What follows belongs to an exercise in optimizing a design on an open flow for small area, a short achievable clock period and few clock cycles per item; a production flow would make more cautious choices. RTL that was checked went through simulation tests only; none was proved equivalent to the original. Some runs may be left out. An edit can pass the tests and still lose a function that they never use. No functional check of the RTL was part of runs 6 to 10.

Figure 1. Met4 routing (run 1).
Bar = 100 µm. Supply wires on this layer in grey. Cells faint in the background.
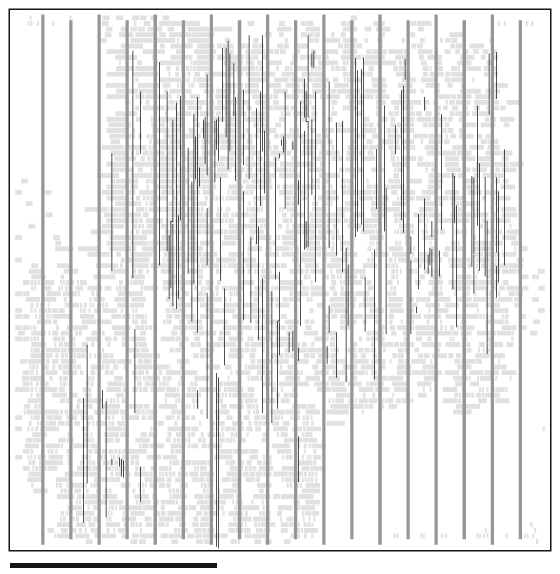
Figure 2. Close-up of the layout (run 1).
Region (171, 40) to (221, 90) µm. Cells in grey, sequential cells in the stronger grey; small squares are vias.
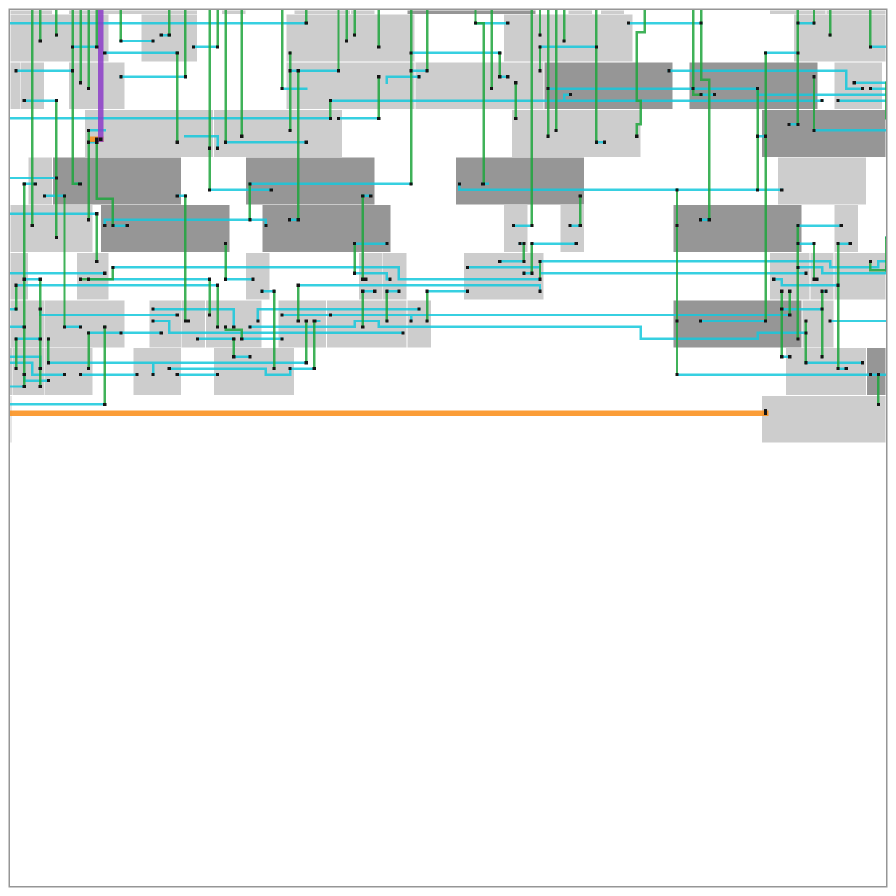
Figure 3. Signal wires by layer (run 1).
Two of the layers only.
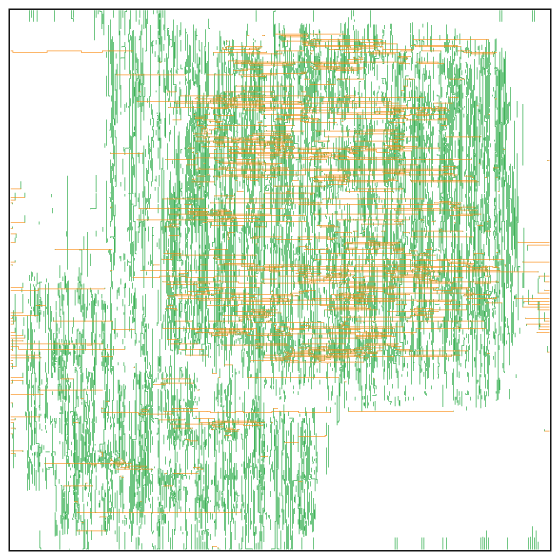
Figure 4. Signal metal coverage by tile (run 1).
Bar = 100 µm. The die is cut into 26 by 26 equal tiles; dark purple is low, yellow is high, scaled to the fullest tile. Values are wire area over tile area, all layers added.
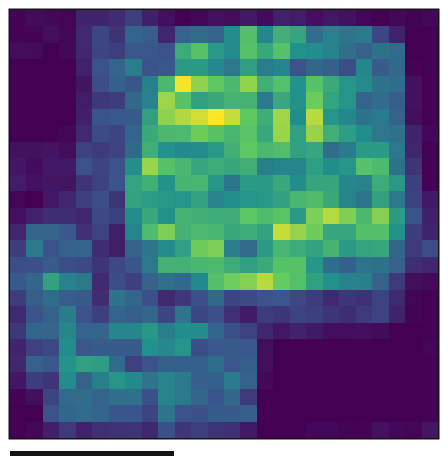
<file path="flow/config.mk">
export PLATFORM = sky130hd
export DESIGN_NAME = dot
export DESIGN_NICKNAME = dot
export VERILOG_FILES = /design/flow/design.v
export SDC_FILE = /design/flow/constraint.sdc
export NUM_CORES = 4
export LEC_CHECK = 0
export CAP_MARGIN = 50
export CORE_MARGIN = 2
export CORE_UTILIZATION = 40
export PLACE_DENSITY = 0.6
export SLEW_MARGIN = 75
export SYNTH_HIERARCHICAL = 1
export SYNTH_MINIMUM_KEEP_SIZE = 0
</file>
<file path="flow/constraint.sdc">
create_clock -name core_clock -period 11.0 [get_ports {clk}]
set_input_delay 2.2000 -clock core_clock [delete_from_list [all_inputs] [get_ports {clk}]]
set_output_delay 2.2000 -clock core_clock [all_outputs]
set_load 0.01 [all_outputs]
</file>
<file path="flow/design.v">
module dot(input logic clk, input logic rst_n,
          output logic slave_waitrequest,
          input logic [3:0] slave_address,
          input logic slave_read, output logic [31:0] slave_readdata,
          input logic slave_write, input logic [31:0] slave_writedata,
          input logic master_waitrequest,
          output logic [31:0] master_address,
          output logic master_read, input logic [31:0] master_readdata, input logic master_readdatavalid,
          output logic master_write, output logic [31:0] master_writedata);
logic [31:0] wbase, xbase;
logic [15:0] len;
logic        busy;       
logic        issuing;    
logic [15:0] nic;        
logic        nph;        
logic [2:0]  oc;         
logic        rph;        
logic        pa, pb;     
logic        ready;      
logic [31:0] wr, xr;
logic [8:0]  bone, btwo, bneg;   
logic        c16;
logic [15:0] as_m_n, as_x_n, ac_m_n, ac_x_n;   
logic        lo_en;                             
logic [31:0] as_r, ac_r;                        
assign as_r = ~{as_m_n, as_x_n};
assign ac_r = ~{ac_m_n, ac_x_n};
logic accept, load, start, wvalid;
assign accept = master_read & ~master_waitrequest;
assign start  = slave_write & (slave_address == 4'd0) & ~busy;
assign load   = busy & issuing & (~master_read | accept) & (oc <= 3'd5);
assign wvalid = master_readdatavalid & rph;
logic [31:0] next_addr;
assign next_addr = (nph ? wbase : xbase) + {14'd0, nic, 2'b00};
always_ff @(posedge clk) begin
   if (!rst_n) begin
      wbase <= 0; xbase <= 0; len <= 0;
      busy <= 0; issuing <= 0; nic <= 0; nph <= 0; oc <= 0; rph <= 0;
      pa <= 0; pb <= 0; ready <= 0;
      master_read <= 0; master_address <= 0;
   end else begin
      if (!busy && slave_write) begin
         case (slave_address)
            4'd2: wbase <= slave_writedata;
            4'd3: xbase <= slave_writedata;
            4'd5: len <= slave_writedata[15:0];
            default: ;
         endcase
      end
      if (start) begin
         busy <= 1;
         issuing <= (len != 0);
         nic <= 0; nph <= 0; rph <= 0;
      end else if (busy && slave_read && !slave_waitrequest) begin
         busy <= 0;
      end
      if (load) begin
         master_read <= 1;
         master_address <= next_addr;
         nph <= ~nph;
         if (nph) nic <= nic + 1'b1;
         if (nph && (nic + 1'b1 == len)) issuing <= 0;
      end else if (accept) begin
         master_read <= 0;
      end
      oc <= oc + {2'b0, accept} - {2'b0, master_readdatavalid};
      if (master_readdatavalid) rph <= ~rph;
      pa <= wvalid;
      pb <= pa;
      ready <= busy & ~start & ~issuing & ~master_read & (oc == 0) & ~pa & ~pb & ~wvalid
               & ~(|(as_r & ac_r));
   end
end
always_ff @(posedge clk) begin
   if (master_readdatavalid & ~rph) xr <= master_readdata;
   if (wvalid) wr <= master_readdata;
   bone <= bd_one;
   btwo <= bd_two;
   bneg <= bd_neg;
end
logic [16:0] bnext;
logic [18:0] bx;
logic [8:0]  bd_one, bd_two, bd_neg;
assign bnext = wvalid ? {1'b0, xr[15:0]} : pa ? {xr[31], xr[31:16]} : 17'd0;
assign bx = {bnext[16], bnext, 1'b0};
genvar bi;
generate for (bi = 0; bi < 9; bi++) begin : benc
   assign bd_one[bi] = bx[2*bi+1] ^ bx[2*bi];
   assign bd_two[bi] = (bx[2*bi+2] & ~bx[2*bi+1] & ~bx[2*bi]) | (~bx[2*bi+2] & bx[2*bi+1] & bx[2*bi]);
   assign bd_neg[bi] = bx[2*bi+2];
end endgenerate
logic [47:0] ts_n, tc_n;
logic [47:0] as_in_n, ac_in_n;
assign as_in_n = {as_x_n, as_m_n, as_x_n | {16{~lo_en}}};
assign ac_in_n = {ac_x_n, ac_m_n, ac_x_n | {16{~lo_en}}};
logic t412;
logic t413;
logic t416;
logic t417;
logic t420;
logic t421;
logic t424;
logic t425;
logic t428;
logic t429;
logic t432;
logic t433;
logic t436;
logic t437;
logic t440;
logic t441;
logic t444;
logic t445;
logic t448;
logic t449;
logic t452;
logic t453;
logic t456;
logic t457;
logic t460;
logic t461;
logic t464;
logic t465;
logic t468;
logic t469;
logic t472;
logic t473;
logic t476;
logic t477;
logic t480;
logic t481;
logic t484;
logic t485;
logic t488;
logic t489;
logic t492;
logic t493;
logic t496;
logic t497;
logic t500;
logic t501;
logic t504;
logic t505;
logic t508;
logic t509;
logic t512;
logic t513;
logic t516;
logic t517;
logic t520;
logic t521;
logic t524;
logic t525;
logic t528;
logic t529;
logic t532;
logic t533;
logic t536;
logic t537;
logic t540;
logic t541;
logic t544;
logic t545;
logic t548;
logic t549;
logic t552;
logic t553;
logic t556;
logic t557;
logic t560;
logic t561;
logic t564;
logic t565;
logic t568;
logic t569;
logic t572;
logic t573;
logic t576;
logic t577;
logic t580;
logic t581;
logic t584;
logic t585;
logic t588;
logic t589;
logic t592;
logic t593;
logic t596;
logic t597;
logic t600;
logic t601;
logic t604;
logic t605;
logic t608;
logic t609;
logic t612;
logic t613;
logic t616;
logic t617;
logic t620;
logic t621;
logic t624;
logic t625;
logic t628;
logic t629;
logic t632;
logic t633;
logic t636;
logic t637;
logic t640;
logic t641;
logic t644;
logic t645;
logic t648;
logic t649;
logic t652;
logic t653;
logic t656;
logic t657;
logic t660;
logic t661;
logic t664;
logic t665;
logic t668;
logic t669;
logic t672;
logic t673;
logic t676;
logic t677;
logic t680;
logic t681;
logic t684;
logic t685;
logic t688;
logic t689;
logic t692;
logic t693;
logic t696;
logic t697;
logic t700;
logic t701;
logic t704;
logic t705;
logic t708;
logic t709;
logic t712;
logic t713;
logic t716;
logic t717;
logic t720;
logic t721;
logic t724;
logic t725;
logic t728;
logic t729;
logic t732;
logic t733;
logic t736;
logic t737;
logic t740;
logic t741;
logic t744;
logic t745;
logic t748;
logic t749;
logic t752;
logic t753;
logic t756;
logic t757;
logic t760;
logic t761;
logic t764;
logic t765;
logic t768;
logic t769;
logic t772;
logic t773;
logic t776;
logic t777;
logic t780;
logic t781;
logic t784;
logic t785;
logic t788;
logic t789;
logic t792;
logic t793;
logic t796;
logic t797;
logic t800;
logic t801;
logic t804;
logic t805;
logic t808;
logic t809;
logic t812;
logic t813;
logic t816;
logic t817;
logic t820;
logic t821;
logic t824;
logic t825;
logic t828;
logic t829;
logic t832;
logic t833;
logic t836;
logic t837;
logic t840;
logic t841;
logic t844;
logic t845;
logic t848;
logic t849;
logic t852;
logic t853;
logic t856;
logic t857;
logic t860;
logic t861;
logic t864;
logic t865;
logic t868;
logic t869;
logic t872;
logic t873;
logic t876;
logic t877;
logic t880;
logic t881;
logic t884;
logic t885;
logic t888;
logic t889;
logic t892;
logic t893;
logic t896;
logic t897;
logic t900;
logic t901;
logic t904;
logic t905;
logic t908;
logic t909;
logic t912;
logic t913;
logic t916;
logic t917;
logic t920;
logic t921;
logic t924;
logic t925;
logic t928;
logic t929;
logic t932;
logic t933;
logic t936;
logic t937;
logic t940;
logic t941;
logic t944;
logic t945;
logic t948;
logic t949;
logic t952;
logic t953;
logic t956;
logic t957;
logic t960;
logic t961;
logic t964;
logic t965;
logic t968;
logic t969;
logic t972;
logic t973;
logic t976;
logic t977;
logic t980;
logic t981;
logic t984;
logic t985;
logic t988;
logic t989;
logic t992;
logic t993;
logic t996;
logic t997;
logic t1000;
logic t1001;
logic t1004;
logic t1005;
logic t1008;
logic t1009;
logic t1012;
logic t1013;
logic t1016;
logic t1017;
logic t1020;
logic t1021;
logic t1024;
logic t1025;
logic t1028;
logic t1029;
logic t1032;
logic t1033;
logic t1036;
logic t1037;
logic t1040;
logic t1041;
logic t1044;
logic t1045;
logic t1048;
logic t1049;
logic t1052;
logic t1053;
logic t1056;
logic t1057;
logic t1060;
logic t1061;
logic t1064;
logic t1065;
logic t1068;
logic t1069;
logic t1072;
logic t1073;
logic t1076;
logic t1077;
logic t1080;
logic t1081;
logic t1084;
logic t1085;
logic t1088;
logic t1089;
logic t1092;
logic t1093;
logic t1096;
logic t1097;
logic t1100;
logic t1101;
logic t1104;
logic t1105;
logic t1108;
logic t1109;
logic t1112;
logic t1113;
logic t1116;
logic t1117;
logic t1120;
logic t1121;
logic t1124;
logic t1125;
logic t1128;
logic t1129;
logic t1132;
logic t1133;
logic t1136;
logic t1137;
logic t1140;
logic t1141;
logic t1144;
logic t1145;
logic t1148;
logic t1149;
logic t1152;
logic t1153;
logic t1156;
logic t1157;
logic t1160;
logic t1161;
logic t1164;
logic t1165;
logic t1168;
logic t1169;
logic t1172;
logic t1173;
logic t1176;
logic t1177;
logic t1180;
logic t1181;
logic t1184;
logic t1185;
logic t1188;
logic t1189;
logic t1192;
logic t1193;
logic t1196;
logic t1197;
logic t1200;
logic t1201;
logic t1204;
logic t1205;
logic t1208;
logic t1209;
logic t1212;
logic t1213;
logic t1216;
logic t1217;
logic t1220;
logic t1221;
logic t1224;
logic t1225;
logic t1228;
logic t1229;
logic t1232;
logic t1233;
logic t1236;
logic t1237;
logic t1240;
logic t1241;
logic t1244;
logic t1245;
logic t1248;
logic t1249;
logic t1252;
logic t1253;
logic t1256;
logic t1257;
logic t1260;
logic t1261;
logic t1264;
logic t1265;
logic t1268;
logic t1269;
logic t1272;
logic t1273;
logic t1276;
logic t1277;
logic t1280;
logic t1281;
logic t1284;
logic t1285;
logic t1288;
logic t1289;
logic t1292;
logic t1293;
logic t1296;
logic t1297;
logic t1300;
logic t1301;
logic t1304;
logic t1305;
logic t1308;
logic t1309;
logic t1312;
logic t1313;
logic t1316;
logic t1317;
logic t1320;
logic t1321;
logic t1324;
logic t1325;
logic t1328;
logic t1329;
logic t1332;
logic t1333;
logic t1336;
logic t1337;
logic t1340;
logic t1341;
logic t1344;
logic t1345;
logic t1348;
logic t1349;
logic t1352;
logic t1353;
logic t1356;
logic t1357;
logic t1360;
logic t1361;
logic t1364;
logic t1365;
logic t1368;
logic t1369;
logic t1372;
logic t1373;
logic t1376;
logic t1377;
logic t1380;
logic t1381;
logic t1384;
logic t1385;
logic t1388;
logic t1389;
logic t1392;
logic t1393;
logic t1396;
logic t1397;
logic t1400;
logic t1401;
logic t1404;
logic t1405;
logic t1408;
logic t1409;
logic t1412;
logic t1413;
logic t1416;
logic t1417;
logic t1420;
logic t1421;
logic t1424;
logic t1425;
logic t1428;
logic t1429;
logic t1432;
logic t1433;
logic t1436;
logic t1437;
logic t1440;
logic t1441;
logic t1444;
logic t1445;
logic t1448;
logic t1449;
logic t1452;
logic t1453;
logic t1456;
logic t1457;
logic t1460;
logic t1461;
logic t1464;
logic t1465;
logic t1468;
logic t1469;
logic t1472;
logic t1473;
logic t1476;
logic t1477;
logic t1480;
logic t1481;
logic t1484;
logic t1485;
logic t1488;
logic t1489;
logic t1492;
logic t1493;
logic t1496;
logic t1497;
logic t1500;
logic t1501;
logic t1504;
logic t1505;
logic t1508;
logic t1509;
logic t1512;
logic t1513;
logic t1516;
logic t1517;
logic t1520;
logic t1521;
logic t1524;
logic t1525;
logic t1528;
logic t1529;
logic t1532;
logic t1533;
logic t1536;
logic t1537;
logic t1540;
logic t1541;
logic t1544;
logic t1545;
logic t1548;
logic t1549;
logic t1552;
logic t1553;
logic t1556;
logic t1557;
logic t1560;
logic t1561;
logic t1564;
logic t1565;
logic t1568;
logic t1569;
logic t1572;
logic t1573;
logic t1576;
logic t1577;
logic t1580;
logic t1581;
logic t1584;
logic t1585;
logic t1588;
logic t1589;
logic t1592;
logic t1593;
logic t1596;
logic t1597;
logic t1600;
logic t1601;
logic t1604;
logic t1605;
logic t1608;
logic t1609;
logic t1612;
logic t1613;
logic t1616;
logic t1617;
logic t1620;
logic t1621;
logic t1624;
logic t1625;
logic t1628;
logic t1629;
logic t1632;
logic t1633;
logic t1636;
logic t1637;
logic t1640;
logic t1641;
logic t1644;
logic t1645;
logic t1648;
logic t1649;
logic t1652;
logic t1653;
logic t1656;
logic t1657;
logic t1660;
logic t1661;
logic t1664;
logic t1665;
logic t1668;
logic t1669;
logic t1672;
logic t1673;
logic t1676;
logic t1677;
logic t1680;
logic t1681;
logic t1684;
logic t1685;
logic t1688;
logic t1689;
logic t1692;
logic t1693;
logic t1696;
logic t1697;
logic t1700;
logic t1701;
logic t1704;
logic t1705;
logic t1708;
logic t1709;
logic t1712;
logic t1713;
logic t1716;
logic t1717;
logic t1720;
logic t1721;
logic t1724;
logic t1725;
logic t1728;
logic t1729;
logic t1732;
logic t1733;
logic t1736;
logic t1737;
logic t1740;
logic t1741;
logic t1744;
logic t1745;
logic t1748;
logic t1749;
logic t1752;
logic t1753;
logic t1756;
logic t1757;
logic t1760;
logic t1761;
logic t1764;
logic t1765;
logic t1768;
logic t1769;
logic t1772;
logic t1773;
logic t1776;
logic t1777;
logic t1780;
logic t1781;
logic t1784;
logic t1785;
logic t1788;
logic t1789;
logic t1792;
logic t1793;
logic t1796;
logic t1797;
logic t1800;
logic t1801;
logic t1804;
logic t1805;
logic t1808;
logic t1809;
logic t1812;
logic t1813;
logic t1816;
logic t1817;
dot_fa ut412 (.a(as_in_n[0]), .b(ac_in_n[0]), .c(~bneg[0]), .s(t412), .co(t413));
dot_fa ut416 (.a(as_in_n[1]), .b(ac_in_n[1]), .c(~(((bone[0] & wr[1]) | (btwo[0] & wr[0])) ^ bneg[0])), .s(t416), .co(t417));
dot_fa ut420 (.a(as_in_n[2]), .b(ac_in_n[2]), .c(~bneg[1]), .s(t420), .co(t421));
dot_fa ut424 (.a(as_in_n[3]), .b(ac_in_n[3]), .c(~(((bone[0] & wr[3]) | (btwo[0] & wr[2])) ^ bneg[0])), .s(t424), .co(t425));
dot_fa ut428 (.a(as_in_n[4]), .b(ac_in_n[4]), .c(~bneg[2]), .s(t428), .co(t429));
dot_fa ut432 (.a(as_in_n[5]), .b(ac_in_n[5]), .c(~(((bone[0] & wr[5]) | (btwo[0] & wr[4])) ^ bneg[0])), .s(t432), .co(t433));
dot_fa ut436 (.a(as_in_n[6]), .b(ac_in_n[6]), .c(~bneg[3]), .s(t436), .co(t437));
dot_fa ut440 (.a(as_in_n[7]), .b(ac_in_n[7]), .c(~(((bone[0] & wr[7]) | (btwo[0] & wr[6])) ^ bneg[0])), .s(t440), .co(t441));
dot_fa ut444 (.a(as_in_n[8]), .b(ac_in_n[8]), .c(~bneg[4]), .s(t444), .co(t445));
dot_fa ut448 (.a(as_in_n[9]), .b(ac_in_n[9]), .c(~(((bone[0] & wr[9]) | (btwo[0] & wr[8])) ^ bneg[0])), .s(t448), .co(t449));
dot_fa ut452 (.a(as_in_n[10]), .b(ac_in_n[10]), .c(~bneg[5]), .s(t452), .co(t453));
dot_fa ut456 (.a(as_in_n[11]), .b(ac_in_n[11]), .c(~(((bone[0] & wr[11]) | (btwo[0] & wr[10])) ^ bneg[0])), .s(t456), .co(t457));
dot_fa ut460 (.a(as_in_n[12]), .b(ac_in_n[12]), .c(~bneg[6]), .s(t460), .co(t461));
dot_fa ut464 (.a(as_in_n[13]), .b(ac_in_n[13]), .c(~(((bone[0] & wr[13]) | (btwo[0] & wr[12])) ^ bneg[0])), .s(t464), .co(t465));
dot_fa ut468 (.a(as_in_n[14]), .b(ac_in_n[14]), .c(~bneg[7]), .s(t468), .co(t469));
dot_fa ut472 (.a(~(((bone[0] & wr[14]) | (btwo[0] & wr[13])) ^ bneg[0])), .b(~(((bone[1] & wr[12]) | (btwo[1] & wr[11])) ^ bneg[1])), .c(1'b1), .s(t472), .co(t473));
dot_fa ut476 (.a(as_in_n[15]), .b(ac_in_n[15]), .c(~(((bone[0] & wr[15]) | (btwo[0] & wr[14])) ^ bneg[0])), .s(t476), .co(t477));
dot_fa ut480 (.a(~(((bone[1] & wr[13]) | (btwo[1] & wr[12])) ^ bneg[1])), .b(~(((bone[2] & wr[11]) | (btwo[2] & wr[10])) ^ bneg[2])), .c(1'b1), .s(t480), .co(t481));
dot_fa ut484 (.a(as_in_n[16]), .b(ac_in_n[16]), .c(~bneg[8]), .s(t484), .co(t485));
dot_fa ut488 (.a(~(((bone[0] & wr[16]) | (btwo[0] & wr[15])) ^ bneg[0])), .b(~(((bone[1] & wr[14]) | (btwo[1] & wr[13])) ^ bneg[1])), .c(~(((bone[2] & wr[12]) | (btwo[2] & wr[11])) ^ bneg[2])), .s(t488), .co(t489));
dot_fa ut492 (.a(~(((bone[3] & wr[10]) | (btwo[3] & wr[9])) ^ bneg[3])), .b(~(((bone[4] & wr[8]) | (btwo[4] & wr[7])) ^ bneg[4])), .c(1'b1), .s(t492), .co(t493));
dot_fa ut496 (.a(as_in_n[17]), .b(ac_in_n[17]), .c(~(((bone[0] & wr[17]) | (btwo[0] & wr[16])) ^ bneg[0])), .s(t496), .co(t497));
dot_fa ut500 (.a(~(((bone[1] & wr[15]) | (btwo[1] & wr[14])) ^ bneg[1])), .b(~(((bone[2] & wr[13]) | (btwo[2] & wr[12])) ^ bneg[2])), .c(~(((bone[3] & wr[11]) | (btwo[3] & wr[10])) ^ bneg[3])), .s(t500), .co(t501));
dot_fa ut504 (.a(~(((bone[4] & wr[9]) | (btwo[4] & wr[8])) ^ bneg[4])), .b(~(((bone[5] & wr[7]) | (btwo[5] & wr[6])) ^ bneg[5])), .c(1'b1), .s(t504), .co(t505));
dot_fa ut508 (.a(as_in_n[18]), .b(ac_in_n[18]), .c(~(((bone[0] & wr[18]) | (btwo[0] & wr[17])) ^ bneg[0])), .s(t508), .co(t509));
dot_fa ut512 (.a(~(((bone[1] & wr[16]) | (btwo[1] & wr[15])) ^ bneg[1])), .b(~(((bone[2] & wr[14]) | (btwo[2] & wr[13])) ^ bneg[2])), .c(~(((bone[3] & wr[12]) | (btwo[3] & wr[11])) ^ bneg[3])), .s(t512), .co(t513));
dot_fa ut516 (.a(~(((bone[4] & wr[10]) | (btwo[4] & wr[9])) ^ bneg[4])), .b(~(((bone[5] & wr[8]) | (btwo[5] & wr[7])) ^ bneg[5])), .c(1'b1), .s(t516), .co(t517));
dot_fa ut520 (.a(as_in_n[19]), .b(ac_in_n[19]), .c(~(((bone[0] & wr[19]) | (btwo[0] & wr[18])) ^ bneg[0])), .s(t520), .co(t521));
dot_fa ut524 (.a(~(((bone[1] & wr[17]) | (btwo[1] & wr[16])) ^ bneg[1])), .b(~(((bone[2] & wr[15]) | (btwo[2] & wr[14])) ^ bneg[2])), .c(~(((bone[3] & wr[13]) | (btwo[3] & wr[12])) ^ bneg[3])), .s(t524), .co(t525));
dot_fa ut528 (.a(~(((bone[4] & wr[11]) | (btwo[4] & wr[10])) ^ bneg[4])), .b(~(((bone[5] & wr[9]) | (btwo[5] & wr[8])) ^ bneg[5])), .c(1'b1), .s(t528), .co(t529));
dot_fa ut532 (.a(as_in_n[20]), .b(ac_in_n[20]), .c(~(((bone[0] & wr[20]) | (btwo[0] & wr[19])) ^ bneg[0])), .s(t532), .co(t533));
dot_fa ut536 (.a(~(((bone[1] & wr[18]) | (btwo[1] & wr[17])) ^ bneg[1])), .b(~(((bone[2] & wr[16]) | (btwo[2] & wr[15])) ^ bneg[2])), .c(~(((bone[3] & wr[14]) | (btwo[3] & wr[13])) ^ bneg[3])), .s(t536), .co(t537));
dot_fa ut540 (.a(~(((bone[4] & wr[12]) | (btwo[4] & wr[11])) ^ bneg[4])), .b(~(((bone[5] & wr[10]) | (btwo[5] & wr[9])) ^ bneg[5])), .c(1'b1), .s(t540), .co(t541));
dot_fa ut544 (.a(as_in_n[21]), .b(ac_in_n[21]), .c(~(((bone[0] & wr[21]) | (btwo[0] & wr[20])) ^ bneg[0])), .s(t544), .co(t545));
dot_fa ut548 (.a(~(((bone[1] & wr[19]) | (btwo[1] & wr[18])) ^ bneg[1])), .b(~(((bone[2] & wr[17]) | (btwo[2] & wr[16])) ^ bneg[2])), .c(~(((bone[3] & wr[15]) | (btwo[3] & wr[14])) ^ bneg[3])), .s(t548), .co(t549));
dot_fa ut552 (.a(~(((bone[4] & wr[13]) | (btwo[4] & wr[12])) ^ bneg[4])), .b(~(((bone[5] & wr[11]) | (btwo[5] & wr[10])) ^ bneg[5])), .c(1'b1), .s(t552), .co(t553));
dot_fa ut556 (.a(as_in_n[22]), .b(ac_in_n[22]), .c(~(((bone[0] & wr[22]) | (btwo[0] & wr[21])) ^ bneg[0])), .s(t556), .co(t557));
dot_fa ut560 (.a(~(((bone[1] & wr[20]) | (btwo[1] & wr[19])) ^ bneg[1])), .b(~(((bone[2] & wr[18]) | (btwo[2] & wr[17])) ^ bneg[2])), .c(~(((bone[3] & wr[16]) | (btwo[3] & wr[15])) ^ bneg[3])), .s(t560), .co(t561));
dot_fa ut564 (.a(~(((bone[4] & wr[14]) | (btwo[4] & wr[13])) ^ bneg[4])), .b(~(((bone[5] & wr[12]) | (btwo[5] & wr[11])) ^ bneg[5])), .c(1'b1), .s(t564), .co(t565));
dot_fa ut568 (.a(as_in_n[23]), .b(ac_in_n[23]), .c(~(((bone[0] & wr[23]) | (btwo[0] & wr[22])) ^ bneg[0])), .s(t568), .co(t569));
dot_fa ut572 (.a(~(((bone[1] & wr[21]) | (btwo[1] & wr[20])) ^ bneg[1])), .b(~(((bone[2] & wr[19]) | (btwo[2] & wr[18])) ^ bneg[2])), .c(~(((bone[3] & wr[17]) | (btwo[3] & wr[16])) ^ bneg[3])), .s(t572), .co(t573));
dot_fa ut576 (.a(~(((bone[4] & wr[15]) | (btwo[4] & wr[14])) ^ bneg[4])), .b(~(((bone[5] & wr[13]) | (btwo[5] & wr[12])) ^ bneg[5])), .c(1'b1), .s(t576), .co(t577));
dot_fa ut580 (.a(as_in_n[24]), .b(ac_in_n[24]), .c(~(((bone[0] & wr[24]) | (btwo[0] & wr[23])) ^ bneg[0])), .s(t580), .co(t581));
dot_fa ut584 (.a(~(((bone[1] & wr[22]) | (btwo[1] & wr[21])) ^ bneg[1])), .b(~(((bone[2] & wr[20]) | (btwo[2] & wr[19])) ^ bneg[2])), .c(~(((bone[3] & wr[18]) | (btwo[3] & wr[17])) ^ bneg[3])), .s(t584), .co(t585));
dot_fa ut588 (.a(~(((bone[4] & wr[16]) | (btwo[4] & wr[15])) ^ bneg[4])), .b(~(((bone[5] & wr[14]) | (btwo[5] & wr[13])) ^ bneg[5])), .c(1'b1), .s(t588), .co(t589));
dot_fa ut592 (.a(as_in_n[25]), .b(ac_in_n[25]), .c(~(((bone[0] & wr[25]) | (btwo[0] & wr[24])) ^ bneg[0])), .s(t592), .co(t593));
dot_fa ut596 (.a(~(((bone[1] & wr[23]) | (btwo[1] & wr[22])) ^ bneg[1])), .b(~(((bone[2] & wr[21]) | (btwo[2] & wr[20])) ^ bneg[2])), .c(~(((bone[3] & wr[19]) | (btwo[3] & wr[18])) ^ bneg[3])), .s(t596), .co(t597));
dot_fa ut600 (.a(~(((bone[4] & wr[17]) | (btwo[4] & wr[16])) ^ bneg[4])), .b(~(((bone[5] & wr[15]) | (btwo[5] & wr[14])) ^ bneg[5])), .c(1'b1), .s(t600), .co(t601));
dot_fa ut604 (.a(as_in_n[26]), .b(ac_in_n[26]), .c(~(((bone[0] & wr[26]) | (btwo[0] & wr[25])) ^ bneg[0])), .s(t604), .co(t605));
dot_fa ut608 (.a(~(((bone[1] & wr[24]) | (btwo[1] & wr[23])) ^ bneg[1])), .b(~(((bone[2] & wr[22]) | (btwo[2] & wr[21])) ^ bneg[2])), .c(~(((bone[3] & wr[20]) | (btwo[3] & wr[19])) ^ bneg[3])), .s(t608), .co(t609));
dot_fa ut612 (.a(~(((bone[4] & wr[18]) | (btwo[4] & wr[17])) ^ bneg[4])), .b(~(((bone[5] & wr[16]) | (btwo[5] & wr[15])) ^ bneg[5])), .c(1'b1), .s(t612), .co(t613));
dot_fa ut616 (.a(as_in_n[27]), .b(ac_in_n[27]), .c(~(((bone[0] & wr[27]) | (btwo[0] & wr[26])) ^ bneg[0])), .s(t616), .co(t617));
dot_fa ut620 (.a(~(((bone[1] & wr[25]) | (btwo[1] & wr[24])) ^ bneg[1])), .b(~(((bone[2] & wr[23]) | (btwo[2] & wr[22])) ^ bneg[2])), .c(~(((bone[3] & wr[21]) | (btwo[3] & wr[20])) ^ bneg[3])), .s(t620), .co(t621));
dot_fa ut624 (.a(~(((bone[4] & wr[19]) | (btwo[4] & wr[18])) ^ bneg[4])), .b(~(((bone[5] & wr[17]) | (btwo[5] & wr[16])) ^ bneg[5])), .c(1'b1), .s(t624), .co(t625));
dot_fa ut628 (.a(as_in_n[28]), .b(ac_in_n[28]), .c(~(((bone[0] & wr[28]) | (btwo[0] & wr[27])) ^ bneg[0])), .s(t628), .co(t629));
dot_fa ut632 (.a(~(((bone[1] & wr[26]) | (btwo[1] & wr[25])) ^ bneg[1])), .b(~(((bone[2] & wr[24]) | (btwo[2] & wr[23])) ^ bneg[2])), .c(~(((bone[3] & wr[22]) | (btwo[3] & wr[21])) ^ bneg[3])), .s(t632), .co(t633));
dot_fa ut636 (.a(~(((bone[4] & wr[20]) | (btwo[4] & wr[19])) ^ bneg[4])), .b(~(((bone[5] & wr[18]) | (btwo[5] & wr[17])) ^ bneg[5])), .c(1'b1), .s(t636), .co(t637));
dot_fa ut640 (.a(as_in_n[29]), .b(ac_in_n[29]), .c(~(((bone[0] & wr[29]) | (btwo[0] & wr[28])) ^ bneg[0])), .s(t640), .co(t641));
dot_fa ut644 (.a(~(((bone[1] & wr[27]) | (btwo[1] & wr[26])) ^ bneg[1])), .b(~(((bone[2] & wr[25]) | (btwo[2] & wr[24])) ^ bneg[2])), .c(~(((bone[3] & wr[23]) | (btwo[3] & wr[22])) ^ bneg[3])), .s(t644), .co(t645));
dot_fa ut648 (.a(~(((bone[4] & wr[21]) | (btwo[4] & wr[20])) ^ bneg[4])), .b(~(((bone[5] & wr[19]) | (btwo[5] & wr[18])) ^ bneg[5])), .c(1'b1), .s(t648), .co(t649));
dot_fa ut652 (.a(as_in_n[30]), .b(ac_in_n[30]), .c(~(((bone[0] & wr[30]) | (btwo[0] & wr[29])) ^ bneg[0])), .s(t652), .co(t653));
dot_fa ut656 (.a(~(((bone[1] & wr[28]) | (btwo[1] & wr[27])) ^ bneg[1])), .b(~(((bone[2] & wr[26]) | (btwo[2] & wr[25])) ^ bneg[2])), .c(~(((bone[3] & wr[24]) | (btwo[3] & wr[23])) ^ bneg[3])), .s(t656), .co(t657));
dot_fa ut660 (.a(~(((bone[4] & wr[22]) | (btwo[4] & wr[21])) ^ bneg[4])), .b(~(((bone[5] & wr[20]) | (btwo[5] & wr[19])) ^ bneg[5])), .c(1'b1), .s(t660), .co(t661));
dot_fa ut664 (.a(as_in_n[31]), .b(ac_in_n[31]), .c(~(((bone[0] & wr[31]) | (btwo[0] & wr[30])) ^ bneg[0])), .s(t664), .co(t665));
dot_fa ut668 (.a(~(((bone[1] & wr[29]) | (btwo[1] & wr[28])) ^ bneg[1])), .b(~(((bone[2] & wr[27]) | (btwo[2] & wr[26])) ^ bneg[2])), .c(~(((bone[3] & wr[25]) | (btwo[3] & wr[24])) ^ bneg[3])), .s(t668), .co(t669));
dot_fa ut672 (.a(~(((bone[4] & wr[23]) | (btwo[4] & wr[22])) ^ bneg[4])), .b(~(((bone[5] & wr[21]) | (btwo[5] & wr[20])) ^ bneg[5])), .c(1'b1), .s(t672), .co(t673));
dot_fa ut676 (.a(as_in_n[32]), .b(ac_in_n[32]), .c(~pa), .s(t676), .co(t677));
dot_fa ut680 (.a((((bone[0] | btwo[0]) & wr[31]) ^ bneg[0])), .b(~(((bone[1] & wr[30]) | (btwo[1] & wr[29])) ^ bneg[1])), .c(~(((bone[2] & wr[28]) | (btwo[2] & wr[27])) ^ bneg[2])), .s(t680), .co(t681));
dot_fa ut684 (.a(~(((bone[3] & wr[26]) | (btwo[3] & wr[25])) ^ bneg[3])), .b(~(((bone[4] & wr[24]) | (btwo[4] & wr[23])) ^ bneg[4])), .c(~(((bone[5] & wr[22]) | (btwo[5] & wr[21])) ^ bneg[5])), .s(t684), .co(t685));
dot_fa ut688 (.a(as_in_n[33]), .b(ac_in_n[33]), .c(~pa), .s(t688), .co(t689));
dot_fa ut692 (.a(~(((bone[1] & wr[31]) | (btwo[1] & wr[30])) ^ bneg[1])), .b(~(((bone[2] & wr[29]) | (btwo[2] & wr[28])) ^ bneg[2])), .c(~(((bone[3] & wr[27]) | (btwo[3] & wr[26])) ^ bneg[3])), .s(t692), .co(t693));
dot_fa ut696 (.a(~(((bone[4] & wr[25]) | (btwo[4] & wr[24])) ^ bneg[4])), .b(~(((bone[5] & wr[23]) | (btwo[5] & wr[22])) ^ bneg[5])), .c(1'b1), .s(t696), .co(t697));
dot_fa ut700 (.a(as_in_n[34]), .b(ac_in_n[34]), .c((((bone[1] | btwo[1]) & wr[31]) ^ bneg[1])), .s(t700), .co(t701));
dot_fa ut704 (.a(~(((bone[2] & wr[30]) | (btwo[2] & wr[29])) ^ bneg[2])), .b(~(((bone[3] & wr[28]) | (btwo[3] & wr[27])) ^ bneg[3])), .c(~(((bone[4] & wr[26]) | (btwo[4] & wr[25])) ^ bneg[4])), .s(t704), .co(t705));
dot_fa ut708 (.a(as_in_n[35]), .b(ac_in_n[35]), .c(~pa), .s(t708), .co(t709));
dot_fa ut712 (.a(~(((bone[2] & wr[31]) | (btwo[2] & wr[30])) ^ bneg[2])), .b(~(((bone[3] & wr[29]) | (btwo[3] & wr[28])) ^ bneg[3])), .c(1'b1), .s(t712), .co(t713));
dot_fa ut716 (.a(as_in_n[36]), .b(ac_in_n[36]), .c((((bone[2] | btwo[2]) & wr[31]) ^ bneg[2])), .s(t716), .co(t717));
dot_fa ut720 (.a(as_in_n[37]), .b(ac_in_n[37]), .c(~pa), .s(t720), .co(t721));
dot_fa ut724 (.a(as_in_n[38]), .b(ac_in_n[38]), .c((((bone[3] | btwo[3]) & wr[31]) ^ bneg[3])), .s(t724), .co(t725));
dot_fa ut728 (.a(as_in_n[39]), .b(ac_in_n[39]), .c(~pa), .s(t728), .co(t729));
dot_fa ut732 (.a(as_in_n[40]), .b(ac_in_n[40]), .c((((bone[4] | btwo[4]) & wr[31]) ^ bneg[4])), .s(t732), .co(t733));
dot_fa ut736 (.a(as_in_n[41]), .b(ac_in_n[41]), .c(~pa), .s(t736), .co(t737));
dot_fa ut740 (.a(as_in_n[42]), .b(ac_in_n[42]), .c((((bone[5] | btwo[5]) & wr[31]) ^ bneg[5])), .s(t740), .co(t741));
dot_fa ut744 (.a(as_in_n[43]), .b(ac_in_n[43]), .c(~pa), .s(t744), .co(t745));
dot_fa ut748 (.a(as_in_n[44]), .b(ac_in_n[44]), .c((((bone[6] | btwo[6]) & wr[31]) ^ bneg[6])), .s(t748), .co(t749));
dot_fa ut752 (.a(as_in_n[45]), .b(ac_in_n[45]), .c(~pa), .s(t752), .co(t753));
dot_fa ut756 (.a(as_in_n[46]), .b(ac_in_n[46]), .c((((bone[7] | btwo[7]) & wr[31]) ^ bneg[7])), .s(t756), .co(t757));
dot_fa ut760 (.a(as_in_n[47]), .b(ac_in_n[47]), .c(~pa), .s(t760), .co(t761));
dot_fa ut764 (.a(~(((bone[0] & wr[8]) | (btwo[0] & wr[7])) ^ bneg[0])), .b(~(((bone[1] & wr[6]) | (btwo[1] & wr[5])) ^ bneg[1])), .c(1'b1), .s(t764), .co(t765));
dot_fa ut768 (.a(~(((bone[1] & wr[7]) | (btwo[1] & wr[6])) ^ bneg[1])), .b(~(((bone[2] & wr[5]) | (btwo[2] & wr[4])) ^ bneg[2])), .c(1'b1), .s(t768), .co(t769));
dot_fa ut772 (.a(~(((bone[0] & wr[10]) | (btwo[0] & wr[9])) ^ bneg[0])), .b(~(((bone[1] & wr[8]) | (btwo[1] & wr[7])) ^ bneg[1])), .c(~(((bone[2] & wr[6]) | (btwo[2] & wr[5])) ^ bneg[2])), .s(t772), .co(t773));
dot_fa ut776 (.a(~(((bone[3] & wr[4]) | (btwo[3] & wr[3])) ^ bneg[3])), .b(~(((bone[4] & wr[2]) | (btwo[4] & wr[1])) ^ bneg[4])), .c(1'b1), .s(t776), .co(t777));
dot_fa ut780 (.a(~(((bone[1] & wr[9]) | (btwo[1] & wr[8])) ^ bneg[1])), .b(~(((bone[2] & wr[7]) | (btwo[2] & wr[6])) ^ bneg[2])), .c(~(((bone[3] & wr[5]) | (btwo[3] & wr[4])) ^ bneg[3])), .s(t780), .co(t781));
dot_fa ut784 (.a(~(((bone[4] & wr[3]) | (btwo[4] & wr[2])) ^ bneg[4])), .b(~(((bone[5] & wr[1]) | (btwo[5] & wr[0])) ^ bneg[5])), .c(1'b1), .s(t784), .co(t785));
dot_fa ut788 (.a(~(((bone[0] & wr[12]) | (btwo[0] & wr[11])) ^ bneg[0])), .b(~(((bone[1] & wr[10]) | (btwo[1] & wr[9])) ^ bneg[1])), .c(~(((bone[2] & wr[8]) | (btwo[2] & wr[7])) ^ bneg[2])), .s(t788), .co(t789));
dot_fa ut792 (.a(~(((bone[3] & wr[6]) | (btwo[3] & wr[5])) ^ bneg[3])), .b(~(((bone[4] & wr[4]) | (btwo[4] & wr[3])) ^ bneg[4])), .c(~(((bone[5] & wr[2]) | (btwo[5] & wr[1])) ^ bneg[5])), .s(t792), .co(t793));
dot_fa ut796 (.a(~((bone[6] & wr[0]) ^ bneg[6])), .b(t460), .c(1'b1), .s(t796), .co(t797));
dot_fa ut800 (.a(~(((bone[1] & wr[11]) | (btwo[1] & wr[10])) ^ bneg[1])), .b(~(((bone[2] & wr[9]) | (btwo[2] & wr[8])) ^ bneg[2])), .c(~(((bone[3] & wr[7]) | (btwo[3] & wr[6])) ^ bneg[3])), .s(t800), .co(t801));
dot_fa ut804 (.a(~(((bone[4] & wr[5]) | (btwo[4] & wr[4])) ^ bneg[4])), .b(~(((bone[5] & wr[3]) | (btwo[5] & wr[2])) ^ bneg[5])), .c(~(((bone[6] & wr[1]) | (btwo[6] & wr[0])) ^ bneg[6])), .s(t804), .co(t805));
dot_fa ut808 (.a(t461), .b(t464), .c(1'b1), .s(t808), .co(t809));
dot_fa ut812 (.a(~(((bone[2] & wr[10]) | (btwo[2] & wr[9])) ^ bneg[2])), .b(~(((bone[3] & wr[8]) | (btwo[3] & wr[7])) ^ bneg[3])), .c(~(((bone[4] & wr[6]) | (btwo[4] & wr[5])) ^ bneg[4])), .s(t812), .co(t813));
dot_fa ut816 (.a(~(((bone[5] & wr[4]) | (btwo[5] & wr[3])) ^ bneg[5])), .b(~(((bone[6] & wr[2]) | (btwo[6] & wr[1])) ^ bneg[6])), .c(~((bone[7] & wr[0]) ^ bneg[7])), .s(t816), .co(t817));
dot_fa ut820 (.a(t472), .b(t468), .c(t465), .s(t820), .co(t821));
dot_fa ut824 (.a(~(((bone[3] & wr[9]) | (btwo[3] & wr[8])) ^ bneg[3])), .b(~(((bone[4] & wr[7]) | (btwo[4] & wr[6])) ^ bneg[4])), .c(~(((bone[5] & wr[5]) | (btwo[5] & wr[4])) ^ bneg[5])), .s(t824), .co(t825));
dot_fa ut828 (.a(~(((bone[6] & wr[3]) | (btwo[6] & wr[2])) ^ bneg[6])), .b(~(((bone[7] & wr[1]) | (btwo[7] & wr[0])) ^ bneg[7])), .c(t469), .s(t828), .co(t829));
dot_fa ut832 (.a(t473), .b(t480), .c(t476), .s(t832), .co(t833));
dot_fa ut836 (.a(~(((bone[5] & wr[6]) | (btwo[5] & wr[5])) ^ bneg[5])), .b(~(((bone[6] & wr[4]) | (btwo[6] & wr[3])) ^ bneg[6])), .c(~(((bone[7] & wr[2]) | (btwo[7] & wr[1])) ^ bneg[7])), .s(t836), .co(t837));
dot_fa ut840 (.a(~((bone[8] & wr[0]) ^ bneg[8])), .b(t481), .c(t492), .s(t840), .co(t841));
dot_fa ut844 (.a(t484), .b(t477), .c(t488), .s(t844), .co(t845));
dot_fa ut848 (.a(~(((bone[6] & wr[5]) | (btwo[6] & wr[4])) ^ bneg[6])), .b(~(((bone[7] & wr[3]) | (btwo[7] & wr[2])) ^ bneg[7])), .c(~(((bone[8] & wr[1]) | (btwo[8] & wr[0])) ^ bneg[8])), .s(t848), .co(t849));
dot_fa ut852 (.a(t485), .b(t493), .c(t504), .s(t852), .co(t853));
dot_fa ut856 (.a(t489), .b(t496), .c(t500), .s(t856), .co(t857));
dot_fa ut860 (.a(~(((bone[6] & wr[6]) | (btwo[6] & wr[5])) ^ bneg[6])), .b(~(((bone[7] & wr[4]) | (btwo[7] & wr[3])) ^ bneg[7])), .c(~(((bone[8] & wr[2]) | (btwo[8] & wr[1])) ^ bneg[8])), .s(t860), .co(t861));
dot_fa ut864 (.a(t505), .b(t516), .c(t497), .s(t864), .co(t865));
dot_fa ut868 (.a(t501), .b(t508), .c(t512), .s(t868), .co(t869));
dot_fa ut872 (.a(~(((bone[6] & wr[7]) | (btwo[6] & wr[6])) ^ bneg[6])), .b(~(((bone[7] & wr[5]) | (btwo[7] & wr[4])) ^ bneg[7])), .c(~(((bone[8] & wr[3]) | (btwo[8] & wr[2])) ^ bneg[8])), .s(t872), .co(t873));
dot_fa ut876 (.a(t517), .b(t528), .c(t509), .s(t876), .co(t877));
dot_fa ut880 (.a(t513), .b(t520), .c(t524), .s(t880), .co(t881));
dot_fa ut884 (.a(~(((bone[6] & wr[8]) | (btwo[6] & wr[7])) ^ bneg[6])), .b(~(((bone[7] & wr[6]) | (btwo[7] & wr[5])) ^ bneg[7])), .c(~(((bone[8] & wr[4]) | (btwo[8] & wr[3])) ^ bneg[8])), .s(t884), .co(t885));
dot_fa ut888 (.a(t529), .b(t540), .c(t521), .s(t888), .co(t889));
dot_fa ut892 (.a(t525), .b(t532), .c(t536), .s(t892), .co(t893));
dot_fa ut896 (.a(~(((bone[6] & wr[9]) | (btwo[6] & wr[8])) ^ bneg[6])), .b(~(((bone[7] & wr[7]) | (btwo[7] & wr[6])) ^ bneg[7])), .c(~(((bone[8] & wr[5]) | (btwo[8] & wr[4])) ^ bneg[8])), .s(t896), .co(t897));
dot_fa ut900 (.a(t541), .b(t552), .c(t533), .s(t900), .co(t901));
dot_fa ut904 (.a(t537), .b(t544), .c(t548), .s(t904), .co(t905));
dot_fa ut908 (.a(~(((bone[6] & wr[10]) | (btwo[6] & wr[9])) ^ bneg[6])), .b(~(((bone[7] & wr[8]) | (btwo[7] & wr[7])) ^ bneg[7])), .c(~(((bone[8] & wr[6]) | (btwo[8] & wr[5])) ^ bneg[8])), .s(t908), .co(t909));
dot_fa ut912 (.a(t553), .b(t564), .c(t545), .s(t912), .co(t913));
dot_fa ut916 (.a(t549), .b(t556), .c(t560), .s(t916), .co(t917));
dot_fa ut920 (.a(~(((bone[6] & wr[11]) | (btwo[6] & wr[10])) ^ bneg[6])), .b(~(((bone[7] & wr[9]) | (btwo[7] & wr[8])) ^ bneg[7])), .c(~(((bone[8] & wr[7]) | (btwo[8] & wr[6])) ^ bneg[8])), .s(t920), .co(t921));
dot_fa ut924 (.a(t565), .b(t576), .c(t557), .s(t924), .co(t925));
dot_fa ut928 (.a(t561), .b(t568), .c(t572), .s(t928), .co(t929));
dot_fa ut932 (.a(~(((bone[6] & wr[12]) | (btwo[6] & wr[11])) ^ bneg[6])), .b(~(((bone[7] & wr[10]) | (btwo[7] & wr[9])) ^ bneg[7])), .c(~(((bone[8] & wr[8]) | (btwo[8] & wr[7])) ^ bneg[8])), .s(t932), .co(t933));
dot_fa ut936 (.a(t577), .b(t588), .c(t569), .s(t936), .co(t937));
dot_fa ut940 (.a(t573), .b(t580), .c(t584), .s(t940), .co(t941));
dot_fa ut944 (.a(~(((bone[6] & wr[13]) | (btwo[6] & wr[12])) ^ bneg[6])), .b(~(((bone[7] & wr[11]) | (btwo[7] & wr[10])) ^ bneg[7])), .c(~(((bone[8] & wr[9]) | (btwo[8] & wr[8])) ^ bneg[8])), .s(t944), .co(t945));
dot_fa ut948 (.a(t589), .b(t600), .c(t581), .s(t948), .co(t949));
dot_fa ut952 (.a(t585), .b(t592), .c(t596), .s(t952), .co(t953));
dot_fa ut956 (.a(~(((bone[6] & wr[14]) | (btwo[6] & wr[13])) ^ bneg[6])), .b(~(((bone[7] & wr[12]) | (btwo[7] & wr[11])) ^ bneg[7])), .c(~(((bone[8] & wr[10]) | (btwo[8] & wr[9])) ^ bneg[8])), .s(t956), .co(t957));
dot_fa ut960 (.a(t601), .b(t612), .c(t593), .s(t960), .co(t961));
dot_fa ut964 (.a(t597), .b(t604), .c(t608), .s(t964), .co(t965));
dot_fa ut968 (.a(~(((bone[6] & wr[15]) | (btwo[6] & wr[14])) ^ bneg[6])), .b(~(((bone[7] & wr[13]) | (btwo[7] & wr[12])) ^ bneg[7])), .c(~(((bone[8] & wr[11]) | (btwo[8] & wr[10])) ^ bneg[8])), .s(t968), .co(t969));
dot_fa ut972 (.a(t613), .b(t624), .c(t605), .s(t972), .co(t973));
dot_fa ut976 (.a(t609), .b(t616), .c(t620), .s(t976), .co(t977));
dot_fa ut980 (.a(~(((bone[6] & wr[16]) | (btwo[6] & wr[15])) ^ bneg[6])), .b(~(((bone[7] & wr[14]) | (btwo[7] & wr[13])) ^ bneg[7])), .c(~(((bone[8] & wr[12]) | (btwo[8] & wr[11])) ^ bneg[8])), .s(t980), .co(t981));
dot_fa ut984 (.a(t625), .b(t636), .c(t617), .s(t984), .co(t985));
dot_fa ut988 (.a(t621), .b(t628), .c(t632), .s(t988), .co(t989));
dot_fa ut992 (.a(~(((bone[6] & wr[17]) | (btwo[6] & wr[16])) ^ bneg[6])), .b(~(((bone[7] & wr[15]) | (btwo[7] & wr[14])) ^ bneg[7])), .c(~(((bone[8] & wr[13]) | (btwo[8] & wr[12])) ^ bneg[8])), .s(t992), .co(t993));
dot_fa ut996 (.a(t637), .b(t648), .c(t629), .s(t996), .co(t997));
dot_fa ut1000 (.a(t633), .b(t640), .c(t644), .s(t1000), .co(t1001));
dot_fa ut1004 (.a(~(((bone[6] & wr[18]) | (btwo[6] & wr[17])) ^ bneg[6])), .b(~(((bone[7] & wr[16]) | (btwo[7] & wr[15])) ^ bneg[7])), .c(~(((bone[8] & wr[14]) | (btwo[8] & wr[13])) ^ bneg[8])), .s(t1004), .co(t1005));
dot_fa ut1008 (.a(t649), .b(t660), .c(t641), .s(t1008), .co(t1009));
dot_fa ut1012 (.a(t645), .b(t652), .c(t656), .s(t1012), .co(t1013));
dot_fa ut1016 (.a(~(((bone[6] & wr[19]) | (btwo[6] & wr[18])) ^ bneg[6])), .b(~(((bone[7] & wr[17]) | (btwo[7] & wr[16])) ^ bneg[7])), .c(~(((bone[8] & wr[15]) | (btwo[8] & wr[14])) ^ bneg[8])), .s(t1016), .co(t1017));
dot_fa ut1020 (.a(t661), .b(t672), .c(t653), .s(t1020), .co(t1021));
dot_fa ut1024 (.a(t657), .b(t664), .c(t668), .s(t1024), .co(t1025));
dot_fa ut1028 (.a(~(((bone[6] & wr[20]) | (btwo[6] & wr[19])) ^ bneg[6])), .b(~(((bone[7] & wr[18]) | (btwo[7] & wr[17])) ^ bneg[7])), .c(~(((bone[8] & wr[16]) | (btwo[8] & wr[15])) ^ bneg[8])), .s(t1028), .co(t1029));
dot_fa ut1032 (.a(t673), .b(t676), .c(t665), .s(t1032), .co(t1033));
dot_fa ut1036 (.a(t669), .b(t680), .c(t684), .s(t1036), .co(t1037));
dot_fa ut1040 (.a(~(((bone[6] & wr[21]) | (btwo[6] & wr[20])) ^ bneg[6])), .b(~(((bone[7] & wr[19]) | (btwo[7] & wr[18])) ^ bneg[7])), .c(~(((bone[8] & wr[17]) | (btwo[8] & wr[16])) ^ bneg[8])), .s(t1040), .co(t1041));
dot_fa ut1044 (.a(t677), .b(t696), .c(t688), .s(t1044), .co(t1045));
dot_fa ut1048 (.a(t681), .b(t685), .c(t692), .s(t1048), .co(t1049));
dot_fa ut1052 (.a(~(((bone[5] & wr[24]) | (btwo[5] & wr[23])) ^ bneg[5])), .b(~(((bone[6] & wr[22]) | (btwo[6] & wr[21])) ^ bneg[6])), .c(~(((bone[7] & wr[20]) | (btwo[7] & wr[19])) ^ bneg[7])), .s(t1052), .co(t1053));
dot_fa ut1056 (.a(~(((bone[8] & wr[18]) | (btwo[8] & wr[17])) ^ bneg[8])), .b(t689), .c(t697), .s(t1056), .co(t1057));
dot_fa ut1060 (.a(t693), .b(t700), .c(t704), .s(t1060), .co(t1061));
dot_fa ut1064 (.a(~(((bone[4] & wr[27]) | (btwo[4] & wr[26])) ^ bneg[4])), .b(~(((bone[5] & wr[25]) | (btwo[5] & wr[24])) ^ bneg[5])), .c(~(((bone[6] & wr[23]) | (btwo[6] & wr[22])) ^ bneg[6])), .s(t1064), .co(t1065));
dot_fa ut1068 (.a(~(((bone[7] & wr[21]) | (btwo[7] & wr[20])) ^ bneg[7])), .b(~(((bone[8] & wr[19]) | (btwo[8] & wr[18])) ^ bneg[8])), .c(t712), .s(t1068), .co(t1069));
dot_fa ut1072 (.a(t708), .b(t701), .c(t705), .s(t1072), .co(t1073));
dot_fa ut1076 (.a(~(((bone[3] & wr[30]) | (btwo[3] & wr[29])) ^ bneg[3])), .b(~(((bone[4] & wr[28]) | (btwo[4] & wr[27])) ^ bneg[4])), .c(~(((bone[5] & wr[26]) | (btwo[5] & wr[25])) ^ bneg[5])), .s(t1076), .co(t1077));
dot_fa ut1080 (.a(~(((bone[6] & wr[24]) | (btwo[6] & wr[23])) ^ bneg[6])), .b(~(((bone[7] & wr[22]) | (btwo[7] & wr[21])) ^ bneg[7])), .c(~(((bone[8] & wr[20]) | (btwo[8] & wr[19])) ^ bneg[8])), .s(t1080), .co(t1081));
dot_fa ut1084 (.a(t709), .b(t713), .c(t716), .s(t1084), .co(t1085));
dot_fa ut1088 (.a(~(((bone[3] & wr[31]) | (btwo[3] & wr[30])) ^ bneg[3])), .b(~(((bone[4] & wr[29]) | (btwo[4] & wr[28])) ^ bneg[4])), .c(~(((bone[5] & wr[27]) | (btwo[5] & wr[26])) ^ bneg[5])), .s(t1088), .co(t1089));
dot_fa ut1092 (.a(~(((bone[6] & wr[25]) | (btwo[6] & wr[24])) ^ bneg[6])), .b(~(((bone[7] & wr[23]) | (btwo[7] & wr[22])) ^ bneg[7])), .c(~(((bone[8] & wr[21]) | (btwo[8] & wr[20])) ^ bneg[8])), .s(t1092), .co(t1093));
dot_fa ut1096 (.a(t720), .b(t717), .c(1'b1), .s(t1096), .co(t1097));
dot_fa ut1100 (.a(~(((bone[4] & wr[30]) | (btwo[4] & wr[29])) ^ bneg[4])), .b(~(((bone[5] & wr[28]) | (btwo[5] & wr[27])) ^ bneg[5])), .c(~(((bone[6] & wr[26]) | (btwo[6] & wr[25])) ^ bneg[6])), .s(t1100), .co(t1101));
dot_fa ut1104 (.a(~(((bone[7] & wr[24]) | (btwo[7] & wr[23])) ^ bneg[7])), .b(~(((bone[8] & wr[22]) | (btwo[8] & wr[21])) ^ bneg[8])), .c(t721), .s(t1104), .co(t1105));
dot_fa ut1108 (.a(~(((bone[4] & wr[31]) | (btwo[4] & wr[30])) ^ bneg[4])), .b(~(((bone[5] & wr[29]) | (btwo[5] & wr[28])) ^ bneg[5])), .c(~(((bone[6] & wr[27]) | (btwo[6] & wr[26])) ^ bneg[6])), .s(t1108), .co(t1109));
dot_fa ut1112 (.a(~(((bone[7] & wr[25]) | (btwo[7] & wr[24])) ^ bneg[7])), .b(~(((bone[8] & wr[23]) | (btwo[8] & wr[22])) ^ bneg[8])), .c(1'b1), .s(t1112), .co(t1113));
dot_fa ut1116 (.a(~(((bone[5] & wr[30]) | (btwo[5] & wr[29])) ^ bneg[5])), .b(~(((bone[6] & wr[28]) | (btwo[6] & wr[27])) ^ bneg[6])), .c(~(((bone[7] & wr[26]) | (btwo[7] & wr[25])) ^ bneg[7])), .s(t1116), .co(t1117));
dot_fa ut1120 (.a(~(((bone[5] & wr[31]) | (btwo[5] & wr[30])) ^ bneg[5])), .b(~(((bone[6] & wr[29]) | (btwo[6] & wr[28])) ^ bneg[6])), .c(1'b1), .s(t1120), .co(t1121));
dot_fa ut1124 (.a(~(((bone[0] & wr[4]) | (btwo[0] & wr[3])) ^ bneg[0])), .b(~(((bone[1] & wr[2]) | (btwo[1] & wr[1])) ^ bneg[1])), .c(1'b1), .s(t1124), .co(t1125));
dot_fa ut1128 (.a(~(((bone[1] & wr[3]) | (btwo[1] & wr[2])) ^ bneg[1])), .b(~(((bone[2] & wr[1]) | (btwo[2] & wr[0])) ^ bneg[2])), .c(1'b1), .s(t1128), .co(t1129));
dot_fa ut1132 (.a(~(((bone[0] & wr[6]) | (btwo[0] & wr[5])) ^ bneg[0])), .b(~(((bone[1] & wr[4]) | (btwo[1] & wr[3])) ^ bneg[1])), .c(~(((bone[2] & wr[2]) | (btwo[2] & wr[1])) ^ bneg[2])), .s(t1132), .co(t1133));
dot_fa ut1136 (.a(~((bone[3] & wr[0]) ^ bneg[3])), .b(t436), .c(1'b1), .s(t1136), .co(t1137));
dot_fa ut1140 (.a(~(((bone[1] & wr[5]) | (btwo[1] & wr[4])) ^ bneg[1])), .b(~(((bone[2] & wr[3]) | (btwo[2] & wr[2])) ^ bneg[2])), .c(~(((bone[3] & wr[1]) | (btwo[3] & wr[0])) ^ bneg[3])), .s(t1140), .co(t1141));
dot_fa ut1144 (.a(t437), .b(t440), .c(1'b1), .s(t1144), .co(t1145));
dot_fa ut1148 (.a(~(((bone[2] & wr[4]) | (btwo[2] & wr[3])) ^ bneg[2])), .b(~(((bone[3] & wr[2]) | (btwo[3] & wr[1])) ^ bneg[3])), .c(~((bone[4] & wr[0]) ^ bneg[4])), .s(t1148), .co(t1149));
dot_fa ut1152 (.a(t764), .b(t444), .c(t441), .s(t1152), .co(t1153));
dot_fa ut1156 (.a(~(((bone[3] & wr[3]) | (btwo[3] & wr[2])) ^ bneg[3])), .b(~(((bone[4] & wr[1]) | (btwo[4] & wr[0])) ^ bneg[4])), .c(t445), .s(t1156), .co(t1157));
dot_fa ut1160 (.a(t765), .b(t768), .c(t448), .s(t1160), .co(t1161));
dot_fa ut1164 (.a(~((bone[5] & wr[0]) ^ bneg[5])), .b(t769), .c(t776), .s(t1164), .co(t1165));
dot_fa ut1168 (.a(t452), .b(t449), .c(t772), .s(t1168), .co(t1169));
dot_fa ut1172 (.a(t453), .b(t777), .c(t784), .s(t1172), .co(t1173));
dot_fa ut1176 (.a(t773), .b(t456), .c(t780), .s(t1176), .co(t1177));
dot_fa ut1180 (.a(t785), .b(t457), .c(t781), .s(t1180), .co(t1181));
dot_fa ut1184 (.a(t788), .b(t792), .c(t796), .s(t1184), .co(t1185));
dot_fa ut1188 (.a(t789), .b(t793), .c(t800), .s(t1188), .co(t1189));
dot_fa ut1192 (.a(t804), .b(t797), .c(t808), .s(t1192), .co(t1193));
dot_fa ut1196 (.a(t801), .b(t805), .c(t812), .s(t1196), .co(t1197));
dot_fa ut1200 (.a(t816), .b(t809), .c(t820), .s(t1200), .co(t1201));
dot_fa ut1204 (.a(t813), .b(t817), .c(t824), .s(t1204), .co(t1205));
dot_fa ut1208 (.a(t828), .b(t821), .c(t832), .s(t1208), .co(t1209));
dot_fa ut1212 (.a(t825), .b(t836), .c(t829), .s(t1212), .co(t1213));
dot_fa ut1216 (.a(t840), .b(t833), .c(t844), .s(t1216), .co(t1217));
dot_fa ut1220 (.a(t837), .b(t848), .c(t841), .s(t1220), .co(t1221));
dot_fa ut1224 (.a(t852), .b(t845), .c(t856), .s(t1224), .co(t1225));
dot_fa ut1228 (.a(t849), .b(t860), .c(t853), .s(t1228), .co(t1229));
dot_fa ut1232 (.a(t857), .b(t864), .c(t868), .s(t1232), .co(t1233));
dot_fa ut1236 (.a(t861), .b(t872), .c(t865), .s(t1236), .co(t1237));
dot_fa ut1240 (.a(t869), .b(t876), .c(t880), .s(t1240), .co(t1241));
dot_fa ut1244 (.a(t873), .b(t884), .c(t877), .s(t1244), .co(t1245));
dot_fa ut1248 (.a(t881), .b(t888), .c(t892), .s(t1248), .co(t1249));
dot_fa ut1252 (.a(t885), .b(t896), .c(t889), .s(t1252), .co(t1253));
dot_fa ut1256 (.a(t893), .b(t900), .c(t904), .s(t1256), .co(t1257));
dot_fa ut1260 (.a(t897), .b(t908), .c(t901), .s(t1260), .co(t1261));
dot_fa ut1264 (.a(t905), .b(t912), .c(t916), .s(t1264), .co(t1265));
dot_fa ut1268 (.a(t909), .b(t920), .c(t913), .s(t1268), .co(t1269));
dot_fa ut1272 (.a(t917), .b(t924), .c(t928), .s(t1272), .co(t1273));
dot_fa ut1276 (.a(t921), .b(t932), .c(t925), .s(t1276), .co(t1277));
dot_fa ut1280 (.a(t929), .b(t936), .c(t940), .s(t1280), .co(t1281));
dot_fa ut1284 (.a(t933), .b(t944), .c(t937), .s(t1284), .co(t1285));
dot_fa ut1288 (.a(t941), .b(t948), .c(t952), .s(t1288), .co(t1289));
dot_fa ut1292 (.a(t945), .b(t956), .c(t949), .s(t1292), .co(t1293));
dot_fa ut1296 (.a(t953), .b(t960), .c(t964), .s(t1296), .co(t1297));
dot_fa ut1300 (.a(t957), .b(t968), .c(t961), .s(t1300), .co(t1301));
dot_fa ut1304 (.a(t965), .b(t972), .c(t976), .s(t1304), .co(t1305));
dot_fa ut1308 (.a(t969), .b(t980), .c(t973), .s(t1308), .co(t1309));
dot_fa ut1312 (.a(t977), .b(t984), .c(t988), .s(t1312), .co(t1313));
dot_fa ut1316 (.a(t981), .b(t992), .c(t985), .s(t1316), .co(t1317));
dot_fa ut1320 (.a(t989), .b(t996), .c(t1000), .s(t1320), .co(t1321));
dot_fa ut1324 (.a(t993), .b(t1004), .c(t997), .s(t1324), .co(t1325));
dot_fa ut1328 (.a(t1001), .b(t1008), .c(t1012), .s(t1328), .co(t1329));
dot_fa ut1332 (.a(t1005), .b(t1016), .c(t1009), .s(t1332), .co(t1333));
dot_fa ut1336 (.a(t1013), .b(t1020), .c(t1024), .s(t1336), .co(t1337));
dot_fa ut1340 (.a(t1017), .b(t1028), .c(t1021), .s(t1340), .co(t1341));
dot_fa ut1344 (.a(t1025), .b(t1032), .c(t1036), .s(t1344), .co(t1345));
dot_fa ut1348 (.a(t1029), .b(t1040), .c(t1044), .s(t1348), .co(t1349));
dot_fa ut1352 (.a(t1033), .b(t1037), .c(t1048), .s(t1352), .co(t1353));
dot_fa ut1356 (.a(t1041), .b(t1052), .c(t1045), .s(t1356), .co(t1357));
dot_fa ut1360 (.a(t1056), .b(t1049), .c(t1060), .s(t1360), .co(t1361));
dot_fa ut1364 (.a(t1053), .b(t1064), .c(t1057), .s(t1364), .co(t1365));
dot_fa ut1368 (.a(t1068), .b(t1061), .c(t1072), .s(t1368), .co(t1369));
dot_fa ut1372 (.a(t1065), .b(t1076), .c(t1080), .s(t1372), .co(t1373));
dot_fa ut1376 (.a(t1069), .b(t1073), .c(t1084), .s(t1376), .co(t1377));
dot_fa ut1380 (.a(t1077), .b(t1081), .c(t1088), .s(t1380), .co(t1381));
dot_fa ut1384 (.a(t1092), .b(t1096), .c(t1085), .s(t1384), .co(t1385));
dot_fa ut1388 (.a(t1089), .b(t1093), .c(t724), .s(t1388), .co(t1389));
dot_fa ut1392 (.a(t1100), .b(t1097), .c(t1104), .s(t1392), .co(t1393));
dot_fa ut1396 (.a(t1112), .b(t728), .c(t725), .s(t1396), .co(t1397));
dot_fa ut1400 (.a(t1101), .b(t1108), .c(t1105), .s(t1400), .co(t1401));
dot_fa ut1404 (.a(~(((bone[8] & wr[24]) | (btwo[8] & wr[23])) ^ bneg[8])), .b(t729), .c(t1113), .s(t1404), .co(t1405));
dot_fa ut1408 (.a(t1109), .b(t732), .c(t1116), .s(t1408), .co(t1409));
dot_fa ut1412 (.a(~(((bone[7] & wr[27]) | (btwo[7] & wr[26])) ^ bneg[7])), .b(~(((bone[8] & wr[25]) | (btwo[8] & wr[24])) ^ bneg[8])), .c(t1120), .s(t1412), .co(t1413));
dot_fa ut1416 (.a(t736), .b(t733), .c(t1117), .s(t1416), .co(t1417));
dot_fa ut1420 (.a(~(((bone[6] & wr[30]) | (btwo[6] & wr[29])) ^ bneg[6])), .b(~(((bone[7] & wr[28]) | (btwo[7] & wr[27])) ^ bneg[7])), .c(~(((bone[8] & wr[26]) | (btwo[8] & wr[25])) ^ bneg[8])), .s(t1420), .co(t1421));
dot_fa ut1424 (.a(t737), .b(t1121), .c(t740), .s(t1424), .co(t1425));
dot_fa ut1428 (.a(~(((bone[6] & wr[31]) | (btwo[6] & wr[30])) ^ bneg[6])), .b(~(((bone[7] & wr[29]) | (btwo[7] & wr[28])) ^ bneg[7])), .c(~(((bone[8] & wr[27]) | (btwo[8] & wr[26])) ^ bneg[8])), .s(t1428), .co(t1429));
dot_fa ut1432 (.a(t744), .b(t741), .c(1'b1), .s(t1432), .co(t1433));
dot_fa ut1436 (.a(~(((bone[7] & wr[30]) | (btwo[7] & wr[29])) ^ bneg[7])), .b(~(((bone[8] & wr[28]) | (btwo[8] & wr[27])) ^ bneg[8])), .c(t745), .s(t1436), .co(t1437));
dot_fa ut1440 (.a(~(((bone[7] & wr[31]) | (btwo[7] & wr[30])) ^ bneg[7])), .b(~(((bone[8] & wr[29]) | (btwo[8] & wr[28])) ^ bneg[8])), .c(1'b1), .s(t1440), .co(t1441));
dot_fa ut1444 (.a(~(((bone[0] & wr[2]) | (btwo[0] & wr[1])) ^ bneg[0])), .b(~((bone[1] & wr[0]) ^ bneg[1])), .c(1'b1), .s(t1444), .co(t1445));
dot_fa ut1448 (.a(~(((bone[1] & wr[1]) | (btwo[1] & wr[0])) ^ bneg[1])), .b(t421), .c(1'b1), .s(t1448), .co(t1449));
dot_fa ut1452 (.a(~((bone[2] & wr[0]) ^ bneg[2])), .b(t1124), .c(t428), .s(t1452), .co(t1453));
dot_fa ut1456 (.a(t429), .b(t1125), .c(t1128), .s(t1456), .co(t1457));
dot_fa ut1460 (.a(t1129), .b(t433), .c(t1132), .s(t1460), .co(t1461));
dot_fa ut1464 (.a(t1133), .b(t1140), .c(t1137), .s(t1464), .co(t1465));
dot_fa ut1468 (.a(t1141), .b(t1148), .c(t1145), .s(t1468), .co(t1469));
dot_fa ut1472 (.a(t1149), .b(t1156), .c(t1153), .s(t1472), .co(t1473));
dot_fa ut1476 (.a(t1157), .b(t1164), .c(t1161), .s(t1476), .co(t1477));
dot_fa ut1480 (.a(t1165), .b(t1172), .c(t1169), .s(t1480), .co(t1481));
dot_fa ut1484 (.a(t1173), .b(t1177), .c(t1180), .s(t1484), .co(t1485));
dot_fa ut1488 (.a(t1181), .b(t1188), .c(t1185), .s(t1488), .co(t1489));
dot_fa ut1492 (.a(t1189), .b(t1196), .c(t1193), .s(t1492), .co(t1493));
dot_fa ut1496 (.a(t1197), .b(t1204), .c(t1201), .s(t1496), .co(t1497));
dot_fa ut1500 (.a(t1205), .b(t1212), .c(t1209), .s(t1500), .co(t1501));
dot_fa ut1504 (.a(t1213), .b(t1220), .c(t1217), .s(t1504), .co(t1505));
dot_fa ut1508 (.a(t1221), .b(t1228), .c(t1225), .s(t1508), .co(t1509));
dot_fa ut1512 (.a(t1229), .b(t1236), .c(t1233), .s(t1512), .co(t1513));
dot_fa ut1516 (.a(t1237), .b(t1244), .c(t1241), .s(t1516), .co(t1517));
dot_fa ut1520 (.a(t1245), .b(t1252), .c(t1249), .s(t1520), .co(t1521));
dot_fa ut1524 (.a(t1253), .b(t1260), .c(t1257), .s(t1524), .co(t1525));
dot_fa ut1528 (.a(t1261), .b(t1268), .c(t1265), .s(t1528), .co(t1529));
dot_fa ut1532 (.a(t1269), .b(t1276), .c(t1273), .s(t1532), .co(t1533));
dot_fa ut1536 (.a(t1277), .b(t1284), .c(t1281), .s(t1536), .co(t1537));
dot_fa ut1540 (.a(t1285), .b(t1292), .c(t1289), .s(t1540), .co(t1541));
dot_fa ut1544 (.a(t1293), .b(t1300), .c(t1297), .s(t1544), .co(t1545));
dot_fa ut1548 (.a(t1301), .b(t1308), .c(t1305), .s(t1548), .co(t1549));
dot_fa ut1552 (.a(t1309), .b(t1316), .c(t1313), .s(t1552), .co(t1553));
dot_fa ut1556 (.a(t1317), .b(t1324), .c(t1321), .s(t1556), .co(t1557));
dot_fa ut1560 (.a(t1325), .b(t1332), .c(t1329), .s(t1560), .co(t1561));
dot_fa ut1564 (.a(t1333), .b(t1340), .c(t1337), .s(t1564), .co(t1565));
dot_fa ut1568 (.a(t1348), .b(t1341), .c(t1345), .s(t1568), .co(t1569));
dot_fa ut1572 (.a(t1349), .b(t1356), .c(t1353), .s(t1572), .co(t1573));
dot_fa ut1576 (.a(t1357), .b(t1364), .c(t1361), .s(t1576), .co(t1577));
dot_fa ut1580 (.a(t1372), .b(t1365), .c(t1369), .s(t1580), .co(t1581));
dot_fa ut1584 (.a(t1373), .b(t1380), .c(t1377), .s(t1584), .co(t1585));
dot_fa ut1588 (.a(t1381), .b(t1388), .c(t1392), .s(t1588), .co(t1589));
dot_fa ut1592 (.a(t1389), .b(t1396), .c(t1393), .s(t1592), .co(t1593));
dot_fa ut1596 (.a(t1404), .b(t1397), .c(t1408), .s(t1596), .co(t1597));
dot_fa ut1600 (.a(t1405), .b(t1412), .c(t1409), .s(t1600), .co(t1601));
dot_fa ut1604 (.a(t1420), .b(t1413), .c(t1417), .s(t1604), .co(t1605));
dot_fa ut1608 (.a(t1421), .b(t1428), .c(t1432), .s(t1608), .co(t1609));
dot_fa ut1612 (.a(t1429), .b(t748), .c(t1433), .s(t1612), .co(t1613));
dot_fa ut1616 (.a(t1440), .b(t752), .c(t749), .s(t1616), .co(t1617));
dot_fa ut1620 (.a(~(((bone[8] & wr[30]) | (btwo[8] & wr[29])) ^ bneg[8])), .b(t753), .c(t1441), .s(t1620), .co(t1621));
dot_fa ut1624 (.a(~(((bone[8] & wr[31]) | (btwo[8] & wr[30])) ^ bneg[8])), .b(t760), .c(1'b1), .s(t1624), .co(t1625));
dot_fa ut1628 (.a(~((bone[0] & wr[0]) ^ bneg[0])), .b(t412), .c(1'b1), .s(t1628), .co(t1629));
dot_fa ut1632 (.a(t413), .b(t416), .c(1'b1), .s(t1632), .co(t1633));
dot_fa ut1636 (.a(t1444), .b(t420), .c(t417), .s(t1636), .co(t1637));
dot_fa ut1640 (.a(t1445), .b(t424), .c(t1448), .s(t1640), .co(t1641));
dot_fa ut1644 (.a(t425), .b(t1449), .c(t1452), .s(t1644), .co(t1645));
dot_fa ut1648 (.a(t432), .b(t1453), .c(t1456), .s(t1648), .co(t1649));
dot_fa ut1652 (.a(t1136), .b(t1457), .c(t1460), .s(t1652), .co(t1653));
dot_fa ut1656 (.a(t1144), .b(t1461), .c(t1464), .s(t1656), .co(t1657));
dot_fa ut1660 (.a(t1152), .b(t1465), .c(t1468), .s(t1660), .co(t1661));
dot_fa ut1664 (.a(t1160), .b(t1469), .c(t1472), .s(t1664), .co(t1665));
dot_fa ut1668 (.a(t1168), .b(t1473), .c(t1476), .s(t1668), .co(t1669));
dot_fa ut1672 (.a(t1176), .b(t1477), .c(t1480), .s(t1672), .co(t1673));
dot_fa ut1676 (.a(t1184), .b(t1481), .c(t1484), .s(t1676), .co(t1677));
dot_fa ut1680 (.a(t1192), .b(t1485), .c(t1488), .s(t1680), .co(t1681));
dot_fa ut1684 (.a(t1200), .b(t1489), .c(t1492), .s(t1684), .co(t1685));
dot_fa ut1688 (.a(t1208), .b(t1493), .c(t1496), .s(t1688), .co(t1689));
dot_fa ut1692 (.a(t1216), .b(t1497), .c(t1500), .s(t1692), .co(t1693));
dot_fa ut1696 (.a(t1224), .b(t1501), .c(t1504), .s(t1696), .co(t1697));
dot_fa ut1700 (.a(t1232), .b(t1505), .c(t1508), .s(t1700), .co(t1701));
dot_fa ut1704 (.a(t1240), .b(t1509), .c(t1512), .s(t1704), .co(t1705));
dot_fa ut1708 (.a(t1248), .b(t1513), .c(t1516), .s(t1708), .co(t1709));
dot_fa ut1712 (.a(t1256), .b(t1517), .c(t1520), .s(t1712), .co(t1713));
dot_fa ut1716 (.a(t1264), .b(t1521), .c(t1524), .s(t1716), .co(t1717));
dot_fa ut1720 (.a(t1272), .b(t1525), .c(t1528), .s(t1720), .co(t1721));
dot_fa ut1724 (.a(t1280), .b(t1529), .c(t1532), .s(t1724), .co(t1725));
dot_fa ut1728 (.a(t1288), .b(t1533), .c(t1536), .s(t1728), .co(t1729));
dot_fa ut1732 (.a(t1296), .b(t1537), .c(t1540), .s(t1732), .co(t1733));
dot_fa ut1736 (.a(t1304), .b(t1541), .c(t1544), .s(t1736), .co(t1737));
dot_fa ut1740 (.a(t1312), .b(t1545), .c(t1548), .s(t1740), .co(t1741));
dot_fa ut1744 (.a(t1320), .b(t1549), .c(t1552), .s(t1744), .co(t1745));
dot_fa ut1748 (.a(t1328), .b(t1553), .c(t1556), .s(t1748), .co(t1749));
dot_fa ut1752 (.a(t1336), .b(t1557), .c(t1560), .s(t1752), .co(t1753));
dot_fa ut1756 (.a(t1344), .b(t1561), .c(t1564), .s(t1756), .co(t1757));
dot_fa ut1760 (.a(t1352), .b(t1565), .c(t1568), .s(t1760), .co(t1761));
dot_fa ut1764 (.a(t1360), .b(t1569), .c(t1572), .s(t1764), .co(t1765));
dot_fa ut1768 (.a(t1368), .b(t1573), .c(t1576), .s(t1768), .co(t1769));
dot_fa ut1772 (.a(t1376), .b(t1577), .c(t1580), .s(t1772), .co(t1773));
dot_fa ut1776 (.a(t1384), .b(t1581), .c(t1584), .s(t1776), .co(t1777));
dot_fa ut1780 (.a(t1385), .b(t1588), .c(t1585), .s(t1780), .co(t1781));
dot_fa ut1784 (.a(t1400), .b(t1592), .c(t1589), .s(t1784), .co(t1785));
dot_fa ut1788 (.a(t1401), .b(t1596), .c(t1593), .s(t1788), .co(t1789));
dot_fa ut1792 (.a(t1416), .b(t1597), .c(t1600), .s(t1792), .co(t1793));
dot_fa ut1796 (.a(t1424), .b(t1601), .c(t1604), .s(t1796), .co(t1797));
dot_fa ut1800 (.a(t1425), .b(t1608), .c(t1605), .s(t1800), .co(t1801));
dot_fa ut1804 (.a(t1436), .b(t1609), .c(t1612), .s(t1804), .co(t1805));
dot_fa ut1808 (.a(t1437), .b(t1616), .c(t1613), .s(t1808), .co(t1809));
dot_fa ut1812 (.a(t756), .b(t1620), .c(t1617), .s(t1812), .co(t1813));
dot_fa ut1816 (.a(t757), .b(t1624), .c(t1621), .s(t1816), .co(t1817));
assign ts_n[0] = ~c16;
assign tc_n[0] = t1628;
assign ts_n[1] = t1629;
assign tc_n[1] = t1632;
assign ts_n[2] = t1633;
assign tc_n[2] = t1636;
assign ts_n[3] = t1637;
assign tc_n[3] = t1640;
assign ts_n[4] = t1641;
assign tc_n[4] = t1644;
assign ts_n[5] = t1645;
assign tc_n[5] = t1648;
assign ts_n[6] = t1649;
assign tc_n[6] = t1652;
assign ts_n[7] = t1653;
assign tc_n[7] = t1656;
assign ts_n[8] = t1657;
assign tc_n[8] = t1660;
assign ts_n[9] = t1661;
assign tc_n[9] = t1664;
assign ts_n[10] = t1665;
assign tc_n[10] = t1668;
assign ts_n[11] = t1669;
assign tc_n[11] = t1672;
assign ts_n[12] = t1673;
assign tc_n[12] = t1676;
assign ts_n[13] = t1677;
assign tc_n[13] = t1680;
assign ts_n[14] = t1681;
assign tc_n[14] = t1684;
assign ts_n[15] = t1685;
assign tc_n[15] = t1688;
assign ts_n[16] = t1689;
assign tc_n[16] = t1692;
assign ts_n[17] = t1693;
assign tc_n[17] = t1696;
assign ts_n[18] = t1697;
assign tc_n[18] = t1700;
assign ts_n[19] = t1701;
assign tc_n[19] = t1704;
assign ts_n[20] = t1705;
assign tc_n[20] = t1708;
assign ts_n[21] = t1709;
assign tc_n[21] = t1712;
assign ts_n[22] = t1713;
assign tc_n[22] = t1716;
assign ts_n[23] = t1717;
assign tc_n[23] = t1720;
assign ts_n[24] = t1721;
assign tc_n[24] = t1724;
assign ts_n[25] = t1725;
assign tc_n[25] = t1728;
assign ts_n[26] = t1729;
assign tc_n[26] = t1732;
assign ts_n[27] = t1733;
assign tc_n[27] = t1736;
assign ts_n[28] = t1737;
assign tc_n[28] = t1740;
assign ts_n[29] = t1741;
assign tc_n[29] = t1744;
assign ts_n[30] = t1745;
assign tc_n[30] = t1748;
assign ts_n[31] = t1749;
assign tc_n[31] = t1752;
assign ts_n[32] = t1753;
assign tc_n[32] = t1756;
assign ts_n[33] = t1757;
assign tc_n[33] = t1760;
assign ts_n[34] = t1761;
assign tc_n[34] = t1764;
assign ts_n[35] = t1765;
assign tc_n[35] = t1768;
assign ts_n[36] = t1769;
assign tc_n[36] = t1772;
assign ts_n[37] = t1773;
assign tc_n[37] = t1776;
assign ts_n[38] = t1777;
assign tc_n[38] = t1780;
assign ts_n[39] = t1784;
assign tc_n[39] = t1781;
assign ts_n[40] = t1788;
assign tc_n[40] = t1785;
assign ts_n[41] = t1792;
assign tc_n[41] = t1789;
assign ts_n[42] = t1793;
assign tc_n[42] = t1796;
assign ts_n[43] = t1797;
assign tc_n[43] = t1800;
assign ts_n[44] = t1804;
assign tc_n[44] = t1801;
assign ts_n[45] = t1805;
assign tc_n[45] = t1808;
assign ts_n[46] = t1812;
assign tc_n[46] = t1809;
assign ts_n[47] = t1816;
assign tc_n[47] = t1813;
logic nxa, nxb;
assign nxa = wvalid;
assign nxb = ~pa & ~wvalid & ~start;
logic [15:0] lo_s_n, lo_c_n;
logic [16:0] lo_sum;
assign lo_sum = {1'b0, ~lo_s_n} + {1'b0, ~lo_c_n};
assign c16 = pb & lo_sum[16];
always_ff @(posedge clk) begin
   lo_s_n <= ts_n[15:0];
   lo_c_n <= tc_n[15:0];
   lo_en <= ~wvalid;
   as_m_n <= ~(({16{pa}} & ~ts_n[47:32]) | ({16{nxa}} & ~ts_n[15:0]) | ({16{nxb}} & ~ts_n[31:16]));
   as_x_n <= ~(({16{pa}} & ~ts_n[31:16]) | ({16{nxa}} & ~ts_n[31:16]) | ({16{nxb}} & ~ts_n[15:0]));
   ac_m_n <= ~(({16{pa}} & ~tc_n[47:32]) | ({16{nxa}} & ~tc_n[15:0]) | ({16{nxb}} & ~tc_n[31:16]));
   ac_x_n <= ~(({16{pa}} & ~tc_n[31:16]) | ({16{nxa}} & ~tc_n[31:16]) | ({16{nxb}} & ~tc_n[15:0]));
end
assign slave_waitrequest = busy & ~ready;
assign slave_readdata = as_r | ac_r;
assign master_write = 1'b0;
assign master_writedata = 32'd0;
endmodule
module dot_fa(input logic a, input logic b, input logic c, output logic s, output logic co);
assign s = a ^ b ^ c;
assign co = (a & b) | (a & c) | (b & c);
endmodule
</file>
<file path="flow/run.sh">
#!/bin/bash
# synth_recipe.tcl (not shown) runs the flow's synth.tcl, then flattens the netlist and writes it again
# the make line also repeats each setting of config.mk as NAME=value (left out here)
make -C /OpenROAD-flow-scripts/flow DESIGN_CONFIG=/design/flow/config.mk WORK_HOME=/design/flow/orfs CLKGATE_MAP_FILE= SYNTH_SCRIPT=/design/flow/synth_recipe.tcl finish
</file>
==> flow_summary_export.csv, run 1 <==
group,metric,value,unit
setup_path,critPathBufInv,4,
logic_synthesis,synthMuxAreaShare,1.755,%
logic_synthesis,ys_seq_elements,326,
setup_path,path_max_fanout,6,
clock_network,cts_hold_buf,0,
routing,detail-route-antenna-nets,0,
outcome,outcome,"finished clean",
setup_path,crit_slowest_cell,"fa_1",
logic_synthesis,synthAdderAreaFrac,28.57,%
placed_design,io_buffers,139,
clock_network,clock_latency,0.58,ns
logic_synthesis,synth_top_area_share,26.86,%
routing,avgViaCountPerCell,5.876,
sta,rsz0062_at_grt,"false",
logic_synthesis,syn_area,26390,µm²
job,maxCapViolCount,0,
logic_synthesis,synthTopCellsByCount,"fa_1, xnor2_1, nand2_1",
logic_synthesis,yosysUniqueCellTypes,77,
logic_synthesis,syn_inst,2669,
logic_synthesis,synth-compound-area-share,14.61,%
routing,drc,0,
setup_path,critPathLaunchType,"flop",
die,die_area,68030,µm²
logic_synthesis,yosys_warnings,7,
min_path,hp-class,"flop to flop",
Testbench counts for the RTL of run 1, summed over its fixed seeds: cycles 91,785, items 45,420.
Notes on Figure 1 above:
The longest straight run is 114 µm. 104 nets have wire on it. The wires run mostly vertical.
Detailed Route WL: 94.20 mm
Via Count: 21680

Notes on Figure 2 above:
met1: marked cyan. met3: marked orange. met4: marked purple. met2: marked green.
Sequential cells in the window: 10. Netlist names of flops here include lo_s_n (6), lo_c_n (4). Most frequent: fa_1 (10), dfxtp_1 (10), inv_1 (9). 52 logic cells have their middle in the window.

Notes on Figure 3 above:
met3: marked orange, wire length 10100 µm. met2: marked green, wire length 42.1 mm.
total track usage: 27.57%
wire per inst: 25.53 µm

Notes on Figure 4 above:
17% of the tiles are nearly empty. The emptiest ninth of the die: lower right. 26% of the tiles are over half the peak. The mean over all tiles is 0.24.

-- run 1: cell families (layout without fill, tap and decap cells) --
kind of cell / Yosys count / in the layout
and+or+nand+nor: 652 / 652
other: 2 / 74
buffers and inverters: 330 / 415
muxes: 44 / 44
adders and majority gates: 390 / 390
xor gates and xnor gates: 342 / 342
AOI/OAI and AO/OA: 583 / 583
DFF: 326 / 326
-- run 1: Yosys stat by module, one instance, submodules excluded --
module | flops+latches | cells inside
dot | 326 | 2317
dot_fa | 0 | 1
-- run 1: area by class of cell --
| class | count | area (µm²) |
|---|---|---|
| clock inverter | 17 | 180.2 |
| tap | 864 | 1081 |
| clock buffer | 57 | 1145 |
| inverter | 60 | 247.7 |
| sequential | 326 | 7233 |
| antenna | 1 | 2.502 |
| fill | 5979 | 34450 |
| multi-input combinational | 2084 | 18320 |
| timing repair buffer | 281 | 2854 |
-- run 1: worst min-delay path, delay by kind of cell (launching register included) --
family	cells	cell delay, ns
AO/OA/AOI/OAI	1	0.05
AND/OR/NAND/NOR	1	0.05
flip-flops	1	0.30
-- run 1: layout by cell type, fill, tap and decap left out, types with 12 or more instances in the layout --
master and instances:
inv_1 48, a21oi_1 146, and3_1 12, o22ai_1 47, xnor2_1 320, buf_4 19
nand2_1 268, o21ai_0 52, a21o_1 14, mux2_2 18, clkbuf_8 12, dfxtp_2 23
buf_2 53, clkdlybuf4s50_1 139, nand2b_1 35, nand4_1 17, dfxtp_1 229, buf_6 18
nor2_1 187, buf_8 29, clkbuf_16 40, nand3_1 43, mux2i_1 24, ha_1 36
a22oi_1 249, fa_1 354, edfxtp_1 64, xor2_1 17, conb_1 73
-- run 1: final timing paths --
kind	start	to	slack, ns	cells after the start
setup / recovery	wr[17]$_DFFE_PP_	ac_x_n[3]$_DFF_P_	6.70	13
hold / removal	wbase[15]$_SDFFE_PN0P_	wbase[15]$_SDFFE_PN0P_	0.45	2
setup reg to reg	wr[17]$_DFFE_PP_	ac_x_n[3]$_DFF_P_	6.70	13
hold reg to reg	wbase[15]$_SDFFE_PN0P_	wbase[15]$_SDFFE_PN0P_	0.45	2
-- run 1: state kept, by name, indices dropped and copies added (netlist names), 3 cells and up --
name            count
master_address     32
wbase              32
wr                 32
xbase              32
xr                 32
ac_m_n             16
ac_x_n             16
as_m_n             16
as_x_n             16
len                16
lo_c_n             16
lo_s_n             16
nic                16
bneg                9
bone                9
btwo                8
oc                  3
-- run 1: metal layers --
metal	global-route usage [%]	up-vias	share of wire, %
li1	-	9220	-
met1	35.40	10840	39
met2	42.48	1343	45
met3	7.828	277	11
met4	13.89	0	5.7
met5	0	-	0
==> inputs of run 2 (changes only) <==
--- a/flow/config.mk
+++ b/flow/config.mk
@@ -5,10 +5,10 @@
 export SDC_FILE = /design/flow/constraint.sdc
 export NUM_CORES = 4
 export LEC_CHECK = 0
-export CAP_MARGIN = 50
+export CAP_MARGIN = 20
 export CORE_MARGIN = 2
 export CORE_UTILIZATION = 40
 export PLACE_DENSITY = 0.6
-export SLEW_MARGIN = 75
+export SLEW_MARGIN = 20
 export SYNTH_HIERARCHICAL = 1
 export SYNTH_MINIMUM_KEEP_SIZE = 0
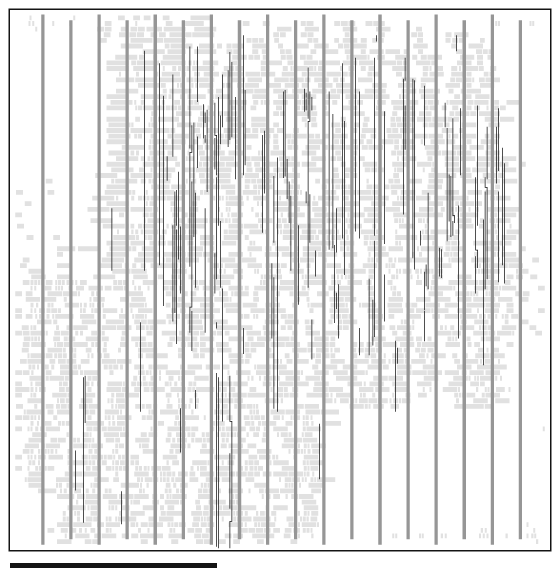
Figure 5: run 2, met4 routing.
Bar = 100 µm. Supply wires on this layer in grey. Cells faint in the background.
91 nets have wire on it. The wires run mostly vertical. The longest straight run is 122 µm. The layer holds 5.4% of the routed length.
Detailed Route WL: 92.95 mm
Via Count: 21280

==> run 2 against run 1 <==
Critical endpoint is now nic[4]$_SDFF_PN0_. Clock skew fell by 0.00057 ns. Design area fell by 4.3%. Synthesized cell count stayed put. Die area stayed put. Still clean on timing, DRC and antenna. Worst setup slack worse by 0.28 ns. Count of clock-buffer cells in the layout down 5.
==> flow_summary_export.csv, run 2 <==
group,metric,value,unit
setup_path,path_max_fanout,64,
sta,max_slew_margin,9.704,%
logic_synthesis,synth_seq_area_share,27.16,%
final_layout,diodes,0,
setup_path,critPathLaunchType,"input port",
setup_path,reg2reg_slack,6.58,ns
clock_network,cts_hold_buf,0,
outcome,outcome,"finished clean",
logic_synthesis,synth.avg_cell_area,9.886,µm²
logic_synthesis,ys_seq_elements,326,
logic_synthesis,synth_top_area_share,26.86,%
sta,clock.fmax,218.2,MHz
final_layout,final_common_cell,"fa_1",
logic_synthesis,synthTopCellsByCount,"fa_1, xnor2_1, nand2_1",
job,maxCapViolCount,0,
routing,drc,0,
logic_synthesis,syn_inst,2669,
final_layout,seq_area,7186,µm²
final_layout,nFillCells,6155,
placed_design,place_area,28390,µm²
logic_synthesis,yosys_warnings,7,
logic_synthesis,syn_area,26390,µm²
clock_network,cts_buffers,40,
routing,detail-route-antenna-nets,0,
clock_network,clock_latency,0.59,ns
min_path,hp-class,"flop to flop",
sta,fin_crit,4.583,ns
routing,avgViaCountPerCell,5.923,
setup_path,crit_slowest_cell,"clkinv_2",
clock_network,cts_setup_buffers,0,
final_layout,layout_common_cells,"fa_1, xnor2_1, nand2_1",
final_layout,multi_input_area,18140,µm²
setup_path,cp.arrival,5.05,ns
placed_design,io_buffers,139,
die,die_area,68030,µm²
clock_network,cts.sinks,326,
clock_network,htree_num_levels,2,
sta,rsz0062_at_grt,"false",
logic_synthesis,yosysUniqueCellTypes,77,
logic_synthesis,yosysTopAreaCell,"fa_1",
final_layout,syn_to_final_growth,12.71,%
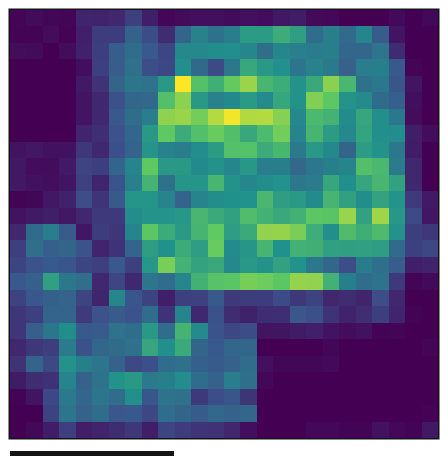
Figure 6: run 2, signal metal coverage by tile.
Bar = 100 µm. The die is cut into 26 by 26 equal tiles; dark purple is low, yellow is high, scaled to the fullest tile. Values are wire area over tile area, all layers added.
The fullest tile reaches 0.78. The densest ninth of the die: centre. The emptiest ninth of the die: lower right. 17% of the tiles are nearly empty. 23% of the tiles are over half the peak.
total track usage: 27.24%
wire per inst: 25.87 µm

## run 2: kinds of logic after synthesis
logic type | count (synthesis) | synth area share [%]
compound gates | 583 | 14.61
xor+xnor | 342 | 11.35
fa+ha+maj | 390 | 28.57
buf+inv | 330 | 5.254
flops | 326 | 27.16
mux | 44 | 1.755
other cells | 2 | 0.02846
simple gates | 652 | 11.27
## run 2: path summary, 6_finish.rpt
path,startpoint,end,cells past startpoint
setup / recovery,rst_n,nic[4]$_SDFF_PN0_,8
hold reg to reg,wbase[15]$_SDFFE_PN0P_,wbase[15]$_SDFFE_PN0P_,2
hold / removal,wbase[15]$_SDFFE_PN0P_,wbase[15]$_SDFFE_PN0P_,2
setup reg to reg,wr[19]$_DFFE_PP_,ac_m_n[0]$_DFF_P_,9
## run 2: worst max-delay path: cells and delay by family
family,cells,cell delay [ns]
compound gates,2,0.25
buf+inv,4,2.02
simple gates,2,0.52
## run 2: layer usage
layer / wire length, µm / part of all wire, % / track usage (%)
met5: 10 / 0.011 / 0
met4: 5046 / 5.4 / 13.54
met3: 9745 / 10 / 7.032
met2: 42270 / 45 / 42.82
met1: 35880 / 39 / 34.79
## run 2: final cells by class
class,count,area share (%)
Multi-Input combinational cell,2084,61.00
Clock inverter,19,0.8078
Clock buffer,52,3.719
Inverter,60,0.7615
Timing Repair Buffer,188,5.916
Tap cell,864,3.635
Sequential cell,326,24.16
## run 2: metrics by stage
stage | instances | setup slack [ns] | hold WS [ns]
floorplan | 2740 | 6.738 | 0.3837
global placement | 3522 | 5.911 | 0.4395
detailed placement | 3522 | 5.812 | 0.4428
CTS | 3593 | 6.422 | 0.4518
global route | 3593 | 6.153 | 0.4777
finish | 3593 | 6.417 | 0.4499
## run 2: per-module statistics from Yosys (local to each module, per instance)
module,cells inside,flip-flops and latches,times used,area [µm²]
dot,2317,326,1,19340
dot_fa,1,0,352,20.02
==> inputs of run 3 (changes only) <==
--- a/flow/config.mk
+++ b/flow/config.mk
@@ -7,8 +7,8 @@
 export LEC_CHECK = 0
 export CAP_MARGIN = 20
 export CORE_MARGIN = 2
-export CORE_UTILIZATION = 40
-export PLACE_DENSITY = 0.6
+export CORE_UTILIZATION = 65
+export PLACE_DENSITY = 0.8
 export SLEW_MARGIN = 20
 export SYNTH_HIERARCHICAL = 1
 export SYNTH_MINIMUM_KEEP_SIZE = 0
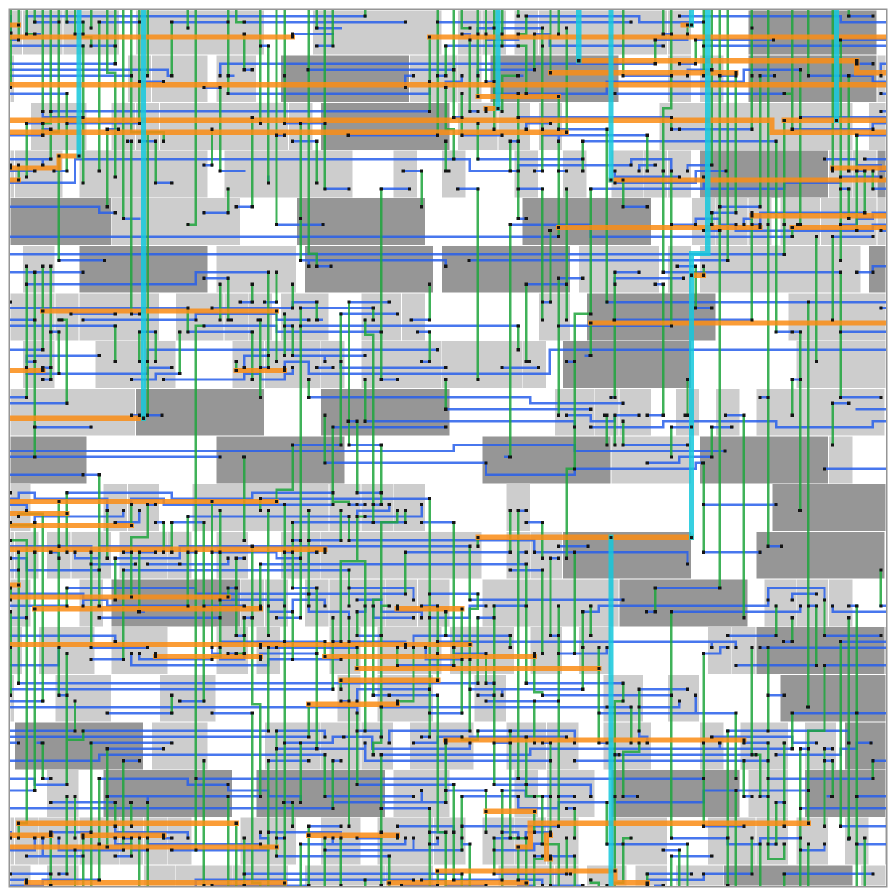
Figure 7: run 3, close-up of the layout.
Region (129, 26) to (179, 76) µm. Cells in grey, sequential cells in the stronger grey; small squares are vias.
met4: marked cyan. met2: marked green. met3: marked orange. met1: marked blue.
Netlist names of flops here include nic (11), lo_s_n (9), lo_c_n (6). Sequential cells in the window: 32. 192 logic cells have their middle in the window. Most frequent: dfxtp_1 (32), nor2_1 (26), o21ai_0 (19).

==> run 3 against run 2 <==
Count of clock-buffer cells in the layout decreased by 1. Critical endpoint is now as_m_n[8]$_DFF_P_. Highest routed layer unchanged. Area after synthesis did not move. Cell count fell by 9.9%. Routed wire length fell by 5.4%. Sequential share of layout area up 0.61 points. Largest cell class unchanged. Register-to-register slack worse by 0.31 ns. Still clean.
==> flow_summary_export.csv, run 3 <==
group,metric,value,unit
setup_path,critPathLaunchType,"input port",
placed_design,place_area,27910,µm²
logic_synthesis,yosysUniqueCellTypes,77,
logic_synthesis,synth.avg_cell_area,9.886,µm²
sta,rsz0062_at_grt,"false",
final_layout,diodes,0,
routing,wire_per_inst,27.16,µm
sta,clock.fmax,176.6,MHz
logic_synthesis,synthTopCellsByCount,"fa_1, xnor2_1, nand2_1",
die,core_area,39910,µm²
clock_network,cts_setup_buffers,0,
global_route,grt_overflow,0,
placed_design,io_buffers,139,
setup_path,path_max_fanout,66,
setup_path,cp_top_family,"buffers and inverters",
logic_synthesis,synthArstFlopShare,0,%
logic_synthesis,yosysTopAreaCell,"fa_1",
clock_network,clock_latency,0.56,ns
job,maxCapViolCount,0,
final_layout,final_common_cell,"fa_1",
logic_synthesis,syn_area,26390,µm²
die,die_x,205.5,µm
logic_synthesis,syn_inst,2669,
sta,fin_crit,5.664,ns
logic_synthesis,synth-main-ff-cell,"dfxtp_1",
die,die_area,42220,µm²
clock_network,cts.sinks,326,
sta,max_slew_margin,22.77,%
logic_synthesis,synth_top_area_share,26.86,%
logic_synthesis,ys_seq_elements,326,
min_path,hp-class,"flop to flop",
final_layout,nFillCells,2935,
routing,avgViaCountPerCell,6.729,
logic_synthesis,synth_seq_area_share,27.16,%
logic_synthesis,yosys_warnings,7,
clock_network,cts_buffers,36,
clock_network,cts_hold_buf,0,
outcome,outcome,"finished clean",
sta,hold_ws,0.4490,ns
setup_path,crit_slowest_cell,"nand2_2",
routing,drtPass1Iterations,6,
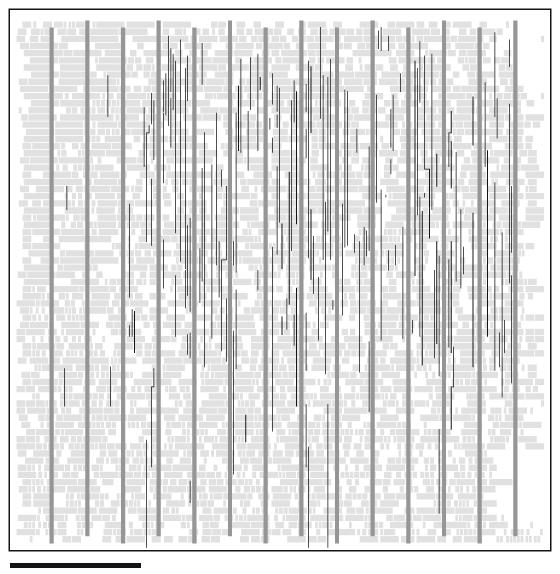
Figure 8: run 3, met4 routing.
Bar = 50 µm. Supply wires on this layer in grey. Cells faint in the background.
The longest straight run is 89.1 µm. The layer holds 5.2% of the routed length.
Via Count: 21790
Detailed Route WL: 87.94 mm

## run 3: modules after synthesis, one instance, submodules excluded
module	cell area, µm²	copies in the design	flip-flops and latches
dot	19340	1	326
dot_fa	20.02	352	0
## run 3: layout make-up
type	count	area [µm²]	share of cell area (%)
Timing Repair Buffer	181	1707	5.883
Tap cell	525	656.9	2.264
Clock buffer	51	1002	3.455
Inverter	60	226.5	0.7806
Clock inverter	11	96.34	0.3321
Multi-Input combinational cell	2084	18130	62.51
Sequential cell	326	7187	24.77
## run 3: kinds of logic (layout without fill, tap and decap cells)
family | after synthesis | count (layout) | share of synthesized area, %
AND/OR/NAND/NOR | 652 | 652 | 11.27
AO/OA/AOI/OAI | 583 | 583 | 14.61
adder cells (fa/ha/maj) | 390 | 390 | 28.57
XOR/XNOR | 342 | 342 | 11.35
buffers and inverters | 330 | 303 | 5.254
flip-flops | 326 | 326 | 27.16
multiplexers | 44 | 44 | 1.755
other | 2 | 73 | 0.02846
## run 3: layer usage
layer | track usage [%] | part of all wire (%) | vias to the layer above
met5 | 0.2381 | 0.016 | -
met4 | 18.71 | 5.2 | 2
met3 | 14.19 | 15 | 333
met2 | 62.18 | 44 | 1797
met1 | 56.16 | 36 | 10650
li1 | - | - | 9003
## run 3: final timing paths
kind	from	end	slack (ns)	depth (start not counted)
worst max-delay path	master_readdatavalid	as_m_n[8]$_DFF_P_	5.34	9
worst min-delay path	xbase[21]$_SDFFE_PN0P_	xbase[21]$_SDFFE_PN0P_	0.45	2
worst max register to register	bone[1]$_DFF_P_	ac_m_n[3]$_DFF_P_	6.27	9
worst min register to register	xbase[21]$_SDFFE_PN0P_	xbase[21]$_SDFFE_PN0P_	0.45	2
## run 3: per-stage QoR
step / instances / setup slack [ns]
finish: 3238 / 5.336
global route: 3238 / 5.149
CTS: 3238 / 5.442
detailed placement: 3176 / 4.885
global placement: 3176 / 5.046
floorplan: 2740 / 6.738
## run 3: worst reg2reg max path, cell delays in order, from the launching register on
cell and delay, ns:
dfxtp_2 1.06, o21ai_0 0.28, xnor2_1 0.61, fa_1 0.57, fa_1 0.50, fa_1 0.40, fa_1 0.51, fa_1 0.46
o22ai_1 0.18, nor2_1 0.07
==> inputs of run 4 (changes only) <==
==> flow/flow/run.sh (new file) <==
#!/bin/bash
export SETUP_SLACK_MARGIN=7
bash standard.sh > standard.log 2>&1
==> flow/standard.sh (new file) <==
#!/bin/bash
# synth_recipe.tcl (not shown) runs the flow's synth.tcl, then flattens the netlist and writes it again
# the make line also repeats each setting of config.mk as NAME=value (left out here)
make -C /OpenROAD-flow-scripts/flow DESIGN_CONFIG=/design/flow/config.mk WORK_HOME=/design/flow/orfs CLKGATE_MAP_FILE= SYNTH_SCRIPT=/design/flow/synth_recipe.tcl "${@:-finish}"
==> flow/config.mk (replaced) <==
export PLATFORM = sky130hd
export DESIGN_NAME = dot
export DESIGN_NICKNAME = dot
export VERILOG_FILES = /design/flow/design.v
export SDC_FILE = /design/flow/constraint.sdc
export NUM_CORES = 4
export LEC_CHECK = 0
export CAP_MARGIN = 50
export CORE_MARGIN = 2
export CORE_UTILIZATION = 40
export PLACE_DENSITY = 0.6
export SLEW_MARGIN = 75
export SYNTH_HIERARCHICAL = 1
export SYNTH_MINIMUM_KEEP_SIZE = 0
removed: flow/run.sh
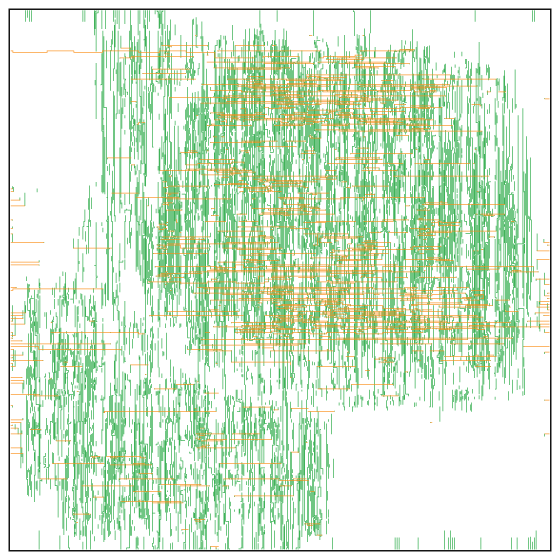
Figure 9: run 4, signal wires by layer.
Two of the layers only.
met3: marked orange, wire length 9270 µm. met2: marked green, wire length 43.7 mm.
Via Count: 21630
Detailed Route WL: 94.39 mm

==> run 4 against run 3 <==
Via count fell by 0.72%. Flip-flop and latch count stayed put. Critical endpoint is now ac_m_n[1]$_DFF_P_. Worst setup slack better by 1.6 ns. Still clean. Design area rose by 10%. Hold slack gained 0.0031 ns. Area after synthesis stayed put. Largest cell class unchanged.
==> flow_summary_export.csv, run 4 <==
group,metric,value,unit
routing,wl_met3,9.272,mm
logic_synthesis,synthArstFlopShare,0,%
final_layout,nFillCells,5956,
placed_design,place_area,29700,µm²
global_route,grt_overflow,0,
routing,met2_wirelength,43.66,mm
logic_synthesis,synth_top_family_by_area,"adder cells",
routing,wire_per_inst,25.31,µm
die,core_area,65510,µm²
logic_synthesis,synthXorXnorAreaFrac,11.35,%
logic_synthesis,synthAdderAreaFrac,28.57,%
routing,drtPass1Iterations,7,
logic_synthesis,syn_area,26390,µm²
min_path,holdPathEnd,"master_address[7]$_SDFFE_PN0P_",
final_layout,seq_area,7244,µm²
min_path,worstHoldPathCells,2,
logic_synthesis,synth-compound-area-share,14.61,%
logic_synthesis,yosysUniqueCellTypes,77,
routing,routed.top_layer,"met4",
outcome,outcome,"finished clean",
logic_synthesis,synth_seq_area_share,27.16,%
min_path,hp-class,"flop to flop",
setup_path,reg2reg_slack,6.99,ns
logic_synthesis,synth-main-ff-cell,"dfxtp_1",
final_layout,syn_to_final_growth,20.96,%
final_layout,final_common_cell,"fa_1",
logic_synthesis,synthSimpleGateAreaFrac,11.27,%
clock_network,cts_buffers,37,
routing,avgViaCountPerCell,5.800,
global_route,track_usage,27.58,%
die,die_x,260.8,µm
die,die_area,68030,µm²
placed_design,io_buffers,139,
setup_path,critPathLaunchType,"flop",
logic_synthesis,yosys_warnings,7,
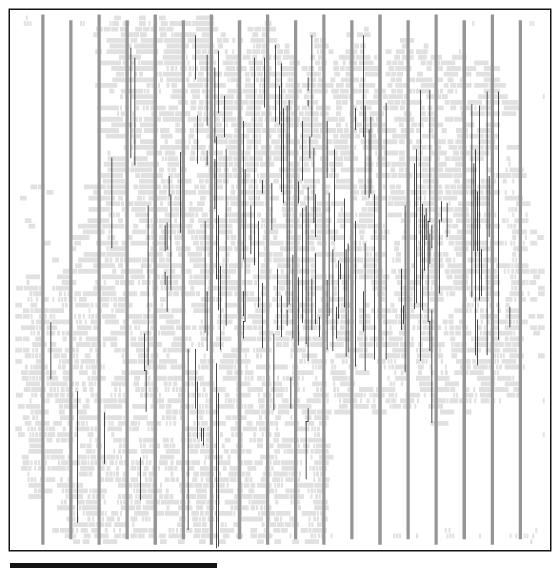
Figure 10: run 4, met4 routing.
Bar = 100 µm. Supply wires on this layer in grey. Cells faint in the background.
The longest straight run is 131 µm. The wires run mostly vertical. The layer holds 5.5% of the routed length.

[run 4: cell counts after synthesis]
No cell type changed its count.
[run 4: final cells by class]
type | instances | area share [%]
clock inverter | 16 | 0.4743
inverter | 60 | 0.7684
multi-input combinational | 2084 | 59.01
tap | 864 | 3.387
antenna | 1 | 0.007840
clock buffer | 51 | 3.164
timing repair buffer | 327 | 10.49
sequential | 326 | 22.70
[run 4: per-layer routing]
layer,global-route usage (%),vias to the layer above
met5,0,-
met2,43.59,1259
li1,-,9316
met4,13.73,0
met1,35.18,10780
met3,6.857,276
[run 4: kinds of logic after synthesis]
family          count (synthesis)
simple gates                  652
compound gates                583
fa+ha+maj                     390
xor+xnor                      342
buf+inv                       330
flops                         326
mux                            44
other cells                     2
[run 4: through the flow]
stage	worst slack (ns)	hold WS (ns)
2_1_floorplan	7.065	0.3837
5_1_grt	6.899	0.4712
6_report	6.985	0.4520
4_1_cts	6.953	0.4539
3_3_place_gp	5.906	0.4381
3_5_place_dp	6.458	0.4465
[run 4: critical path, cell delays in order, from the launching register on]
cell	delay (ns)
edfxtp_1	0.43
buf_6	0.16
buf_4	0.16
buf_4	0.16
a22oi_2	0.16
xnor2_2	0.10
fa_2	0.55
fa_2	0.44
fa_2	0.40
fa_2	0.58
fa_2	0.51
o22ai_2	0.19
nor2_1	0.06
[run 4: worst max-delay path by stage]
| stage | endpoint | start | depth (start not counted) |
|---|---|---|---|
| after global placement | nic[14]$_SDFF_PN0_ | rst_n | 7 |
| after global routing | ac_m_n[1]$_DFF_P_ | wr[27]$_DFFE_PP_ | 12 |
| final | ac_m_n[1]$_DFF_P_ | wr[27]$_DFFE_PP_ | 12 |
| after floorplan | ac_m_n[1]$_DFF_P_ | pa$_SDFF_PN0_ | 11 |
| after CTS | ac_m_n[2]$_DFF_P_ | wr[31]$_DFFE_PP_ | 12 |
| after detailed placement | issuing$_SDFF_PN0_ | master_waitrequest | 9 |
[run 4: repair_timing]
action | 4_1_cts | 5_1_grt
hold buffers | 0 | 0
gates cloned | 0 | 0
setup endpoints to repair | 38 | 58
gates resized for setup | 66 | 141
setup buffers | 11 | 18
pin swaps | 38 | 73
[run 4: per-module statistics from Yosys (local to each module, per instance)]
module	area [µm²]	flip-flops and latches
dot	19340	326
dot_fa	20.02	0
==> inputs of run 5 (changes only) <==
==> flow/flow/run.sh (replaced) <==
#!/bin/bash
export SETUP_SLACK_MARGIN=8
bash standard.sh > standard.log 2>&1
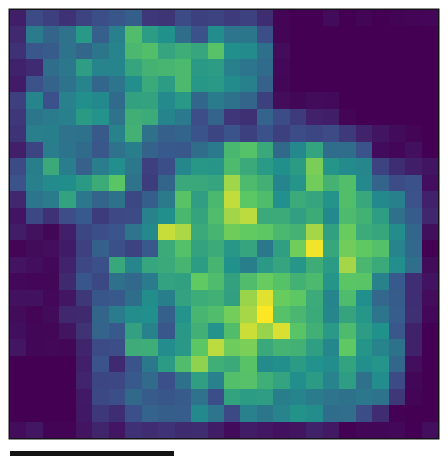
Figure 11: run 5, signal metal coverage by tile.
Bar = 100 µm. The die is cut into 26 by 26 equal tiles; dark purple is low, yellow is high, scaled to the fullest tile. Values are wire area over tile area, all layers added.
The densest ninth of the die: centre. The fullest tile reaches 0.79. 30% of the tiles are over half the peak. 16% of the tiles are nearly empty. The emptiest ninth of the die: upper right. The mean over all tiles is 0.27.
total track usage: 30.03%
Via Count: 23440
wire per inst: 27.11 µm
Detailed Route WL: 106.9 mm

==> run 5 against run 4 <==
Cell count is 5.8% higher. Worst setup slack got worse by 0.014 ns. Largest cell class unchanged. First-iteration DRC count up 2.0%. Highest routed layer is now met5. Sequential share of layout area shrank 2.3 points. Synthesized cell count unchanged. Hold slack gained 0.0043 ns.
==> flow_summary_export.csv, run 5 <==
group,metric,value,unit
outcome,outcome,"finished clean",
logic_synthesis,synthArstFlopShare,0,%
setup_path,rr_worst_depth,13,
logic_synthesis,synth-main-ff-cell,"dfxtp_1",
routing,drtPass1Iterations,6,
logic_synthesis,synthTopCellsByCount,"fa_1, xnor2_1, nand2_1",
logic_synthesis,syn_inst,2669,
setup_path,crit_cells,13,
final_layout,final_common_cell,"xnor2_1",
setup_path,cp_slowest_stage_delay,0.55,ns
setup_path,crit_slowest_cell,"fa_2",
logic_synthesis,synth_top_area_share,26.86,%
setup_path,cpMostUsedCell,"fa_2",
setup_path,critPathLaunchType,"flop",
setup_path,regToRegEndpoint,"ac_m_n[3]$_DFF_P_",
sta,setup_ws,6.972,ns
setup_path,cp-startpoint,"wr[26]$_DFFE_PP_",
setup_path,reg2reg_slack,6.97,ns
die,die_area,68030,µm²
setup_path,cp.arrival,4.49,ns
min_path,hp-class,"flop to flop",
logic_synthesis,yosysTopAreaCell,"fa_1",
placed_design,io_buffers,139,
final_layout,syn_to_final_growth,39.35,%
clock_network,cts_hold_buf,0,
clock_network,cts.sinks,326,
placed_design,pre_cts_slack,6.454,ns
logic_synthesis,synth_seq_area_share,27.16,%
routing,drc,0,
clock_network,htree_num_levels,2,
setup_path,path_max_fanout,4,
clock_network,clock_latency,0.62,ns
sta,clock.fmax,248.2,MHz
job,maxCapViolCount,0,
setup_path,crit_path_end,"ac_m_n[3]$_DFF_P_",
global_route,grt_overflow,0,
sta,fin_crit,4.028,ns
logic_synthesis,yosysUniqueCellTypes,77,
routing,detail-route-antenna-nets,0,
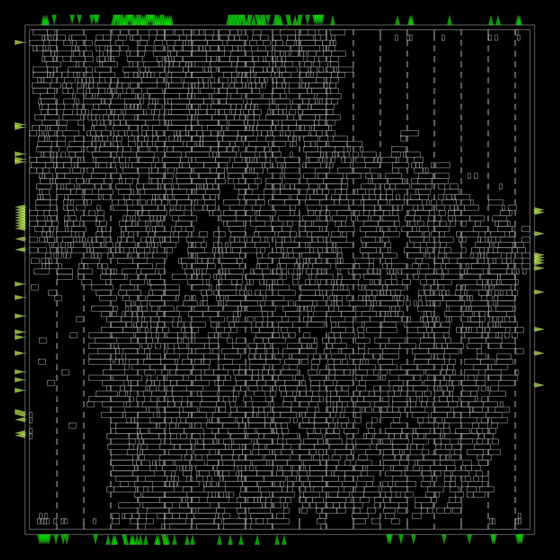
Figure 12: run 5, cell placement.
core area: 65510 µm²
Post-Layout Cell Count: 3945
sequential cell area share: 20.42%
sequential cell count: 326

[run 5: cell counts after synthesis]
No cell type changed its count.
[run 5: worst min-delay path by stage]
stage | depth (start not counted) | to | from
global route | 2 | xbase[17]$_SDFFE_PN0P_ | xbase[17]$_SDFFE_PN0P_
floorplan | 1 | lo_s_n[0]$_DFF_P_ | pb$_SDFF_PN0_
detailed placement | 2 | wbase[12]$_SDFFE_PN0P_ | wbase[12]$_SDFFE_PN0P_
global placement | 2 | wbase[3]$_SDFFE_PN0P_ | wbase[3]$_SDFFE_PN0P_
finish | 2 | wbase[29]$_SDFFE_PN0P_ | wbase[29]$_SDFFE_PN0P_
CTS | 2 | wbase[12]$_SDFFE_PN0P_ | wbase[12]$_SDFFE_PN0P_
[run 5: layout make-up]
| cell class | instances | area [µm²] | area share, % |
|---|---|---|---|
| Clock buffer | 51 | 1112 | 3.025 |
| Timing Repair inverter | 3 | 43.79 | 0.1191 |
| Multi-Input combinational cell | 2087 | 20630 | 56.10 |
| Timing Repair Buffer | 530 | 5818 | 15.82 |
| Sequential cell | 326 | 7510 | 20.42 |
| Inverter | 60 | 291.5 | 0.7929 |
| Antenna cell | 1 | 2.502 | 0.006806 |
| Clock inverter | 23 | 282.8 | 0.7690 |
| Tap cell | 864 | 1081 | 2.940 |
[run 5: cell families after synthesis]
logic type | count (synthesis) | synth area share, %
XOR/XNOR | 342 | 11.35
adder cells (fa/ha/maj) | 390 | 28.57
multiplexers | 44 | 1.755
AND/OR/NAND/NOR | 652 | 11.27
buffers and inverters | 330 | 5.254
flip-flops | 326 | 27.16
other | 2 | 0.02846
AO/OA/AOI/OAI | 583 | 14.61
[run 5: layer usage]
layer  wire length, µm  track usage [%]
met1             41300            38.62
met2             48370            46.87
met3             10730            7.527
met4              6540            15.37
met5                13                0
[run 5: timing repair]
action / 4_1_cts / 5_1_grt
endpoints found under the setup margin: 298 / 264
pin swaps: 146 / 175
buffers inserted: 148 / 55
cloned: 13 / 14
gates resized for setup: 846 / 312
[run 5: worst register-to-register path, cell delays in order (launching register included)]
cell,delay [ns]
edfxtp_1,0.53
buf_6,0.19
buf_6,0.11
buf_6,0.12
buf_6,0.12
a22oi_2,0.15
xnor2_1,0.10
fa_2,0.55
fa_2,0.44
fa_2,0.35
fa_2,0.54
fa_2,0.46
o22ai_1,0.17
nor2_1,0.05
[run 5: metrics by stage]
stage | hold slack, ns | cell area, µm² | util [%]
after detailed placement | 0.4447 | 30290 | 46.23
after floorplan | 0.3837 | 28200 | -
final | 0.4563 | 36770 | 56.13
after global routing | 0.4840 | 36770 | 56.12
after CTS | 0.4532 | 34750 | 53.05
after global placement | 0.4389 | 28980 | 44.24
[run 5: Yosys stat by module, one instance, submodules excluded]
module  cells inside  flops+latches  times used  area [µm²]
dot             2317            326           1       19340
dot_fa             1              0         352       20.02
--- run 6 (changed files replaced; the others as in run 5) ---
removed: flow/flow/run.sh
removed: flow/standard.sh
==> flow/design.v <==
module dot(input logic clk, input logic rst_n,
          output logic slave_waitrequest,
          input logic [3:0] slave_address,
          input logic slave_read, output logic [31:0] slave_readdata,
          input logic slave_write, input logic [31:0] slave_writedata,
          input logic master_waitrequest,
          output logic [31:0] master_address,
          output logic master_read, input logic [31:0] master_readdata, input logic master_readdatavalid,
          output logic master_write, output logic [31:0] master_writedata);
enum logic [2:0] {IDLE, WAIT_READ_WEIGHT, READ_WEIGHT, WAIT_READ_INPUT, READ_INPUT, COMPUTE, DONE} state;
logic [31:0] weight_address;
logic [31:0] input_address;
logic [31:0] input_length;
logic signed [31:0] total;
logic signed [63:0] product;
logic signed [31:0] weight_value, input_value;
logic [31:0] count;
assign product = weight_value * input_value;
always_ff @(posedge clk) begin
   if (!rst_n) begin
       state <= IDLE;
       total <= 0;
       count <= 0;
       weight_address <= 0;
       input_address <= 0;
       input_length <= 0;
   end else begin
       case (state)
           IDLE: begin
               if (slave_write) begin
                   case (slave_address)
                        4'd0: state <= WAIT_READ_WEIGHT;
                        4'd2: weight_address <= slave_writedata;
                        4'd3: input_address <= slave_writedata;
                        4'd5: input_length <= slave_writedata;
                   endcase
               end
               total <= 0;
               count <= 0;
           end
           WAIT_READ_WEIGHT: begin
               if (count < input_length) begin
                   if(master_waitrequest) state <= WAIT_READ_WEIGHT;
                   else state <= READ_WEIGHT;
               end else state <= DONE;
           end
           READ_WEIGHT: begin
               if (master_readdatavalid) begin
                   weight_value <= master_readdata;
                   state <= WAIT_READ_INPUT;
               end
           end
           WAIT_READ_INPUT: begin
               if(master_waitrequest) state <= WAIT_READ_INPUT;
               else state <= READ_INPUT;
           end
           READ_INPUT: begin
               if (master_readdatavalid) begin
                   input_value <= master_readdata;
                   state <= COMPUTE;
               end
           end
           COMPUTE: begin
               total <= total + product[47:16];
               count <= count + 1;
               state <= WAIT_READ_WEIGHT;
           end
           DONE: begin
               if (slave_read) begin
                   state <= IDLE;
               end
           end
       endcase
   end
end
   always_comb begin
       case(state)
           IDLE: begin
               slave_waitrequest = 1'b0;
               master_address = 32'd0;
               master_read = 1'd0;
               master_writedata = 32'd0;
               master_write = 1'd0;
               slave_readdata = 32'd0;
           end
           WAIT_READ_WEIGHT: begin
               slave_waitrequest = 1'b1;
               master_address = weight_address + (count << 2);
               master_read = (count < input_length);
               master_writedata = 32'd0;
               master_write = 1'b0;
               slave_readdata = 32'd0;
           end
           READ_WEIGHT: begin
               slave_waitrequest = 1'd1;
               master_address = weight_address + (count << 2);
               master_read = 1'b0;
               master_writedata = 32'd0;
               master_write = 1'b0;
               slave_readdata = 32'd0;
           end
           WAIT_READ_INPUT: begin
               slave_waitrequest = 1'b1;
               master_address = input_address + (count << 2);
               master_read = 1'b1;
               master_writedata = 32'd0;
               master_write = 1'b0;  
               slave_readdata = 32'd0;            
           end
           READ_INPUT: begin
               slave_waitrequest = 1'd1;
               master_address = input_address + (count << 2);
               master_read = 1'b0;
               master_writedata = 32'd0;
               master_write = 1'b0;
               slave_readdata = 32'd0;
           end
           COMPUTE: begin
               slave_waitrequest = 1'b1;
               master_address = 32'd0;
               master_read = 1'b0;
               master_writedata = 32'd0;
               master_write = 1'b0;  
               slave_readdata = 32'd0;            
           end
           DONE: begin
               slave_waitrequest = 1'd0;
               master_address = 32'd0;
               master_read = 1'b0;
               master_writedata = 32'd0;
               master_write = 1'b0;  
               if(slave_read) begin
                   slave_readdata = total;
               end
               else slave_readdata = 32'd0;            
           end
           default: begin
               slave_waitrequest = 1'b0;
               master_address = 32'd0;
               master_read = 1'b0;
               master_writedata = 32'd0;
               master_write = 1'b0;
               slave_readdata = 32'd0;
           end
       endcase
   end
endmodule
==> flow/run.sh <==
#!/bin/bash
# synth_recipe.tcl (not shown) runs the flow's synth.tcl, then flattens the netlist and writes it again
# the make line also repeats each setting of config.mk as NAME=value (left out here)
make -C /OpenROAD-flow-scripts/flow DESIGN_CONFIG=/design/flow/config.mk WORK_HOME=/design/flow/orfs CLKGATE_MAP_FILE= SYNTH_SCRIPT=/design/flow/synth_recipe.tcl finish
==> flow/config.mk <==
export PLATFORM = sky130hd
export DESIGN_NAME = dot
export DESIGN_NICKNAME = dot
export VERILOG_FILES = /design/flow/design.v
export SDC_FILE = /design/flow/constraint.sdc
export NUM_CORES = 4
export LEC_CHECK = 0
export CAP_MARGIN = 20
export CORE_MARGIN = 2
export CORE_UTILIZATION = 40
export PLACE_DENSITY = 0.6
export SLEW_MARGIN = 20
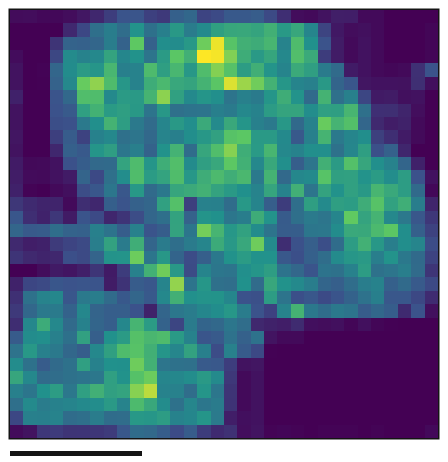
Figure 13: run 6, signal metal coverage by tile.
Bar = 100 µm. The die is cut into 32 by 32 equal tiles; dark purple is low, yellow is high, scaled to the fullest tile. Values are wire area over tile area, all layers added.
The mean over all tiles is 0.17. The densest ninth of the die: top centre. 15% of the tiles are nearly empty.
total track usage: 22.40%
wire per inst: 19.23 µm
Via Count: 29870
Detailed Route WL: 114.0 mm

==> run 6 against run 5 <==
Still clean. Cell count up 50%. Non-clock buffer count shrank 319. Sequential share of layout area is 8.9 points lower. Clock skew decreased by 0.018 ns. Synthesized cell count grew 69%. Via count is 27% higher. Critical endpoint is now total[31]$_SDFFE_PN0P_.
==> flow_summary_export.csv, run 6 <==
group,metric,value,unit
setup_path,cp_slowest_stage_delay,0.82,ns
sta,rsz0062_at_grt,"false",
sta,fin_crit,10.27,ns
clock_network,cts.sinks,227,
final_layout,finalInstanceArea,44810,µm²
global_route,grt_pass1_wl,181.4,mm
placed_design,placed_cells,5867,
clock_network,clock_latency,0.63,ns
setup_path,cpMostUsedCell,"fa_1",
logic_synthesis,synth-main-ff-cell,"dfxtp_1",
final_layout,final_util,44.04,%
logic_synthesis,synthArstFlopShare,0,%
setup_path,reg2reg_slack,0.73,ns
outcome,outcome,"finished clean",
final_layout,final_common_cell,"inv_1",
final_layout,fin_cells,5927,
die,die_x,324.3,µm
logic_synthesis,yosys_warnings,1,
sta,setup_ws,0.7325,ns
routing,drtPass1Iterations,5,
placed_design,io_buffers,139,
routing,drc,0,
logic_synthesis,syn_inst,4523,
logic_synthesis,synthTopCellsByCount,"inv_1, fa_1, nand2_1",
die,die_area,105200,µm²
clock_network,cts_hold_buf,0,
die,core_area,101700,µm²
logic_synthesis,yosysUniqueCellTypes,79,
setup_path,critPathLaunchType,"flop",
setup_path,critPathBufInv,2,
setup_path,crit_slowest_cell,"edfxtp_1",
setup_path,worstSetupPathType,"flop to flop",
logic_synthesis,syn_area,41030,µm²
final_layout,diodes,0,
logic_synthesis,synth_top_area_share,40.98,%
routing,detail-route-antenna-nets,0,
global_route,grt_overflow,0,
logic_synthesis,ys_seq_elements,227,
sta,max_slew_margin,23.23,%
clock_network,cts_buffers,31,
min_path,hp-class,"flop to flop",
setup_path,cp.arrival,10.76,ns
logic_synthesis,synth.avg_cell_area,9.072,µm²
final_layout,syn_to_final_growth,9.200,%
routing,avgViaCountPerCell,5.040,
logic_synthesis,synth_seq_area_share,12.64,%
logic_synthesis,yosysTopAreaCell,"fa_1",
sta,hold_ws,0.4527,ns
setup_path,cp_top_family,"adder cells",
setup_path,path_max_fanout,32,
job,maxCapViolCount,0,
final_layout,multi_input_area,31680,µm²
placed_design,pre_cts_slack,0.7639,ns
sta,clock.fmax,97.39,MHz
clock_network,cts_setup_buffers,0,
final_layout,nFillCells,9959,
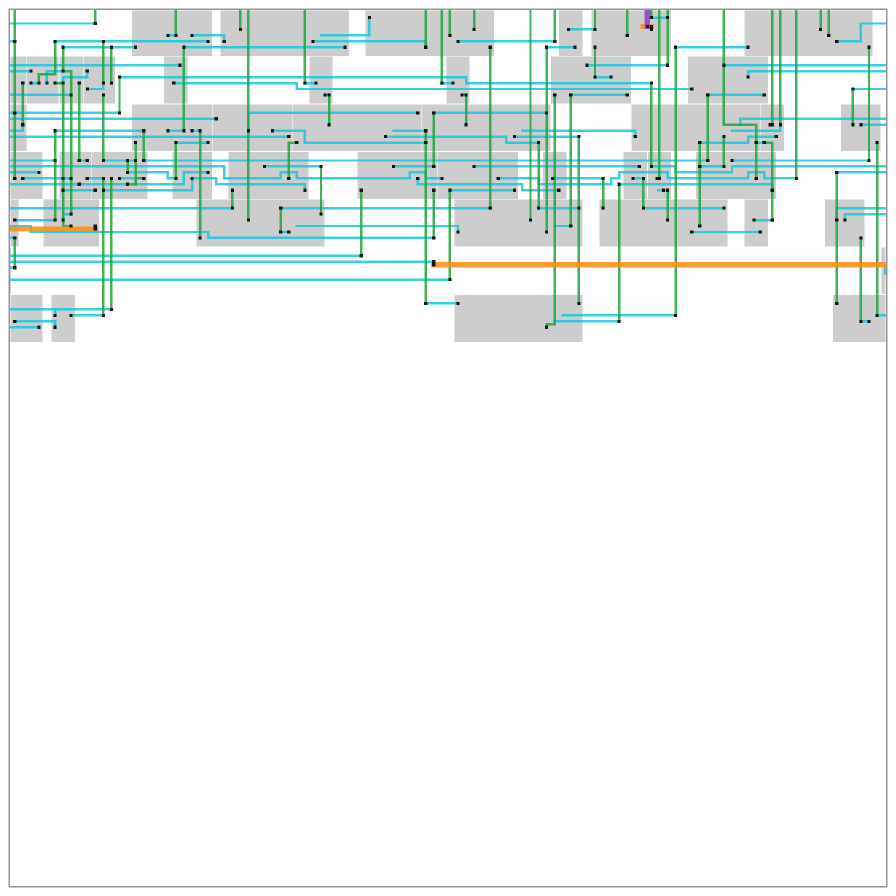
Figure 14: run 6, close-up of the layout.
Region (218, 56) to (268, 106) µm. Cells in grey, sequential cells in the stronger grey; small squares are vias.
met4: marked purple. met3: marked orange. met1: marked cyan. met2: marked green.
Most frequent: ha_1 (11), fa_1 (10), inv_1 (9). 43 logic cells have their middle in the window. Sequential cells in the window: 0.

## run 6: cell count changes after synthesis, moves of 50 or more
cell     before  now
nand2_1     270  649
dfxtp_1     262  163
xnor2_1     325   84
inv_1        49  852
nor2_1      189  128
a22oi_1     249   20
fa_1        354  840
o22ai_1      50    0
ha_1         36  257
and2_1       10  534
## run 6: routing by layer
metal  wire length, µm  track usage (%)
met1             47310            29.23
met3              4902            2.179
met5                 0                0
met2             57590            39.04
met4              4156            7.366
## run 6: area by class of cell
class                      count  area share [%]
multi-input combinational   3211           70.71
sequential                   227           11.57
inverter                     853           7.151
timing repair buffer         211           4.362
tap                         1368           3.820
clock buffer                  39           1.888
clock inverter                18          0.5026
## run 6: worst min-delay path, stage by stage, from the launching register on
cell and delay, ns:
dfxtp_1 0.30, nand2_1 0.05, a21oi_1 0.05
## run 6: cell families after synthesis
logic type | after synthesis | share of synthesized area [%]
simple gates | 1512 | 18.16
flops | 227 | 12.64
compound gates | 423 | 6.538
xor+xnor | 110 | 2.348
mux | 36 | 0.9727
buf+inv | 1117 | 10.52
fa+ha+maj | 1097 | 48.82
other cells | 1 | 0.009139
## run 6: worst paths after layout
| path | endpoint | startpoint | depth (start not counted) |
|---|---|---|---|
| worst max-delay path | total[31]$_SDFFE_PN0P_ | input_value[11]$_DFFE_PP_ | 34 |
| worst min-delay path | input_address[8]$_SDFFE_PN0P_ | input_address[8]$_SDFFE_PN0P_ | 2 |
| worst max register to register | total[31]$_SDFFE_PN0P_ | input_value[11]$_DFFE_PP_ | 34 |
| worst min register to register | input_address[8]$_SDFFE_PN0P_ | input_address[8]$_SDFFE_PN0P_ | 2 |
==> inputs of run 7 (changes only) <==
==> flow/design.v (replaced) <==
module dot(input logic clk, input logic rst_n,
          output logic slave_waitrequest,
          input logic [3:0] slave_address,
          input logic slave_read, output logic [31:0] slave_readdata,
          input logic slave_write, input logic [31:0] slave_writedata,
          input logic master_waitrequest,
          output logic [31:0] master_address,
          output logic master_read, input logic [31:0] master_readdata, input logic master_readdatavalid,
          output logic master_write, output logic [31:0] master_writedata);
logic [31:0] wbase, xbase;
logic [15:0] len;
logic        busy;       
logic        issuing;    
logic [15:0] nic;        
logic        nph;        
logic [2:0]  oc;         
logic        rph;        
logic        pa, pb;     
logic [31:0] wr, xr;
logic [15:0] hr;
logic [31:0] acc;
logic accept, load, start;
assign accept = master_read & ~master_waitrequest;
assign start  = slave_write & (slave_address == 4'd0) & ~busy;
assign load   = busy & issuing & (~master_read | accept) & (oc <= 3'd5);
logic [31:0] next_addr;
assign next_addr = (nph ? wbase : xbase) + {14'd0, nic, 2'b00};
always_ff @(posedge clk) begin
   if (!rst_n) begin
      wbase <= 0; xbase <= 0; len <= 0;
      busy <= 0; issuing <= 0; nic <= 0; nph <= 0; oc <= 0; rph <= 0;
      pa <= 0; pb <= 0;
      master_read <= 0; master_address <= 0;
   end else begin
      if (!busy && slave_write) begin
         case (slave_address)
            4'd2: wbase <= slave_writedata;
            4'd3: xbase <= slave_writedata;
            4'd5: len <= slave_writedata[15:0];
            default: ;
         endcase
      end
      if (start) begin
         busy <= 1;
         issuing <= (len != 0);
         nic <= 0; nph <= 0; rph <= 0;
      end else if (busy && slave_read && !slave_waitrequest) begin
         busy <= 0;
      end
      if (load) begin
         master_read <= 1;
         master_address <= next_addr;
         nph <= ~nph;
         if (nph) nic <= nic + 1'b1;
         if (nph && (nic + 1'b1 == len)) issuing <= 0;
      end else if (accept) begin
         master_read <= 0;
      end
      oc <= oc + {2'b0, accept} - {2'b0, master_readdatavalid};
      if (master_readdatavalid) rph <= ~rph;
      pa <= master_readdatavalid & rph;
      pb <= pa;
   end
end
always_ff @(posedge clk) begin
   if (master_readdatavalid & ~rph) xr <= master_readdata;
   if (master_readdatavalid &  rph) wr <= master_readdata;
   if (pa) hr <= xr[31:16];
end
logic signed [16:0] bsel;
logic signed [48:0] m;
logic [31:0] addend;
assign bsel = pa ? {1'b0, xr[15:0]} : pb ? {hr[15], hr} : 17'd0;
assign m = $signed(wr) * bsel;
assign addend = pa ? m[47:16] : m[31:0];
always_ff @(posedge clk) begin
   if (start) acc <= 0;
   else acc <= acc + addend;
end
assign slave_waitrequest = busy & (issuing | master_read | (oc != 0) | pa | pb);
assign slave_readdata = acc;
assign master_write = 1'b0;
assign master_writedata = 32'd0;
endmodule
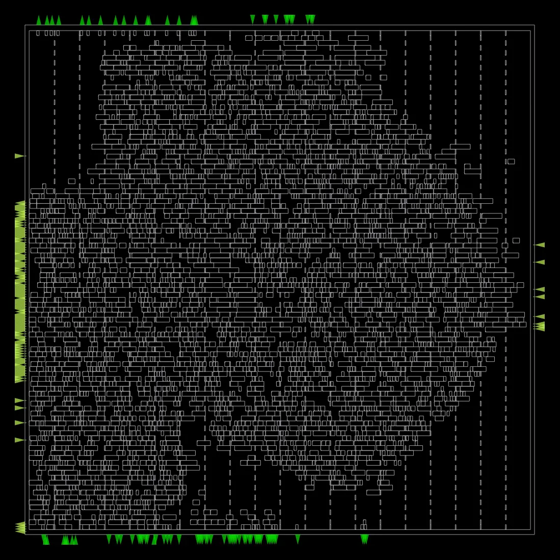
Figure 15: run 7, cell placement.
tap cells: 978
Post-Layout Cell Count: 4444
Cell Rows: 101
sequential cell count: 250
core area: 75820 µm²

==> run 7 against run 6 <==
Critical path depth increased by 4. Count of clock-buffer cells in the layout increased by 2. Register-to-register slack got worse by 0.14 ns. Core utilization increased by 0.78 points. Critical path type unchanged. Synthesized cell count decreased by 26%. Largest cell class unchanged. Area after synthesis decreased by 25%. Cell count decreased by 25%. First-iteration DRC count decreased by 33%. Still clean on timing, DRC and antenna. Die area decreased by 25%.
==> flow_summary_export.csv, run 7 <==
group,metric,value,unit
outcome,outcome,"finished clean",
logic_synthesis,synthArstFlopShare,0,%
clock_network,htree_num_levels,1,
setup_path,critPathLaunchType,"flop",
final_layout,nFillCells,7488,
setup_path,path_max_fanout,14,
routing,wire_per_inst,18.04,µm
logic_synthesis,yosys_warnings,1,
global_route,grt_overflow,0,
clock_network,cts_resized,0,
job,maxCapViolCount,0,
final_layout,layout_common_cells,"inv_1, nand2_1, fa_1",
placed_design,placed_cells,4384,
sta,max_slew_margin,31.96,%
logic_synthesis,syn_area,30590,µm²
logic_synthesis,synth-main-ff-cell,"dfxtp_1",
logic_synthesis,yosysUniqueCellTypes,79,
logic_synthesis,synth_top_area_share,33.90,%
logic_synthesis,syn_inst,3360,
setup_path,cp_top_family,"adder cells",
global_route,track_usage,21.13,%
global_route,grt_pass1_vias,23250,
min_path,hp-class,"flop to flop",
setup_path,crit_slowest_cell,"and2b_1",
global_route,grt_pass1_wl,130.1,mm
setup_path,cp.arrival,10.90,ns
routing,detail-route-antenna-nets,0,
sta,rsz0062_at_grt,"false",
logic_synthesis,synthTopCellsByCount,"inv_1, nand2_1, fa_1",
final_layout,final_common_cell,"inv_1",
die,die_area,78710,µm²
routing,drc,0,
die,die_x,280.6,µm
final_layout,syn_to_final_growth,11.09,%
routing,drtPass1Iterations,5,
sta,clock.fmax,96.06,MHz
clock_network,cts.sinks,250,
clock_network,cts_buffers,31,
clock_network,cts_max_path_buffers,3,
sta,fin_crit,10.41,ns
routing,avgViaCountPerCell,5.006,
clock_network,cts_setup_buffers,0,
setup_path,cp_slowest_stage_delay,0.75,ns
logic_synthesis,synth.avg_cell_area,9.105,µm²
clock_network,clock_latency,0.62,ns
setup_path,cpMostUsedCell,"fa_1",
setup_path,worstSetupPathType,"flop to flop",
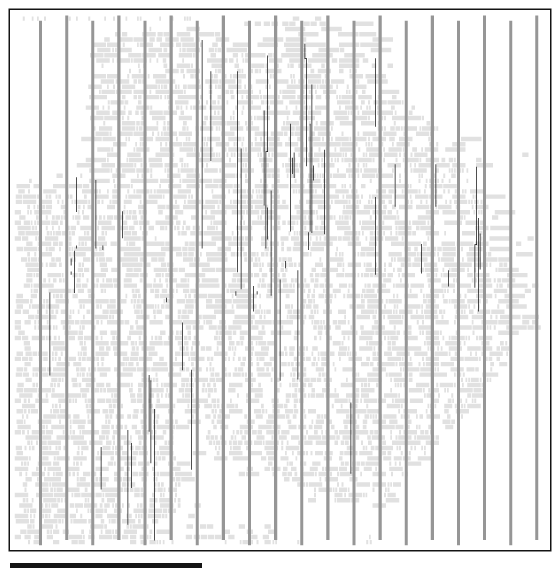
Figure 16: run 7, met4 routing.
Bar = 100 µm. Supply wires on this layer in grey. Cells faint in the background.
37 nets have wire on it. The layer holds 2.2% of the routed length. The longest straight run is 108 µm.
Via Count: 22250
Detailed Route WL: 80.19 mm

==> run 7: final timing paths <==
kind,startpoint,endpoint,slack [ns],cells past startpoint
setup / recovery,pa$_SDFF_PN0_,acc[31]$_SDFF_PP0_,0.59,38
hold / removal,xr[30]$_DFFE_PP_,hr[14]$_DFFE_PP_,0.41,0
setup reg to reg,pa$_SDFF_PN0_,acc[31]$_SDFF_PP0_,0.59,38
hold reg to reg,xr[30]$_DFFE_PP_,hr[14]$_DFFE_PP_,0.41,0
==> run 7: kinds of logic after synthesis <==
family / share of synthesized area (%)
AOI/OAI and AO/OA: 8.663
xor gates and xnor gates: 3.595
adders and majority gates: 40.69
buffers and inverters: 9.628
DFF: 18.98
muxes: 2.209
other: 0.01226
and+or+nand+nor: 16.23
==> run 7: metrics by stage <==
stage / utilization, % / worst slack, ns / cell area (µm²) / hold WS [ns]
after floorplan: - / 1.390 / 30710 / 0.4003
after global placement: 43.49 / 0.8430 / 32970 / 0.4027
after detailed placement: 43.49 / 0.6393 / 32970 / 0.4045
after global routing: 44.81 / 0.05471 / 33980 / 0.4171
after CTS: 44.81 / 0.5988 / 33980 / 0.4109
final: 44.82 / 0.5894 / 33980 / 0.4101
==> run 7: final cells by class <==
class / instances / area (µm²) / share of cell area (%)
multi-input combinational: 2399 / 22020 / 64.79
sequential: 250 / 5811 / 17.10
inverter: 566 / 2126 / 6.255
timing repair buffer: 191 / 1794 / 5.280
tap: 978 / 1224 / 3.601
clock buffer: 41 / 883.3 / 2.599
clock inverter: 17 / 122.6 / 0.3608
antenna: 2 / 5.005 / 0.01473
==> run 7: metal layers <==
layer,part of all wire [%],vias up,GRT usage [%]
met2,47,484,34.75
met4,2.2,12,5.019
li1,-,10530,-
met1,44,11110,28.42
met5,0.092,-,0
met3,6.5,110,4.588
==> run 7: worst register-to-register path: cells and delay by family, from the launching register on <==
kind / cells / cell delay [ns]
adders and majority gates: 8 / 3.75
DFF: 1 / 0.35
AOI/OAI and AO/OA: 14 / 3.61
and+or+nand+nor: 7 / 1.48
muxes: 1 / 0.27
buffers and inverters: 6 / 0.55
xor gates and xnor gates: 2 / 0.27
--- run 8: outline of the changes from run 7 ---
flow/design.v: 84 -> 1915 lines; modules unchanged: 0
  dot: edited, 84 -> 1911 lines
  dot_fa: new, 4 lines
==> module dot_fa as of run 8 <==
module dot_fa(input logic a, input logic b, input logic c, output logic s, output logic co);
assign s = a ^ b ^ c;
assign co = (a & b) | (a & c) | (b & c);
endmodule
--- a/flow/config.mk
+++ b/flow/config.mk
@@ -11,2 +11,4 @@
 export PLACE_DENSITY = 0.6
 export SLEW_MARGIN = 20
+export SYNTH_HIERARCHICAL = 1
+export SYNTH_MINIMUM_KEEP_SIZE = 0
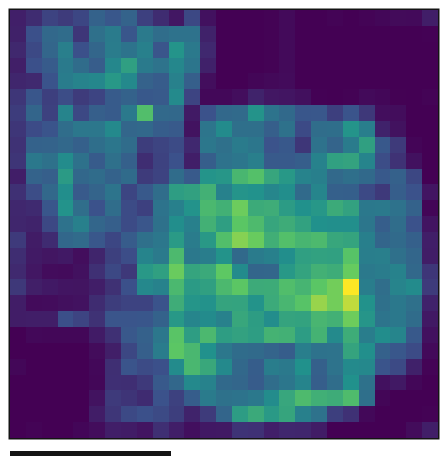
Figure 17: run 8, signal metal coverage by tile.
Bar = 100 µm. The die is cut into 27 by 27 equal tiles; dark purple is low, yellow is high, scaled to the fullest tile. Values are wire area over tile area, all layers added.
18% of the tiles are nearly empty. 18% of the tiles are over half the peak. The fullest tile reaches 0.81.
wire per inst: 25.96 µm
total track usage: 27.38%

==> run 8 against run 7 <==
Still clean. Core utilization grew 0.15 points. First-iteration DRC count is 73% higher. Critical path depth fell by 27.
==> flow_summary_export.csv, run 8 <==
group,metric,value,unit
routing,drc,0,
logic_synthesis,ys_seq_elements,290,
setup_path,cp_slowest_stage_delay,0.62,ns
routing,avgViaCountPerCell,5.759,
routing,wl,95.81,mm
logic_synthesis,yosysTopAreaCell,"fa_1",
logic_synthesis,syn_inst,2753,
logic_synthesis,synth_seq_area_share,23.43,%
logic_synthesis,yosysUniqueCellTypes,84,
setup_path,cp_top_family,"adder cells",
setup_path,cpMostUsedCell,"fa_1",
final_layout,final_common_cell,"nand2_1",
setup_path,crit_cells,11,
clock_network,cts_max_path_buffers,3,
sta,fin_crit,5.157,ns
clock_network,cts_hold_buf,0,
setup_path,cp.arrival,5.64,ns
logic_synthesis,syn_area,27510,µm²
min_path,hp-class,"flop to flop",
die,std_cell_rows,96,
die,core_area,68350,µm²
global_route,grt_pass1_vias,22680,
final_layout,layout_common_cells,"nand2_1, fa_1, dfxtp_1",
setup_path,critPathLaunchType,"flop",
logic_synthesis,synth_top_area_share,38.64,%
setup_path,worstSetupPathType,"flop to flop",
sta,max_slew_margin,22.07,%
logic_synthesis,synth.avg_cell_area,9.994,µm²
setup_path,crit_path_cell_trace,"buf_12 -> nand2b_1 -> fa_1 -> fa_1 -> fa_1 -> fa_1 -> fa_1 -> fa_1 -> a222oi_1 -> a21oi_1 -> a21boi_0",
final_layout,nFillCells,6372,
clock_network,cts_setup_buffers,0,
sta,clock.fmax,193.9,MHz
global_route,grt_overflow,0,
logic_synthesis,synthArstFlopShare,0,%
clock_network,cts_resized,0,
min_path,worstHoldPathCells,2,
logic_synthesis,synthTopCellsByCount,"nand2_1, fa_1, dfxtp_1",
outcome,outcome,"finished clean",
clock_network,htree_num_levels,2,
final_layout,final_util,44.97,%
setup_path,rr_worst_depth,11,
placed_design,place_area,29480,µm²
final_layout,diodes,0,
sta,rsz0062_at_grt,"false",
final_layout,seq_area,6462,µm²
clock_network,cts.sinks,290,
global_route,grt_pass1_wl,143.7,mm
final_layout,multi_input_area,19870,µm²
die,die_x,266.3,µm
final_layout,finalInstanceArea,30740,µm²
routing,vias,21260,
routing,detail-route-antenna-nets,0,
logic_synthesis,yosys_warnings,7,
clock_network,clock_latency,0.58,ns
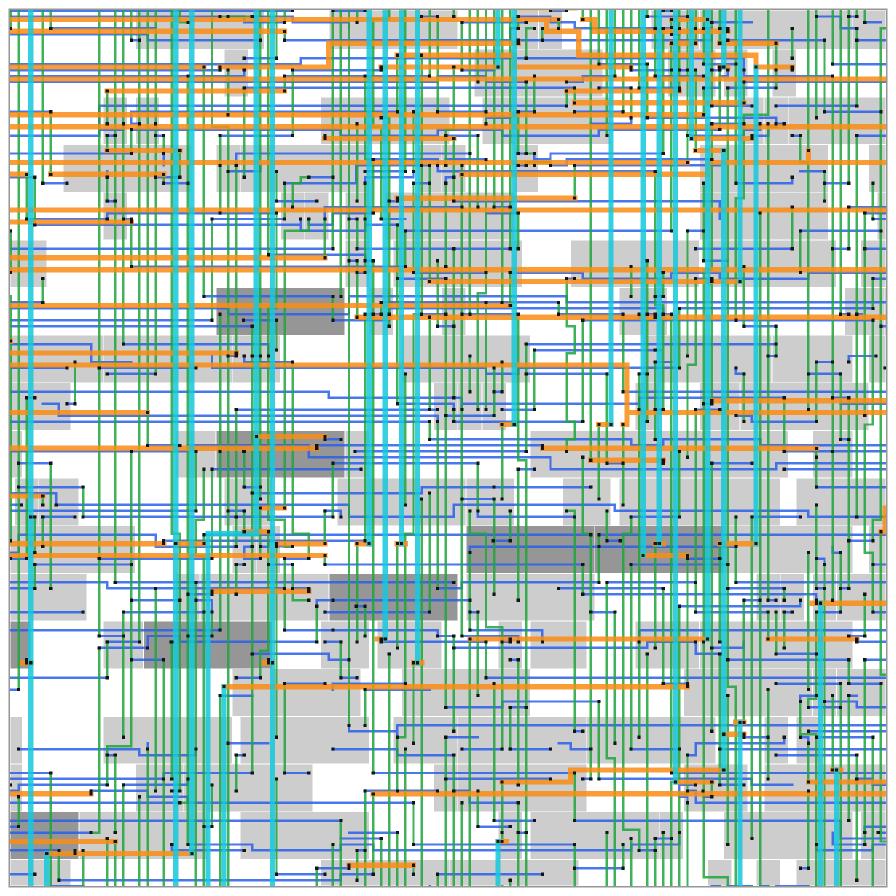
Figure 18: run 8, close-up of the layout.
Region (175, 42) to (225, 92) µm. Cells in grey, sequential cells in the stronger grey; small squares are vias.
met3: marked orange. met4: marked cyan. met2: marked green. met1: marked blue.
Netlist names of flops here include as_r (4), ac_r (3). Most frequent: nand2_1 (47), fa_1 (47), dfxtp_1 (7). 124 logic cells have their middle in the window. Sequential cells in the window: 7.

run 8: cell types whose count changed after synthesis, moves of 31 or more:
cell / before / now
a211oi_1: 13 / 70
a21o_1: 43 / 9
a21oi_1: 169 / 120
and2_1: 181 / 51
dfxtp_1: 170 / 226
ha_1: 166 / 51
inv_1: 565 / 80
nand2_1: 536 / 699
nand2b_1: 25 / 58
nor2_1: 154 / 80
o21ai_0: 76 / 43
or2_2: 2 / 33
xnor2_1: 77 / 17
run 8: routing by layer:
| metal | vias to the layer above | global-route usage [%] | routed length [µm] |
|---|---|---|---|
| met5 | - | 0 | 25 |
| met1 | 10900 | 35.96 | 37710 |
| met2 | 1213 | 43.14 | 44040 |
| li1 | 8907 | - | - |
| met3 | 232 | 7.311 | 10250 |
| met4 | 4 | 10.84 | 3792 |
run 8: worst min path at each step:
stage                                      from                     to  slack, ns
after global placement          xr[8]$_DFFE_PP_          br[8]$_DFF_P_       0.42
after detailed placement       xr[13]$_DFFE_PP_         br[13]$_DFF_P_       0.43
final                           xr[5]$_DFFE_PP_          br[5]$_DFF_P_       0.43
after CTS                       xr[5]$_DFFE_PP_          br[5]$_DFF_P_       0.44
after floorplan                 xr[0]$_DFFE_PP_          br[0]$_DFF_P_       0.42
after global routing      wbase[7]$_SDFFE_PN0P_  wbase[7]$_SDFFE_PN0P_       0.47
run 8: cell type report:
type                       count  share of cell area (%)
inverter                      80                  0.9851
timing repair buffer         184                   5.666
multi-input combinational   2187                   64.64
sequential                   290                   21.02
tap                          882                   3.590
clock inverter                14                  0.6106
clock buffer                  54                   3.480
run 8: cells by family after synthesis:
kind of cell	count (synthesis)	share of synthesized area (%)
other	1	0.01363
XOR/XNOR	33	1.050
AO/OA/AOI/OAI	328	7.785
AND/OR/NAND/NOR	1129	18.76
buffers and inverters	308	4.916
multiplexers	81	3.056
flip-flops	290	23.43
adder cells (fa/ha/maj)	583	40.99
run 8: per-module statistics from Yosys (local to each module, per instance):
module | flip-flops and latches | cells inside | times used
dot | 290 | 2224 | 1
dot_fa | 0 | 1 | 529
run 8: worst reg2reg max path: stages, from the launching register on:
cell and delay, ns:
dfxtp_4 0.62, buf_12 0.56, nand2b_1 0.36, fa_1 0.45, fa_1 0.54, fa_1 0.43, fa_1 0.39, fa_1 0.52
fa_1 0.48, a222oi_1 0.42, a21oi_1 0.12, a21boi_0 0.17
run 8: metrics by stage:
stage	cells	worst slack [ns]
4_1_cts	3691	5.930
3_3_place_gp	3623	5.995
5_1_grt	3691	5.604
2_1_floorplan	2785	6.400
3_5_place_dp	3623	5.930
6_report	3691	5.843
==> inputs of run 9 (changes only) <==
--- a/flow/design.v
+++ b/flow/design.v
@@ -17,6 +17,7 @@
 logic        rph;        
 logic        pa, pb;     
 logic        ready;      
+logic        clr;        
 logic [31:0] wr, xr;
 logic [15:0] br;         
 logic        xs;         
@@ -35,7 +36,7 @@
    if (!rst_n) begin
       wbase <= 0; xbase <= 0; len <= 0;
       busy <= 0; issuing <= 0; nic <= 0; nph <= 0; oc <= 0; rph <= 0;
-      pa <= 0; pb <= 0; ready <= 0;
+      pa <= 0; pb <= 0; ready <= 0; clr <= 0;
       master_read <= 0; master_address <= 0;
    end else begin
       if (!busy && slave_write) begin
@@ -66,7 +67,8 @@
       if (master_readdatavalid) rph <= ~rph;
       pa <= wvalid;
       pb <= pa;
-      ready <= busy & ~start & ~issuing & ~master_read & (oc == 0) & ~pa & ~pb & ~wvalid
+      clr <= start;
+      ready <= busy & ~start & ~clr & ~issuing & ~master_read & (oc == 0) & ~pa & ~pb & ~wvalid
                & ~(|(as_r & ac_r));
    end
 end
@@ -77,8 +79,10 @@
 end
 assign xs = xr[31];
 logic [47:0] as_in_n, ac_in_n, ts_n, tc_n;
-assign as_in_n = ~(pa ? {as_r, 16'd0} : {16'd0, as_r});
-assign ac_in_n = ~(pa ? {ac_r, 16'd0} : {16'd0, ac_r});
+logic sel_lo;
+assign sel_lo = ~pa & ~clr;
+assign as_in_n = ~(({48{pa}} & {as_r, 16'd0}) | ({48{sel_lo}} & {16'd0, as_r}));
+assign ac_in_n = ~(({48{pa}} & {ac_r, 16'd0}) | ({48{sel_lo}} & {16'd0, ac_r}));
 logic t629;
 logic t630;
 logic t633;
@@ -1896,13 +1900,8 @@
 always_ff @(posedge clk) begin
    gq <= pa ? gg : 4'd0;
    pq <= pa ? pp[3:1] : 3'd0;
-   if (start) begin
-      as_r <= 0;
-      ac_r <= 0;
-   end else begin
-      as_r <= ~(pa ? ts_n[47:16] : ts_n[31:0]);
-      ac_r <= ~(pa ? tc_n[47:16] : tc_n[31:0]);
-   end
+   as_r <= ~(pa ? ts_n[47:16] : ts_n[31:0]);
+   ac_r <= ~(pa ? tc_n[47:16] : tc_n[31:0]);
 end
 assign slave_waitrequest = busy & ~ready;
 assign slave_readdata = as_r | ac_r;
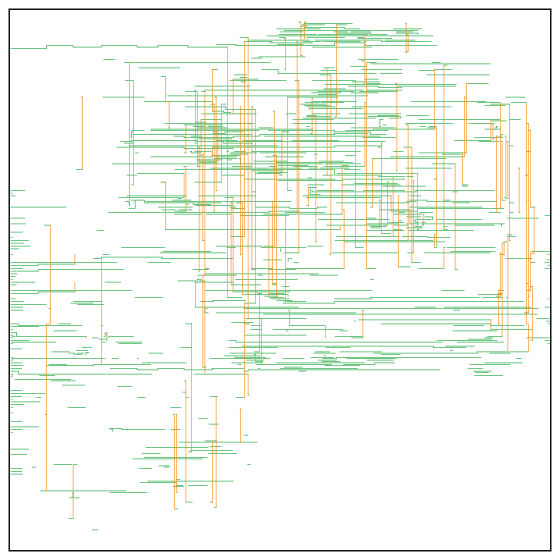
Figure 19: run 9, signal wires by layer.
Two of the layers only.
met4: marked orange, wire length 4810 µm. met3: marked green, wire length 11000 µm.
wire per inst: 26.10 µm
total track usage: 27.44%
Detailed Route WL: 94.57 mm
Via Count: 20890

==> run 9 against run 8 <==
Critical path depth did not move. Still clean. Highest routed layer unchanged.
==> flow_summary_export.csv, run 9 <==
group,metric,value,unit
outcome,outcome,"finished clean",
setup_path,cp.arrival,6.32,ns
final_layout,syn_to_final_growth,11.53,%
logic_synthesis,synth-main-ff-cell,"dfxtp_1",
sta,rsz0062_at_grt,"false",
setup_path,rr_worst_depth,11,
logic_synthesis,yosysTopAreaCell,"fa_1",
die,die_area,69670,µm²
logic_synthesis,synthArstFlopShare,0,%
logic_synthesis,syn_inst,2697,
logic_synthesis,yosys_warnings,7,
min_path,holdPathEnd,"br[2]$_DFF_P_",
logic_synthesis,synthTopCellsByCount,"nand2_1, fa_1, dfxtp_1",
final_layout,layout_common_cells,"nand2_1, fa_1, dfxtp_1",
sta,clock.fmax,168.7,MHz
logic_synthesis,synth_top_area_share,39.33,%
clock_network,htree_num_levels,2,
clock_network,cts_buffers,34,
logic_synthesis,synth_seq_area_share,23.92,%
setup_path,crit_path_cell_trace,"buf_4 -> buf_4 -> nor3b_1 -> a21oi_1 -> fa_1 -> fa_1 -> fa_1 -> fa_1 -> fa_1 -> fa_1 -> mux2i_1",
setup_path,worstSetupPathType,"flop to flop",
routing,avgViaCountPerCell,5.763,
die,std_cell_rows,95,
routing,detail-route-antenna-nets,0,
clock_network,cts_resized,0,
logic_synthesis,ys_seq_elements,291,
setup_path,cpMostUsedCell,"fa_1",
logic_synthesis,synth.avg_cell_area,10.02,µm²
min_path,hp-class,"flop to flop",
sta,setup_ws,5.074,ns
placed_design,io_buffers,139,
clock_network,cts_setup_buffers,0,
global_route,grt_pass1_vias,22440,
placed_design,pre_cts_slack,5.191,ns
sta,max_slew_margin,26.56,%
setup_path,reg2reg_slack,5.07,ns
setup_path,regToRegEndpoint,"ac_r[22]$_DFF_P_",
clock_network,cts_max_path_buffers,3,
job,maxCapViolCount,0,
setup_path,critPathLaunchType,"flop",
setup_path,crit_slowest_cell,"dfxtp_4",
setup_path,r2r_start,"pa$_SDFF_PN0_",
min_path,hold_start,"xr[2]$_DFFE_PP_",
global_route,grt_pass1_wl,141.8,mm
global_route,grt_overflow,0,
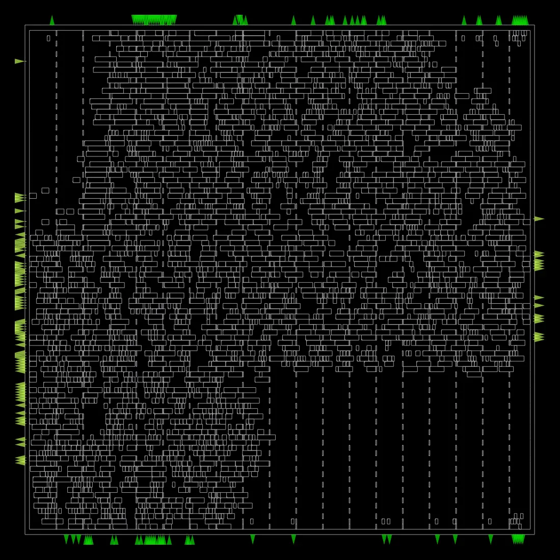
Figure 20: run 9, cell placement.
Final Core Density: 44.96%
sequential cell count: 291
Fillers: 6295
core area: 67040 µm²

## run 9: how the worst max path moves through the flow
stage | to | slack, ns | depth (start not counted) | start
2_1_floorplan | gq[3]$_SDFF_PN0_ | 6.45 | 13 | pa$_SDFF_PN0_
3_3_place_gp | ac_r[6]$_DFF_P_ | 5.28 | 11 | pa$_SDFF_PN0_
3_5_place_dp | ac_r[22]$_DFF_P_ | 5.19 | 11 | pa$_SDFF_PN0_
4_1_cts | ac_r[22]$_DFF_P_ | 5.16 | 11 | pa$_SDFF_PN0_
5_1_grt | ac_r[4]$_DFF_P_ | 4.87 | 11 | pa$_SDFF_PN0_
6_report | ac_r[22]$_DFF_P_ | 5.07 | 11 | pa$_SDFF_PN0_
## run 9: modules after synthesis, one instance, submodules excluded
| module | times used | flops+latches | cells inside | cell area, µm² |
|---|---|---|---|---|
| dot_fa | 529 | 0 | 1 | 20.02 |
| dot | 1 | 291 | 2168 | 16440 |
## run 9: area by class of cell
cell class / count / share of cell area, %
antenna: 1 / 0.008302
clock inverter: 12 / 0.5521
multi-input combinational: 2137 / 64.51
inverter: 78 / 0.9754
clock buffer: 48 / 3.130
tap: 873 / 3.624
sequential: 291 / 21.47
timing repair buffer: 184 / 5.736
## run 9: per-stage QoR
step           instance area, µm²  hold WS, ns  instances
2_1_floorplan               27150       0.4178       2729
3_3_place_gp                29030       0.4252       3563
3_5_place_dp                29030       0.4282       3563
4_1_cts                     30140       0.4216       3623
5_1_grt                     30140       0.4464       3623
6_report                    30140       0.4221       3624
## run 9: per-layer routing
layer  global-route usage, %  vias to the layer above  part of all wire (%)
met5                       0                        -                 0.087
met4                   12.13                       12                   5.1
met3                   8.650                      289                    12
met2                   41.56                     1267                    44
met1                   36.17                    10630                    39
li1                        -                     8688                     -
## run 9: logic make-up (layout without fill, tap and decap cells)
group	after synthesis	after routing	synth area share, %
fa+ha+maj	583	583	41.73
buf+inv	301	322	4.708
other cells	1	34	0.01387
compound gates	291	291	6.486
xor+xnor	41	41	1.329
flops	291	291	23.92
mux	109	109	4.139
simple gates	1080	1080	17.67
## run 9: worst min-delay path: stages (launching register included)
cell and delay, ns:
edfxtp_1 0.32, nand2_1 0.05, o21ai_0 0.05
==> inputs of run 10 (changes only) <==
--- a/flow/design.v
+++ b/flow/design.v
@@ -17,14 +17,16 @@
 logic        rph;        
 logic        pa, pb;     
 logic        ready;      
-logic        clr;        
 logic [31:0] wr, xr;
 logic [15:0] br;         
 logic        xs;         
 logic        c16;
-logic [3:0]  gq;         
-logic [3:1]  pq;         
-logic [31:0] as_r, ac_r;
+logic [7:0]  gq;         
+logic [7:1]  pq;         
+logic [47:0] as_q, ac_q;   
+logic [31:0] as_r, ac_r;   
+assign as_r = as_q[31:0];
+assign ac_r = ac_q[31:0];
 logic accept, load, start, wvalid;
 assign accept = master_read & ~master_waitrequest;
 assign start  = slave_write & (slave_address == 4'd0) & ~busy;
@@ -36,7 +38,7 @@
    if (!rst_n) begin
       wbase <= 0; xbase <= 0; len <= 0;
       busy <= 0; issuing <= 0; nic <= 0; nph <= 0; oc <= 0; rph <= 0;
-      pa <= 0; pb <= 0; ready <= 0; clr <= 0;
+      pa <= 0; pb <= 0; ready <= 0;
       master_read <= 0; master_address <= 0;
    end else begin
       if (!busy && slave_write) begin
@@ -67,8 +69,7 @@
       if (master_readdatavalid) rph <= ~rph;
       pa <= wvalid;
       pb <= pa;
-      clr <= start;
-      ready <= busy & ~start & ~clr & ~issuing & ~master_read & (oc == 0) & ~pa & ~pb & ~wvalid
+      ready <= busy & ~start & ~issuing & ~master_read & (oc == 0) & ~pa & ~pb & ~wvalid
                & ~(|(as_r & ac_r));
    end
 end
@@ -78,11 +79,10 @@
    br <= wvalid ? xr[15:0] : pa ? xr[31:16] : 16'd0;
 end
 assign xs = xr[31];
-logic [47:0] as_in_n, ac_in_n, ts_n, tc_n;
-logic sel_lo;
-assign sel_lo = ~pa & ~clr;
-assign as_in_n = ~(({48{pa}} & {as_r, 16'd0}) | ({48{sel_lo}} & {16'd0, as_r}));
-assign ac_in_n = ~(({48{pa}} & {ac_r, 16'd0}) | ({48{sel_lo}} & {16'd0, ac_r}));
+logic [47:0] ts_n, tc_n;
+logic [47:0] as_in_n, ac_in_n;
+assign as_in_n = ~as_q;
+assign ac_in_n = ~ac_q;
 logic t629;
 logic t630;
 logic t633;
@@ -1886,22 +1886,31 @@
 assign tc_n[46] = t2854;
 assign ts_n[47] = t2861;
 assign tc_n[47] = t2858;
+logic nxa, nxb;
+assign nxa = wvalid;
+assign nxb = ~pa & ~wvalid & ~start;
 logic [15:0] g, p;
-logic [3:0] gg, pp;
+logic [7:0] gg, pp;
 assign g = ~(ts_n[15:0] | tc_n[15:0]);
 assign p = ~(ts_n[15:0] & tc_n[15:0]);
 genvar gi;
-generate for (gi = 0; gi < 4; gi++) begin : grp
-   assign gg[gi] = g[4*gi+3] | (p[4*gi+3] & g[4*gi+2]) | (p[4*gi+3] & p[4*gi+2] & g[4*gi+1])
-                 | (p[4*gi+3] & p[4*gi+2] & p[4*gi+1] & g[4*gi]);
-   assign pp[gi] = &p[4*gi +: 4];
+generate for (gi = 0; gi < 8; gi++) begin : grp
+   assign gg[gi] = g[2*gi+1] | (p[2*gi+1] & g[2*gi]);
+   assign pp[gi] = p[2*gi+1] & p[2*gi];
 end endgenerate
-assign c16 = gq[3] | (pq[3] & gq[2]) | (pq[3] & pq[2] & gq[1]) | (pq[3] & pq[2] & pq[1] & gq[0]);
+logic [7:0] cg;    
+assign cg[0] = gq[0];
+generate for (gi = 1; gi < 8; gi++) begin : cch
+   assign cg[gi] = gq[gi] | (pq[gi] & cg[gi-1]);
+end endgenerate
+assign c16 = cg[7];
 always_ff @(posedge clk) begin
-   gq <= pa ? gg : 4'd0;
-   pq <= pa ? pp[3:1] : 3'd0;
-   as_r <= ~(pa ? ts_n[47:16] : ts_n[31:0]);
-   ac_r <= ~(pa ? tc_n[47:16] : tc_n[31:0]);
+   gq <= pa ? gg : 8'd0;
+   pq <= pa ? pp[7:1] : 7'd0;
+   as_q <= ({48{pa}} & {16'd0, ~ts_n[47:16]}) | ({48{nxa}} & {~ts_n[31:0], 16'd0})
+         | ({48{nxb}} & {16'd0, ~ts_n[31:0]});
+   ac_q <= ({48{pa}} & {16'd0, ~tc_n[47:16]}) | ({48{nxa}} & {~tc_n[31:0], 16'd0})
+         | ({48{nxb}} & {16'd0, ~tc_n[31:0]});
 end
 assign slave_waitrequest = busy & ~ready;
 assign slave_readdata = as_r | ac_r;
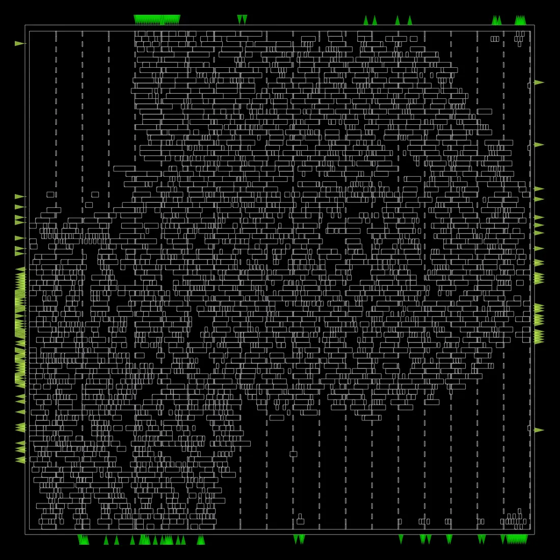
Figure 21: run 10, cell placement.
sequential cell area share: 23.56%
Final Core Density: 44.89%

==> run 10 against run 9 <==
Still clean on timing, DRC and antenna. Routed wire length is 3.6% lower. Clock skew is 0.0069 ns lower. Hold slack better by 0.011 ns. Core utilization is 0.071 points lower. Die area is 2.4% higher. Critical path depth is 1 lower. Synthesized cell count is 3.3% higher. Largest cell class unchanged. Highest routed layer unchanged.
==> flow_summary_export.csv, run 10 <==
group,metric,value,unit
outcome,outcome,"finished clean",
sta,hold_ws,0.4330,ns
clock_network,cts.sinks,330,
clock_network,clock_latency,0.55,ns
placed_design,placed_cells,3701,
final_layout,biggestRegsByFlops,"ac_q: 48 flops, as_q: 48 flops",
logic_synthesis,synthTopCellsByCount,"nand2_1, fa_1, dfxtp_1",
routing,avgViaCountPerCell,5.615,
global_route,grt_pass1_wl,138.8,mm
setup_path,path_max_fanout,17,
logic_synthesis,synthArstFlopShare,0,%
final_layout,seq_area,7256,µm²
clock_network,cts_buffers,37,
clock_network,cts_hold_buf,0,
routing,wire_per_inst,24.20,µm
placed_design,io_buffers,139,
logic_synthesis,synth-main-ff-cell,"dfxtp_1",
die,die_x,267.1,µm
logic_synthesis,syn_inst,2785,
setup_path,worstSetupPathType,"flop to flop",
final_layout,final_common_cell,"nand2_1",
logic_synthesis,yosysUniqueCellTypes,72,
clock_network,cts_resized,0,
sta,clock.fmax,205.8,MHz
die,die_area,71340,µm²
logic_synthesis,yosysTopAreaCell,"fa_1",
job,maxCapViolCount,0,
routing,drc,0,
sta,fin_crit,4.860,ns
routing,drtPass1Iterations,6,
logic_synthesis,synth.avg_cell_area,9.941,µm²
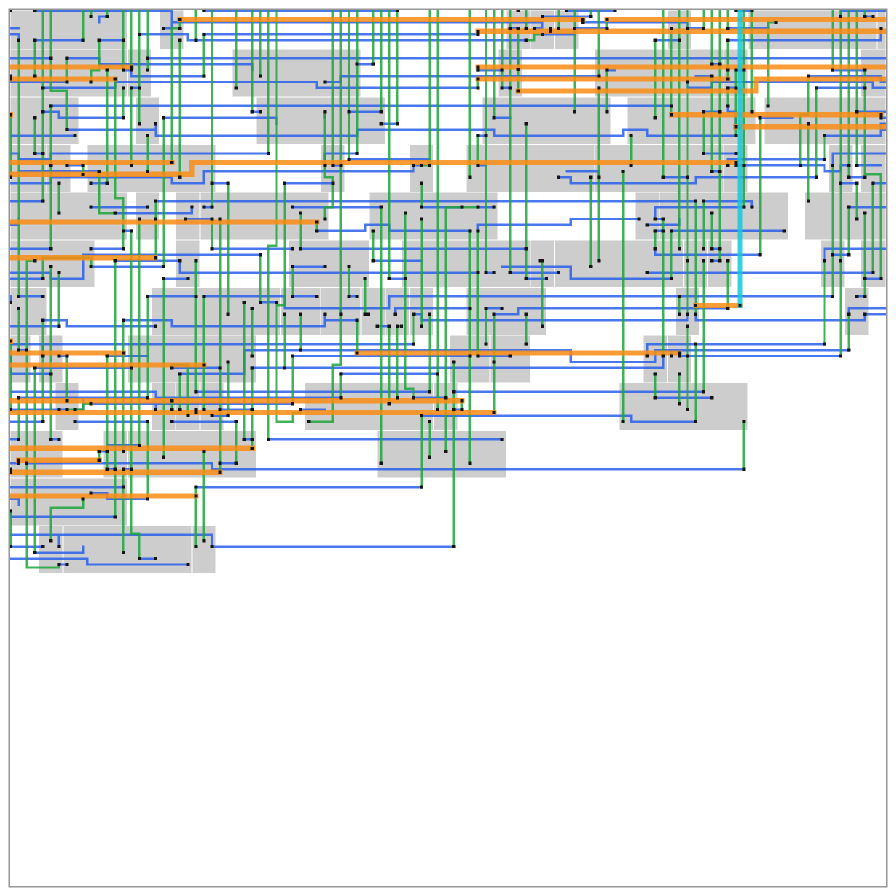
Figure 22: run 10, close-up of the layout.
Region (175, 42) to (225, 92) µm. Cells in grey, sequential cells in the stronger grey; small squares are vias.
met3: marked orange. met1: marked blue. met4: marked cyan. met2: marked green.
Most frequent: nand2_1 (34), fa_1 (29). Sequential cells in the window: 0. 73 logic cells have their middle in the window.

run 10: changes by cell type after synthesis, moves of 29 or more:
cell and delta:
nor2_1 +50, or2_2 -33, nor3b_1 -29, inv_1 +102
dfxtp_1 +39, o21bai_1 +30, o22ai_1 +67, mux2i_1 -57
a21oi_1 -31, nand2_1 -29
run 10: metal layers:
metal	wire (µm)	track usage (%)	vias up
li1	-	-	8878
met1	36190	33.90	10950
met2	43370	42.69	1136
met3	8414	5.940	192
met4	3193	9.171	4
met5	36	0	-
run 10: modules after synthesis (local to each module, per instance):
module	area (µm²)	cells inside	copies in the design	flops+latches
dot	17100	2256	1	330
dot_fa	20.02	1	529	0
run 10: worst max-delay path, stage by stage, from the launching register on:
cell and delay [ns]:
edfxtp_1 0.98, nand2_1 0.18, fa_1 0.55, fa_1 0.44, fa_1 0.48, fa_1 0.41
fa_1 0.51, fa_1 0.50, or2_2 0.32, maj3_1 0.34, nor2_1 0.09
run 10: metrics by stage:
stage	util (%)	instance area [µm²]	setup slack [ns]
2_1_floorplan	-	27810	6.711
3_3_place_gp	43.22	29640	6.015
3_5_place_dp	43.23	29650	5.968
4_1_cts	44.89	30790	6.157
5_1_grt	44.89	30790	6.017
6_report	44.89	30790	6.140
run 10: worst paths after layout:
path / from / end / slack [ns] / cells past startpoint
worst max register to register: wr[13]$_DFFE_PP_ / gq[7]$_SDFF_PN0_ / 6.14 / 10
worst max-delay path: wr[13]$_DFFE_PP_ / gq[7]$_SDFF_PN0_ / 6.14 / 10
worst min register to register: xr[0]$_DFFE_PP_ / br[0]$_DFF_P_ / 0.43 / 2
worst min-delay path: xr[0]$_DFFE_PP_ / br[0]$_DFF_P_ / 0.43 / 2
run 10: final cells by class:
class	instances	area share (%)
Antenna cell	2	0.01625
Clock buffer	48	3.206
Clock inverter	17	0.4836
Inverter	180	2.202
Multi-Input combinational cell	2087	61.40
Sequential cell	330	23.56
Tap cell	931	3.783
Timing Repair Buffer	173	5.348
run 10: cells by family after synthesis:
logic type               synth area share [%]
AO/OA/AOI/OAI                           7.823
XOR/XNOR                                1.297
adder cells (fa/ha/maj)                 40.77
buffers and inverters                   6.128
flip-flops                              26.17
multiplexers                            1.695
other                                 0.01354
AND/OR/NAND/NOR                         16.10
## Run 11: large edit since run 10, in outline
flow/design.v: 1923 -> 1174 lines; modules unchanged: 1
  dot: edited, 1919 -> 1170 lines
==> flow/flow/run.sh (new file) <==
#!/bin/bash
export SETUP_SLACK_MARGIN=7
bash standard.sh > standard.log 2>&1
==> flow/standard.sh (new file) <==
#!/bin/bash
# synth_recipe.tcl (not shown) runs the flow's synth.tcl, then flattens the netlist and writes it again
# the make line also repeats each setting of config.mk as NAME=value (left out here)
make -C /OpenROAD-flow-scripts/flow DESIGN_CONFIG=/design/flow/config.mk WORK_HOME=/design/flow/orfs CLKGATE_MAP_FILE= SYNTH_SCRIPT=/design/flow/synth_recipe.tcl "${@:-finish}"
--- a/flow/config.mk
+++ b/flow/config.mk
@@ -6,9 +6,9 @@
 export NUM_CORES = 4
 export LEC_CHECK = 0
-export CAP_MARGIN = 20
+export CAP_MARGIN = 50
 export CORE_MARGIN = 2
 export CORE_UTILIZATION = 40
 export PLACE_DENSITY = 0.6
-export SLEW_MARGIN = 20
+export SLEW_MARGIN = 75
 export SYNTH_HIERARCHICAL = 1
 export SYNTH_MINIMUM_KEEP_SIZE = 0
removed: flow/run.sh
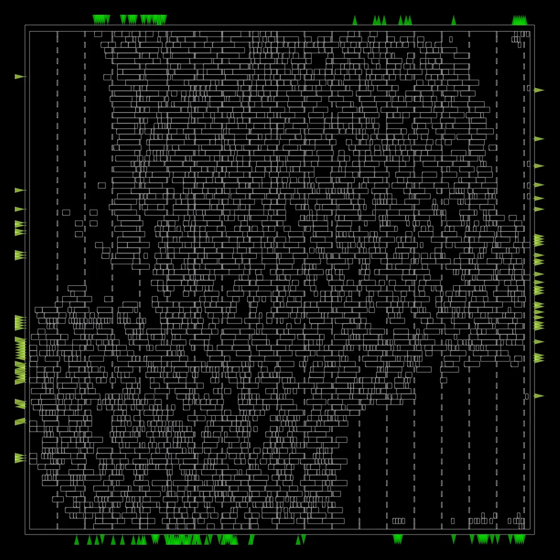
Figure 23: run 11, cell placement.
sequential cell count: 324
core area: 62970 µm²
tap cells: 846

==> run 11 against run 10 <==
Still clean. Worst setup slack better by 0.85 ns. Non-clock buffer count up 140. Die area down 8.0%. Register-to-register slack better by 0.85 ns.
==> flow_summary_export.csv, run 11 <==
group,metric,value,unit
outcome,outcome,"finished clean",
min_path,worstHoldPathCells,2,
global_route,grt_overflow,0,
setup_path,critPathLaunchType,"flop",
setup_path,critPathBufInv,3,
logic_synthesis,yosys_warnings,7,
logic_synthesis,yosysTopAreaCell,"fa_1",
sta,hold_ws,0.4517,ns
logic_synthesis,syn_area,25430,µm²
final_layout,finalInstanceArea,30770,µm²
die,std_cell_rows,92,
setup_path,cpMostUsedCell,"fa_2",
setup_path,regToRegEndpoint,"ac_x_n[15]$_DFF_P_",
clock_network,htree_num_levels,2,
global_route,grt_pass1_vias,21240,
routing,drtPass1Iterations,6,
final_layout,fin_cells,3638,
setup_path,cp_top_family,"adder cells",
setup_path,cp.arrival,4.44,ns
routing,wl,87.97,mm
placed_design,pre_cts_slack,6.292,ns
global_route,grt_pass1_wl,132.0,mm
final_layout,final_common_cell,"fa_1",
setup_path,reg2reg_slack,6.99,ns
routing,avgViaCountPerCell,5.720,
setup_path,cp_slowest_stage_delay,0.59,ns
sta,fin_crit,4.007,ns
placed_design,placed_cells,3547,
logic_synthesis,synth-main-ff-cell,"dfxtp_1",
clock_network,cts_hold_buf,0,
clock_network,cts.sinks,324,
setup_path,rr_worst_depth,12,
logic_synthesis,synth.avg_cell_area,9.800,µm²
setup_path,crit_path_cell_trace,"buf_6 -> buf_2 -> buf_6 -> a22oi_2 -> xnor2_2 -> fa_2 -> fa_2 -> fa_2 -> fa_2 -> fa_2 -> nor2_1 -> a21oi_1",
min_path,hold_start,"wbase[31]$_SDFFE_PN0P_",
placed_design,place_area,28700,µm²
Testbench counts for the RTL of run 11, summed over its fixed seeds: cycles 91,778, items 45,420.
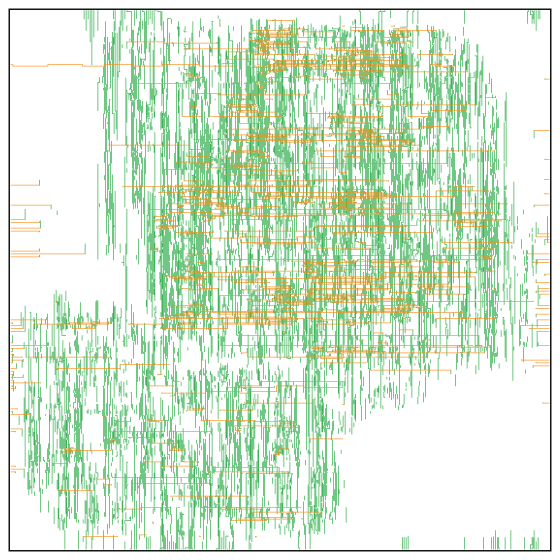
Figure 24: run 11, signal wires by layer.
Two of the layers only.
met3: marked orange, wire length 9320 µm. met2: marked green, wire length 39.2 mm.
total track usage: 26.31%
Via Count: 20810

-- run 11: changes by cell type after synthesis, moves of 16 or more --
cell / previous run / this run
a21oi_1: 120 / 156
a221oi_1: 16 / 0
a22oi_1: 0 / 248
and2_1: 46 / 12
buf_1: 5 / 30
clkbuf_1: 168 / 190
fa_1: 531 / 322
inv_1: 179 / 49
nand2_1: 706 / 245
nor2_1: 115 / 196
o21ai_0: 33 / 54
o21bai_1: 30 / 1
o22ai_1: 69 / 50
xnor2_1: 26 / 290
-- run 11: modules after synthesis, one instance, submodules excluded --
module  cell area, µm²  flops+latches
dot              19020            324
dot_fa           20.02              0
-- run 11: worst max path at each step --
stage / start / endpoint / slack, ns / depth (start not counted)
after floorplan: master_readdatavalid / btwo[2]$_DFF_P_ / 7.23 / 7
after global placement: master_readdatavalid / as_m_n[0]$_DFF_P_ / 5.66 / 11
after detailed placement: master_readdatavalid / as_m_n[0]$_DFF_P_ / 6.29 / 11
after CTS: wr[28]$_DFFE_PP_ / ac_m_n[0]$_DFF_P_ / 6.97 / 12
after global routing: wr[16]$_DFFE_PP_ / ac_x_n[2]$_DFF_P_ / 6.93 / 11
final: wr[29]$_DFFE_PP_ / ac_x_n[15]$_DFF_P_ / 6.99 / 12
-- run 11: final cells by class --
type / count / area (µm²)
antenna: 1 / 2.502
clock buffer: 48 / 1028
clock inverter: 22 / 326.6
fill: 5651 / 32200
inverter: 58 / 285.3
multi-input combinational: 2026 / 17730
sequential: 324 / 7198
tap: 846 / 1059
timing repair buffer: 313 / 3138
-- run 11: worst min-delay path: stages (launching register included) --
cell and delay (ns):
dfxtp_1 0.30, nand2_1 0.05, a21oi_1 0.05
-- run 11: timing repair --
item | 4_1_cts | 5_1_grt
endpoints found under the setup margin | 21 | 46
resized for setup | 46 | 80
setup buffers | 5 | 11
pin swaps | 27 | 68
cloned | 1 | 0
-- run 11: through the flow --
stage                     util [%]
after floorplan                  -
after global routing         48.86
after detailed placement     45.58
final                        48.87
after CTS                    48.08
after global placement       43.33
-- run 11: kinds of logic (layout without fill, tap and decap cells) --
| logic type | Yosys count | after routing | synth area share (%) |
|---|---|---|---|
| adders and majority gates | 358 | 358 | 27.12 |
| and+or+nand+nor | 642 | 642 | 11.47 |
| muxes | 53 | 53 | 2.175 |
| AOI/OAI and AO/OA | 585 | 585 | 15.14 |
| xor gates and xnor gates | 306 | 306 | 10.54 |
| DFF | 324 | 324 | 28.02 |
| other | 2 | 83 | 0.02953 |
| buffers and inverters | 325 | 441 | 5.505 |
-- run 11: metal layers --
layer / GRT usage (%) / vias up / wire length (µm)
met4: 11.18 / 0 / 4032
li1: - / 9095 / -
met1: 34.99 / 10310 / 35400
met5: 0 / - / 0
met3: 6.962 / 204 / 9320
met2: 40.50 / 1200 / 39220
==> inputs of run 12 (changes only) <==
==> flow/flow/run.sh (replaced) <==
#!/bin/bash
export SETUP_SLACK_MARGIN=6.5
bash standard.sh > standard.log 2>&1
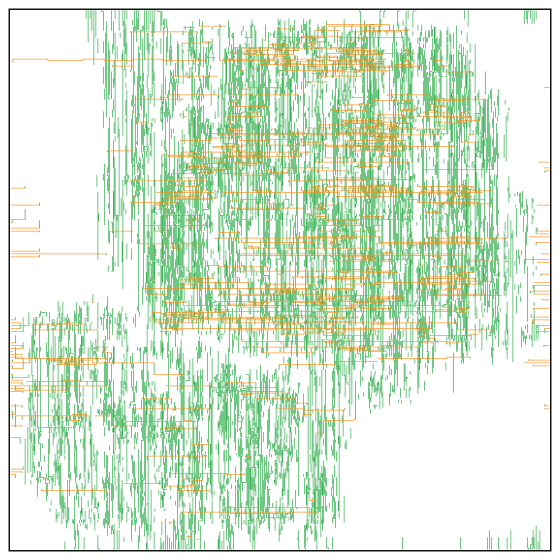
Figure 25: run 12, signal wires by layer.
Two of the layers only.
met3: marked orange, wire length 8840 µm. met2: marked green, wire length 38.7 mm.
Detailed Route WL: 86.62 mm
total track usage: 26.02%
Via Count: 20920
wire per inst: 23.94 µm

==> run 12 against run 11 <==
Synthesized cell count unchanged. Design area decreased by 2.1%. Still clean on timing, DRC and antenna. Register-to-register slack got worse by 0.27 ns. Global-route usage decreased by 0.29 points. Die area unchanged. Clock skew increased by 0.0013 ns. Core utilization decreased by 1.0 points. Hold slack about the same.
==> flow_summary_export.csv, run 12 <==
group,metric,value,unit
logic_synthesis,yosysUniqueCellTypes,70,
logic_synthesis,synth_top_area_share,25.35,%
sta,fin_crit,4.279,ns
logic_synthesis,syn_inst,2595,
setup_path,regToRegEndpoint,"ac_m_n[0]$_DFF_P_",
logic_synthesis,synth_seq_area_share,28.02,%
clock_network,cts_max_path_buffers,3,
setup_path,reg2reg_slack,6.72,ns
routing,detail-route-antenna-nets,0,
setup_path,path_max_fanout,6,
outcome,outcome,"finished clean",
final_layout,final_common_cell,"fa_1",
final_layout,finalInstanceArea,30120,µm²
final_layout,final_util,47.84,%
setup_path,cp_slowest_stage_delay,0.53,ns
clock_network,htree_num_levels,2,
setup_path,crit_slowest_cell,"fa_1",
setup_path,crit_path_cell_trace,"buf_2 -> buf_2 -> buf_2 -> a22oi_1 -> xnor2_1 -> fa_1 -> fa_1 -> fa_1 -> fa_1 -> fa_1 -> o22ai_1 -> nor2_1",
final_layout,nFillCells,5794,
logic_synthesis,yosys_warnings,7,
final_layout,layout_common_cells,"fa_1, xnor2_1, a22oi_1",
routing,avgViaCountPerCell,5.780,
sta,rsz0062_at_grt,"false",
global_route,grt_overflow,0,
global_route,grt_pass1_vias,21130,
setup_path,cpMostUsedCell,"fa_1",
die,die_area,65610,µm²
die,std_cell_rows,92,
logic_synthesis,synth.avg_cell_area,9.800,µm²
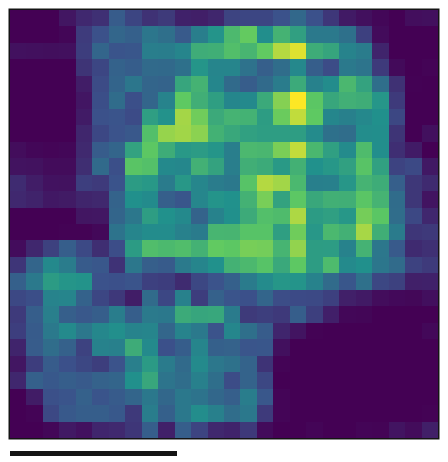
Figure 26: run 12, signal metal coverage by tile.
Bar = 100 µm. The die is cut into 26 by 26 equal tiles; dark purple is low, yellow is high, scaled to the fullest tile. Values are wire area over tile area, all layers added.
The fullest tile reaches 0.73. The mean over all tiles is 0.22. The emptiest ninth of the die: lower right.

## run 12: changes by cell type in the layout (fill, tap and decap cells not counted), sizes merged
cell / previous run / this run
bufinv: 8 / 5
clkbuf: 50 / 51
clkdlybuf4s50: 138 / 139
dlygate4sd2: 1 / 0
inv: 58 / 54
clkdlybuf4s18: 1 / 2
diode: 1 / 0
buf: 169 / 154
bufbuf: 1 / 0
clkinv: 12 / 15
## run 12: worst min-delay path by stage
stage / from / endpoint / cells past startpoint
2_1_floorplan: wbase[10]$_SDFFE_PN0P_ / wbase[10]$_SDFFE_PN0P_ / 2
3_5_place_dp: wbase[16]$_SDFFE_PN0P_ / wbase[16]$_SDFFE_PN0P_ / 2
4_1_cts: wbase[16]$_SDFFE_PN0P_ / wbase[16]$_SDFFE_PN0P_ / 2
3_3_place_gp: xbase[7]$_SDFFE_PN0P_ / xbase[7]$_SDFFE_PN0P_ / 2
6_report: wbase[16]$_SDFFE_PN0P_ / wbase[16]$_SDFFE_PN0P_ / 2
5_1_grt: xbase[13]$_SDFFE_PN0P_ / xbase[13]$_SDFFE_PN0P_ / 2
## run 12: per-layer routing
metal	vias to the layer above	track usage, %	routed length (µm)
met4	0	10.66	3694
met3	192	5.516	8839
met1	10440	35.53	35400
met2	1204	40.19	38690
li1	9077	-	-
met5	-	0	0
## run 12: Yosys stat by module (local to each module, per instance)
module,area (µm²),cells inside
dot_fa,20.02,1
dot,19020,2275
## run 12: cell type report
cell class                 instances  share of cell area [%]
clock inverter                    18                  0.9263
multi-input combinational       2026                   57.83
timing repair buffer             297                   9.550
inverter                          58                  0.9180
sequential                       324                   23.86
tap                              846                   3.514
clock buffer                      50                   3.406
## run 12: kinds of logic after synthesis
kind of cell    after synthesis  synth area share [%]
simple gates                642                 11.47
compound gates              585                 15.14
fa+ha+maj                   358                 27.12
buf+inv                     325                 5.505
flops                       324                 28.02
xor+xnor                    306                 10.54
mux                          53                 2.175
other cells                   2               0.02953
## run 12: per-stage QoR
step,cells,setup slack [ns]
finish,3619,6.721
global route,3619,6.591
CTS,3613,6.729
detailed placement,3545,6.283
global placement,3421,6.031
floorplan,2675,6.626
## run 12: worst max-delay path, delay by kind of cell (launching register included)
| family | cells | cell delay (ns) |
|---|---|---|
| fa+ha+maj | 5 | 2.49 |
| buf+inv | 3 | 0.58 |
| flops | 1 | 0.52 |
| compound gates | 2 | 0.40 |
| xor+xnor | 1 | 0.12 |
| simple gates | 1 | 0.06 |
==> inputs of run 13 (changes only) <==
==> flow/flow/run.sh (replaced) <==
#!/bin/bash
export SETUP_SLACK_MARGIN=7.3
bash standard.sh > standard.log 2>&1
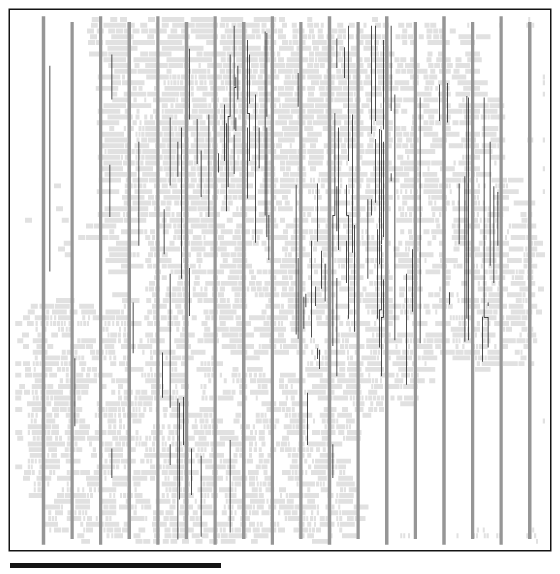
Figure 27: run 13, met4 routing.
Bar = 100 µm. Supply wires on this layer in grey. Cells faint in the background.
The longest straight run is 116 µm. The layer holds 4.3% of the routed length. The wires run mostly vertical.
Via Count: 21320
Detailed Route WL: 90.88 mm

==> run 13 against run 12 <==
Flip-flop and latch count unchanged. Fmax is 9.3% higher. Via count increased by 1.9%. Synthesized cell count unchanged. Routed wire length rose by 4.9%.
==> flow_summary_export.csv, run 13 <==
group,metric,value,unit
outcome,outcome,"finished clean",
final_layout,fin_cells,3678,
clock_network,clock_latency,0.59,ns
global_route,grt_overflow,0,
routing,detail-route-antenna-nets,0,
min_path,hp-class,"flop to flop",
setup_path,cp.arrival,4.37,ns
die,std_cell_rows,92,
logic_synthesis,synth_seq_area_share,28.02,%
logic_synthesis,yosys_warnings,7,
global_route,grt_pass1_wl,133.1,mm
sta,rsz0062_at_grt,"true",
final_layout,multi_input_area,17990,µm²
placed_design,placed_cells,3536,
clock_network,htree_num_levels,2,
final_layout,seq_area,7283,µm²
final_layout,final_common_cell,"xnor2_1",
logic_synthesis,synthTopCellsByCount,"fa_1, xnor2_1, dfxtp_1",
final_layout,layout_common_cells,"xnor2_1, fa_1, nand2_1",
logic_synthesis,synthArstFlopShare,0,%
final_layout,nFillCells,5609,
routing,drtPass1Iterations,6,
logic_synthesis,synth.avg_cell_area,9.800,µm²
routing,drc,0,
final_layout,syn_to_final_growth,24.39,%
logic_synthesis,yosysTopAreaCell,"fa_1",
logic_synthesis,synth-main-ff-cell,"dfxtp_1",
job,maxCapViolCount,0,
global_route,grt_pass1_vias,21190,
die,core_area,62970,µm²
setup_path,path_max_fanout,6,
final_layout,diodes,0,
logic_synthesis,ys_seq_elements,324,
sta,clock.fmax,255.4,MHz
clock_network,cts.sinks,324,
setup_path,worstSetupPathType,"flop to flop",
logic_synthesis,yosysUniqueCellTypes,70,
setup_path,critPathLaunchType,"flop",
placed_design,io_buffers,139,
routing,avgViaCountPerCell,5.797,
clock_network,cts_hold_buf,0,
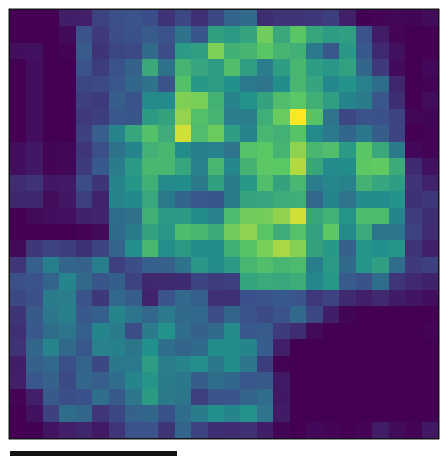
Figure 28: run 13, signal metal coverage by tile.
Bar = 100 µm. The die is cut into 26 by 26 equal tiles; dark purple is low, yellow is high, scaled to the fullest tile. Values are wire area over tile area, all layers added.
24% of the tiles are over half the peak. The mean over all tiles is 0.24. The fullest tile reaches 0.76. 18% of the tiles are nearly empty. The emptiest ninth of the die: lower right.
wire per inst: 24.71 µm
total track usage: 26.67%

-- run 13: final cells by class --
class	count	area share, %
clock buffers	50	3.406
multi-input cells	2026	56.86
flip-flops and latches	324	23.02
clock inverters	22	0.8662
well taps	846	3.346
repair buffers	351	11.45
repair inverters	1	0.02769
inverters	58	1.017
-- run 13: what timing repair did --
item                       4_1_cts  5_1_grt
gates resized for setup        250      109
pin swaps                      115      115
buffers inserted                26       34
cloned                           1        6
setup endpoints to repair      145       78
-- run 13: kinds of logic after synthesis --
family          after synthesis  synth area share [%]
fa+ha+maj                   358                 27.12
mux                          53                 2.175
simple gates                642                 11.47
flops                       324                 28.02
xor+xnor                    306                 10.54
compound gates              585                 15.14
buf+inv                     325                 5.505
other cells                   2               0.02953
-- run 13: through the flow --
| step | utilization, % | cell area (µm²) | setup WS, ns | hold WS, ns |
|---|---|---|---|---|
| after CTS | 48.74 | 30690 | 7.077 | 0.4548 |
| after global placement | 43.31 | 27270 | 6.000 | 0.4394 |
| after floorplan | - | 25740 | 7.304 | 0.4329 |
| after global routing | 50.24 | 31630 | 7.004 | 0.4712 |
| after detailed placement | 45.42 | 28600 | 6.328 | 0.4465 |
| final | 50.24 | 31630 | 7.085 | 0.4517 |
-- run 13: path summary, 6_finish.rpt --
| check | end | cells after the start | slack [ns] | from |
|---|---|---|---|---|
| max | ac_m_n[0]$_DFF_P_ | 11 | 7.09 | wr[27]$_DFFE_PP_ |
| min | wbase[2]$_SDFFE_PN0P_ | 2 | 0.45 | wbase[2]$_SDFFE_PN0P_ |
| max reg2reg | ac_m_n[0]$_DFF_P_ | 11 | 7.09 | wr[27]$_DFFE_PP_ |
| min reg2reg | wbase[2]$_SDFFE_PN0P_ | 2 | 0.45 | wbase[2]$_SDFFE_PN0P_ |
-- run 13: per-module statistics from Yosys (local to each module, per instance) --
module / flip-flops and latches / cells inside / times used
dot: 324 / 2275 / 1
dot_fa: 0 / 1 / 320
-- run 13: worst max-delay path, cell delays in order (launching register included) --
cell and delay, ns:
edfxtp_1 0.50, buf_6 0.18, buf_6 0.13, a22oi_2 0.13
xnor2_1 0.16, fa_1 0.47, fa_1 0.52, fa_2 0.41
fa_1 0.55, fa_2 0.52, o22ai_2 0.19, nor2_1 0.05
-- run 13: metal layers --
layer  up-vias  share of wire, %  GRT usage [%]
li1       9179                 -              -
met1     10680                40          36.09
met2      1244                45          40.90
met3       217                11          6.793
met4         4               4.3          10.45
met5         -             0.025              0
==> inputs of run 14 (changes only) <==
==> flow/run.sh (new file) <==
#!/bin/bash
# synth_recipe.tcl (not shown) runs the flow's synth.tcl, then flattens the netlist and writes it again
# the make line also repeats each setting of config.mk as NAME=value (left out here)
make -C /OpenROAD-flow-scripts/flow DESIGN_CONFIG=/design/flow/config.mk WORK_HOME=/design/flow/orfs CLKGATE_MAP_FILE= SYNTH_SCRIPT=/design/flow/synth_recipe.tcl finish
removed: flow/flow/run.sh
removed: flow/standard.sh
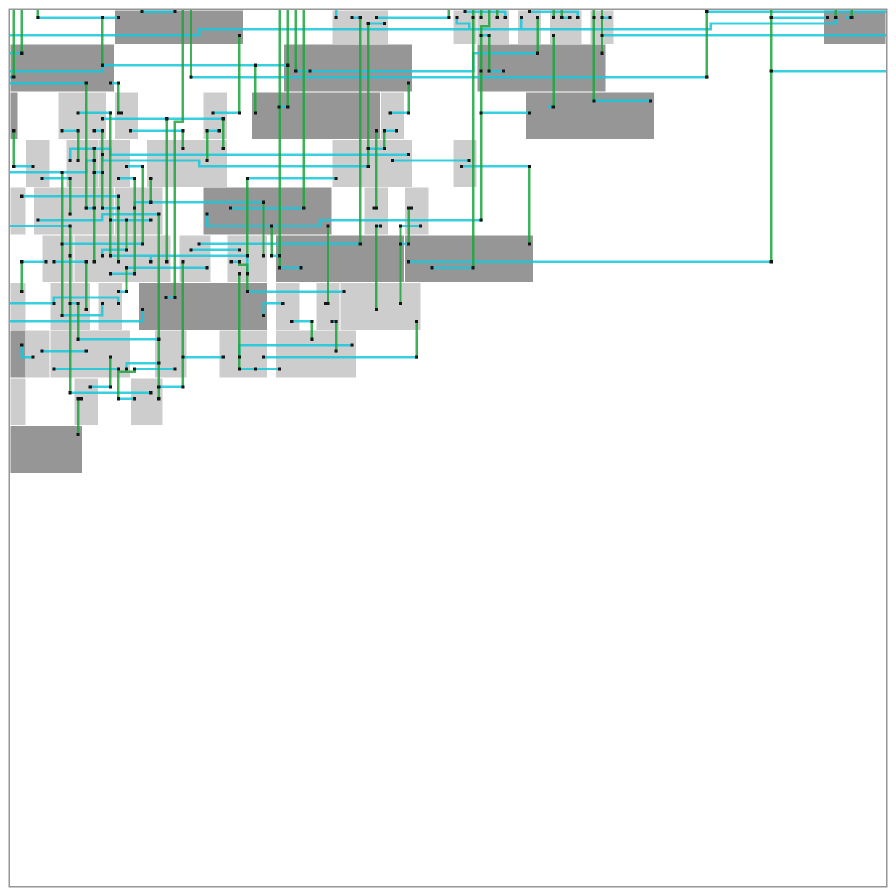
Figure 29: run 14, close-up of the layout.
Region (167, 39) to (217, 89) µm. Cells in grey, sequential cells in the stronger grey; small squares are vias.
met1: marked cyan. met2: marked green.
Most frequent: inv_1 (11), dfxtp_1 (11), ha_1 (6). 47 logic cells have their middle in the window. Sequential cells in the window: 11. Netlist names of flops here include lo_s_n (5), lo_c_n (4).

==> run 14 against run 13 <==
Fmax down 8.5%. First-iteration DRC count up 2.7%. Flip-flop and latch count is the same. Hold slack about the same. Synthesized cell count did not move. Cell count is 1.6% lower. Via count down 1.9%. Global-route usage shrank 0.65 points. Largest cell class unchanged.
==> flow_summary_export.csv, run 14 <==
group,metric,value,unit
outcome,outcome,"finished clean",
routing,vias,20920,
setup_path,critPathLaunchType,"flop",
clock_network,cts_buffers,38,
logic_synthesis,synth_top_area_share,25.35,%
clock_network,clock_latency,0.58,ns
logic_synthesis,yosys_warnings,7,
die,die_x,256.1,µm
routing,wl,86.62,mm
global_route,grt_pass1_wl,130.9,mm
logic_synthesis,syn_inst,2595,
logic_synthesis,synth.avg_cell_area,9.800,µm²
logic_synthesis,syn_area,25430,µm²
setup_path,cp.arrival,4.73,ns
sta,rsz0062_at_grt,"false",
global_route,track_usage,26.02,%
routing,drc,0,
routing,wire_per_inst,23.94,µm
placed_design,pre_cts_slack,6.283,ns
min_path,hp-class,"flop to flop",
final_layout,final_common_cell,"fa_1",
logic_synthesis,synth-main-ff-cell,"dfxtp_1",
clock_network,cts_setup_buffers,0,
clock_network,cts.sinks,324,
die,core_area,62970,µm²
die,std_cell_rows,92,
clock_network,htree_num_levels,2,
final_layout,multi_input_area,17420,µm²
clock_network,cts_max_path_buffers,3,
placed_design,io_buffers,139,
clock_network,cts_hold_buf,0,
global_route,grt_overflow,0,
routing,avgViaCountPerCell,5.780,
routing,detail-route-antenna-nets,0,
logic_synthesis,yosysUniqueCellTypes,70,
final_layout,seq_area,7186,µm²
sta,clock.fmax,233.7,MHz
logic_synthesis,synthTopCellsByCount,"fa_1, xnor2_1, dfxtp_1",
logic_synthesis,synthArstFlopShare,0,%
clock_network,cts_resized,0,
logic_synthesis,yosysTopAreaCell,"fa_1",
die,die_area,65610,µm²
routing,drtPass1Iterations,5,
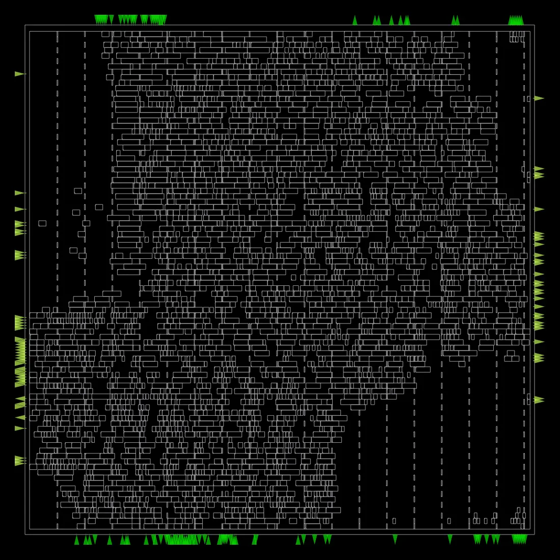
Figure 30: run 14, cell placement.
sequential cell area share: 23.86%
Fillers: 5794

run 14: cell counts after synthesis:
No cell type changed its count.
run 14: worst paths after layout:
check | from | to | slack (ns) | cells past startpoint
setup / recovery | wr[29]$_DFFE_PP_ | ac_m_n[0]$_DFF_P_ | 6.72 | 12
hold / removal | wbase[16]$_SDFFE_PN0P_ | wbase[16]$_SDFFE_PN0P_ | 0.45 | 2
setup reg to reg | wr[29]$_DFFE_PP_ | ac_m_n[0]$_DFF_P_ | 6.72 | 12
hold reg to reg | wbase[16]$_SDFFE_PN0P_ | wbase[16]$_SDFFE_PN0P_ | 0.45 | 2
run 14: Yosys stat by module (local to each module, per instance):
| module | flops+latches | cells inside |
|---|---|---|
| dot | 324 | 2275 |
| dot_fa | 0 | 1 |
run 14: cell families after synthesis:
group	count (synthesis)	share of synthesized area (%)
other cells	2	0.02953
simple gates	642	11.47
mux	53	2.175
xor+xnor	306	10.54
flops	324	28.02
buf+inv	325	5.505
compound gates	585	15.14
fa+ha+maj	358	27.12
run 14: final cells by class:
cell class / instances / area share [%]
multi-input cells: 2026 / 57.83
flip-flops and latches: 324 / 23.86
repair buffers: 297 / 9.550
well taps: 846 / 3.514
clock buffers: 50 / 3.406
clock inverters: 18 / 0.9263
inverters: 58 / 0.9180
run 14: per-layer routing:
metal  track usage, %  wire length, µm  vias to the layer above  share of wire, %
met5                0                0                        -                 0
met3            5.516             8839                      192                10
met2            40.19            38690                     1204                45
met4            10.66             3694                        0               4.3
li1                 -                -                     9077                 -
met1            35.53            35400                    10440                41
run 14: metrics by stage:
stage	area, µm²	hold WS [ns]	utilization [%]	cells
after floorplan	25730	0.4329	-	2675
after global placement	27260	0.4394	43.30	3421
after detailed placement	28610	0.4454	45.43	3545
after CTS	29910	0.4539	47.51	3613
after global routing	30120	0.4692	47.84	3619
final	30120	0.4516	47.84	3619
run 14: worst max-delay path: stages, from the launching register on:
cell and delay, ns:
edfxtp_1 0.52, buf_2 0.23, buf_2 0.19, buf_2 0.16, a22oi_1 0.20, xnor2_1 0.12, fa_1 0.51, fa_1 0.53
fa_1 0.43, fa_1 0.51, fa_1 0.51, o22ai_1 0.20, nor2_1 0.06
==> inputs of run 15 (changes only) <==
==> flow/flow/run.sh (new file) <==
#!/bin/bash
export SETUP_SLACK_MARGIN=7.2
bash standard.sh > standard.log 2>&1
==> flow/standard.sh (new file) <==
#!/bin/bash
# synth_recipe.tcl (not shown) runs the flow's synth.tcl, then flattens the netlist and writes it again
# the make line also repeats each setting of config.mk as NAME=value (left out here)
make -C /OpenROAD-flow-scripts/flow DESIGN_CONFIG=/design/flow/config.mk WORK_HOME=/design/flow/orfs CLKGATE_MAP_FILE= SYNTH_SCRIPT=/design/flow/synth_recipe.tcl "${@:-finish}"
--- a/flow/config.mk
+++ b/flow/config.mk
@@ -7,8 +7,8 @@
 export LEC_CHECK = 0
 export CAP_MARGIN = 50
 export CORE_MARGIN = 2
-export CORE_UTILIZATION = 40
-export PLACE_DENSITY = 0.6
+export CORE_UTILIZATION = 55
+export PLACE_DENSITY = 0.7
 export SLEW_MARGIN = 75
 export SYNTH_HIERARCHICAL = 1
 export SYNTH_MINIMUM_KEEP_SIZE = 0
removed: flow/run.sh
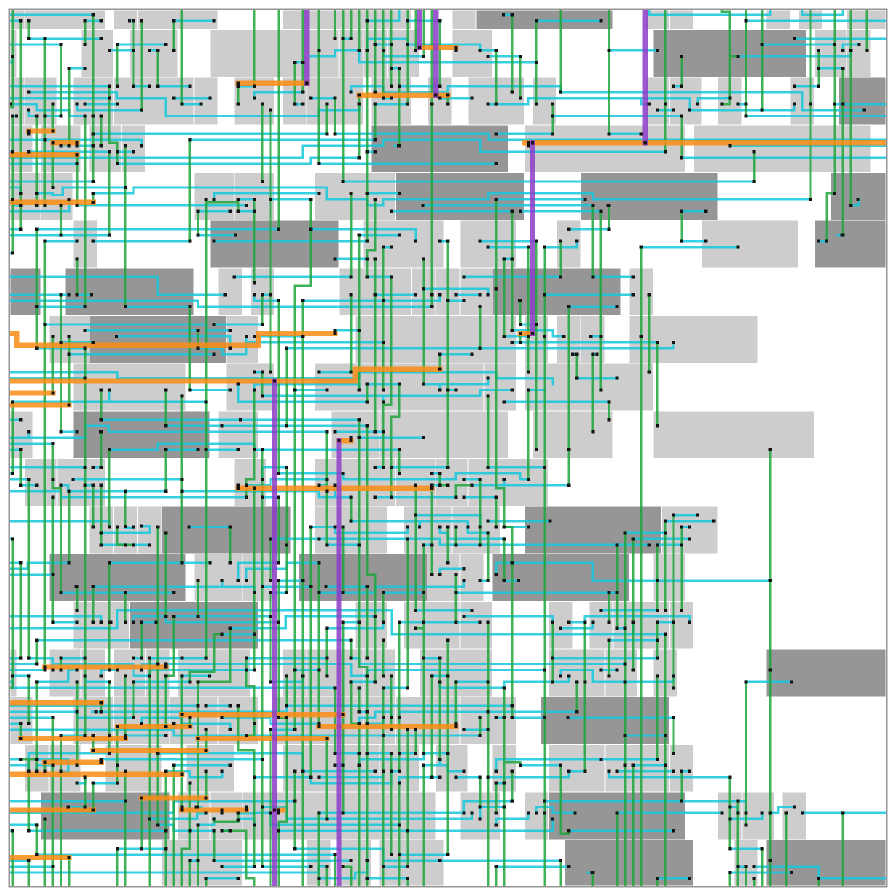
Figure 31: run 15, close-up of the layout.
Region (139, 30) to (189, 80) µm. Cells in grey, sequential cells in the stronger grey; small squares are vias.
met4: marked purple. met2: marked green. met3: marked orange. met1: marked cyan.
162 logic cells have their middle in the window. Most frequent: nor2_1 (21), nand2_1 (14), dfxtp_1 (12). Netlist names of flops here include nic (9), oc (3), as_x_n (2). Sequential cells in the window: 22.

==> run 15 against run 14 <==
Still clean. Sequential share of layout area shrank 0.41 points. Highest routed layer unchanged. Die area decreased by 27%. Via count rose by 5.7%. Core utilization up 20 points. Synthesized cell count is the same.
==> flow_summary_export.csv, run 15 <==
group,metric,value,unit
final_layout,final_common_cell,"xnor2_1",
global_route,grt_overflow,0,
routing,avgViaCountPerCell,6.469,
routing,drc,0,
logic_synthesis,synthArstFlopShare,0,%
clock_network,cts_buffers,38,
clock_network,cts_hold_buf,0,
setup_path,path_max_fanout,6,
routing,drtPass1Iterations,10,
final_layout,nFillCells,3449,
setup_path,worstSetupPathType,"flop to flop",
logic_synthesis,synth_seq_area_share,28.02,%
routing,detail-route-antenna-nets,0,
clock_network,cts.sinks,324,
clock_network,cts_max_path_buffers,3,
logic_synthesis,synth-main-ff-cell,"dfxtp_1",
final_layout,layout_common_cells,"xnor2_1, fa_1, nand2_1",
clock_network,clock_latency,0.58,ns
sta,clock.fmax,253.2,MHz
global_route,grt_pass1_wl,131.1,mm
outcome,outcome,"finished clean",
job,maxCapViolCount,0,
final_layout,finalInstanceArea,31040,µm²
logic_synthesis,syn_inst,2595,
logic_synthesis,synthTopCellsByCount,"fa_1, xnor2_1, dfxtp_1",
logic_synthesis,yosysUniqueCellTypes,70,
setup_path,critPathLaunchType,"flop",
final_layout,seq_area,7277,µm²
logic_synthesis,yosysTopAreaCell,"fa_1",
placed_design,io_buffers,139,
logic_synthesis,synth.avg_cell_area,9.800,µm²
routing,wire_per_inst,26.40,µm
global_route,track_usage,36.51,%
final_layout,multi_input_area,18060,µm²
sta,fin_crit,3.949,ns
die,die_area,47970,µm²
final_layout,syn_to_final_growth,22.05,%
die,die_x,219.0,µm
placed_design,place_area,28310,µm²
logic_synthesis,synth_top_area_share,25.35,%
logic_synthesis,ys_seq_elements,324,
clock_network,htree_num_levels,2,
logic_synthesis,syn_area,25430,µm²
sta,rsz0062_at_grt,"true",
logic_synthesis,yosys_warnings,7,
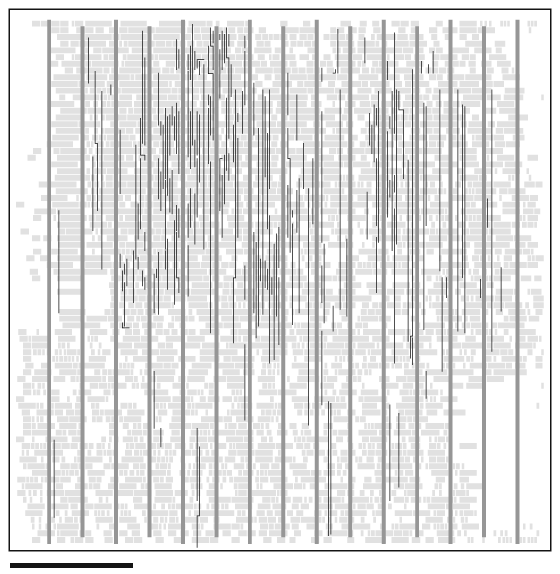
Figure 32: run 15, met4 routing.
Bar = 50 µm. Supply wires on this layer in grey. Cells faint in the background.
137 nets have wire on it. The longest straight run is 108 µm. The wires run mostly vertical.
Detailed Route WL: 90.25 mm
Via Count: 22110

==> run 15: kinds of logic (layout without fill, tap and decap cells) <==
logic type	after synthesis	after routing	share of synthesized area [%]
compound gates	585	585	15.14
flops	324	324	28.02
simple gates	642	642	11.47
mux	53	53	2.175
buf+inv	325	468	5.505
xor+xnor	306	306	10.54
other cells	2	82	0.02953
fa+ha+maj	358	358	27.12
==> run 15: critical path, stage by stage (launching register included) <==
cell and delay, ns:
edfxtp_1 0.49, buf_6 0.18, buf_6 0.12, buf_6 0.13, a22oi_2 0.16, xnor2_2 0.11
fa_2 0.58, fa_2 0.46, fa_2 0.36, fa_1 0.50, fa_2 0.50, o22ai_2 0.19
nor2_1 0.05
==> run 15: timing repair <==
item	CTS	global route
pin swaps	105	103
cloned	0	2
gates resized for setup	204	115
buffers inserted	24	16
endpoints found under the setup margin	97	90
==> run 15: through the flow <==
stage | hold WS [ns] | util (%) | cells | setup WS (ns)
after global placement | 0.4395 | 59.27 | 3175 | 5.490
after global routing | 0.4744 | 68.25 | 3418 | 7.021
after floorplan | 0.4329 | - | 2675 | 7.229
final | 0.4517 | 68.25 | 3418 | 7.051
after CTS | 0.4536 | 66.49 | 3394 | 7.056
after detailed placement | 0.4461 | 62.24 | 3302 | 6.492
==> run 15: metal layers <==
| layer | up-vias | track usage [%] | routed length (µm) |
|---|---|---|---|
| li1 | 9159 | - | - |
| met5 | - | 0 | 0 |
| met3 | 388 | 11.91 | 12160 |
| met1 | 10860 | 49.78 | 34350 |
| met2 | 1709 | 53.69 | 38760 |
| met4 | 0 | 15.00 | 4969 |
==> run 15: final cells by class <==
| type | count | share of cell area (%) |
|---|---|---|
| multi-input combinational | 2026 | 58.19 |
| sequential | 324 | 23.45 |
| tap | 600 | 2.419 |
| clock inverter | 11 | 0.3668 |
| clock buffer | 57 | 3.455 |
| inverter | 58 | 0.9312 |
| timing repair buffer | 342 | 11.19 |
==> run 15: per-module statistics from Yosys, one instance, submodules excluded <==
module / flops+latches / times used
dot_fa: 0 / 320
dot: 324 / 1
==> run 15: final timing paths <==
| check | start | endpoint | slack, ns | cells after the start |
|---|---|---|---|---|
| setup / recovery | wr[28]$_DFFE_PP_ | ac_m_n[1]$_DFF_P_ | 7.05 | 12 |
| hold / removal | xbase[27]$_SDFFE_PN0P_ | xbase[27]$_SDFFE_PN0P_ | 0.45 | 2 |
| setup reg to reg | wr[28]$_DFFE_PP_ | ac_m_n[1]$_DFF_P_ | 7.05 | 12 |
| hold reg to reg | xbase[27]$_SDFFE_PN0P_ | xbase[27]$_SDFFE_PN0P_ | 0.45 | 2 |
==> inputs of run 16 (changes only) <==
==> flow/flow/run.sh (replaced) <==
#!/bin/bash
export SETUP_SLACK_MARGIN=7
bash standard.sh > standard.log 2>&1
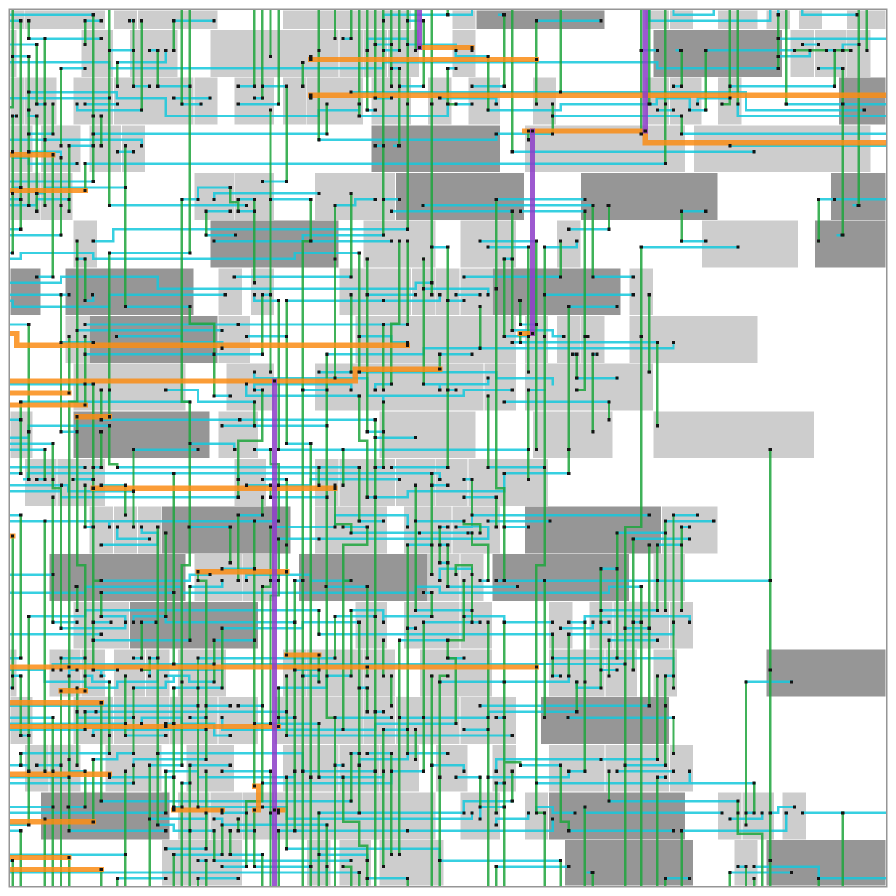
Figure 33: run 16, close-up of the layout.
Region (139, 30) to (189, 80) µm. Cells in grey, sequential cells in the stronger grey; small squares are vias.
met1: marked cyan. met3: marked orange. met2: marked green. met4: marked purple.
Most frequent: nor2_1 (22), dfxtp_1 (16), nand2_1 (15). Sequential cells in the window: 22. Netlist names of flops here include nic (9), oc (3), as_x_n (2). 161 logic cells have their middle in the window.

==> run 16 against run 15 <==
Still clean. Design area down 3.0%. Sequential share of layout area increased by 0.43 points. Global-route usage fell by 0.53 points. Core utilization fell by 2.0 points. Critical path type unchanged.
==> flow_summary_export.csv, run 16 <==
group,metric,value,unit
outcome,outcome,"finished clean",
logic_synthesis,synthTopCellsByCount,"fa_1, xnor2_1, dfxtp_1",
logic_synthesis,syn_area,25430,µm²
sta,clock.fmax,247.9,MHz
sta,rsz0062_at_grt,"true",
global_route,grt_overflow,0,
logic_synthesis,yosysTopAreaCell,"fa_1",
setup_path,critPathLaunchType,"flop",
die,std_cell_rows,78,
clock_network,cts_hold_buf,0,
global_route,grt_pass1_wl,129.3,mm
setup_path,cp-startpoint,"wr[31]$_DFFE_PP_",
min_path,hp-class,"flop to flop",
final_layout,seq_area,7187,µm²
logic_synthesis,synth_top_area_share,25.35,%
final_layout,nFillCells,3613,
logic_synthesis,synthArstFlopShare,0,%
die,die_x,219.0,µm
logic_synthesis,ys_seq_elements,324,
clock_network,htree_num_levels,2,
setup_path,r2r_start,"wr[31]$_DFFE_PP_",
routing,routed.top_layer,"met4",
setup_path,cp.arrival,4.49,ns
logic_synthesis,synth-main-ff-cell,"dfxtp_1",
final_layout,layout_common_cells,"fa_1, xnor2_1, nand2_1",
min_path,hold_start,"wbase[3]$_SDFFE_PN0P_",
placed_design,io_buffers,139,
routing,drtPass1Iterations,7,
logic_synthesis,yosys_warnings,7,
clock_network,cts_buffers,38,
clock_network,clock_latency,0.57,ns
routing,detail-route-antenna-nets,0,
final_layout,final_common_cell,"fa_1",
logic_synthesis,synth.avg_cell_area,9.800,µm²
routing,met2_wirelength,37.47,mm
clock_network,cts.sinks,324,
clock_network,cts_max_path_buffers,3,
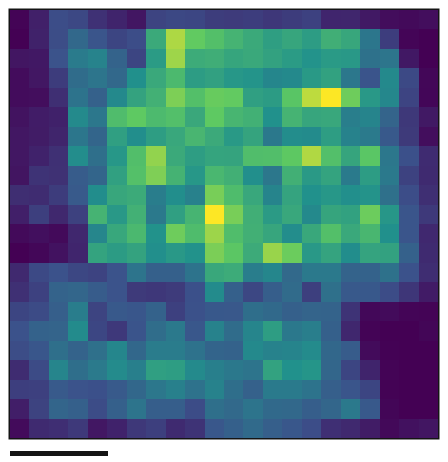
Figure 34: run 16, signal metal coverage by tile.
Bar = 50 µm. The die is cut into 22 by 22 equal tiles; dark purple is low, yellow is high, scaled to the fullest tile. Values are wire area over tile area, all layers added.
30% of the tiles are over half the peak. The fullest tile reaches 0.85. The mean over all tiles is 0.31. 5.6% of the tiles are nearly empty. The emptiest ninth of the die: lower right.
wire per inst: 25.37 µm
Via Count: 21520
Detailed Route WL: 85.99 mm
total track usage: 35.97%

## run 16: cell counts after synthesis
Identical to the previous run, type by type.
## run 16: timing repair
| item | 4_1_cts | 5_1_grt |
|---|---|---|
| pin swaps | 11 | 40 |
| setup endpoints to repair | 16 | 54 |
| gates cloned | 0 | 0 |
| hold endpoints to repair | 0 | 0 |
| buffers inserted | 3 | 9 |
| resized for setup | 20 | 78 |
## run 16: kinds of logic (layout without fill, tap and decap cells)
logic type | Yosys count | in the layout | synth area share [%]
other | 2 | 84 | 0.02953
AOI/OAI and AO/OA | 585 | 585 | 15.14
and+or+nand+nor | 642 | 642 | 11.47
DFF | 324 | 324 | 28.02
xor gates and xnor gates | 306 | 306 | 10.54
buffers and inverters | 325 | 437 | 5.505
adders and majority gates | 358 | 358 | 27.12
muxes | 53 | 53 | 2.175
## run 16: cell type report
class | instances | share of cell area (%)
diodes | 2 | 0.01662
clock buffers | 57 | 3.562
well taps | 600 | 2.494
multi-input cells | 2026 | 58.71
clock inverters | 11 | 0.3782
inverters | 58 | 0.9601
repair buffers | 311 | 10.01
flip-flops and latches | 324 | 23.87
## run 16: worst max-delay path, stage by stage (launching register included)
cell	delay, ns
edfxtp_1	0.46
buf_6	0.17
buf_6	0.13
buf_4	0.13
a22oi_1	0.20
xnor2_1	0.17
fa_2	0.52
fa_1	0.54
fa_2	0.38
fa_1	0.51
fa_2	0.50
o22ai_1	0.18
nor2_1	0.05
## run 16: final timing paths
path | endpoint | slack (ns) | cells past startpoint
max reg2reg | ac_m_n[0]$_DFF_P_ | 6.97 | 12
max | ac_m_n[0]$_DFF_P_ | 6.97 | 12
min | wbase[3]$_SDFFE_PN0P_ | 0.45 | 2
min reg2reg | wbase[3]$_SDFFE_PN0P_ | 0.45 | 2
## run 16: per-layer routing
layer,track usage (%),vias to the layer above
met5,0,-
met4,13.99,0
met3,11.25,259
met2,53.08,1499
met1,49.54,10660
li1,-,9101
## run 16: per-stage QoR
| step | instances | cell area, µm² | utilization, % | worst slack (ns) | hold slack (ns) |
|---|---|---|---|---|---|
| 2_1_floorplan | 2675 | 25730 | - | 7.229 | 0.4329 |
| 3_3_place_gp | 3175 | 26950 | 59.27 | 5.490 | 0.4395 |
| 3_5_place_dp | 3302 | 28310 | 62.24 | 6.492 | 0.4461 |
| 4_1_cts | 3373 | 29580 | 65.04 | 7.005 | 0.4536 |
| 5_1_grt | 3387 | 30100 | 66.19 | 6.872 | 0.4701 |
| 6_report | 3389 | 30110 | 66.20 | 6.967 | 0.4527 |
## run 16: per-module statistics from Yosys, one instance, submodules excluded
module,copies in the design,cells
dot,1,2275
dot_fa,320,1
==> inputs of run 17 (changes only) <==
--- a/flow/config.mk
+++ b/flow/config.mk
@@ -5,10 +5,10 @@
 export SDC_FILE = /design/flow/constraint.sdc
 export NUM_CORES = 4
 export LEC_CHECK = 0
-export CAP_MARGIN = 50
+export CAP_MARGIN = 20
 export CORE_MARGIN = 2
 export CORE_UTILIZATION = 55
 export PLACE_DENSITY = 0.7
-export SLEW_MARGIN = 75
+export SLEW_MARGIN = 20
 export SYNTH_HIERARCHICAL = 1
 export SYNTH_MINIMUM_KEEP_SIZE = 0
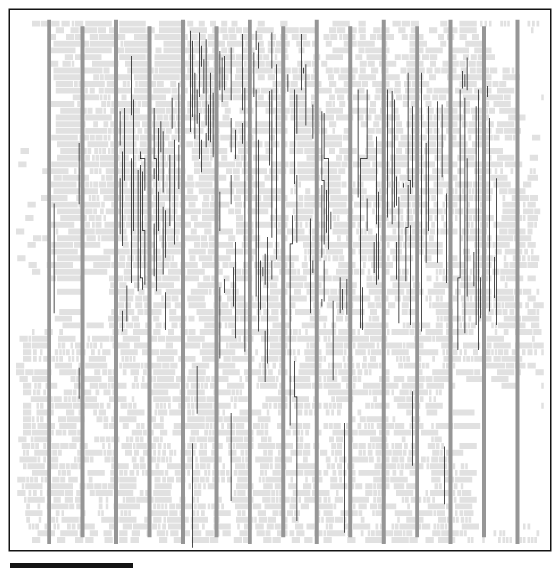
Figure 35: run 17, met4 routing.
Bar = 50 µm. Supply wires on this layer in grey. Cells faint in the background.
The layer carries 4460 µm of wire. The wires run mostly vertical. The longest straight run is 107 µm. 114 nets have wire on it.
Via Count: 21510
Detailed Route WL: 87.87 mm

==> run 17 against run 16 <==
Area after synthesis is the same. Die area is the same. Critical path type unchanged.
==> flow_summary_export.csv, run 17 <==
group,metric,value,unit
sta,max_slew_margin,34.13,%
die,die_x,219.0,µm
setup_path,regToRegEndpoint,"ac_m_n[1]$_DFF_P_",
logic_synthesis,yosysTopAreaCell,"fa_1",
setup_path,cp-startpoint,"btwo[0]$_DFF_P_",
global_route,grt_overflow,0,
setup_path,reg2reg_slack,6.97,ns
setup_path,crit_cells,10,
min_path,hp-class,"flop to flop",
clock_network,cts_max_path_buffers,3,
sta,fin_crit,4.028,ns
die,core_area,45480,µm²
logic_synthesis,synth_top_area_share,25.35,%
placed_design,pre_cts_slack,5.424,ns
setup_path,critPathLaunchType,"flop",
setup_path,cp_top_family,"adder cells",
clock_network,clock_latency,0.57,ns
setup_path,worstSetupPathType,"flop to flop",
setup_path,crit_path_end,"ac_m_n[1]$_DFF_P_",
outcome,outcome,"finished clean",
routing,drc,0,
final_layout,final_common_cell,"fa_1",
logic_synthesis,synth-main-ff-cell,"dfxtp_1",
setup_path,path_max_fanout,32,
final_layout,finalInstanceArea,29190,µm²
die,die_area,47970,µm²
final_layout,syn_to_final_growth,14.78,%
die,std_cell_rows,78,
final_layout,diodes,0,
global_route,grt_pass1_vias,21270,
setup_path,critPathBufInv,1,
clock_network,cts.sinks,324,
setup_path,r2r_start,"btwo[0]$_DFF_P_",
clock_network,htree_num_levels,2,
setup_path,cp_slowest_stage_delay,0.51,ns
logic_synthesis,synth.avg_cell_area,9.800,µm²
sta,rsz0062_at_grt,"true",
logic_synthesis,yosys_warnings,7,
setup_path,cp.arrival,4.47,ns
logic_synthesis,syn_inst,2595,
clock_network,cts_buffers,38,
final_layout,final_util,64.18,%
placed_design,io_buffers,139,
final_layout,layout_common_cells,"fa_1, xnor2_1, a22oi_1",
global_route,grt_pass1_wl,128.5,mm
logic_synthesis,syn_area,25430,µm²
logic_synthesis,ys_seq_elements,324,
routing,detail-route-antenna-nets,0,
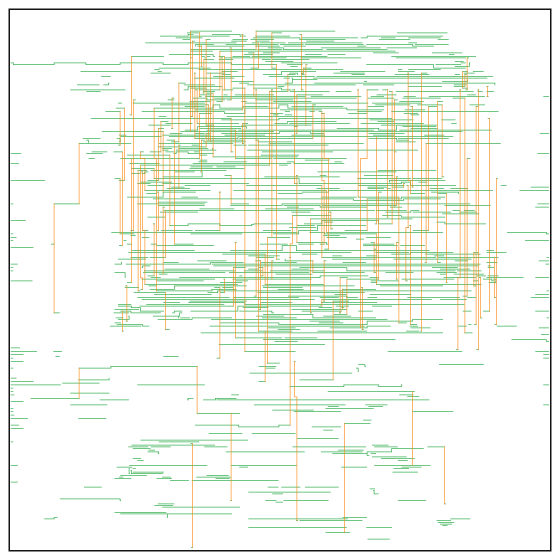
Figure 36: run 17, signal wires by layer.
Two of the layers only.
met4: marked orange, wire length 4460 µm. met3: marked green, wire length 12200 µm.
total track usage: 35.93%
wire per inst: 26.56 µm

## run 17: cell counts after synthesis
Identical to the previous run, type by type.
## run 17: kinds of logic after synthesis
group	after synthesis	share of synthesized area [%]
mux	53	2.175
compound gates	585	15.14
other cells	2	0.02953
buf+inv	325	5.505
flops	324	28.02
simple gates	642	11.47
xor+xnor	306	10.54
fa+ha+maj	358	27.12
## run 17: final cells by class
cell class / count / area [µm²]
tap: 600 / 750.7
inverter: 58 / 255.2
clock buffer: 56 / 1079
clock inverter: 9 / 152.6
multi-input combinational: 2026 / 17290
fill: 3726 / 16290
sequential: 324 / 7171
timing repair buffer: 235 / 2491
## run 17: routing by layer
layer	vias up	track usage [%]	wire length [µm]
li1	8924	-	-
met1	10660	49.22	33830
met2	1605	51.67	37320
met3	317	12.10	12240
met4	2	16.08	4457
met5	-	0	18
## run 17: worst min-delay path by stage
stage	start	endpoint	slack [ns]	cells after the start
finish	xbase[11]$_SDFFE_PN0P_	xbase[11]$_SDFFE_PN0P_	0.45	2
global route	wbase[8]$_SDFFE_PN0P_	wbase[8]$_SDFFE_PN0P_	0.47	2
CTS	xbase[27]$_SDFFE_PN0P_	xbase[27]$_SDFFE_PN0P_	0.45	2
detailed placement	xbase[27]$_SDFFE_PN0P_	xbase[27]$_SDFFE_PN0P_	0.45	2
global placement	wbase[13]$_SDFFE_PN0P_	wbase[13]$_SDFFE_PN0P_	0.44	2
floorplan	wbase[10]$_SDFFE_PN0P_	wbase[10]$_SDFFE_PN0P_	0.43	2
## run 17: timing repair
item | in CTS | in global routing
setup buffers | 53 | 12
pin swaps | 0 | 3
cloned | 0 | 2
hold buffers | 0 | 0
resized for setup | 26 | 37
endpoints found under the setup margin | 145 | 83
## run 17: Yosys stat by module (local to each module, per instance)
module | cell area (µm²) | cells inside | flip-flops and latches
dot | 19020 | 2275 | 324
dot_fa | 20.02 | 1 | 0
## run 17: per-stage QoR
step	cells
2_1_floorplan	2675
3_3_place_gp	3175
3_5_place_dp	3175
4_1_cts	3293
5_1_grt	3308
6_report	3308
## run 17: worst min-delay path: cells and delay by family, from the launching register on
kind	cells	cell delay, ns
simple gates	1	0.05
compound gates	1	0.05
flops	1	0.30
==> inputs of run 18 (changes only) <==
==> flow/flow/run.sh (replaced) <==
#!/bin/bash
export SETUP_SLACK_MARGIN=7.2
bash standard.sh > standard.log 2>&1
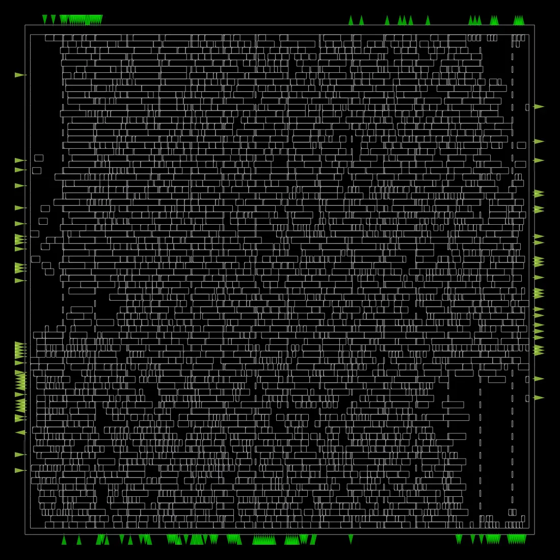
Figure 37: run 18, cell placement.
Final Core Density: 66.45%
sequential cell area share: 24.06%
Cell Rows: 78
tap cells: 600

==> run 18 against run 17 <==
Still clean on timing, DRC and antenna. Routed wire length rose by 2.9%. Sequential share of layout area fell by 0.50 points. Count of clock-buffer cells in the layout did not move. Via count rose by 2.0%. First-iteration DRC count fell by 2.6%.
==> flow_summary_export.csv, run 18 <==
group,metric,value,unit
routing,met2_wirelength,38.35,mm
logic_synthesis,synth_top_area_share,25.35,%
sta,clock.fmax,260.3,MHz
final_layout,multi_input_area,17550,µm²
min_path,hp-class,"flop to flop",
final_layout,diodes,0,
logic_synthesis,synthTopCellsByCount,"fa_1, xnor2_1, dfxtp_1",
final_layout,nFillCells,3555,
logic_synthesis,ys_seq_elements,324,
logic_synthesis,yosysTopAreaCell,"fa_1",
setup_path,path_max_fanout,5,
placed_design,io_buffers,139,
clock_network,cts.sinks,324,
routing,wl_met3,12.96,mm
outcome,outcome,"finished clean",
die,die_area,47970,µm²
final_layout,finalInstanceArea,30220,µm²
global_route,track_usage,37.09,%
placed_design,place_area,26950,µm²
global_route,grt_pass1_wl,132.1,mm
final_layout,seq_area,7272,µm²
routing,wire_per_inst,26.98,µm
setup_path,cp.arrival,4.34,ns
global_route,grt_pass1_vias,21770,
logic_synthesis,yosysUniqueCellTypes,70,
routing,drc,0,
routing,avgViaCountPerCell,6.548,
sta,fin_crit,3.842,ns
logic_synthesis,synth_seq_area_share,28.02,%
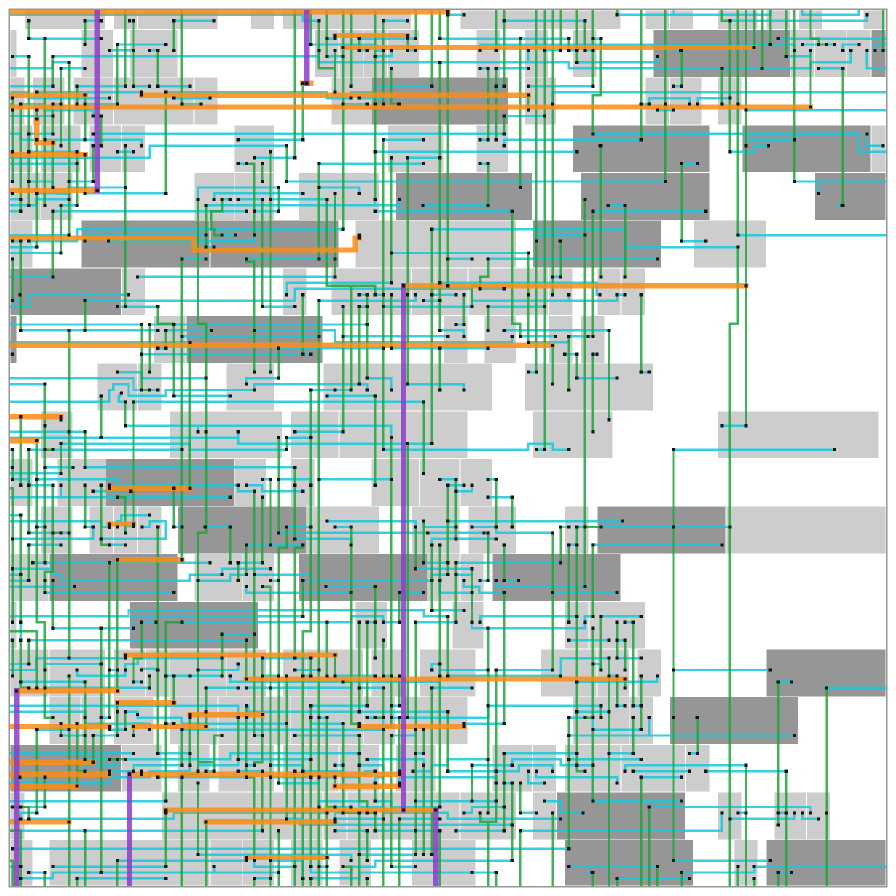
Figure 38: run 18, close-up of the layout.
Region (139, 30) to (189, 80) µm. Cells in grey, sequential cells in the stronger grey; small squares are vias.
met2: marked green. met3: marked orange. met1: marked cyan. met4: marked purple.
Most frequent: nor2_1 (23), dfxtp_1 (19), nand2_1 (14). Netlist names of flops here include nic (9), oc (3), ac_x_n (2). 162 logic cells have their middle in the window. Sequential cells in the window: 25.

-- run 18: per-layer routing --
metal	vias to the layer above	global-route usage, %
li1	9017	-
met2	1736	53.01
met1	10830	50.24
met4	0	16.98
met3	364	13.53
met5	-	0
-- run 18: cell families after synthesis --
| logic type | Yosys count | share of synthesized area, % |
|---|---|---|
| flops | 324 | 28.02 |
| xor+xnor | 306 | 10.54 |
| mux | 53 | 2.175 |
| compound gates | 585 | 15.14 |
| buf+inv | 325 | 5.505 |
| fa+ha+maj | 358 | 27.12 |
| other cells | 2 | 0.02953 |
| simple gates | 642 | 11.47 |
-- run 18: cell type report --
class                   instances  area share (%)
flip-flops and latches        324           24.06
multi-input cells            2026           58.09
clock inverters                 9          0.5051
repair buffers                278           10.41
well taps                     600           2.484
inverters                      58          0.8819
clock buffers                  56           3.569
-- run 18: worst paths after layout --
check | startpoint | end | slack [ns] | cells past startpoint
min reg2reg | xbase[27]$_SDFFE_PN0P_ | xbase[27]$_SDFFE_PN0P_ | 0.45 | 2
min | xbase[27]$_SDFFE_PN0P_ | xbase[27]$_SDFFE_PN0P_ | 0.45 | 2
max | wr[23]$_DFFE_PP_ | ac_x_n[12]$_DFF_P_ | 7.16 | 9
max reg2reg | wr[23]$_DFFE_PP_ | ac_x_n[12]$_DFF_P_ | 7.16 | 9
-- run 18: timing repair --
item,in CTS,in global routing
pin swaps,5,66
setup endpoints to repair,234,119
buffers inserted,74,30
gates cloned,5,2
resized for setup,134,104
-- run 18: modules after synthesis (local to each module, per instance) --
module,cell area (µm²),flops+latches,copies in the design
dot,19020,324,1
dot_fa,20.02,0,320
-- run 18: metrics by stage --
stage                     worst slack (ns)  utilization (%)  cells  hold slack, ns
after floorplan                      7.229                -   2675          0.4329
after global placement               5.490            59.27   3175          0.4395
after detailed placement             5.424            59.27   3175          0.4461
after CTS                            7.111            64.78   3319          0.4538
after global routing                 7.089            66.45   3351          0.4665
final                                7.158            66.45   3351          0.4533
-- run 18: worst max-delay path, cell delays in order, from the launching register on --
cell,delay (ns)
edfxtp_1,0.57
a22oi_1,0.32
xnor2_1,0.14
fa_1,0.45
fa_1,0.50
fa_2,0.42
fa_1,0.52
fa_2,0.67
nor2_1,0.07
a21oi_1,0.11
==> inputs of run 19 (changes only) <==
--- a/flow/config.mk
+++ b/flow/config.mk
@@ -8,6 +8,8 @@
 export CAP_MARGIN = 20
 export CORE_MARGIN = 2
 export CORE_UTILIZATION = 55
+export CTS_CLUSTER_DIAMETER = 70
+export CTS_CLUSTER_SIZE = 22
 export PLACE_DENSITY = 0.7
 export SLEW_MARGIN = 20
 export SYNTH_HIERARCHICAL = 1
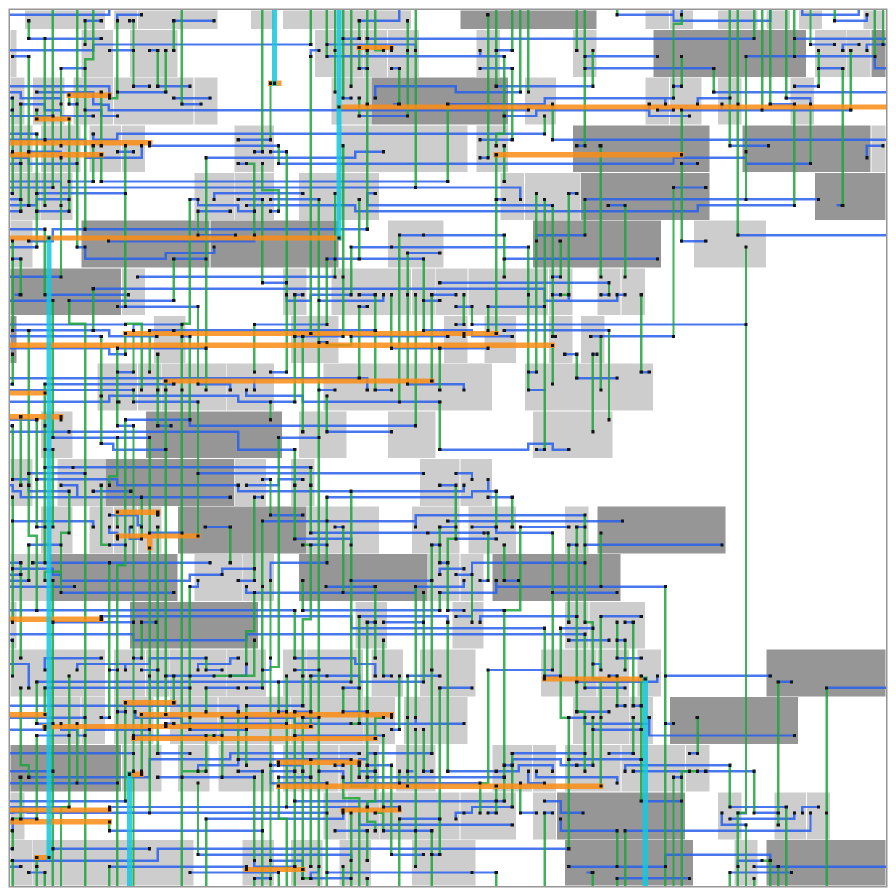
Figure 39: run 19, close-up of the layout.
Region (139, 30) to (189, 80) µm. Cells in grey, sequential cells in the stronger grey; small squares are vias.
met1: marked blue. met2: marked green. met3: marked orange. met4: marked cyan.
158 logic cells have their middle in the window. Netlist names of flops here include nic (9), oc (3), as_x_n (2). Sequential cells in the window: 24. Most frequent: nor2_1 (23), dfxtp_1 (19), nand2_1 (14).

==> run 19 against run 18 <==
Via count fell by 0.80%. Hold slack improved by 0.0032 ns. Non-clock buffer count up 1. Flip-flop and latch count is the same. Global-route usage decreased by 0.58 points. Largest cell class unchanged. Highest routed layer is now met5.
==> flow_summary_export.csv, run 19 <==
group,metric,value,unit
placed_design,pre_cts_slack,5.424,ns
routing,avgViaCountPerCell,6.535,
placed_design,placed_cells,3175,
sta,max_slew_margin,33.51,%
placed_design,place_area,26950,µm²
logic_synthesis,synth_seq_area_share,28.02,%
global_route,grt_pass1_wl,130.9,mm
logic_synthesis,yosysUniqueCellTypes,70,
logic_synthesis,synthTopCellsByCount,"fa_1, xnor2_1, dfxtp_1",
routing,wl,89.34,mm
clock_network,clock_latency,0.58,ns
clock_network,htree_num_levels,1,
final_layout,multi_input_area,17680,µm²
setup_path,cpMostUsedCell,"fa_1",
clock_network,cts.sinks,324,
setup_path,cp_slowest_stage_delay,0.52,ns
setup_path,crit_slowest_cell,"fa_1",
clock_network,cts_max_path_buffers,3,
global_route,grt_overflow,0,
routing,drtPass1Iterations,7,
logic_synthesis,synth_top_area_share,25.35,%
die,std_cell_rows,78,
logic_synthesis,synthArstFlopShare,0,%
logic_synthesis,ys_seq_elements,324,
clock_network,cts_hold_buf,0,
logic_synthesis,syn_inst,2595,
setup_path,rr_worst_depth,10,
die,die_area,47970,µm²
job,maxCapViolCount,0,
routing,vias,21770,
final_layout,diodes,0,
logic_synthesis,synth.avg_cell_area,9.800,µm²
logic_synthesis,yosys_warnings,7,
sta,fin_crit,3.851,ns
logic_synthesis,yosysTopAreaCell,"fa_1",
min_path,hp-class,"flop to flop",
final_layout,layout_common_cells,"fa_1, xnor2_1, nand2_1",
outcome,outcome,"finished clean",
final_layout,seq_area,7271,µm²
global_route,grt_pass1_vias,21550,
routing,drc,0,
final_layout,final_common_cell,"fa_1",
setup_path,critPathLaunchType,"flop",
sta,rsz0062_at_grt,"true",
setup_path,worstSetupPathType,"flop to flop",
routing,wire_per_inst,26.82,µm
logic_synthesis,synth-main-ff-cell,"dfxtp_1",
sta,setup_ws,7.149,ns
clock_network,cts_buffers,24,
setup_path,crit_path_cell_trace,"buf_12 -> o21ai_1 -> xnor2_2 -> fa_1 -> fa_1 -> fa_1 -> fa_1 -> fa_2 -> o22ai_2 -> nor2_1",
logic_synthesis,syn_area,25430,µm²
final_layout,syn_to_final_growth,17.97,%
setup_path,crit_cells,10,
die,die_x,219.0,µm
setup_path,path_max_fanout,17,
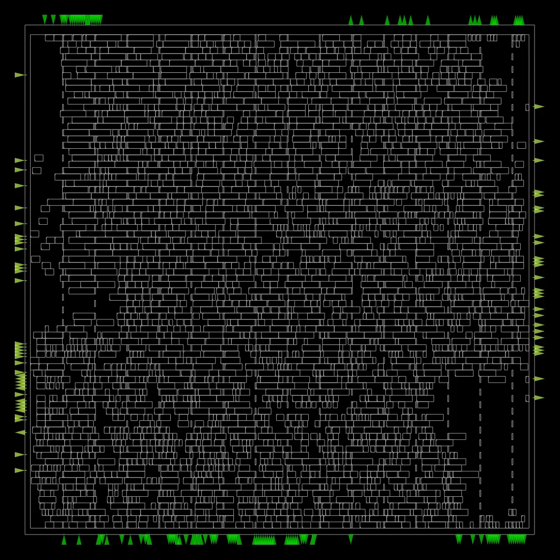
Figure 40: run 19, cell placement.
Post-Layout Cell Count: 3331
sequential cell area share: 24.24%
core area: 45480 µm²
Fillers: 3566

-- run 19: cell counts after synthesis --
No cell type changed its count.
-- run 19: repair_timing --
action,in CTS,in global routing
setup endpoints to repair,233,117
buffers inserted,79,27
resized for setup,138,134
cloned,4,2
pin swaps,6,76
-- run 19: cell families (layout without fill, tap and decap cells) --
group / after synthesis / count (layout) / share of synthesized area, %
XOR/XNOR: 306 / 306 / 10.54
other: 2 / 82 / 0.02953
AND/OR/NAND/NOR: 642 / 642 / 11.47
buffers and inverters: 325 / 381 / 5.505
adder cells (fa/ha/maj): 358 / 358 / 27.12
flip-flops: 324 / 324 / 28.02
AO/OA/AOI/OAI: 585 / 585 / 15.14
multiplexers: 53 / 53 / 2.175
-- run 19: tightest hold or removal path, delay by kind of cell, from the launching register on --
kind | cells | cell delay (ns)
flip-flops | 1 | 0.31
AND/OR/NAND/NOR | 1 | 0.05
AO/OA/AOI/OAI | 1 | 0.05
-- run 19: area by class of cell --
type / instances / share of cell area, %
timing repair buffer: 279 / 10.51
clock inverter: 14 / 0.7174
clock buffer: 30 / 2.215
inverter: 58 / 0.8884
tap: 600 / 2.502
sequential: 324 / 24.24
multi-input combinational: 2026 / 58.93
-- run 19: routing by layer --
layer	vias to the layer above	track usage (%)	routed length [µm]
li1	8992	-	-
met1	10730	49.84	33720
met2	1725	52.76	38080
met3	313	12.22	12960
met4	4	16.24	4559
met5	-	0	26
-- run 19: path summary, 6_finish.rpt --
path	start	slack [ns]	to
hold / removal	wbase[17]$_SDFFE_PN0P_	0.46	wbase[17]$_SDFFE_PN0P_
setup reg to reg	bone[0]$_DFF_P_	7.15	ac_m_n[1]$_DFF_P_
hold reg to reg	wbase[17]$_SDFFE_PN0P_	0.46	wbase[17]$_SDFFE_PN0P_
setup / recovery	bone[0]$_DFF_P_	7.15	ac_m_n[1]$_DFF_P_
-- run 19: modules after synthesis (local to each module, per instance) --
module,flip-flops and latches,cells,area (µm²)
dot,324,2275,19020
dot_fa,0,1,20.02
-- run 19: metrics by stage --
step | hold WS [ns] | utilization, %
2_1_floorplan | 0.4329 | -
3_3_place_gp | 0.4395 | 59.27
3_5_place_dp | 0.4461 | 59.27
4_1_cts | 0.4579 | 64.01
5_1_grt | 0.4710 | 65.97
6_report | 0.4564 | 65.97
==> inputs of run 20 (changes only) <==
==> flow/flow/run.sh (replaced) <==
#!/bin/bash
export SETUP_SLACK_MARGIN=7
bash standard.sh > standard.log 2>&1
--- a/flow/config.mk
+++ b/flow/config.mk
@@ -5,6 +5,7 @@
 export SDC_FILE = /design/flow/constraint.sdc
 export NUM_CORES = 4
 export LEC_CHECK = 0
+export ABC_AREA = 1
 export CAP_MARGIN = 20
 export CORE_MARGIN = 2
 export CORE_UTILIZATION = 55
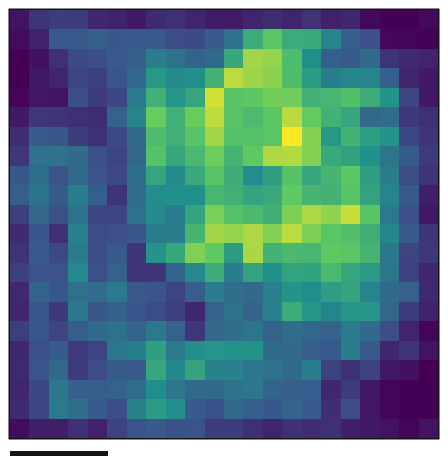
Figure 41: run 20, signal metal coverage by tile.
Bar = 50 µm. The die is cut into 22 by 22 equal tiles; dark purple is low, yellow is high, scaled to the fullest tile. Values are wire area over tile area, all layers added.
The mean over all tiles is 0.33. The fullest tile reaches 0.90. 3.3% of the tiles are nearly empty.
Detailed Route WL: 91.42 mm
total track usage: 37.72%
Via Count: 22690
wire per inst: 25.02 µm

==> run 20 against run 19 <==
Still clean on timing, DRC and antenna. Hold slack hardly changed. Critical path depth is 2 higher. Flip-flop and latch count stayed put. Via count is 4.2% higher. First-iteration DRC count is 1.4% higher. Global-route usage is 1.2 points higher. Non-clock buffer count is 27 lower. Routed wire length is 2.3% higher. Highest routed layer is now met4.
==> flow_summary_export.csv, run 20 <==
group,metric,value,unit
final_layout,final_common_cell,"nand2_1",
logic_synthesis,synth.avg_cell_area,8.880,µm²
setup_path,cp_top_family,"adder cells",
logic_synthesis,synthTopCellsByCount,"nand2_1, o22ai_1, fa_1",
routing,detail-route-antenna-nets,0,
setup_path,critPathLaunchType,"flop",
clock_network,cts.sinks,324,
sta,clock.fmax,240.6,MHz
clock_network,cts_max_path_buffers,3,
logic_synthesis,synth_seq_area_share,27.91,%
die,die_x,219.5,µm
routing,drc,0,
final_layout,diodes,0,
min_path,hp-class,"flop to flop",
final_layout,syn_to_final_growth,16.47,%
clock_network,cts_buffers,28,
routing,avgViaCountPerCell,6.210,
logic_synthesis,synthArstFlopShare,0,%
logic_synthesis,yosysUniqueCellTypes,46,
setup_path,crit_path_cell_trace,"inv_1 -> buf_8 -> o22ai_1 -> xor2_1 -> fa_1 -> fa_1 -> fa_1 -> fa_1 -> fa_2 -> o22ai_1 -> o21bai_1 -> inv_1",
setup_path,cp_slowest_stage_delay,0.64,ns
global_route,grt_util_met1,49.99,%
global_route,grt_overflow,0,
setup_path,crit_slowest_cell,"fa_2",
logic_synthesis,synth_top_area_share,25.25,%
setup_path,path_max_fanout,31,
setup_path,critPathBufInv,3,
setup_path,cp.arrival,4.70,ns
global_route,busiest_layer,"met2",
die,std_cell_rows,78,
clock_network,clock_latency,0.60,ns
die,core_area,45580,µm²
routing,drtPass1Iterations,8,
global_route,grt_pass1_vias,22380,
logic_synthesis,yosysTopAreaCell,"fa_1",
logic_synthesis,syn_area,25530,µm²
logic_synthesis,yosys_warnings,7,
sta,fin_crit,4.156,ns
outcome,outcome,"finished clean",
placed_design,io_buffers,139,
setup_path,cpMostUsedCell,"fa_1",
job,maxCapViolCount,0,
final_layout,layout_common_cells,"nand2_1, o22ai_1, fa_1",
global_route,grt_pass1_wl,135.5,mm
die,die_area,48160,µm²
setup_path,worstSetupPathType,"flop to flop",
clock_network,htree_num_levels,1,
setup_path,reg2reg_slack,6.84,ns
logic_synthesis,synth-main-ff-cell,"dfxtp_1",
routing,drt_iter0_drc,2950,
setup_path,cp-end-kind,"flop",
clock_network,cts_hold_buf,0,
sta,hold_ws,0.4563,ns
global_route,grt_use_met2,57.38,%
sta,max_slew_margin,42.64,%
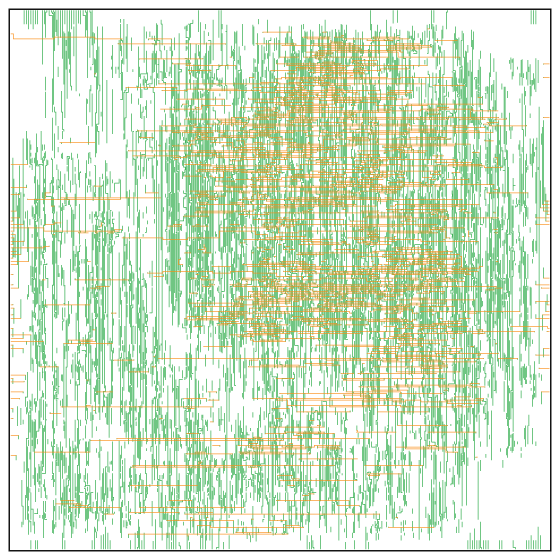
Figure 42: run 20, signal wires by layer.
Two of the layers only.
met2: marked green, wire length 39.9 mm. met3: marked orange, wire length 11500 µm.

-- run 20: cell types whose count changed in the layout (fill, tap and decap cells not counted), moves of 72 or more --
cell / delta
xnor2_1: -272
o22ai_1: +260
xor2_1: +249
inv_1: +232
a22oi_1: -201
nand2_1: +128
o21ai_0: +93
a21oi_1: -92
dfxtp_1: +72
-- run 20: timing repair --
action	CTS	global route
buffers inserted	63	21
gates resized for setup	46	126
setup endpoints to repair	67	79
cloned	0	0
pin swaps	6	39
-- run 20: cells by family (layout without fill, tap and decap cells) --
group / Yosys count / in the layout / synth area share, %
other: 2 / 82 / 0.02942
xor gates and xnor gates: 281 / 281 / 9.640
DFF: 324 / 324 / 27.91
buffers and inverters: 534 / 633 / 8.576
adders and majority gates: 358 / 358 / 27.01
muxes: 1 / 1 / 0.03921
and+or+nand+nor: 760 / 760 / 12.34
AOI/OAI and AO/OA: 615 / 615 / 14.45
-- run 20: worst register-to-register path: cells and delay by family, from the launching register on --
kind                     cells  cell delay [ns]
adder cells (fa/ha/maj)      5             2.62
flip-flops                   1             0.36
XOR/XNOR                     1             0.22
buffers and inverters        3             0.34
AO/OA/AOI/OAI                3             0.55
-- run 20: worst paths after layout --
path / startpoint / end / depth (start not counted)
max: btwo[2]$_DFF_P_ / ac_m_n[4]$_DFF_P_ / 12
min: wbase[30]$_SDFFE_PN0P_ / wbase[30]$_SDFFE_PN0P_ / 2
max reg2reg: btwo[2]$_DFF_P_ / ac_m_n[4]$_DFF_P_ / 12
min reg2reg: wbase[30]$_SDFFE_PN0P_ / wbase[30]$_SDFFE_PN0P_ / 2
-- run 20: cell type report --
| cell class | instances | area, µm² |
|---|---|---|
| Multi-Input combinational cell | 2097 | 16960 |
| Fill cell | 3686 | 15840 |
| Clock buffer | 32 | 737.0 |
| Sequential cell | 324 | 7136 |
| Tap cell | 600 | 750.7 |
| Timing Repair Buffer | 252 | 2496 |
| Inverter | 329 | 1373 |
| Clock inverter | 20 | 289.0 |
-- run 20: per-module statistics from Yosys, one instance, submodules excluded --
| module | times used | flops+latches | cells inside |
|---|---|---|---|
| dot | 1 | 324 | 2555 |
| dot_fa | 320 | 0 | 1 |
-- run 20: layer usage --
| metal | up-vias | routed length, µm |
|---|---|---|
| met5 | - | 0 |
| met3 | 411 | 11480 |
| met1 | 10980 | 34730 |
| li1 | 9644 | - |
| met2 | 1662 | 39880 |
| met4 | 0 | 5328 |
-- run 20: metrics by stage --
stage          instances  util, %  area [µm²]  worst slack (ns)
2_1_floorplan       2955        -       25830             7.230
3_3_place_gp        3516    59.74       27230             6.464
3_5_place_dp        3516    59.74       27230             6.408
4_1_cts             3631    63.61       28990             6.960
5_1_grt             3654    65.24       29740             6.779
6_report            3654    65.24       29740             6.844
==> inputs of run 21 (changes only) <==
--- a/flow/config.mk
+++ b/flow/config.mk
@@ -5,7 +5,6 @@
 export SDC_FILE = /design/flow/constraint.sdc
 export NUM_CORES = 4
 export LEC_CHECK = 0
-export ABC_AREA = 1
 export CAP_MARGIN = 20
 export CORE_MARGIN = 2
 export CORE_UTILIZATION = 55
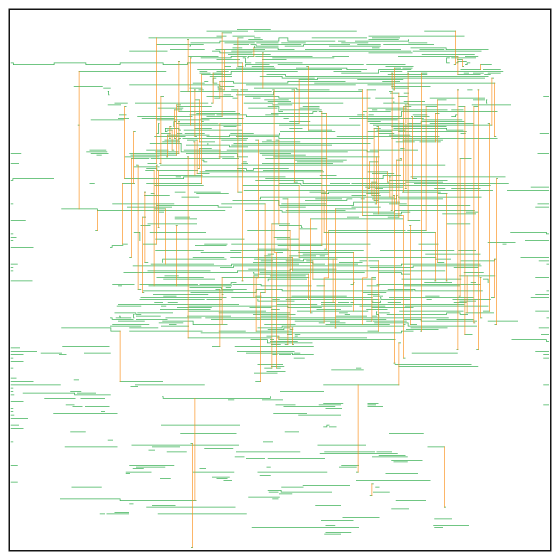
Figure 43: run 21, signal wires by layer.
Two of the layers only.
met4: marked orange, wire length 3950 µm. met3: marked green, wire length 11800 µm.
Via Count: 21220
total track usage: 35.26%
wire per inst: 26.21 µm
Detailed Route WL: 86.18 mm

==> run 21 against run 20 <==
Synthesized cell count fell by 9.7%. Via count fell by 6.5%. Still clean on timing, DRC and antenna. Sequential share of layout area rose by 0.88 points. Clock skew rose by 0.013 ns. First-iteration DRC count fell by 4.9%. Register-to-register slack improved by 0.15 ns. Count of clock-buffer cells in the layout fell by 2. Design area fell by 3.1%. Non-clock buffer count fell by 16.
==> flow_summary_export.csv, run 21 <==
group,metric,value,unit
outcome,outcome,"finished clean",
sta,setup_ws,6.995,ns
setup_path,critPathLaunchType,"flop",
logic_synthesis,synthAdderAreaFrac,27.12,%
logic_synthesis,yosysTopAreaCell,"fa_1",
global_route,grt_pass1_wl,127.1,mm
setup_path,cp-end-kind,"flop",
sta,clock.fmax,249.7,MHz
routing,drt_iter0_drc,2804,
sta,rsz0062_at_grt,"true",
logic_synthesis,synthSimpleGateAreaFrac,11.47,%
logic_synthesis,synthMuxAreaShare,2.175,%
global_route,grt_overflow,0,
setup_path,worstSetupPathType,"flop to flop",
routing,detail-route-antenna-nets,0,
setup_path,cpMostUsedCell,"fa_1",
setup_path,path_max_fanout,32,
clock_network,htree_num_levels,1,
logic_synthesis,synth_top_area_share,25.35,%
logic_synthesis,yosys_warnings,7,
clock_network,cts_buffers,24,
final_layout,layout_common_cells,"fa_1, xnor2_1, a22oi_1",
global_route,grt_pass1_vias,21030,
clock_network,clock_latency,0.58,ns
setup_path,r2r_start,"btwo[0]$_DFF_P_",
min_path,hold_start,"wbase[17]$_SDFFE_PN0P_",
routing,drc,0,
setup_path,cp_slowest_stage_delay,0.51,ns
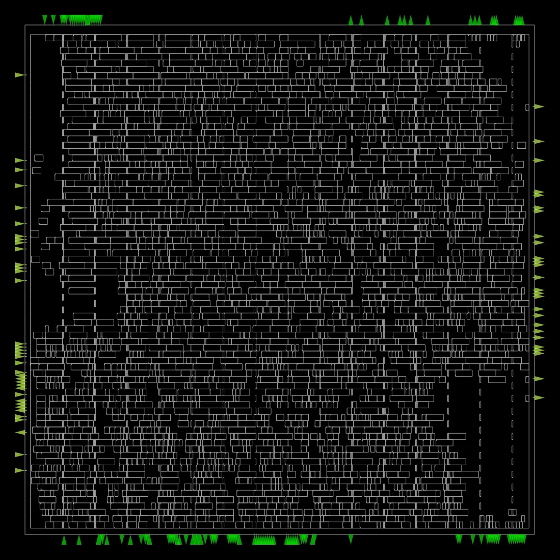
Figure 44: run 21, cell placement.
Final Core Density: 63.39%
Fillers: 3765
sequential cell area share: 24.88%
Post-Layout Cell Count: 3288

run 21: cell count changes after synthesis, sizes merged, moves of 38 or more:
cell and change:
nor2 -51, a22oi +234, xor2 -262, a21oi +92
xnor2 +287, inv -270, o22ai -290, clkbuf +68
nand2 -131, nand2b +38, o21ai -102
run 21: worst max-delay path: cells and delay by family, from the launching register on:
kind	cells	cell delay, ns
AOI/OAI and AO/OA	2	0.42
xor gates and xnor gates	1	0.42
adders and majority gates	5	2.37
buffers and inverters	1	0.28
DFF	1	0.37
and+or+nand+nor	1	0.06
run 21: per-layer routing:
metal / vias to the layer above / wire length (µm) / track usage, %
li1: 8898 / - / -
met1: 10470 / 33630 / 49.47
met2: 1579 / 36680 / 51.38
met3: 267 / 11840 / 10.01
met4: 2 / 3952 / 14.46
met5: - / 77 / 0
run 21: final timing paths:
kind | endpoint | slack [ns] | depth (start not counted)
min | wbase[17]$_SDFFE_PN0P_ | 0.46 | 2
min reg2reg | wbase[17]$_SDFFE_PN0P_ | 0.46 | 2
max | ac_m_n[1]$_DFF_P_ | 6.99 | 10
max reg2reg | ac_m_n[1]$_DFF_P_ | 6.99 | 10
run 21: stage by stage:
step / hold slack [ns] / cells
after global placement: 0.4395 / 3175
after floorplan: 0.4329 / 2675
after global routing: 0.4711 / 3288
after CTS: 0.4579 / 3273
after detailed placement: 0.4461 / 3175
final: 0.4563 / 3288
run 21: area by class of cell:
class | instances | area (µm²) | area share, %
clock buffers | 30 | 664.4 | 2.305
clock inverters | 14 | 215.2 | 0.7465
inverters | 58 | 257.7 | 0.8941
multi-input cells | 2026 | 17290 | 59.98
flip-flops and latches | 324 | 7172 | 24.88
well taps | 600 | 750.7 | 2.604
repair buffers | 236 | 2479 | 8.598
run 21: kinds of logic (layout without fill, tap and decap cells):
logic type,Yosys count,after routing
compound gates,585,585
xor+xnor,306,306
fa+ha+maj,358,358
buf+inv,325,338
flops,324,324
mux,53,53
other cells,2,82
simple gates,642,642
run 21: repair_timing:
item,CTS,global route
setup buffers,54,12
cloned,0,2
pin swaps,0,3
resized for setup,24,38
endpoints found under the setup margin,137,85
run 21: per-module statistics from Yosys (local to each module, per instance):
module / area (µm²) / flops+latches / copies in the design / cells
dot_fa: 20.02 / 0 / 320 / 1
dot: 19020 / 324 / 1 / 2275

==> screenshots <==
Signal wires by layer.
Two of the layers only.
shot_01.png
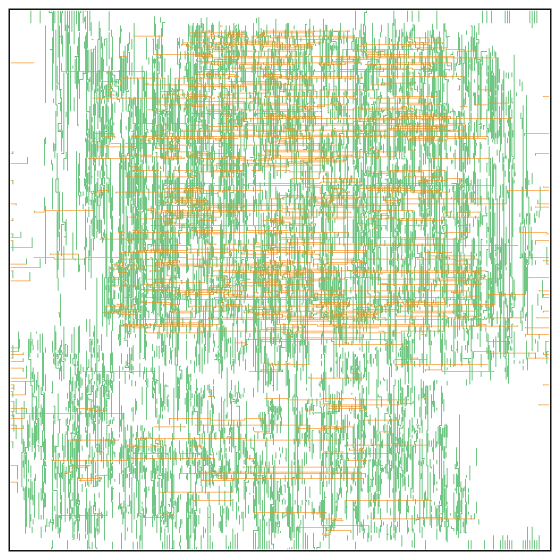
shot_02.png
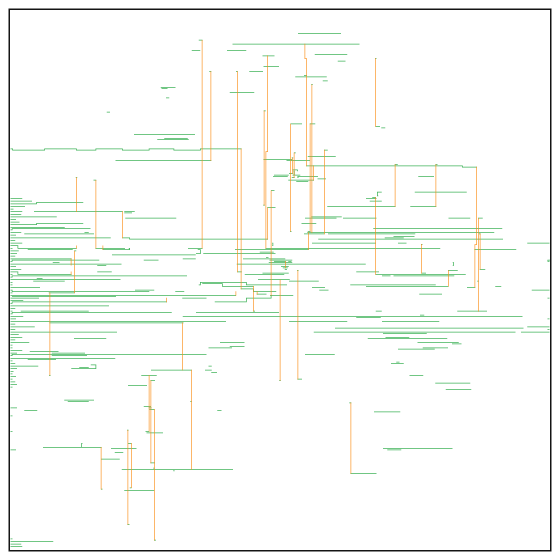
shot_03.png
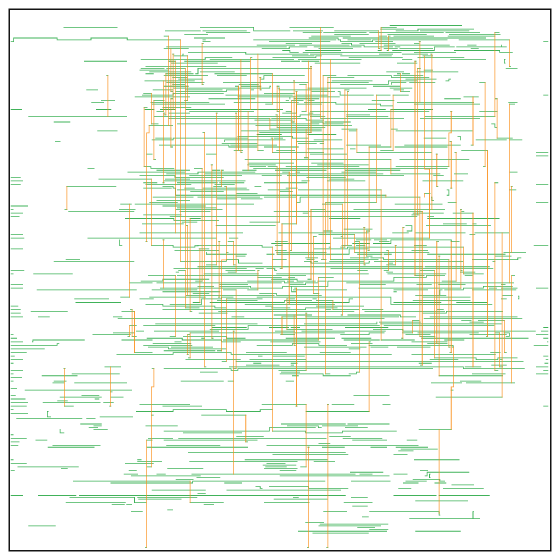
shot_04.png
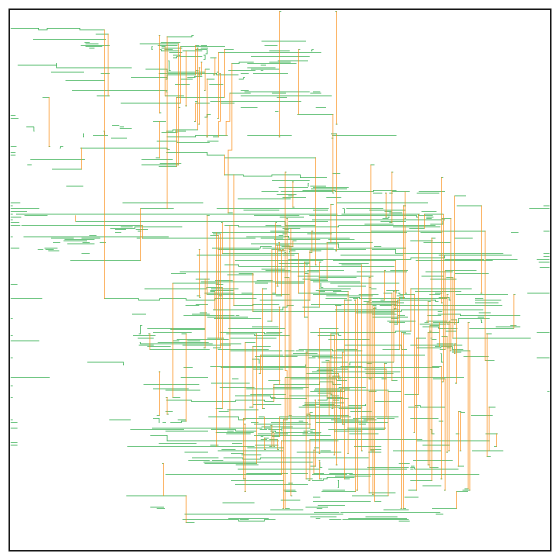
shot_05.png
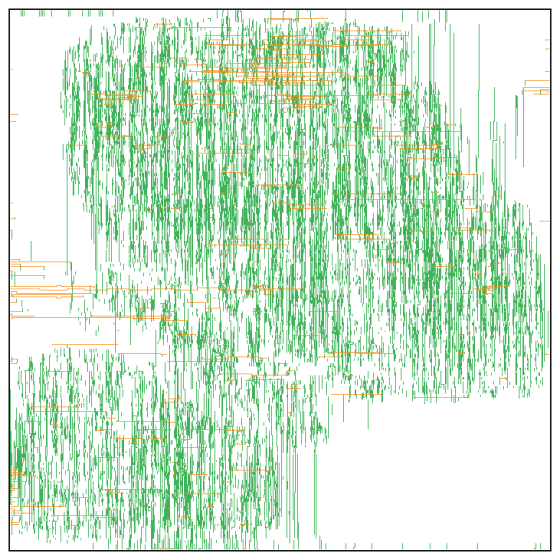
shot_06.png
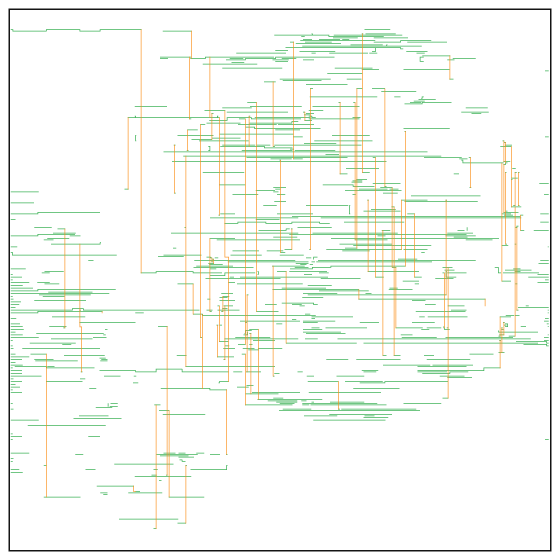
| picture | from |
|---|---|
| shot_01.png | run 16 |
| shot_05.png | run 6 |
| shot_06.png | run 10 |
| shot_02.png | run 7 |
| shot_04.png | run 5 |
| shot_03.png | run 3 |


## Gallery

Signal wires by layer.
Two of the layers only.
image #1
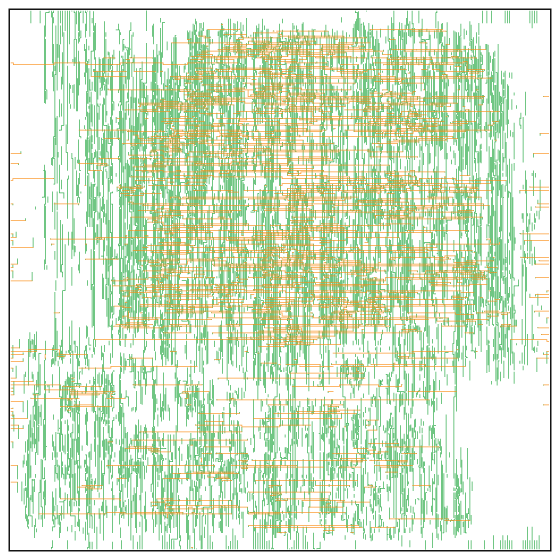
image #2
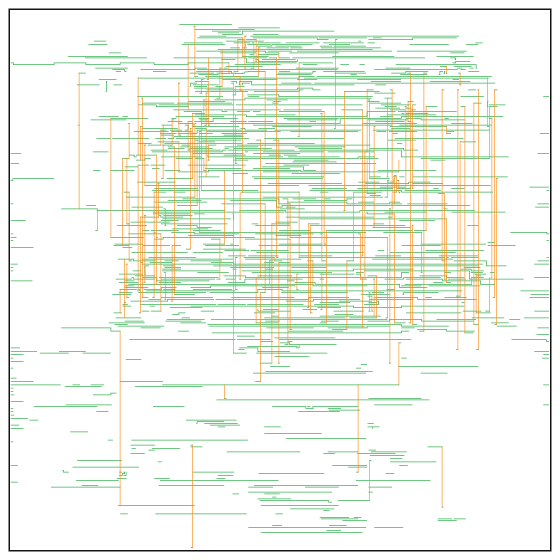
image #3
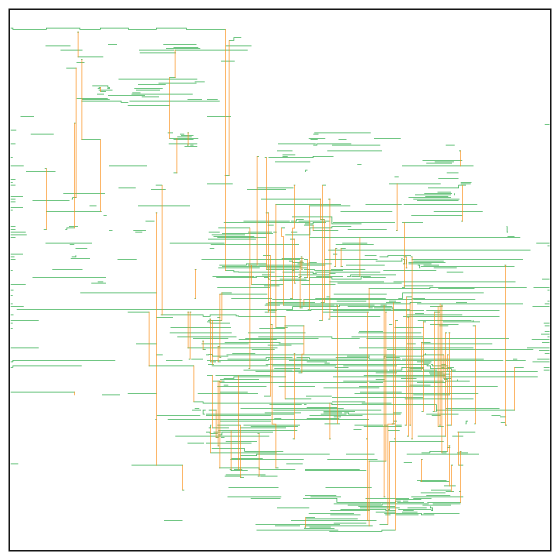
- run 8 = image #3
- run 18 = image #1
- run 19 = image #2

separate check: timing with driven ports:
The results above use ideal ports. As a check the final layouts listed here were re-extracted and re-timed, cells and wires unchanged.
Step 1, drivers: a clkbuf_16 drives clk and a buf_2 each remaining input, both assumed.
Step 2 also shifts input and output timing later by t, the mid clock arrival at the registers, as if the neighbouring blocks saw the same clock.
Slacks: ideal / step 1 / step 2; pairs: ideal / step 1.
| run | t, ns | setup slack, ns | hold WS [ns] | clock arrival spread, ns | slew at the worst register clock pin (ns) |
|---|---|---|---|---|---|
| run 1 | 0.625 | 6.697 / 6.697 / 6.399 | 0.449 / 0.449 / 0.449 | 0.043 / 0.043 | 0.07 / 0.07 |
| run 2 | 0.637 | 6.417 / 6.456 / 5.818 | 0.450 / 0.450 / 0.450 | 0.042 / 0.043 | 0.06 / 0.06 |
| run 3 | 0.597 | 5.336 / 5.372 / 4.774 | 0.449 / 0.449 / 0.449 | 0.036 / 0.037 | 0.07 / 0.07 |
| run 4 | 0.623 | 6.985 / 6.949 / 6.540 | 0.452 / 0.452 / 0.452 | 0.024 / 0.024 | 0.07 / 0.07 |
| run 5 | 0.665 | 6.972 / 6.972 / 6.972 | 0.456 / 0.456 / 0.456 | 0.052 / 0.052 | 0.07 / 0.07 |
| run 6 | 0.677 | 0.732 / 0.732 / 0.732 | 0.453 / 0.453 / 0.453 | 0.033 / 0.033 | 0.06 / 0.06 |
| run 7 | 0.667 | 0.589 / 0.589 / 0.589 | 0.410 / 0.410 / 0.410 | 0.020 / 0.021 | 0.07 / 0.07 |
| run 8 | 0.633 | 5.843 / 5.843 / 5.843 | 0.429 / 0.429 / 0.429 | 0.038 / 0.037 | 0.07 / 0.07 |
| run 9 | 0.625 | 5.074 / 5.074 / 5.074 | 0.422 / 0.422 / 0.422 | 0.035 / 0.035 | 0.07 / 0.07 |
| run 10 | 0.599 | 6.140 / 6.140 / 5.908 | 0.433 / 0.433 / 0.433 | 0.028 / 0.027 | 0.06 / 0.06 |
| run 11 | 0.623 | 6.993 / 6.967 / 6.528 | 0.452 / 0.452 / 0.452 | 0.022 / 0.022 | 0.06 / 0.06 |
| run 12 | 0.629 | 6.721 / 6.721 / 6.363 | 0.452 / 0.452 / 0.452 | 0.024 / 0.023 | 0.06 / 0.06 |
| run 13 | 0.631 | 7.085 / 7.085 / 6.688 | 0.452 / 0.452 / 0.452 | 0.038 / 0.038 | 0.07 / 0.07 |
| run 14 | 0.629 | 6.721 / 6.721 / 6.363 | 0.452 / 0.452 / 0.452 | 0.024 / 0.023 | 0.06 / 0.06 |
| run 15 | 0.622 | 7.051 / 7.051 / 6.637 | 0.452 / 0.452 / 0.452 | 0.026 / 0.026 | 0.07 / 0.07 |
| run 16 | 0.614 | 6.967 / 6.955 / 6.531 | 0.453 / 0.453 / 0.453 | 0.028 / 0.028 | 0.07 / 0.07 |
| run 17 | 0.611 | 6.972 / 6.949 / 6.425 | 0.451 / 0.451 / 0.451 | 0.030 / 0.031 | 0.06 / 0.06 |
| run 18 | 0.617 | 7.158 / 7.133 / 6.632 | 0.453 / 0.453 / 0.453 | 0.023 / 0.023 | 0.07 / 0.07 |
| run 19 | 0.626 | 7.149 / 7.149 / 6.654 | 0.456 / 0.456 / 0.456 | 0.032 / 0.032 | 0.09 / 0.09 |
| run 20 | 0.653 | 6.844 / 6.844 / 6.580 | 0.456 / 0.456 / 0.456 | 0.022 / 0.022 | 0.09 / 0.09 |
| run 21 | 0.623 | 6.995 / 6.944 / 6.425 | 0.456 / 0.456 / 0.456 | 0.033 / 0.033 | 0.09 / 0.09 |
After both steps setup and hold are still met in every run listed. For run 2, which loses most, drivers alone change the setup slack by +0.039 ns; drivers and shift together by -0.599 ns.
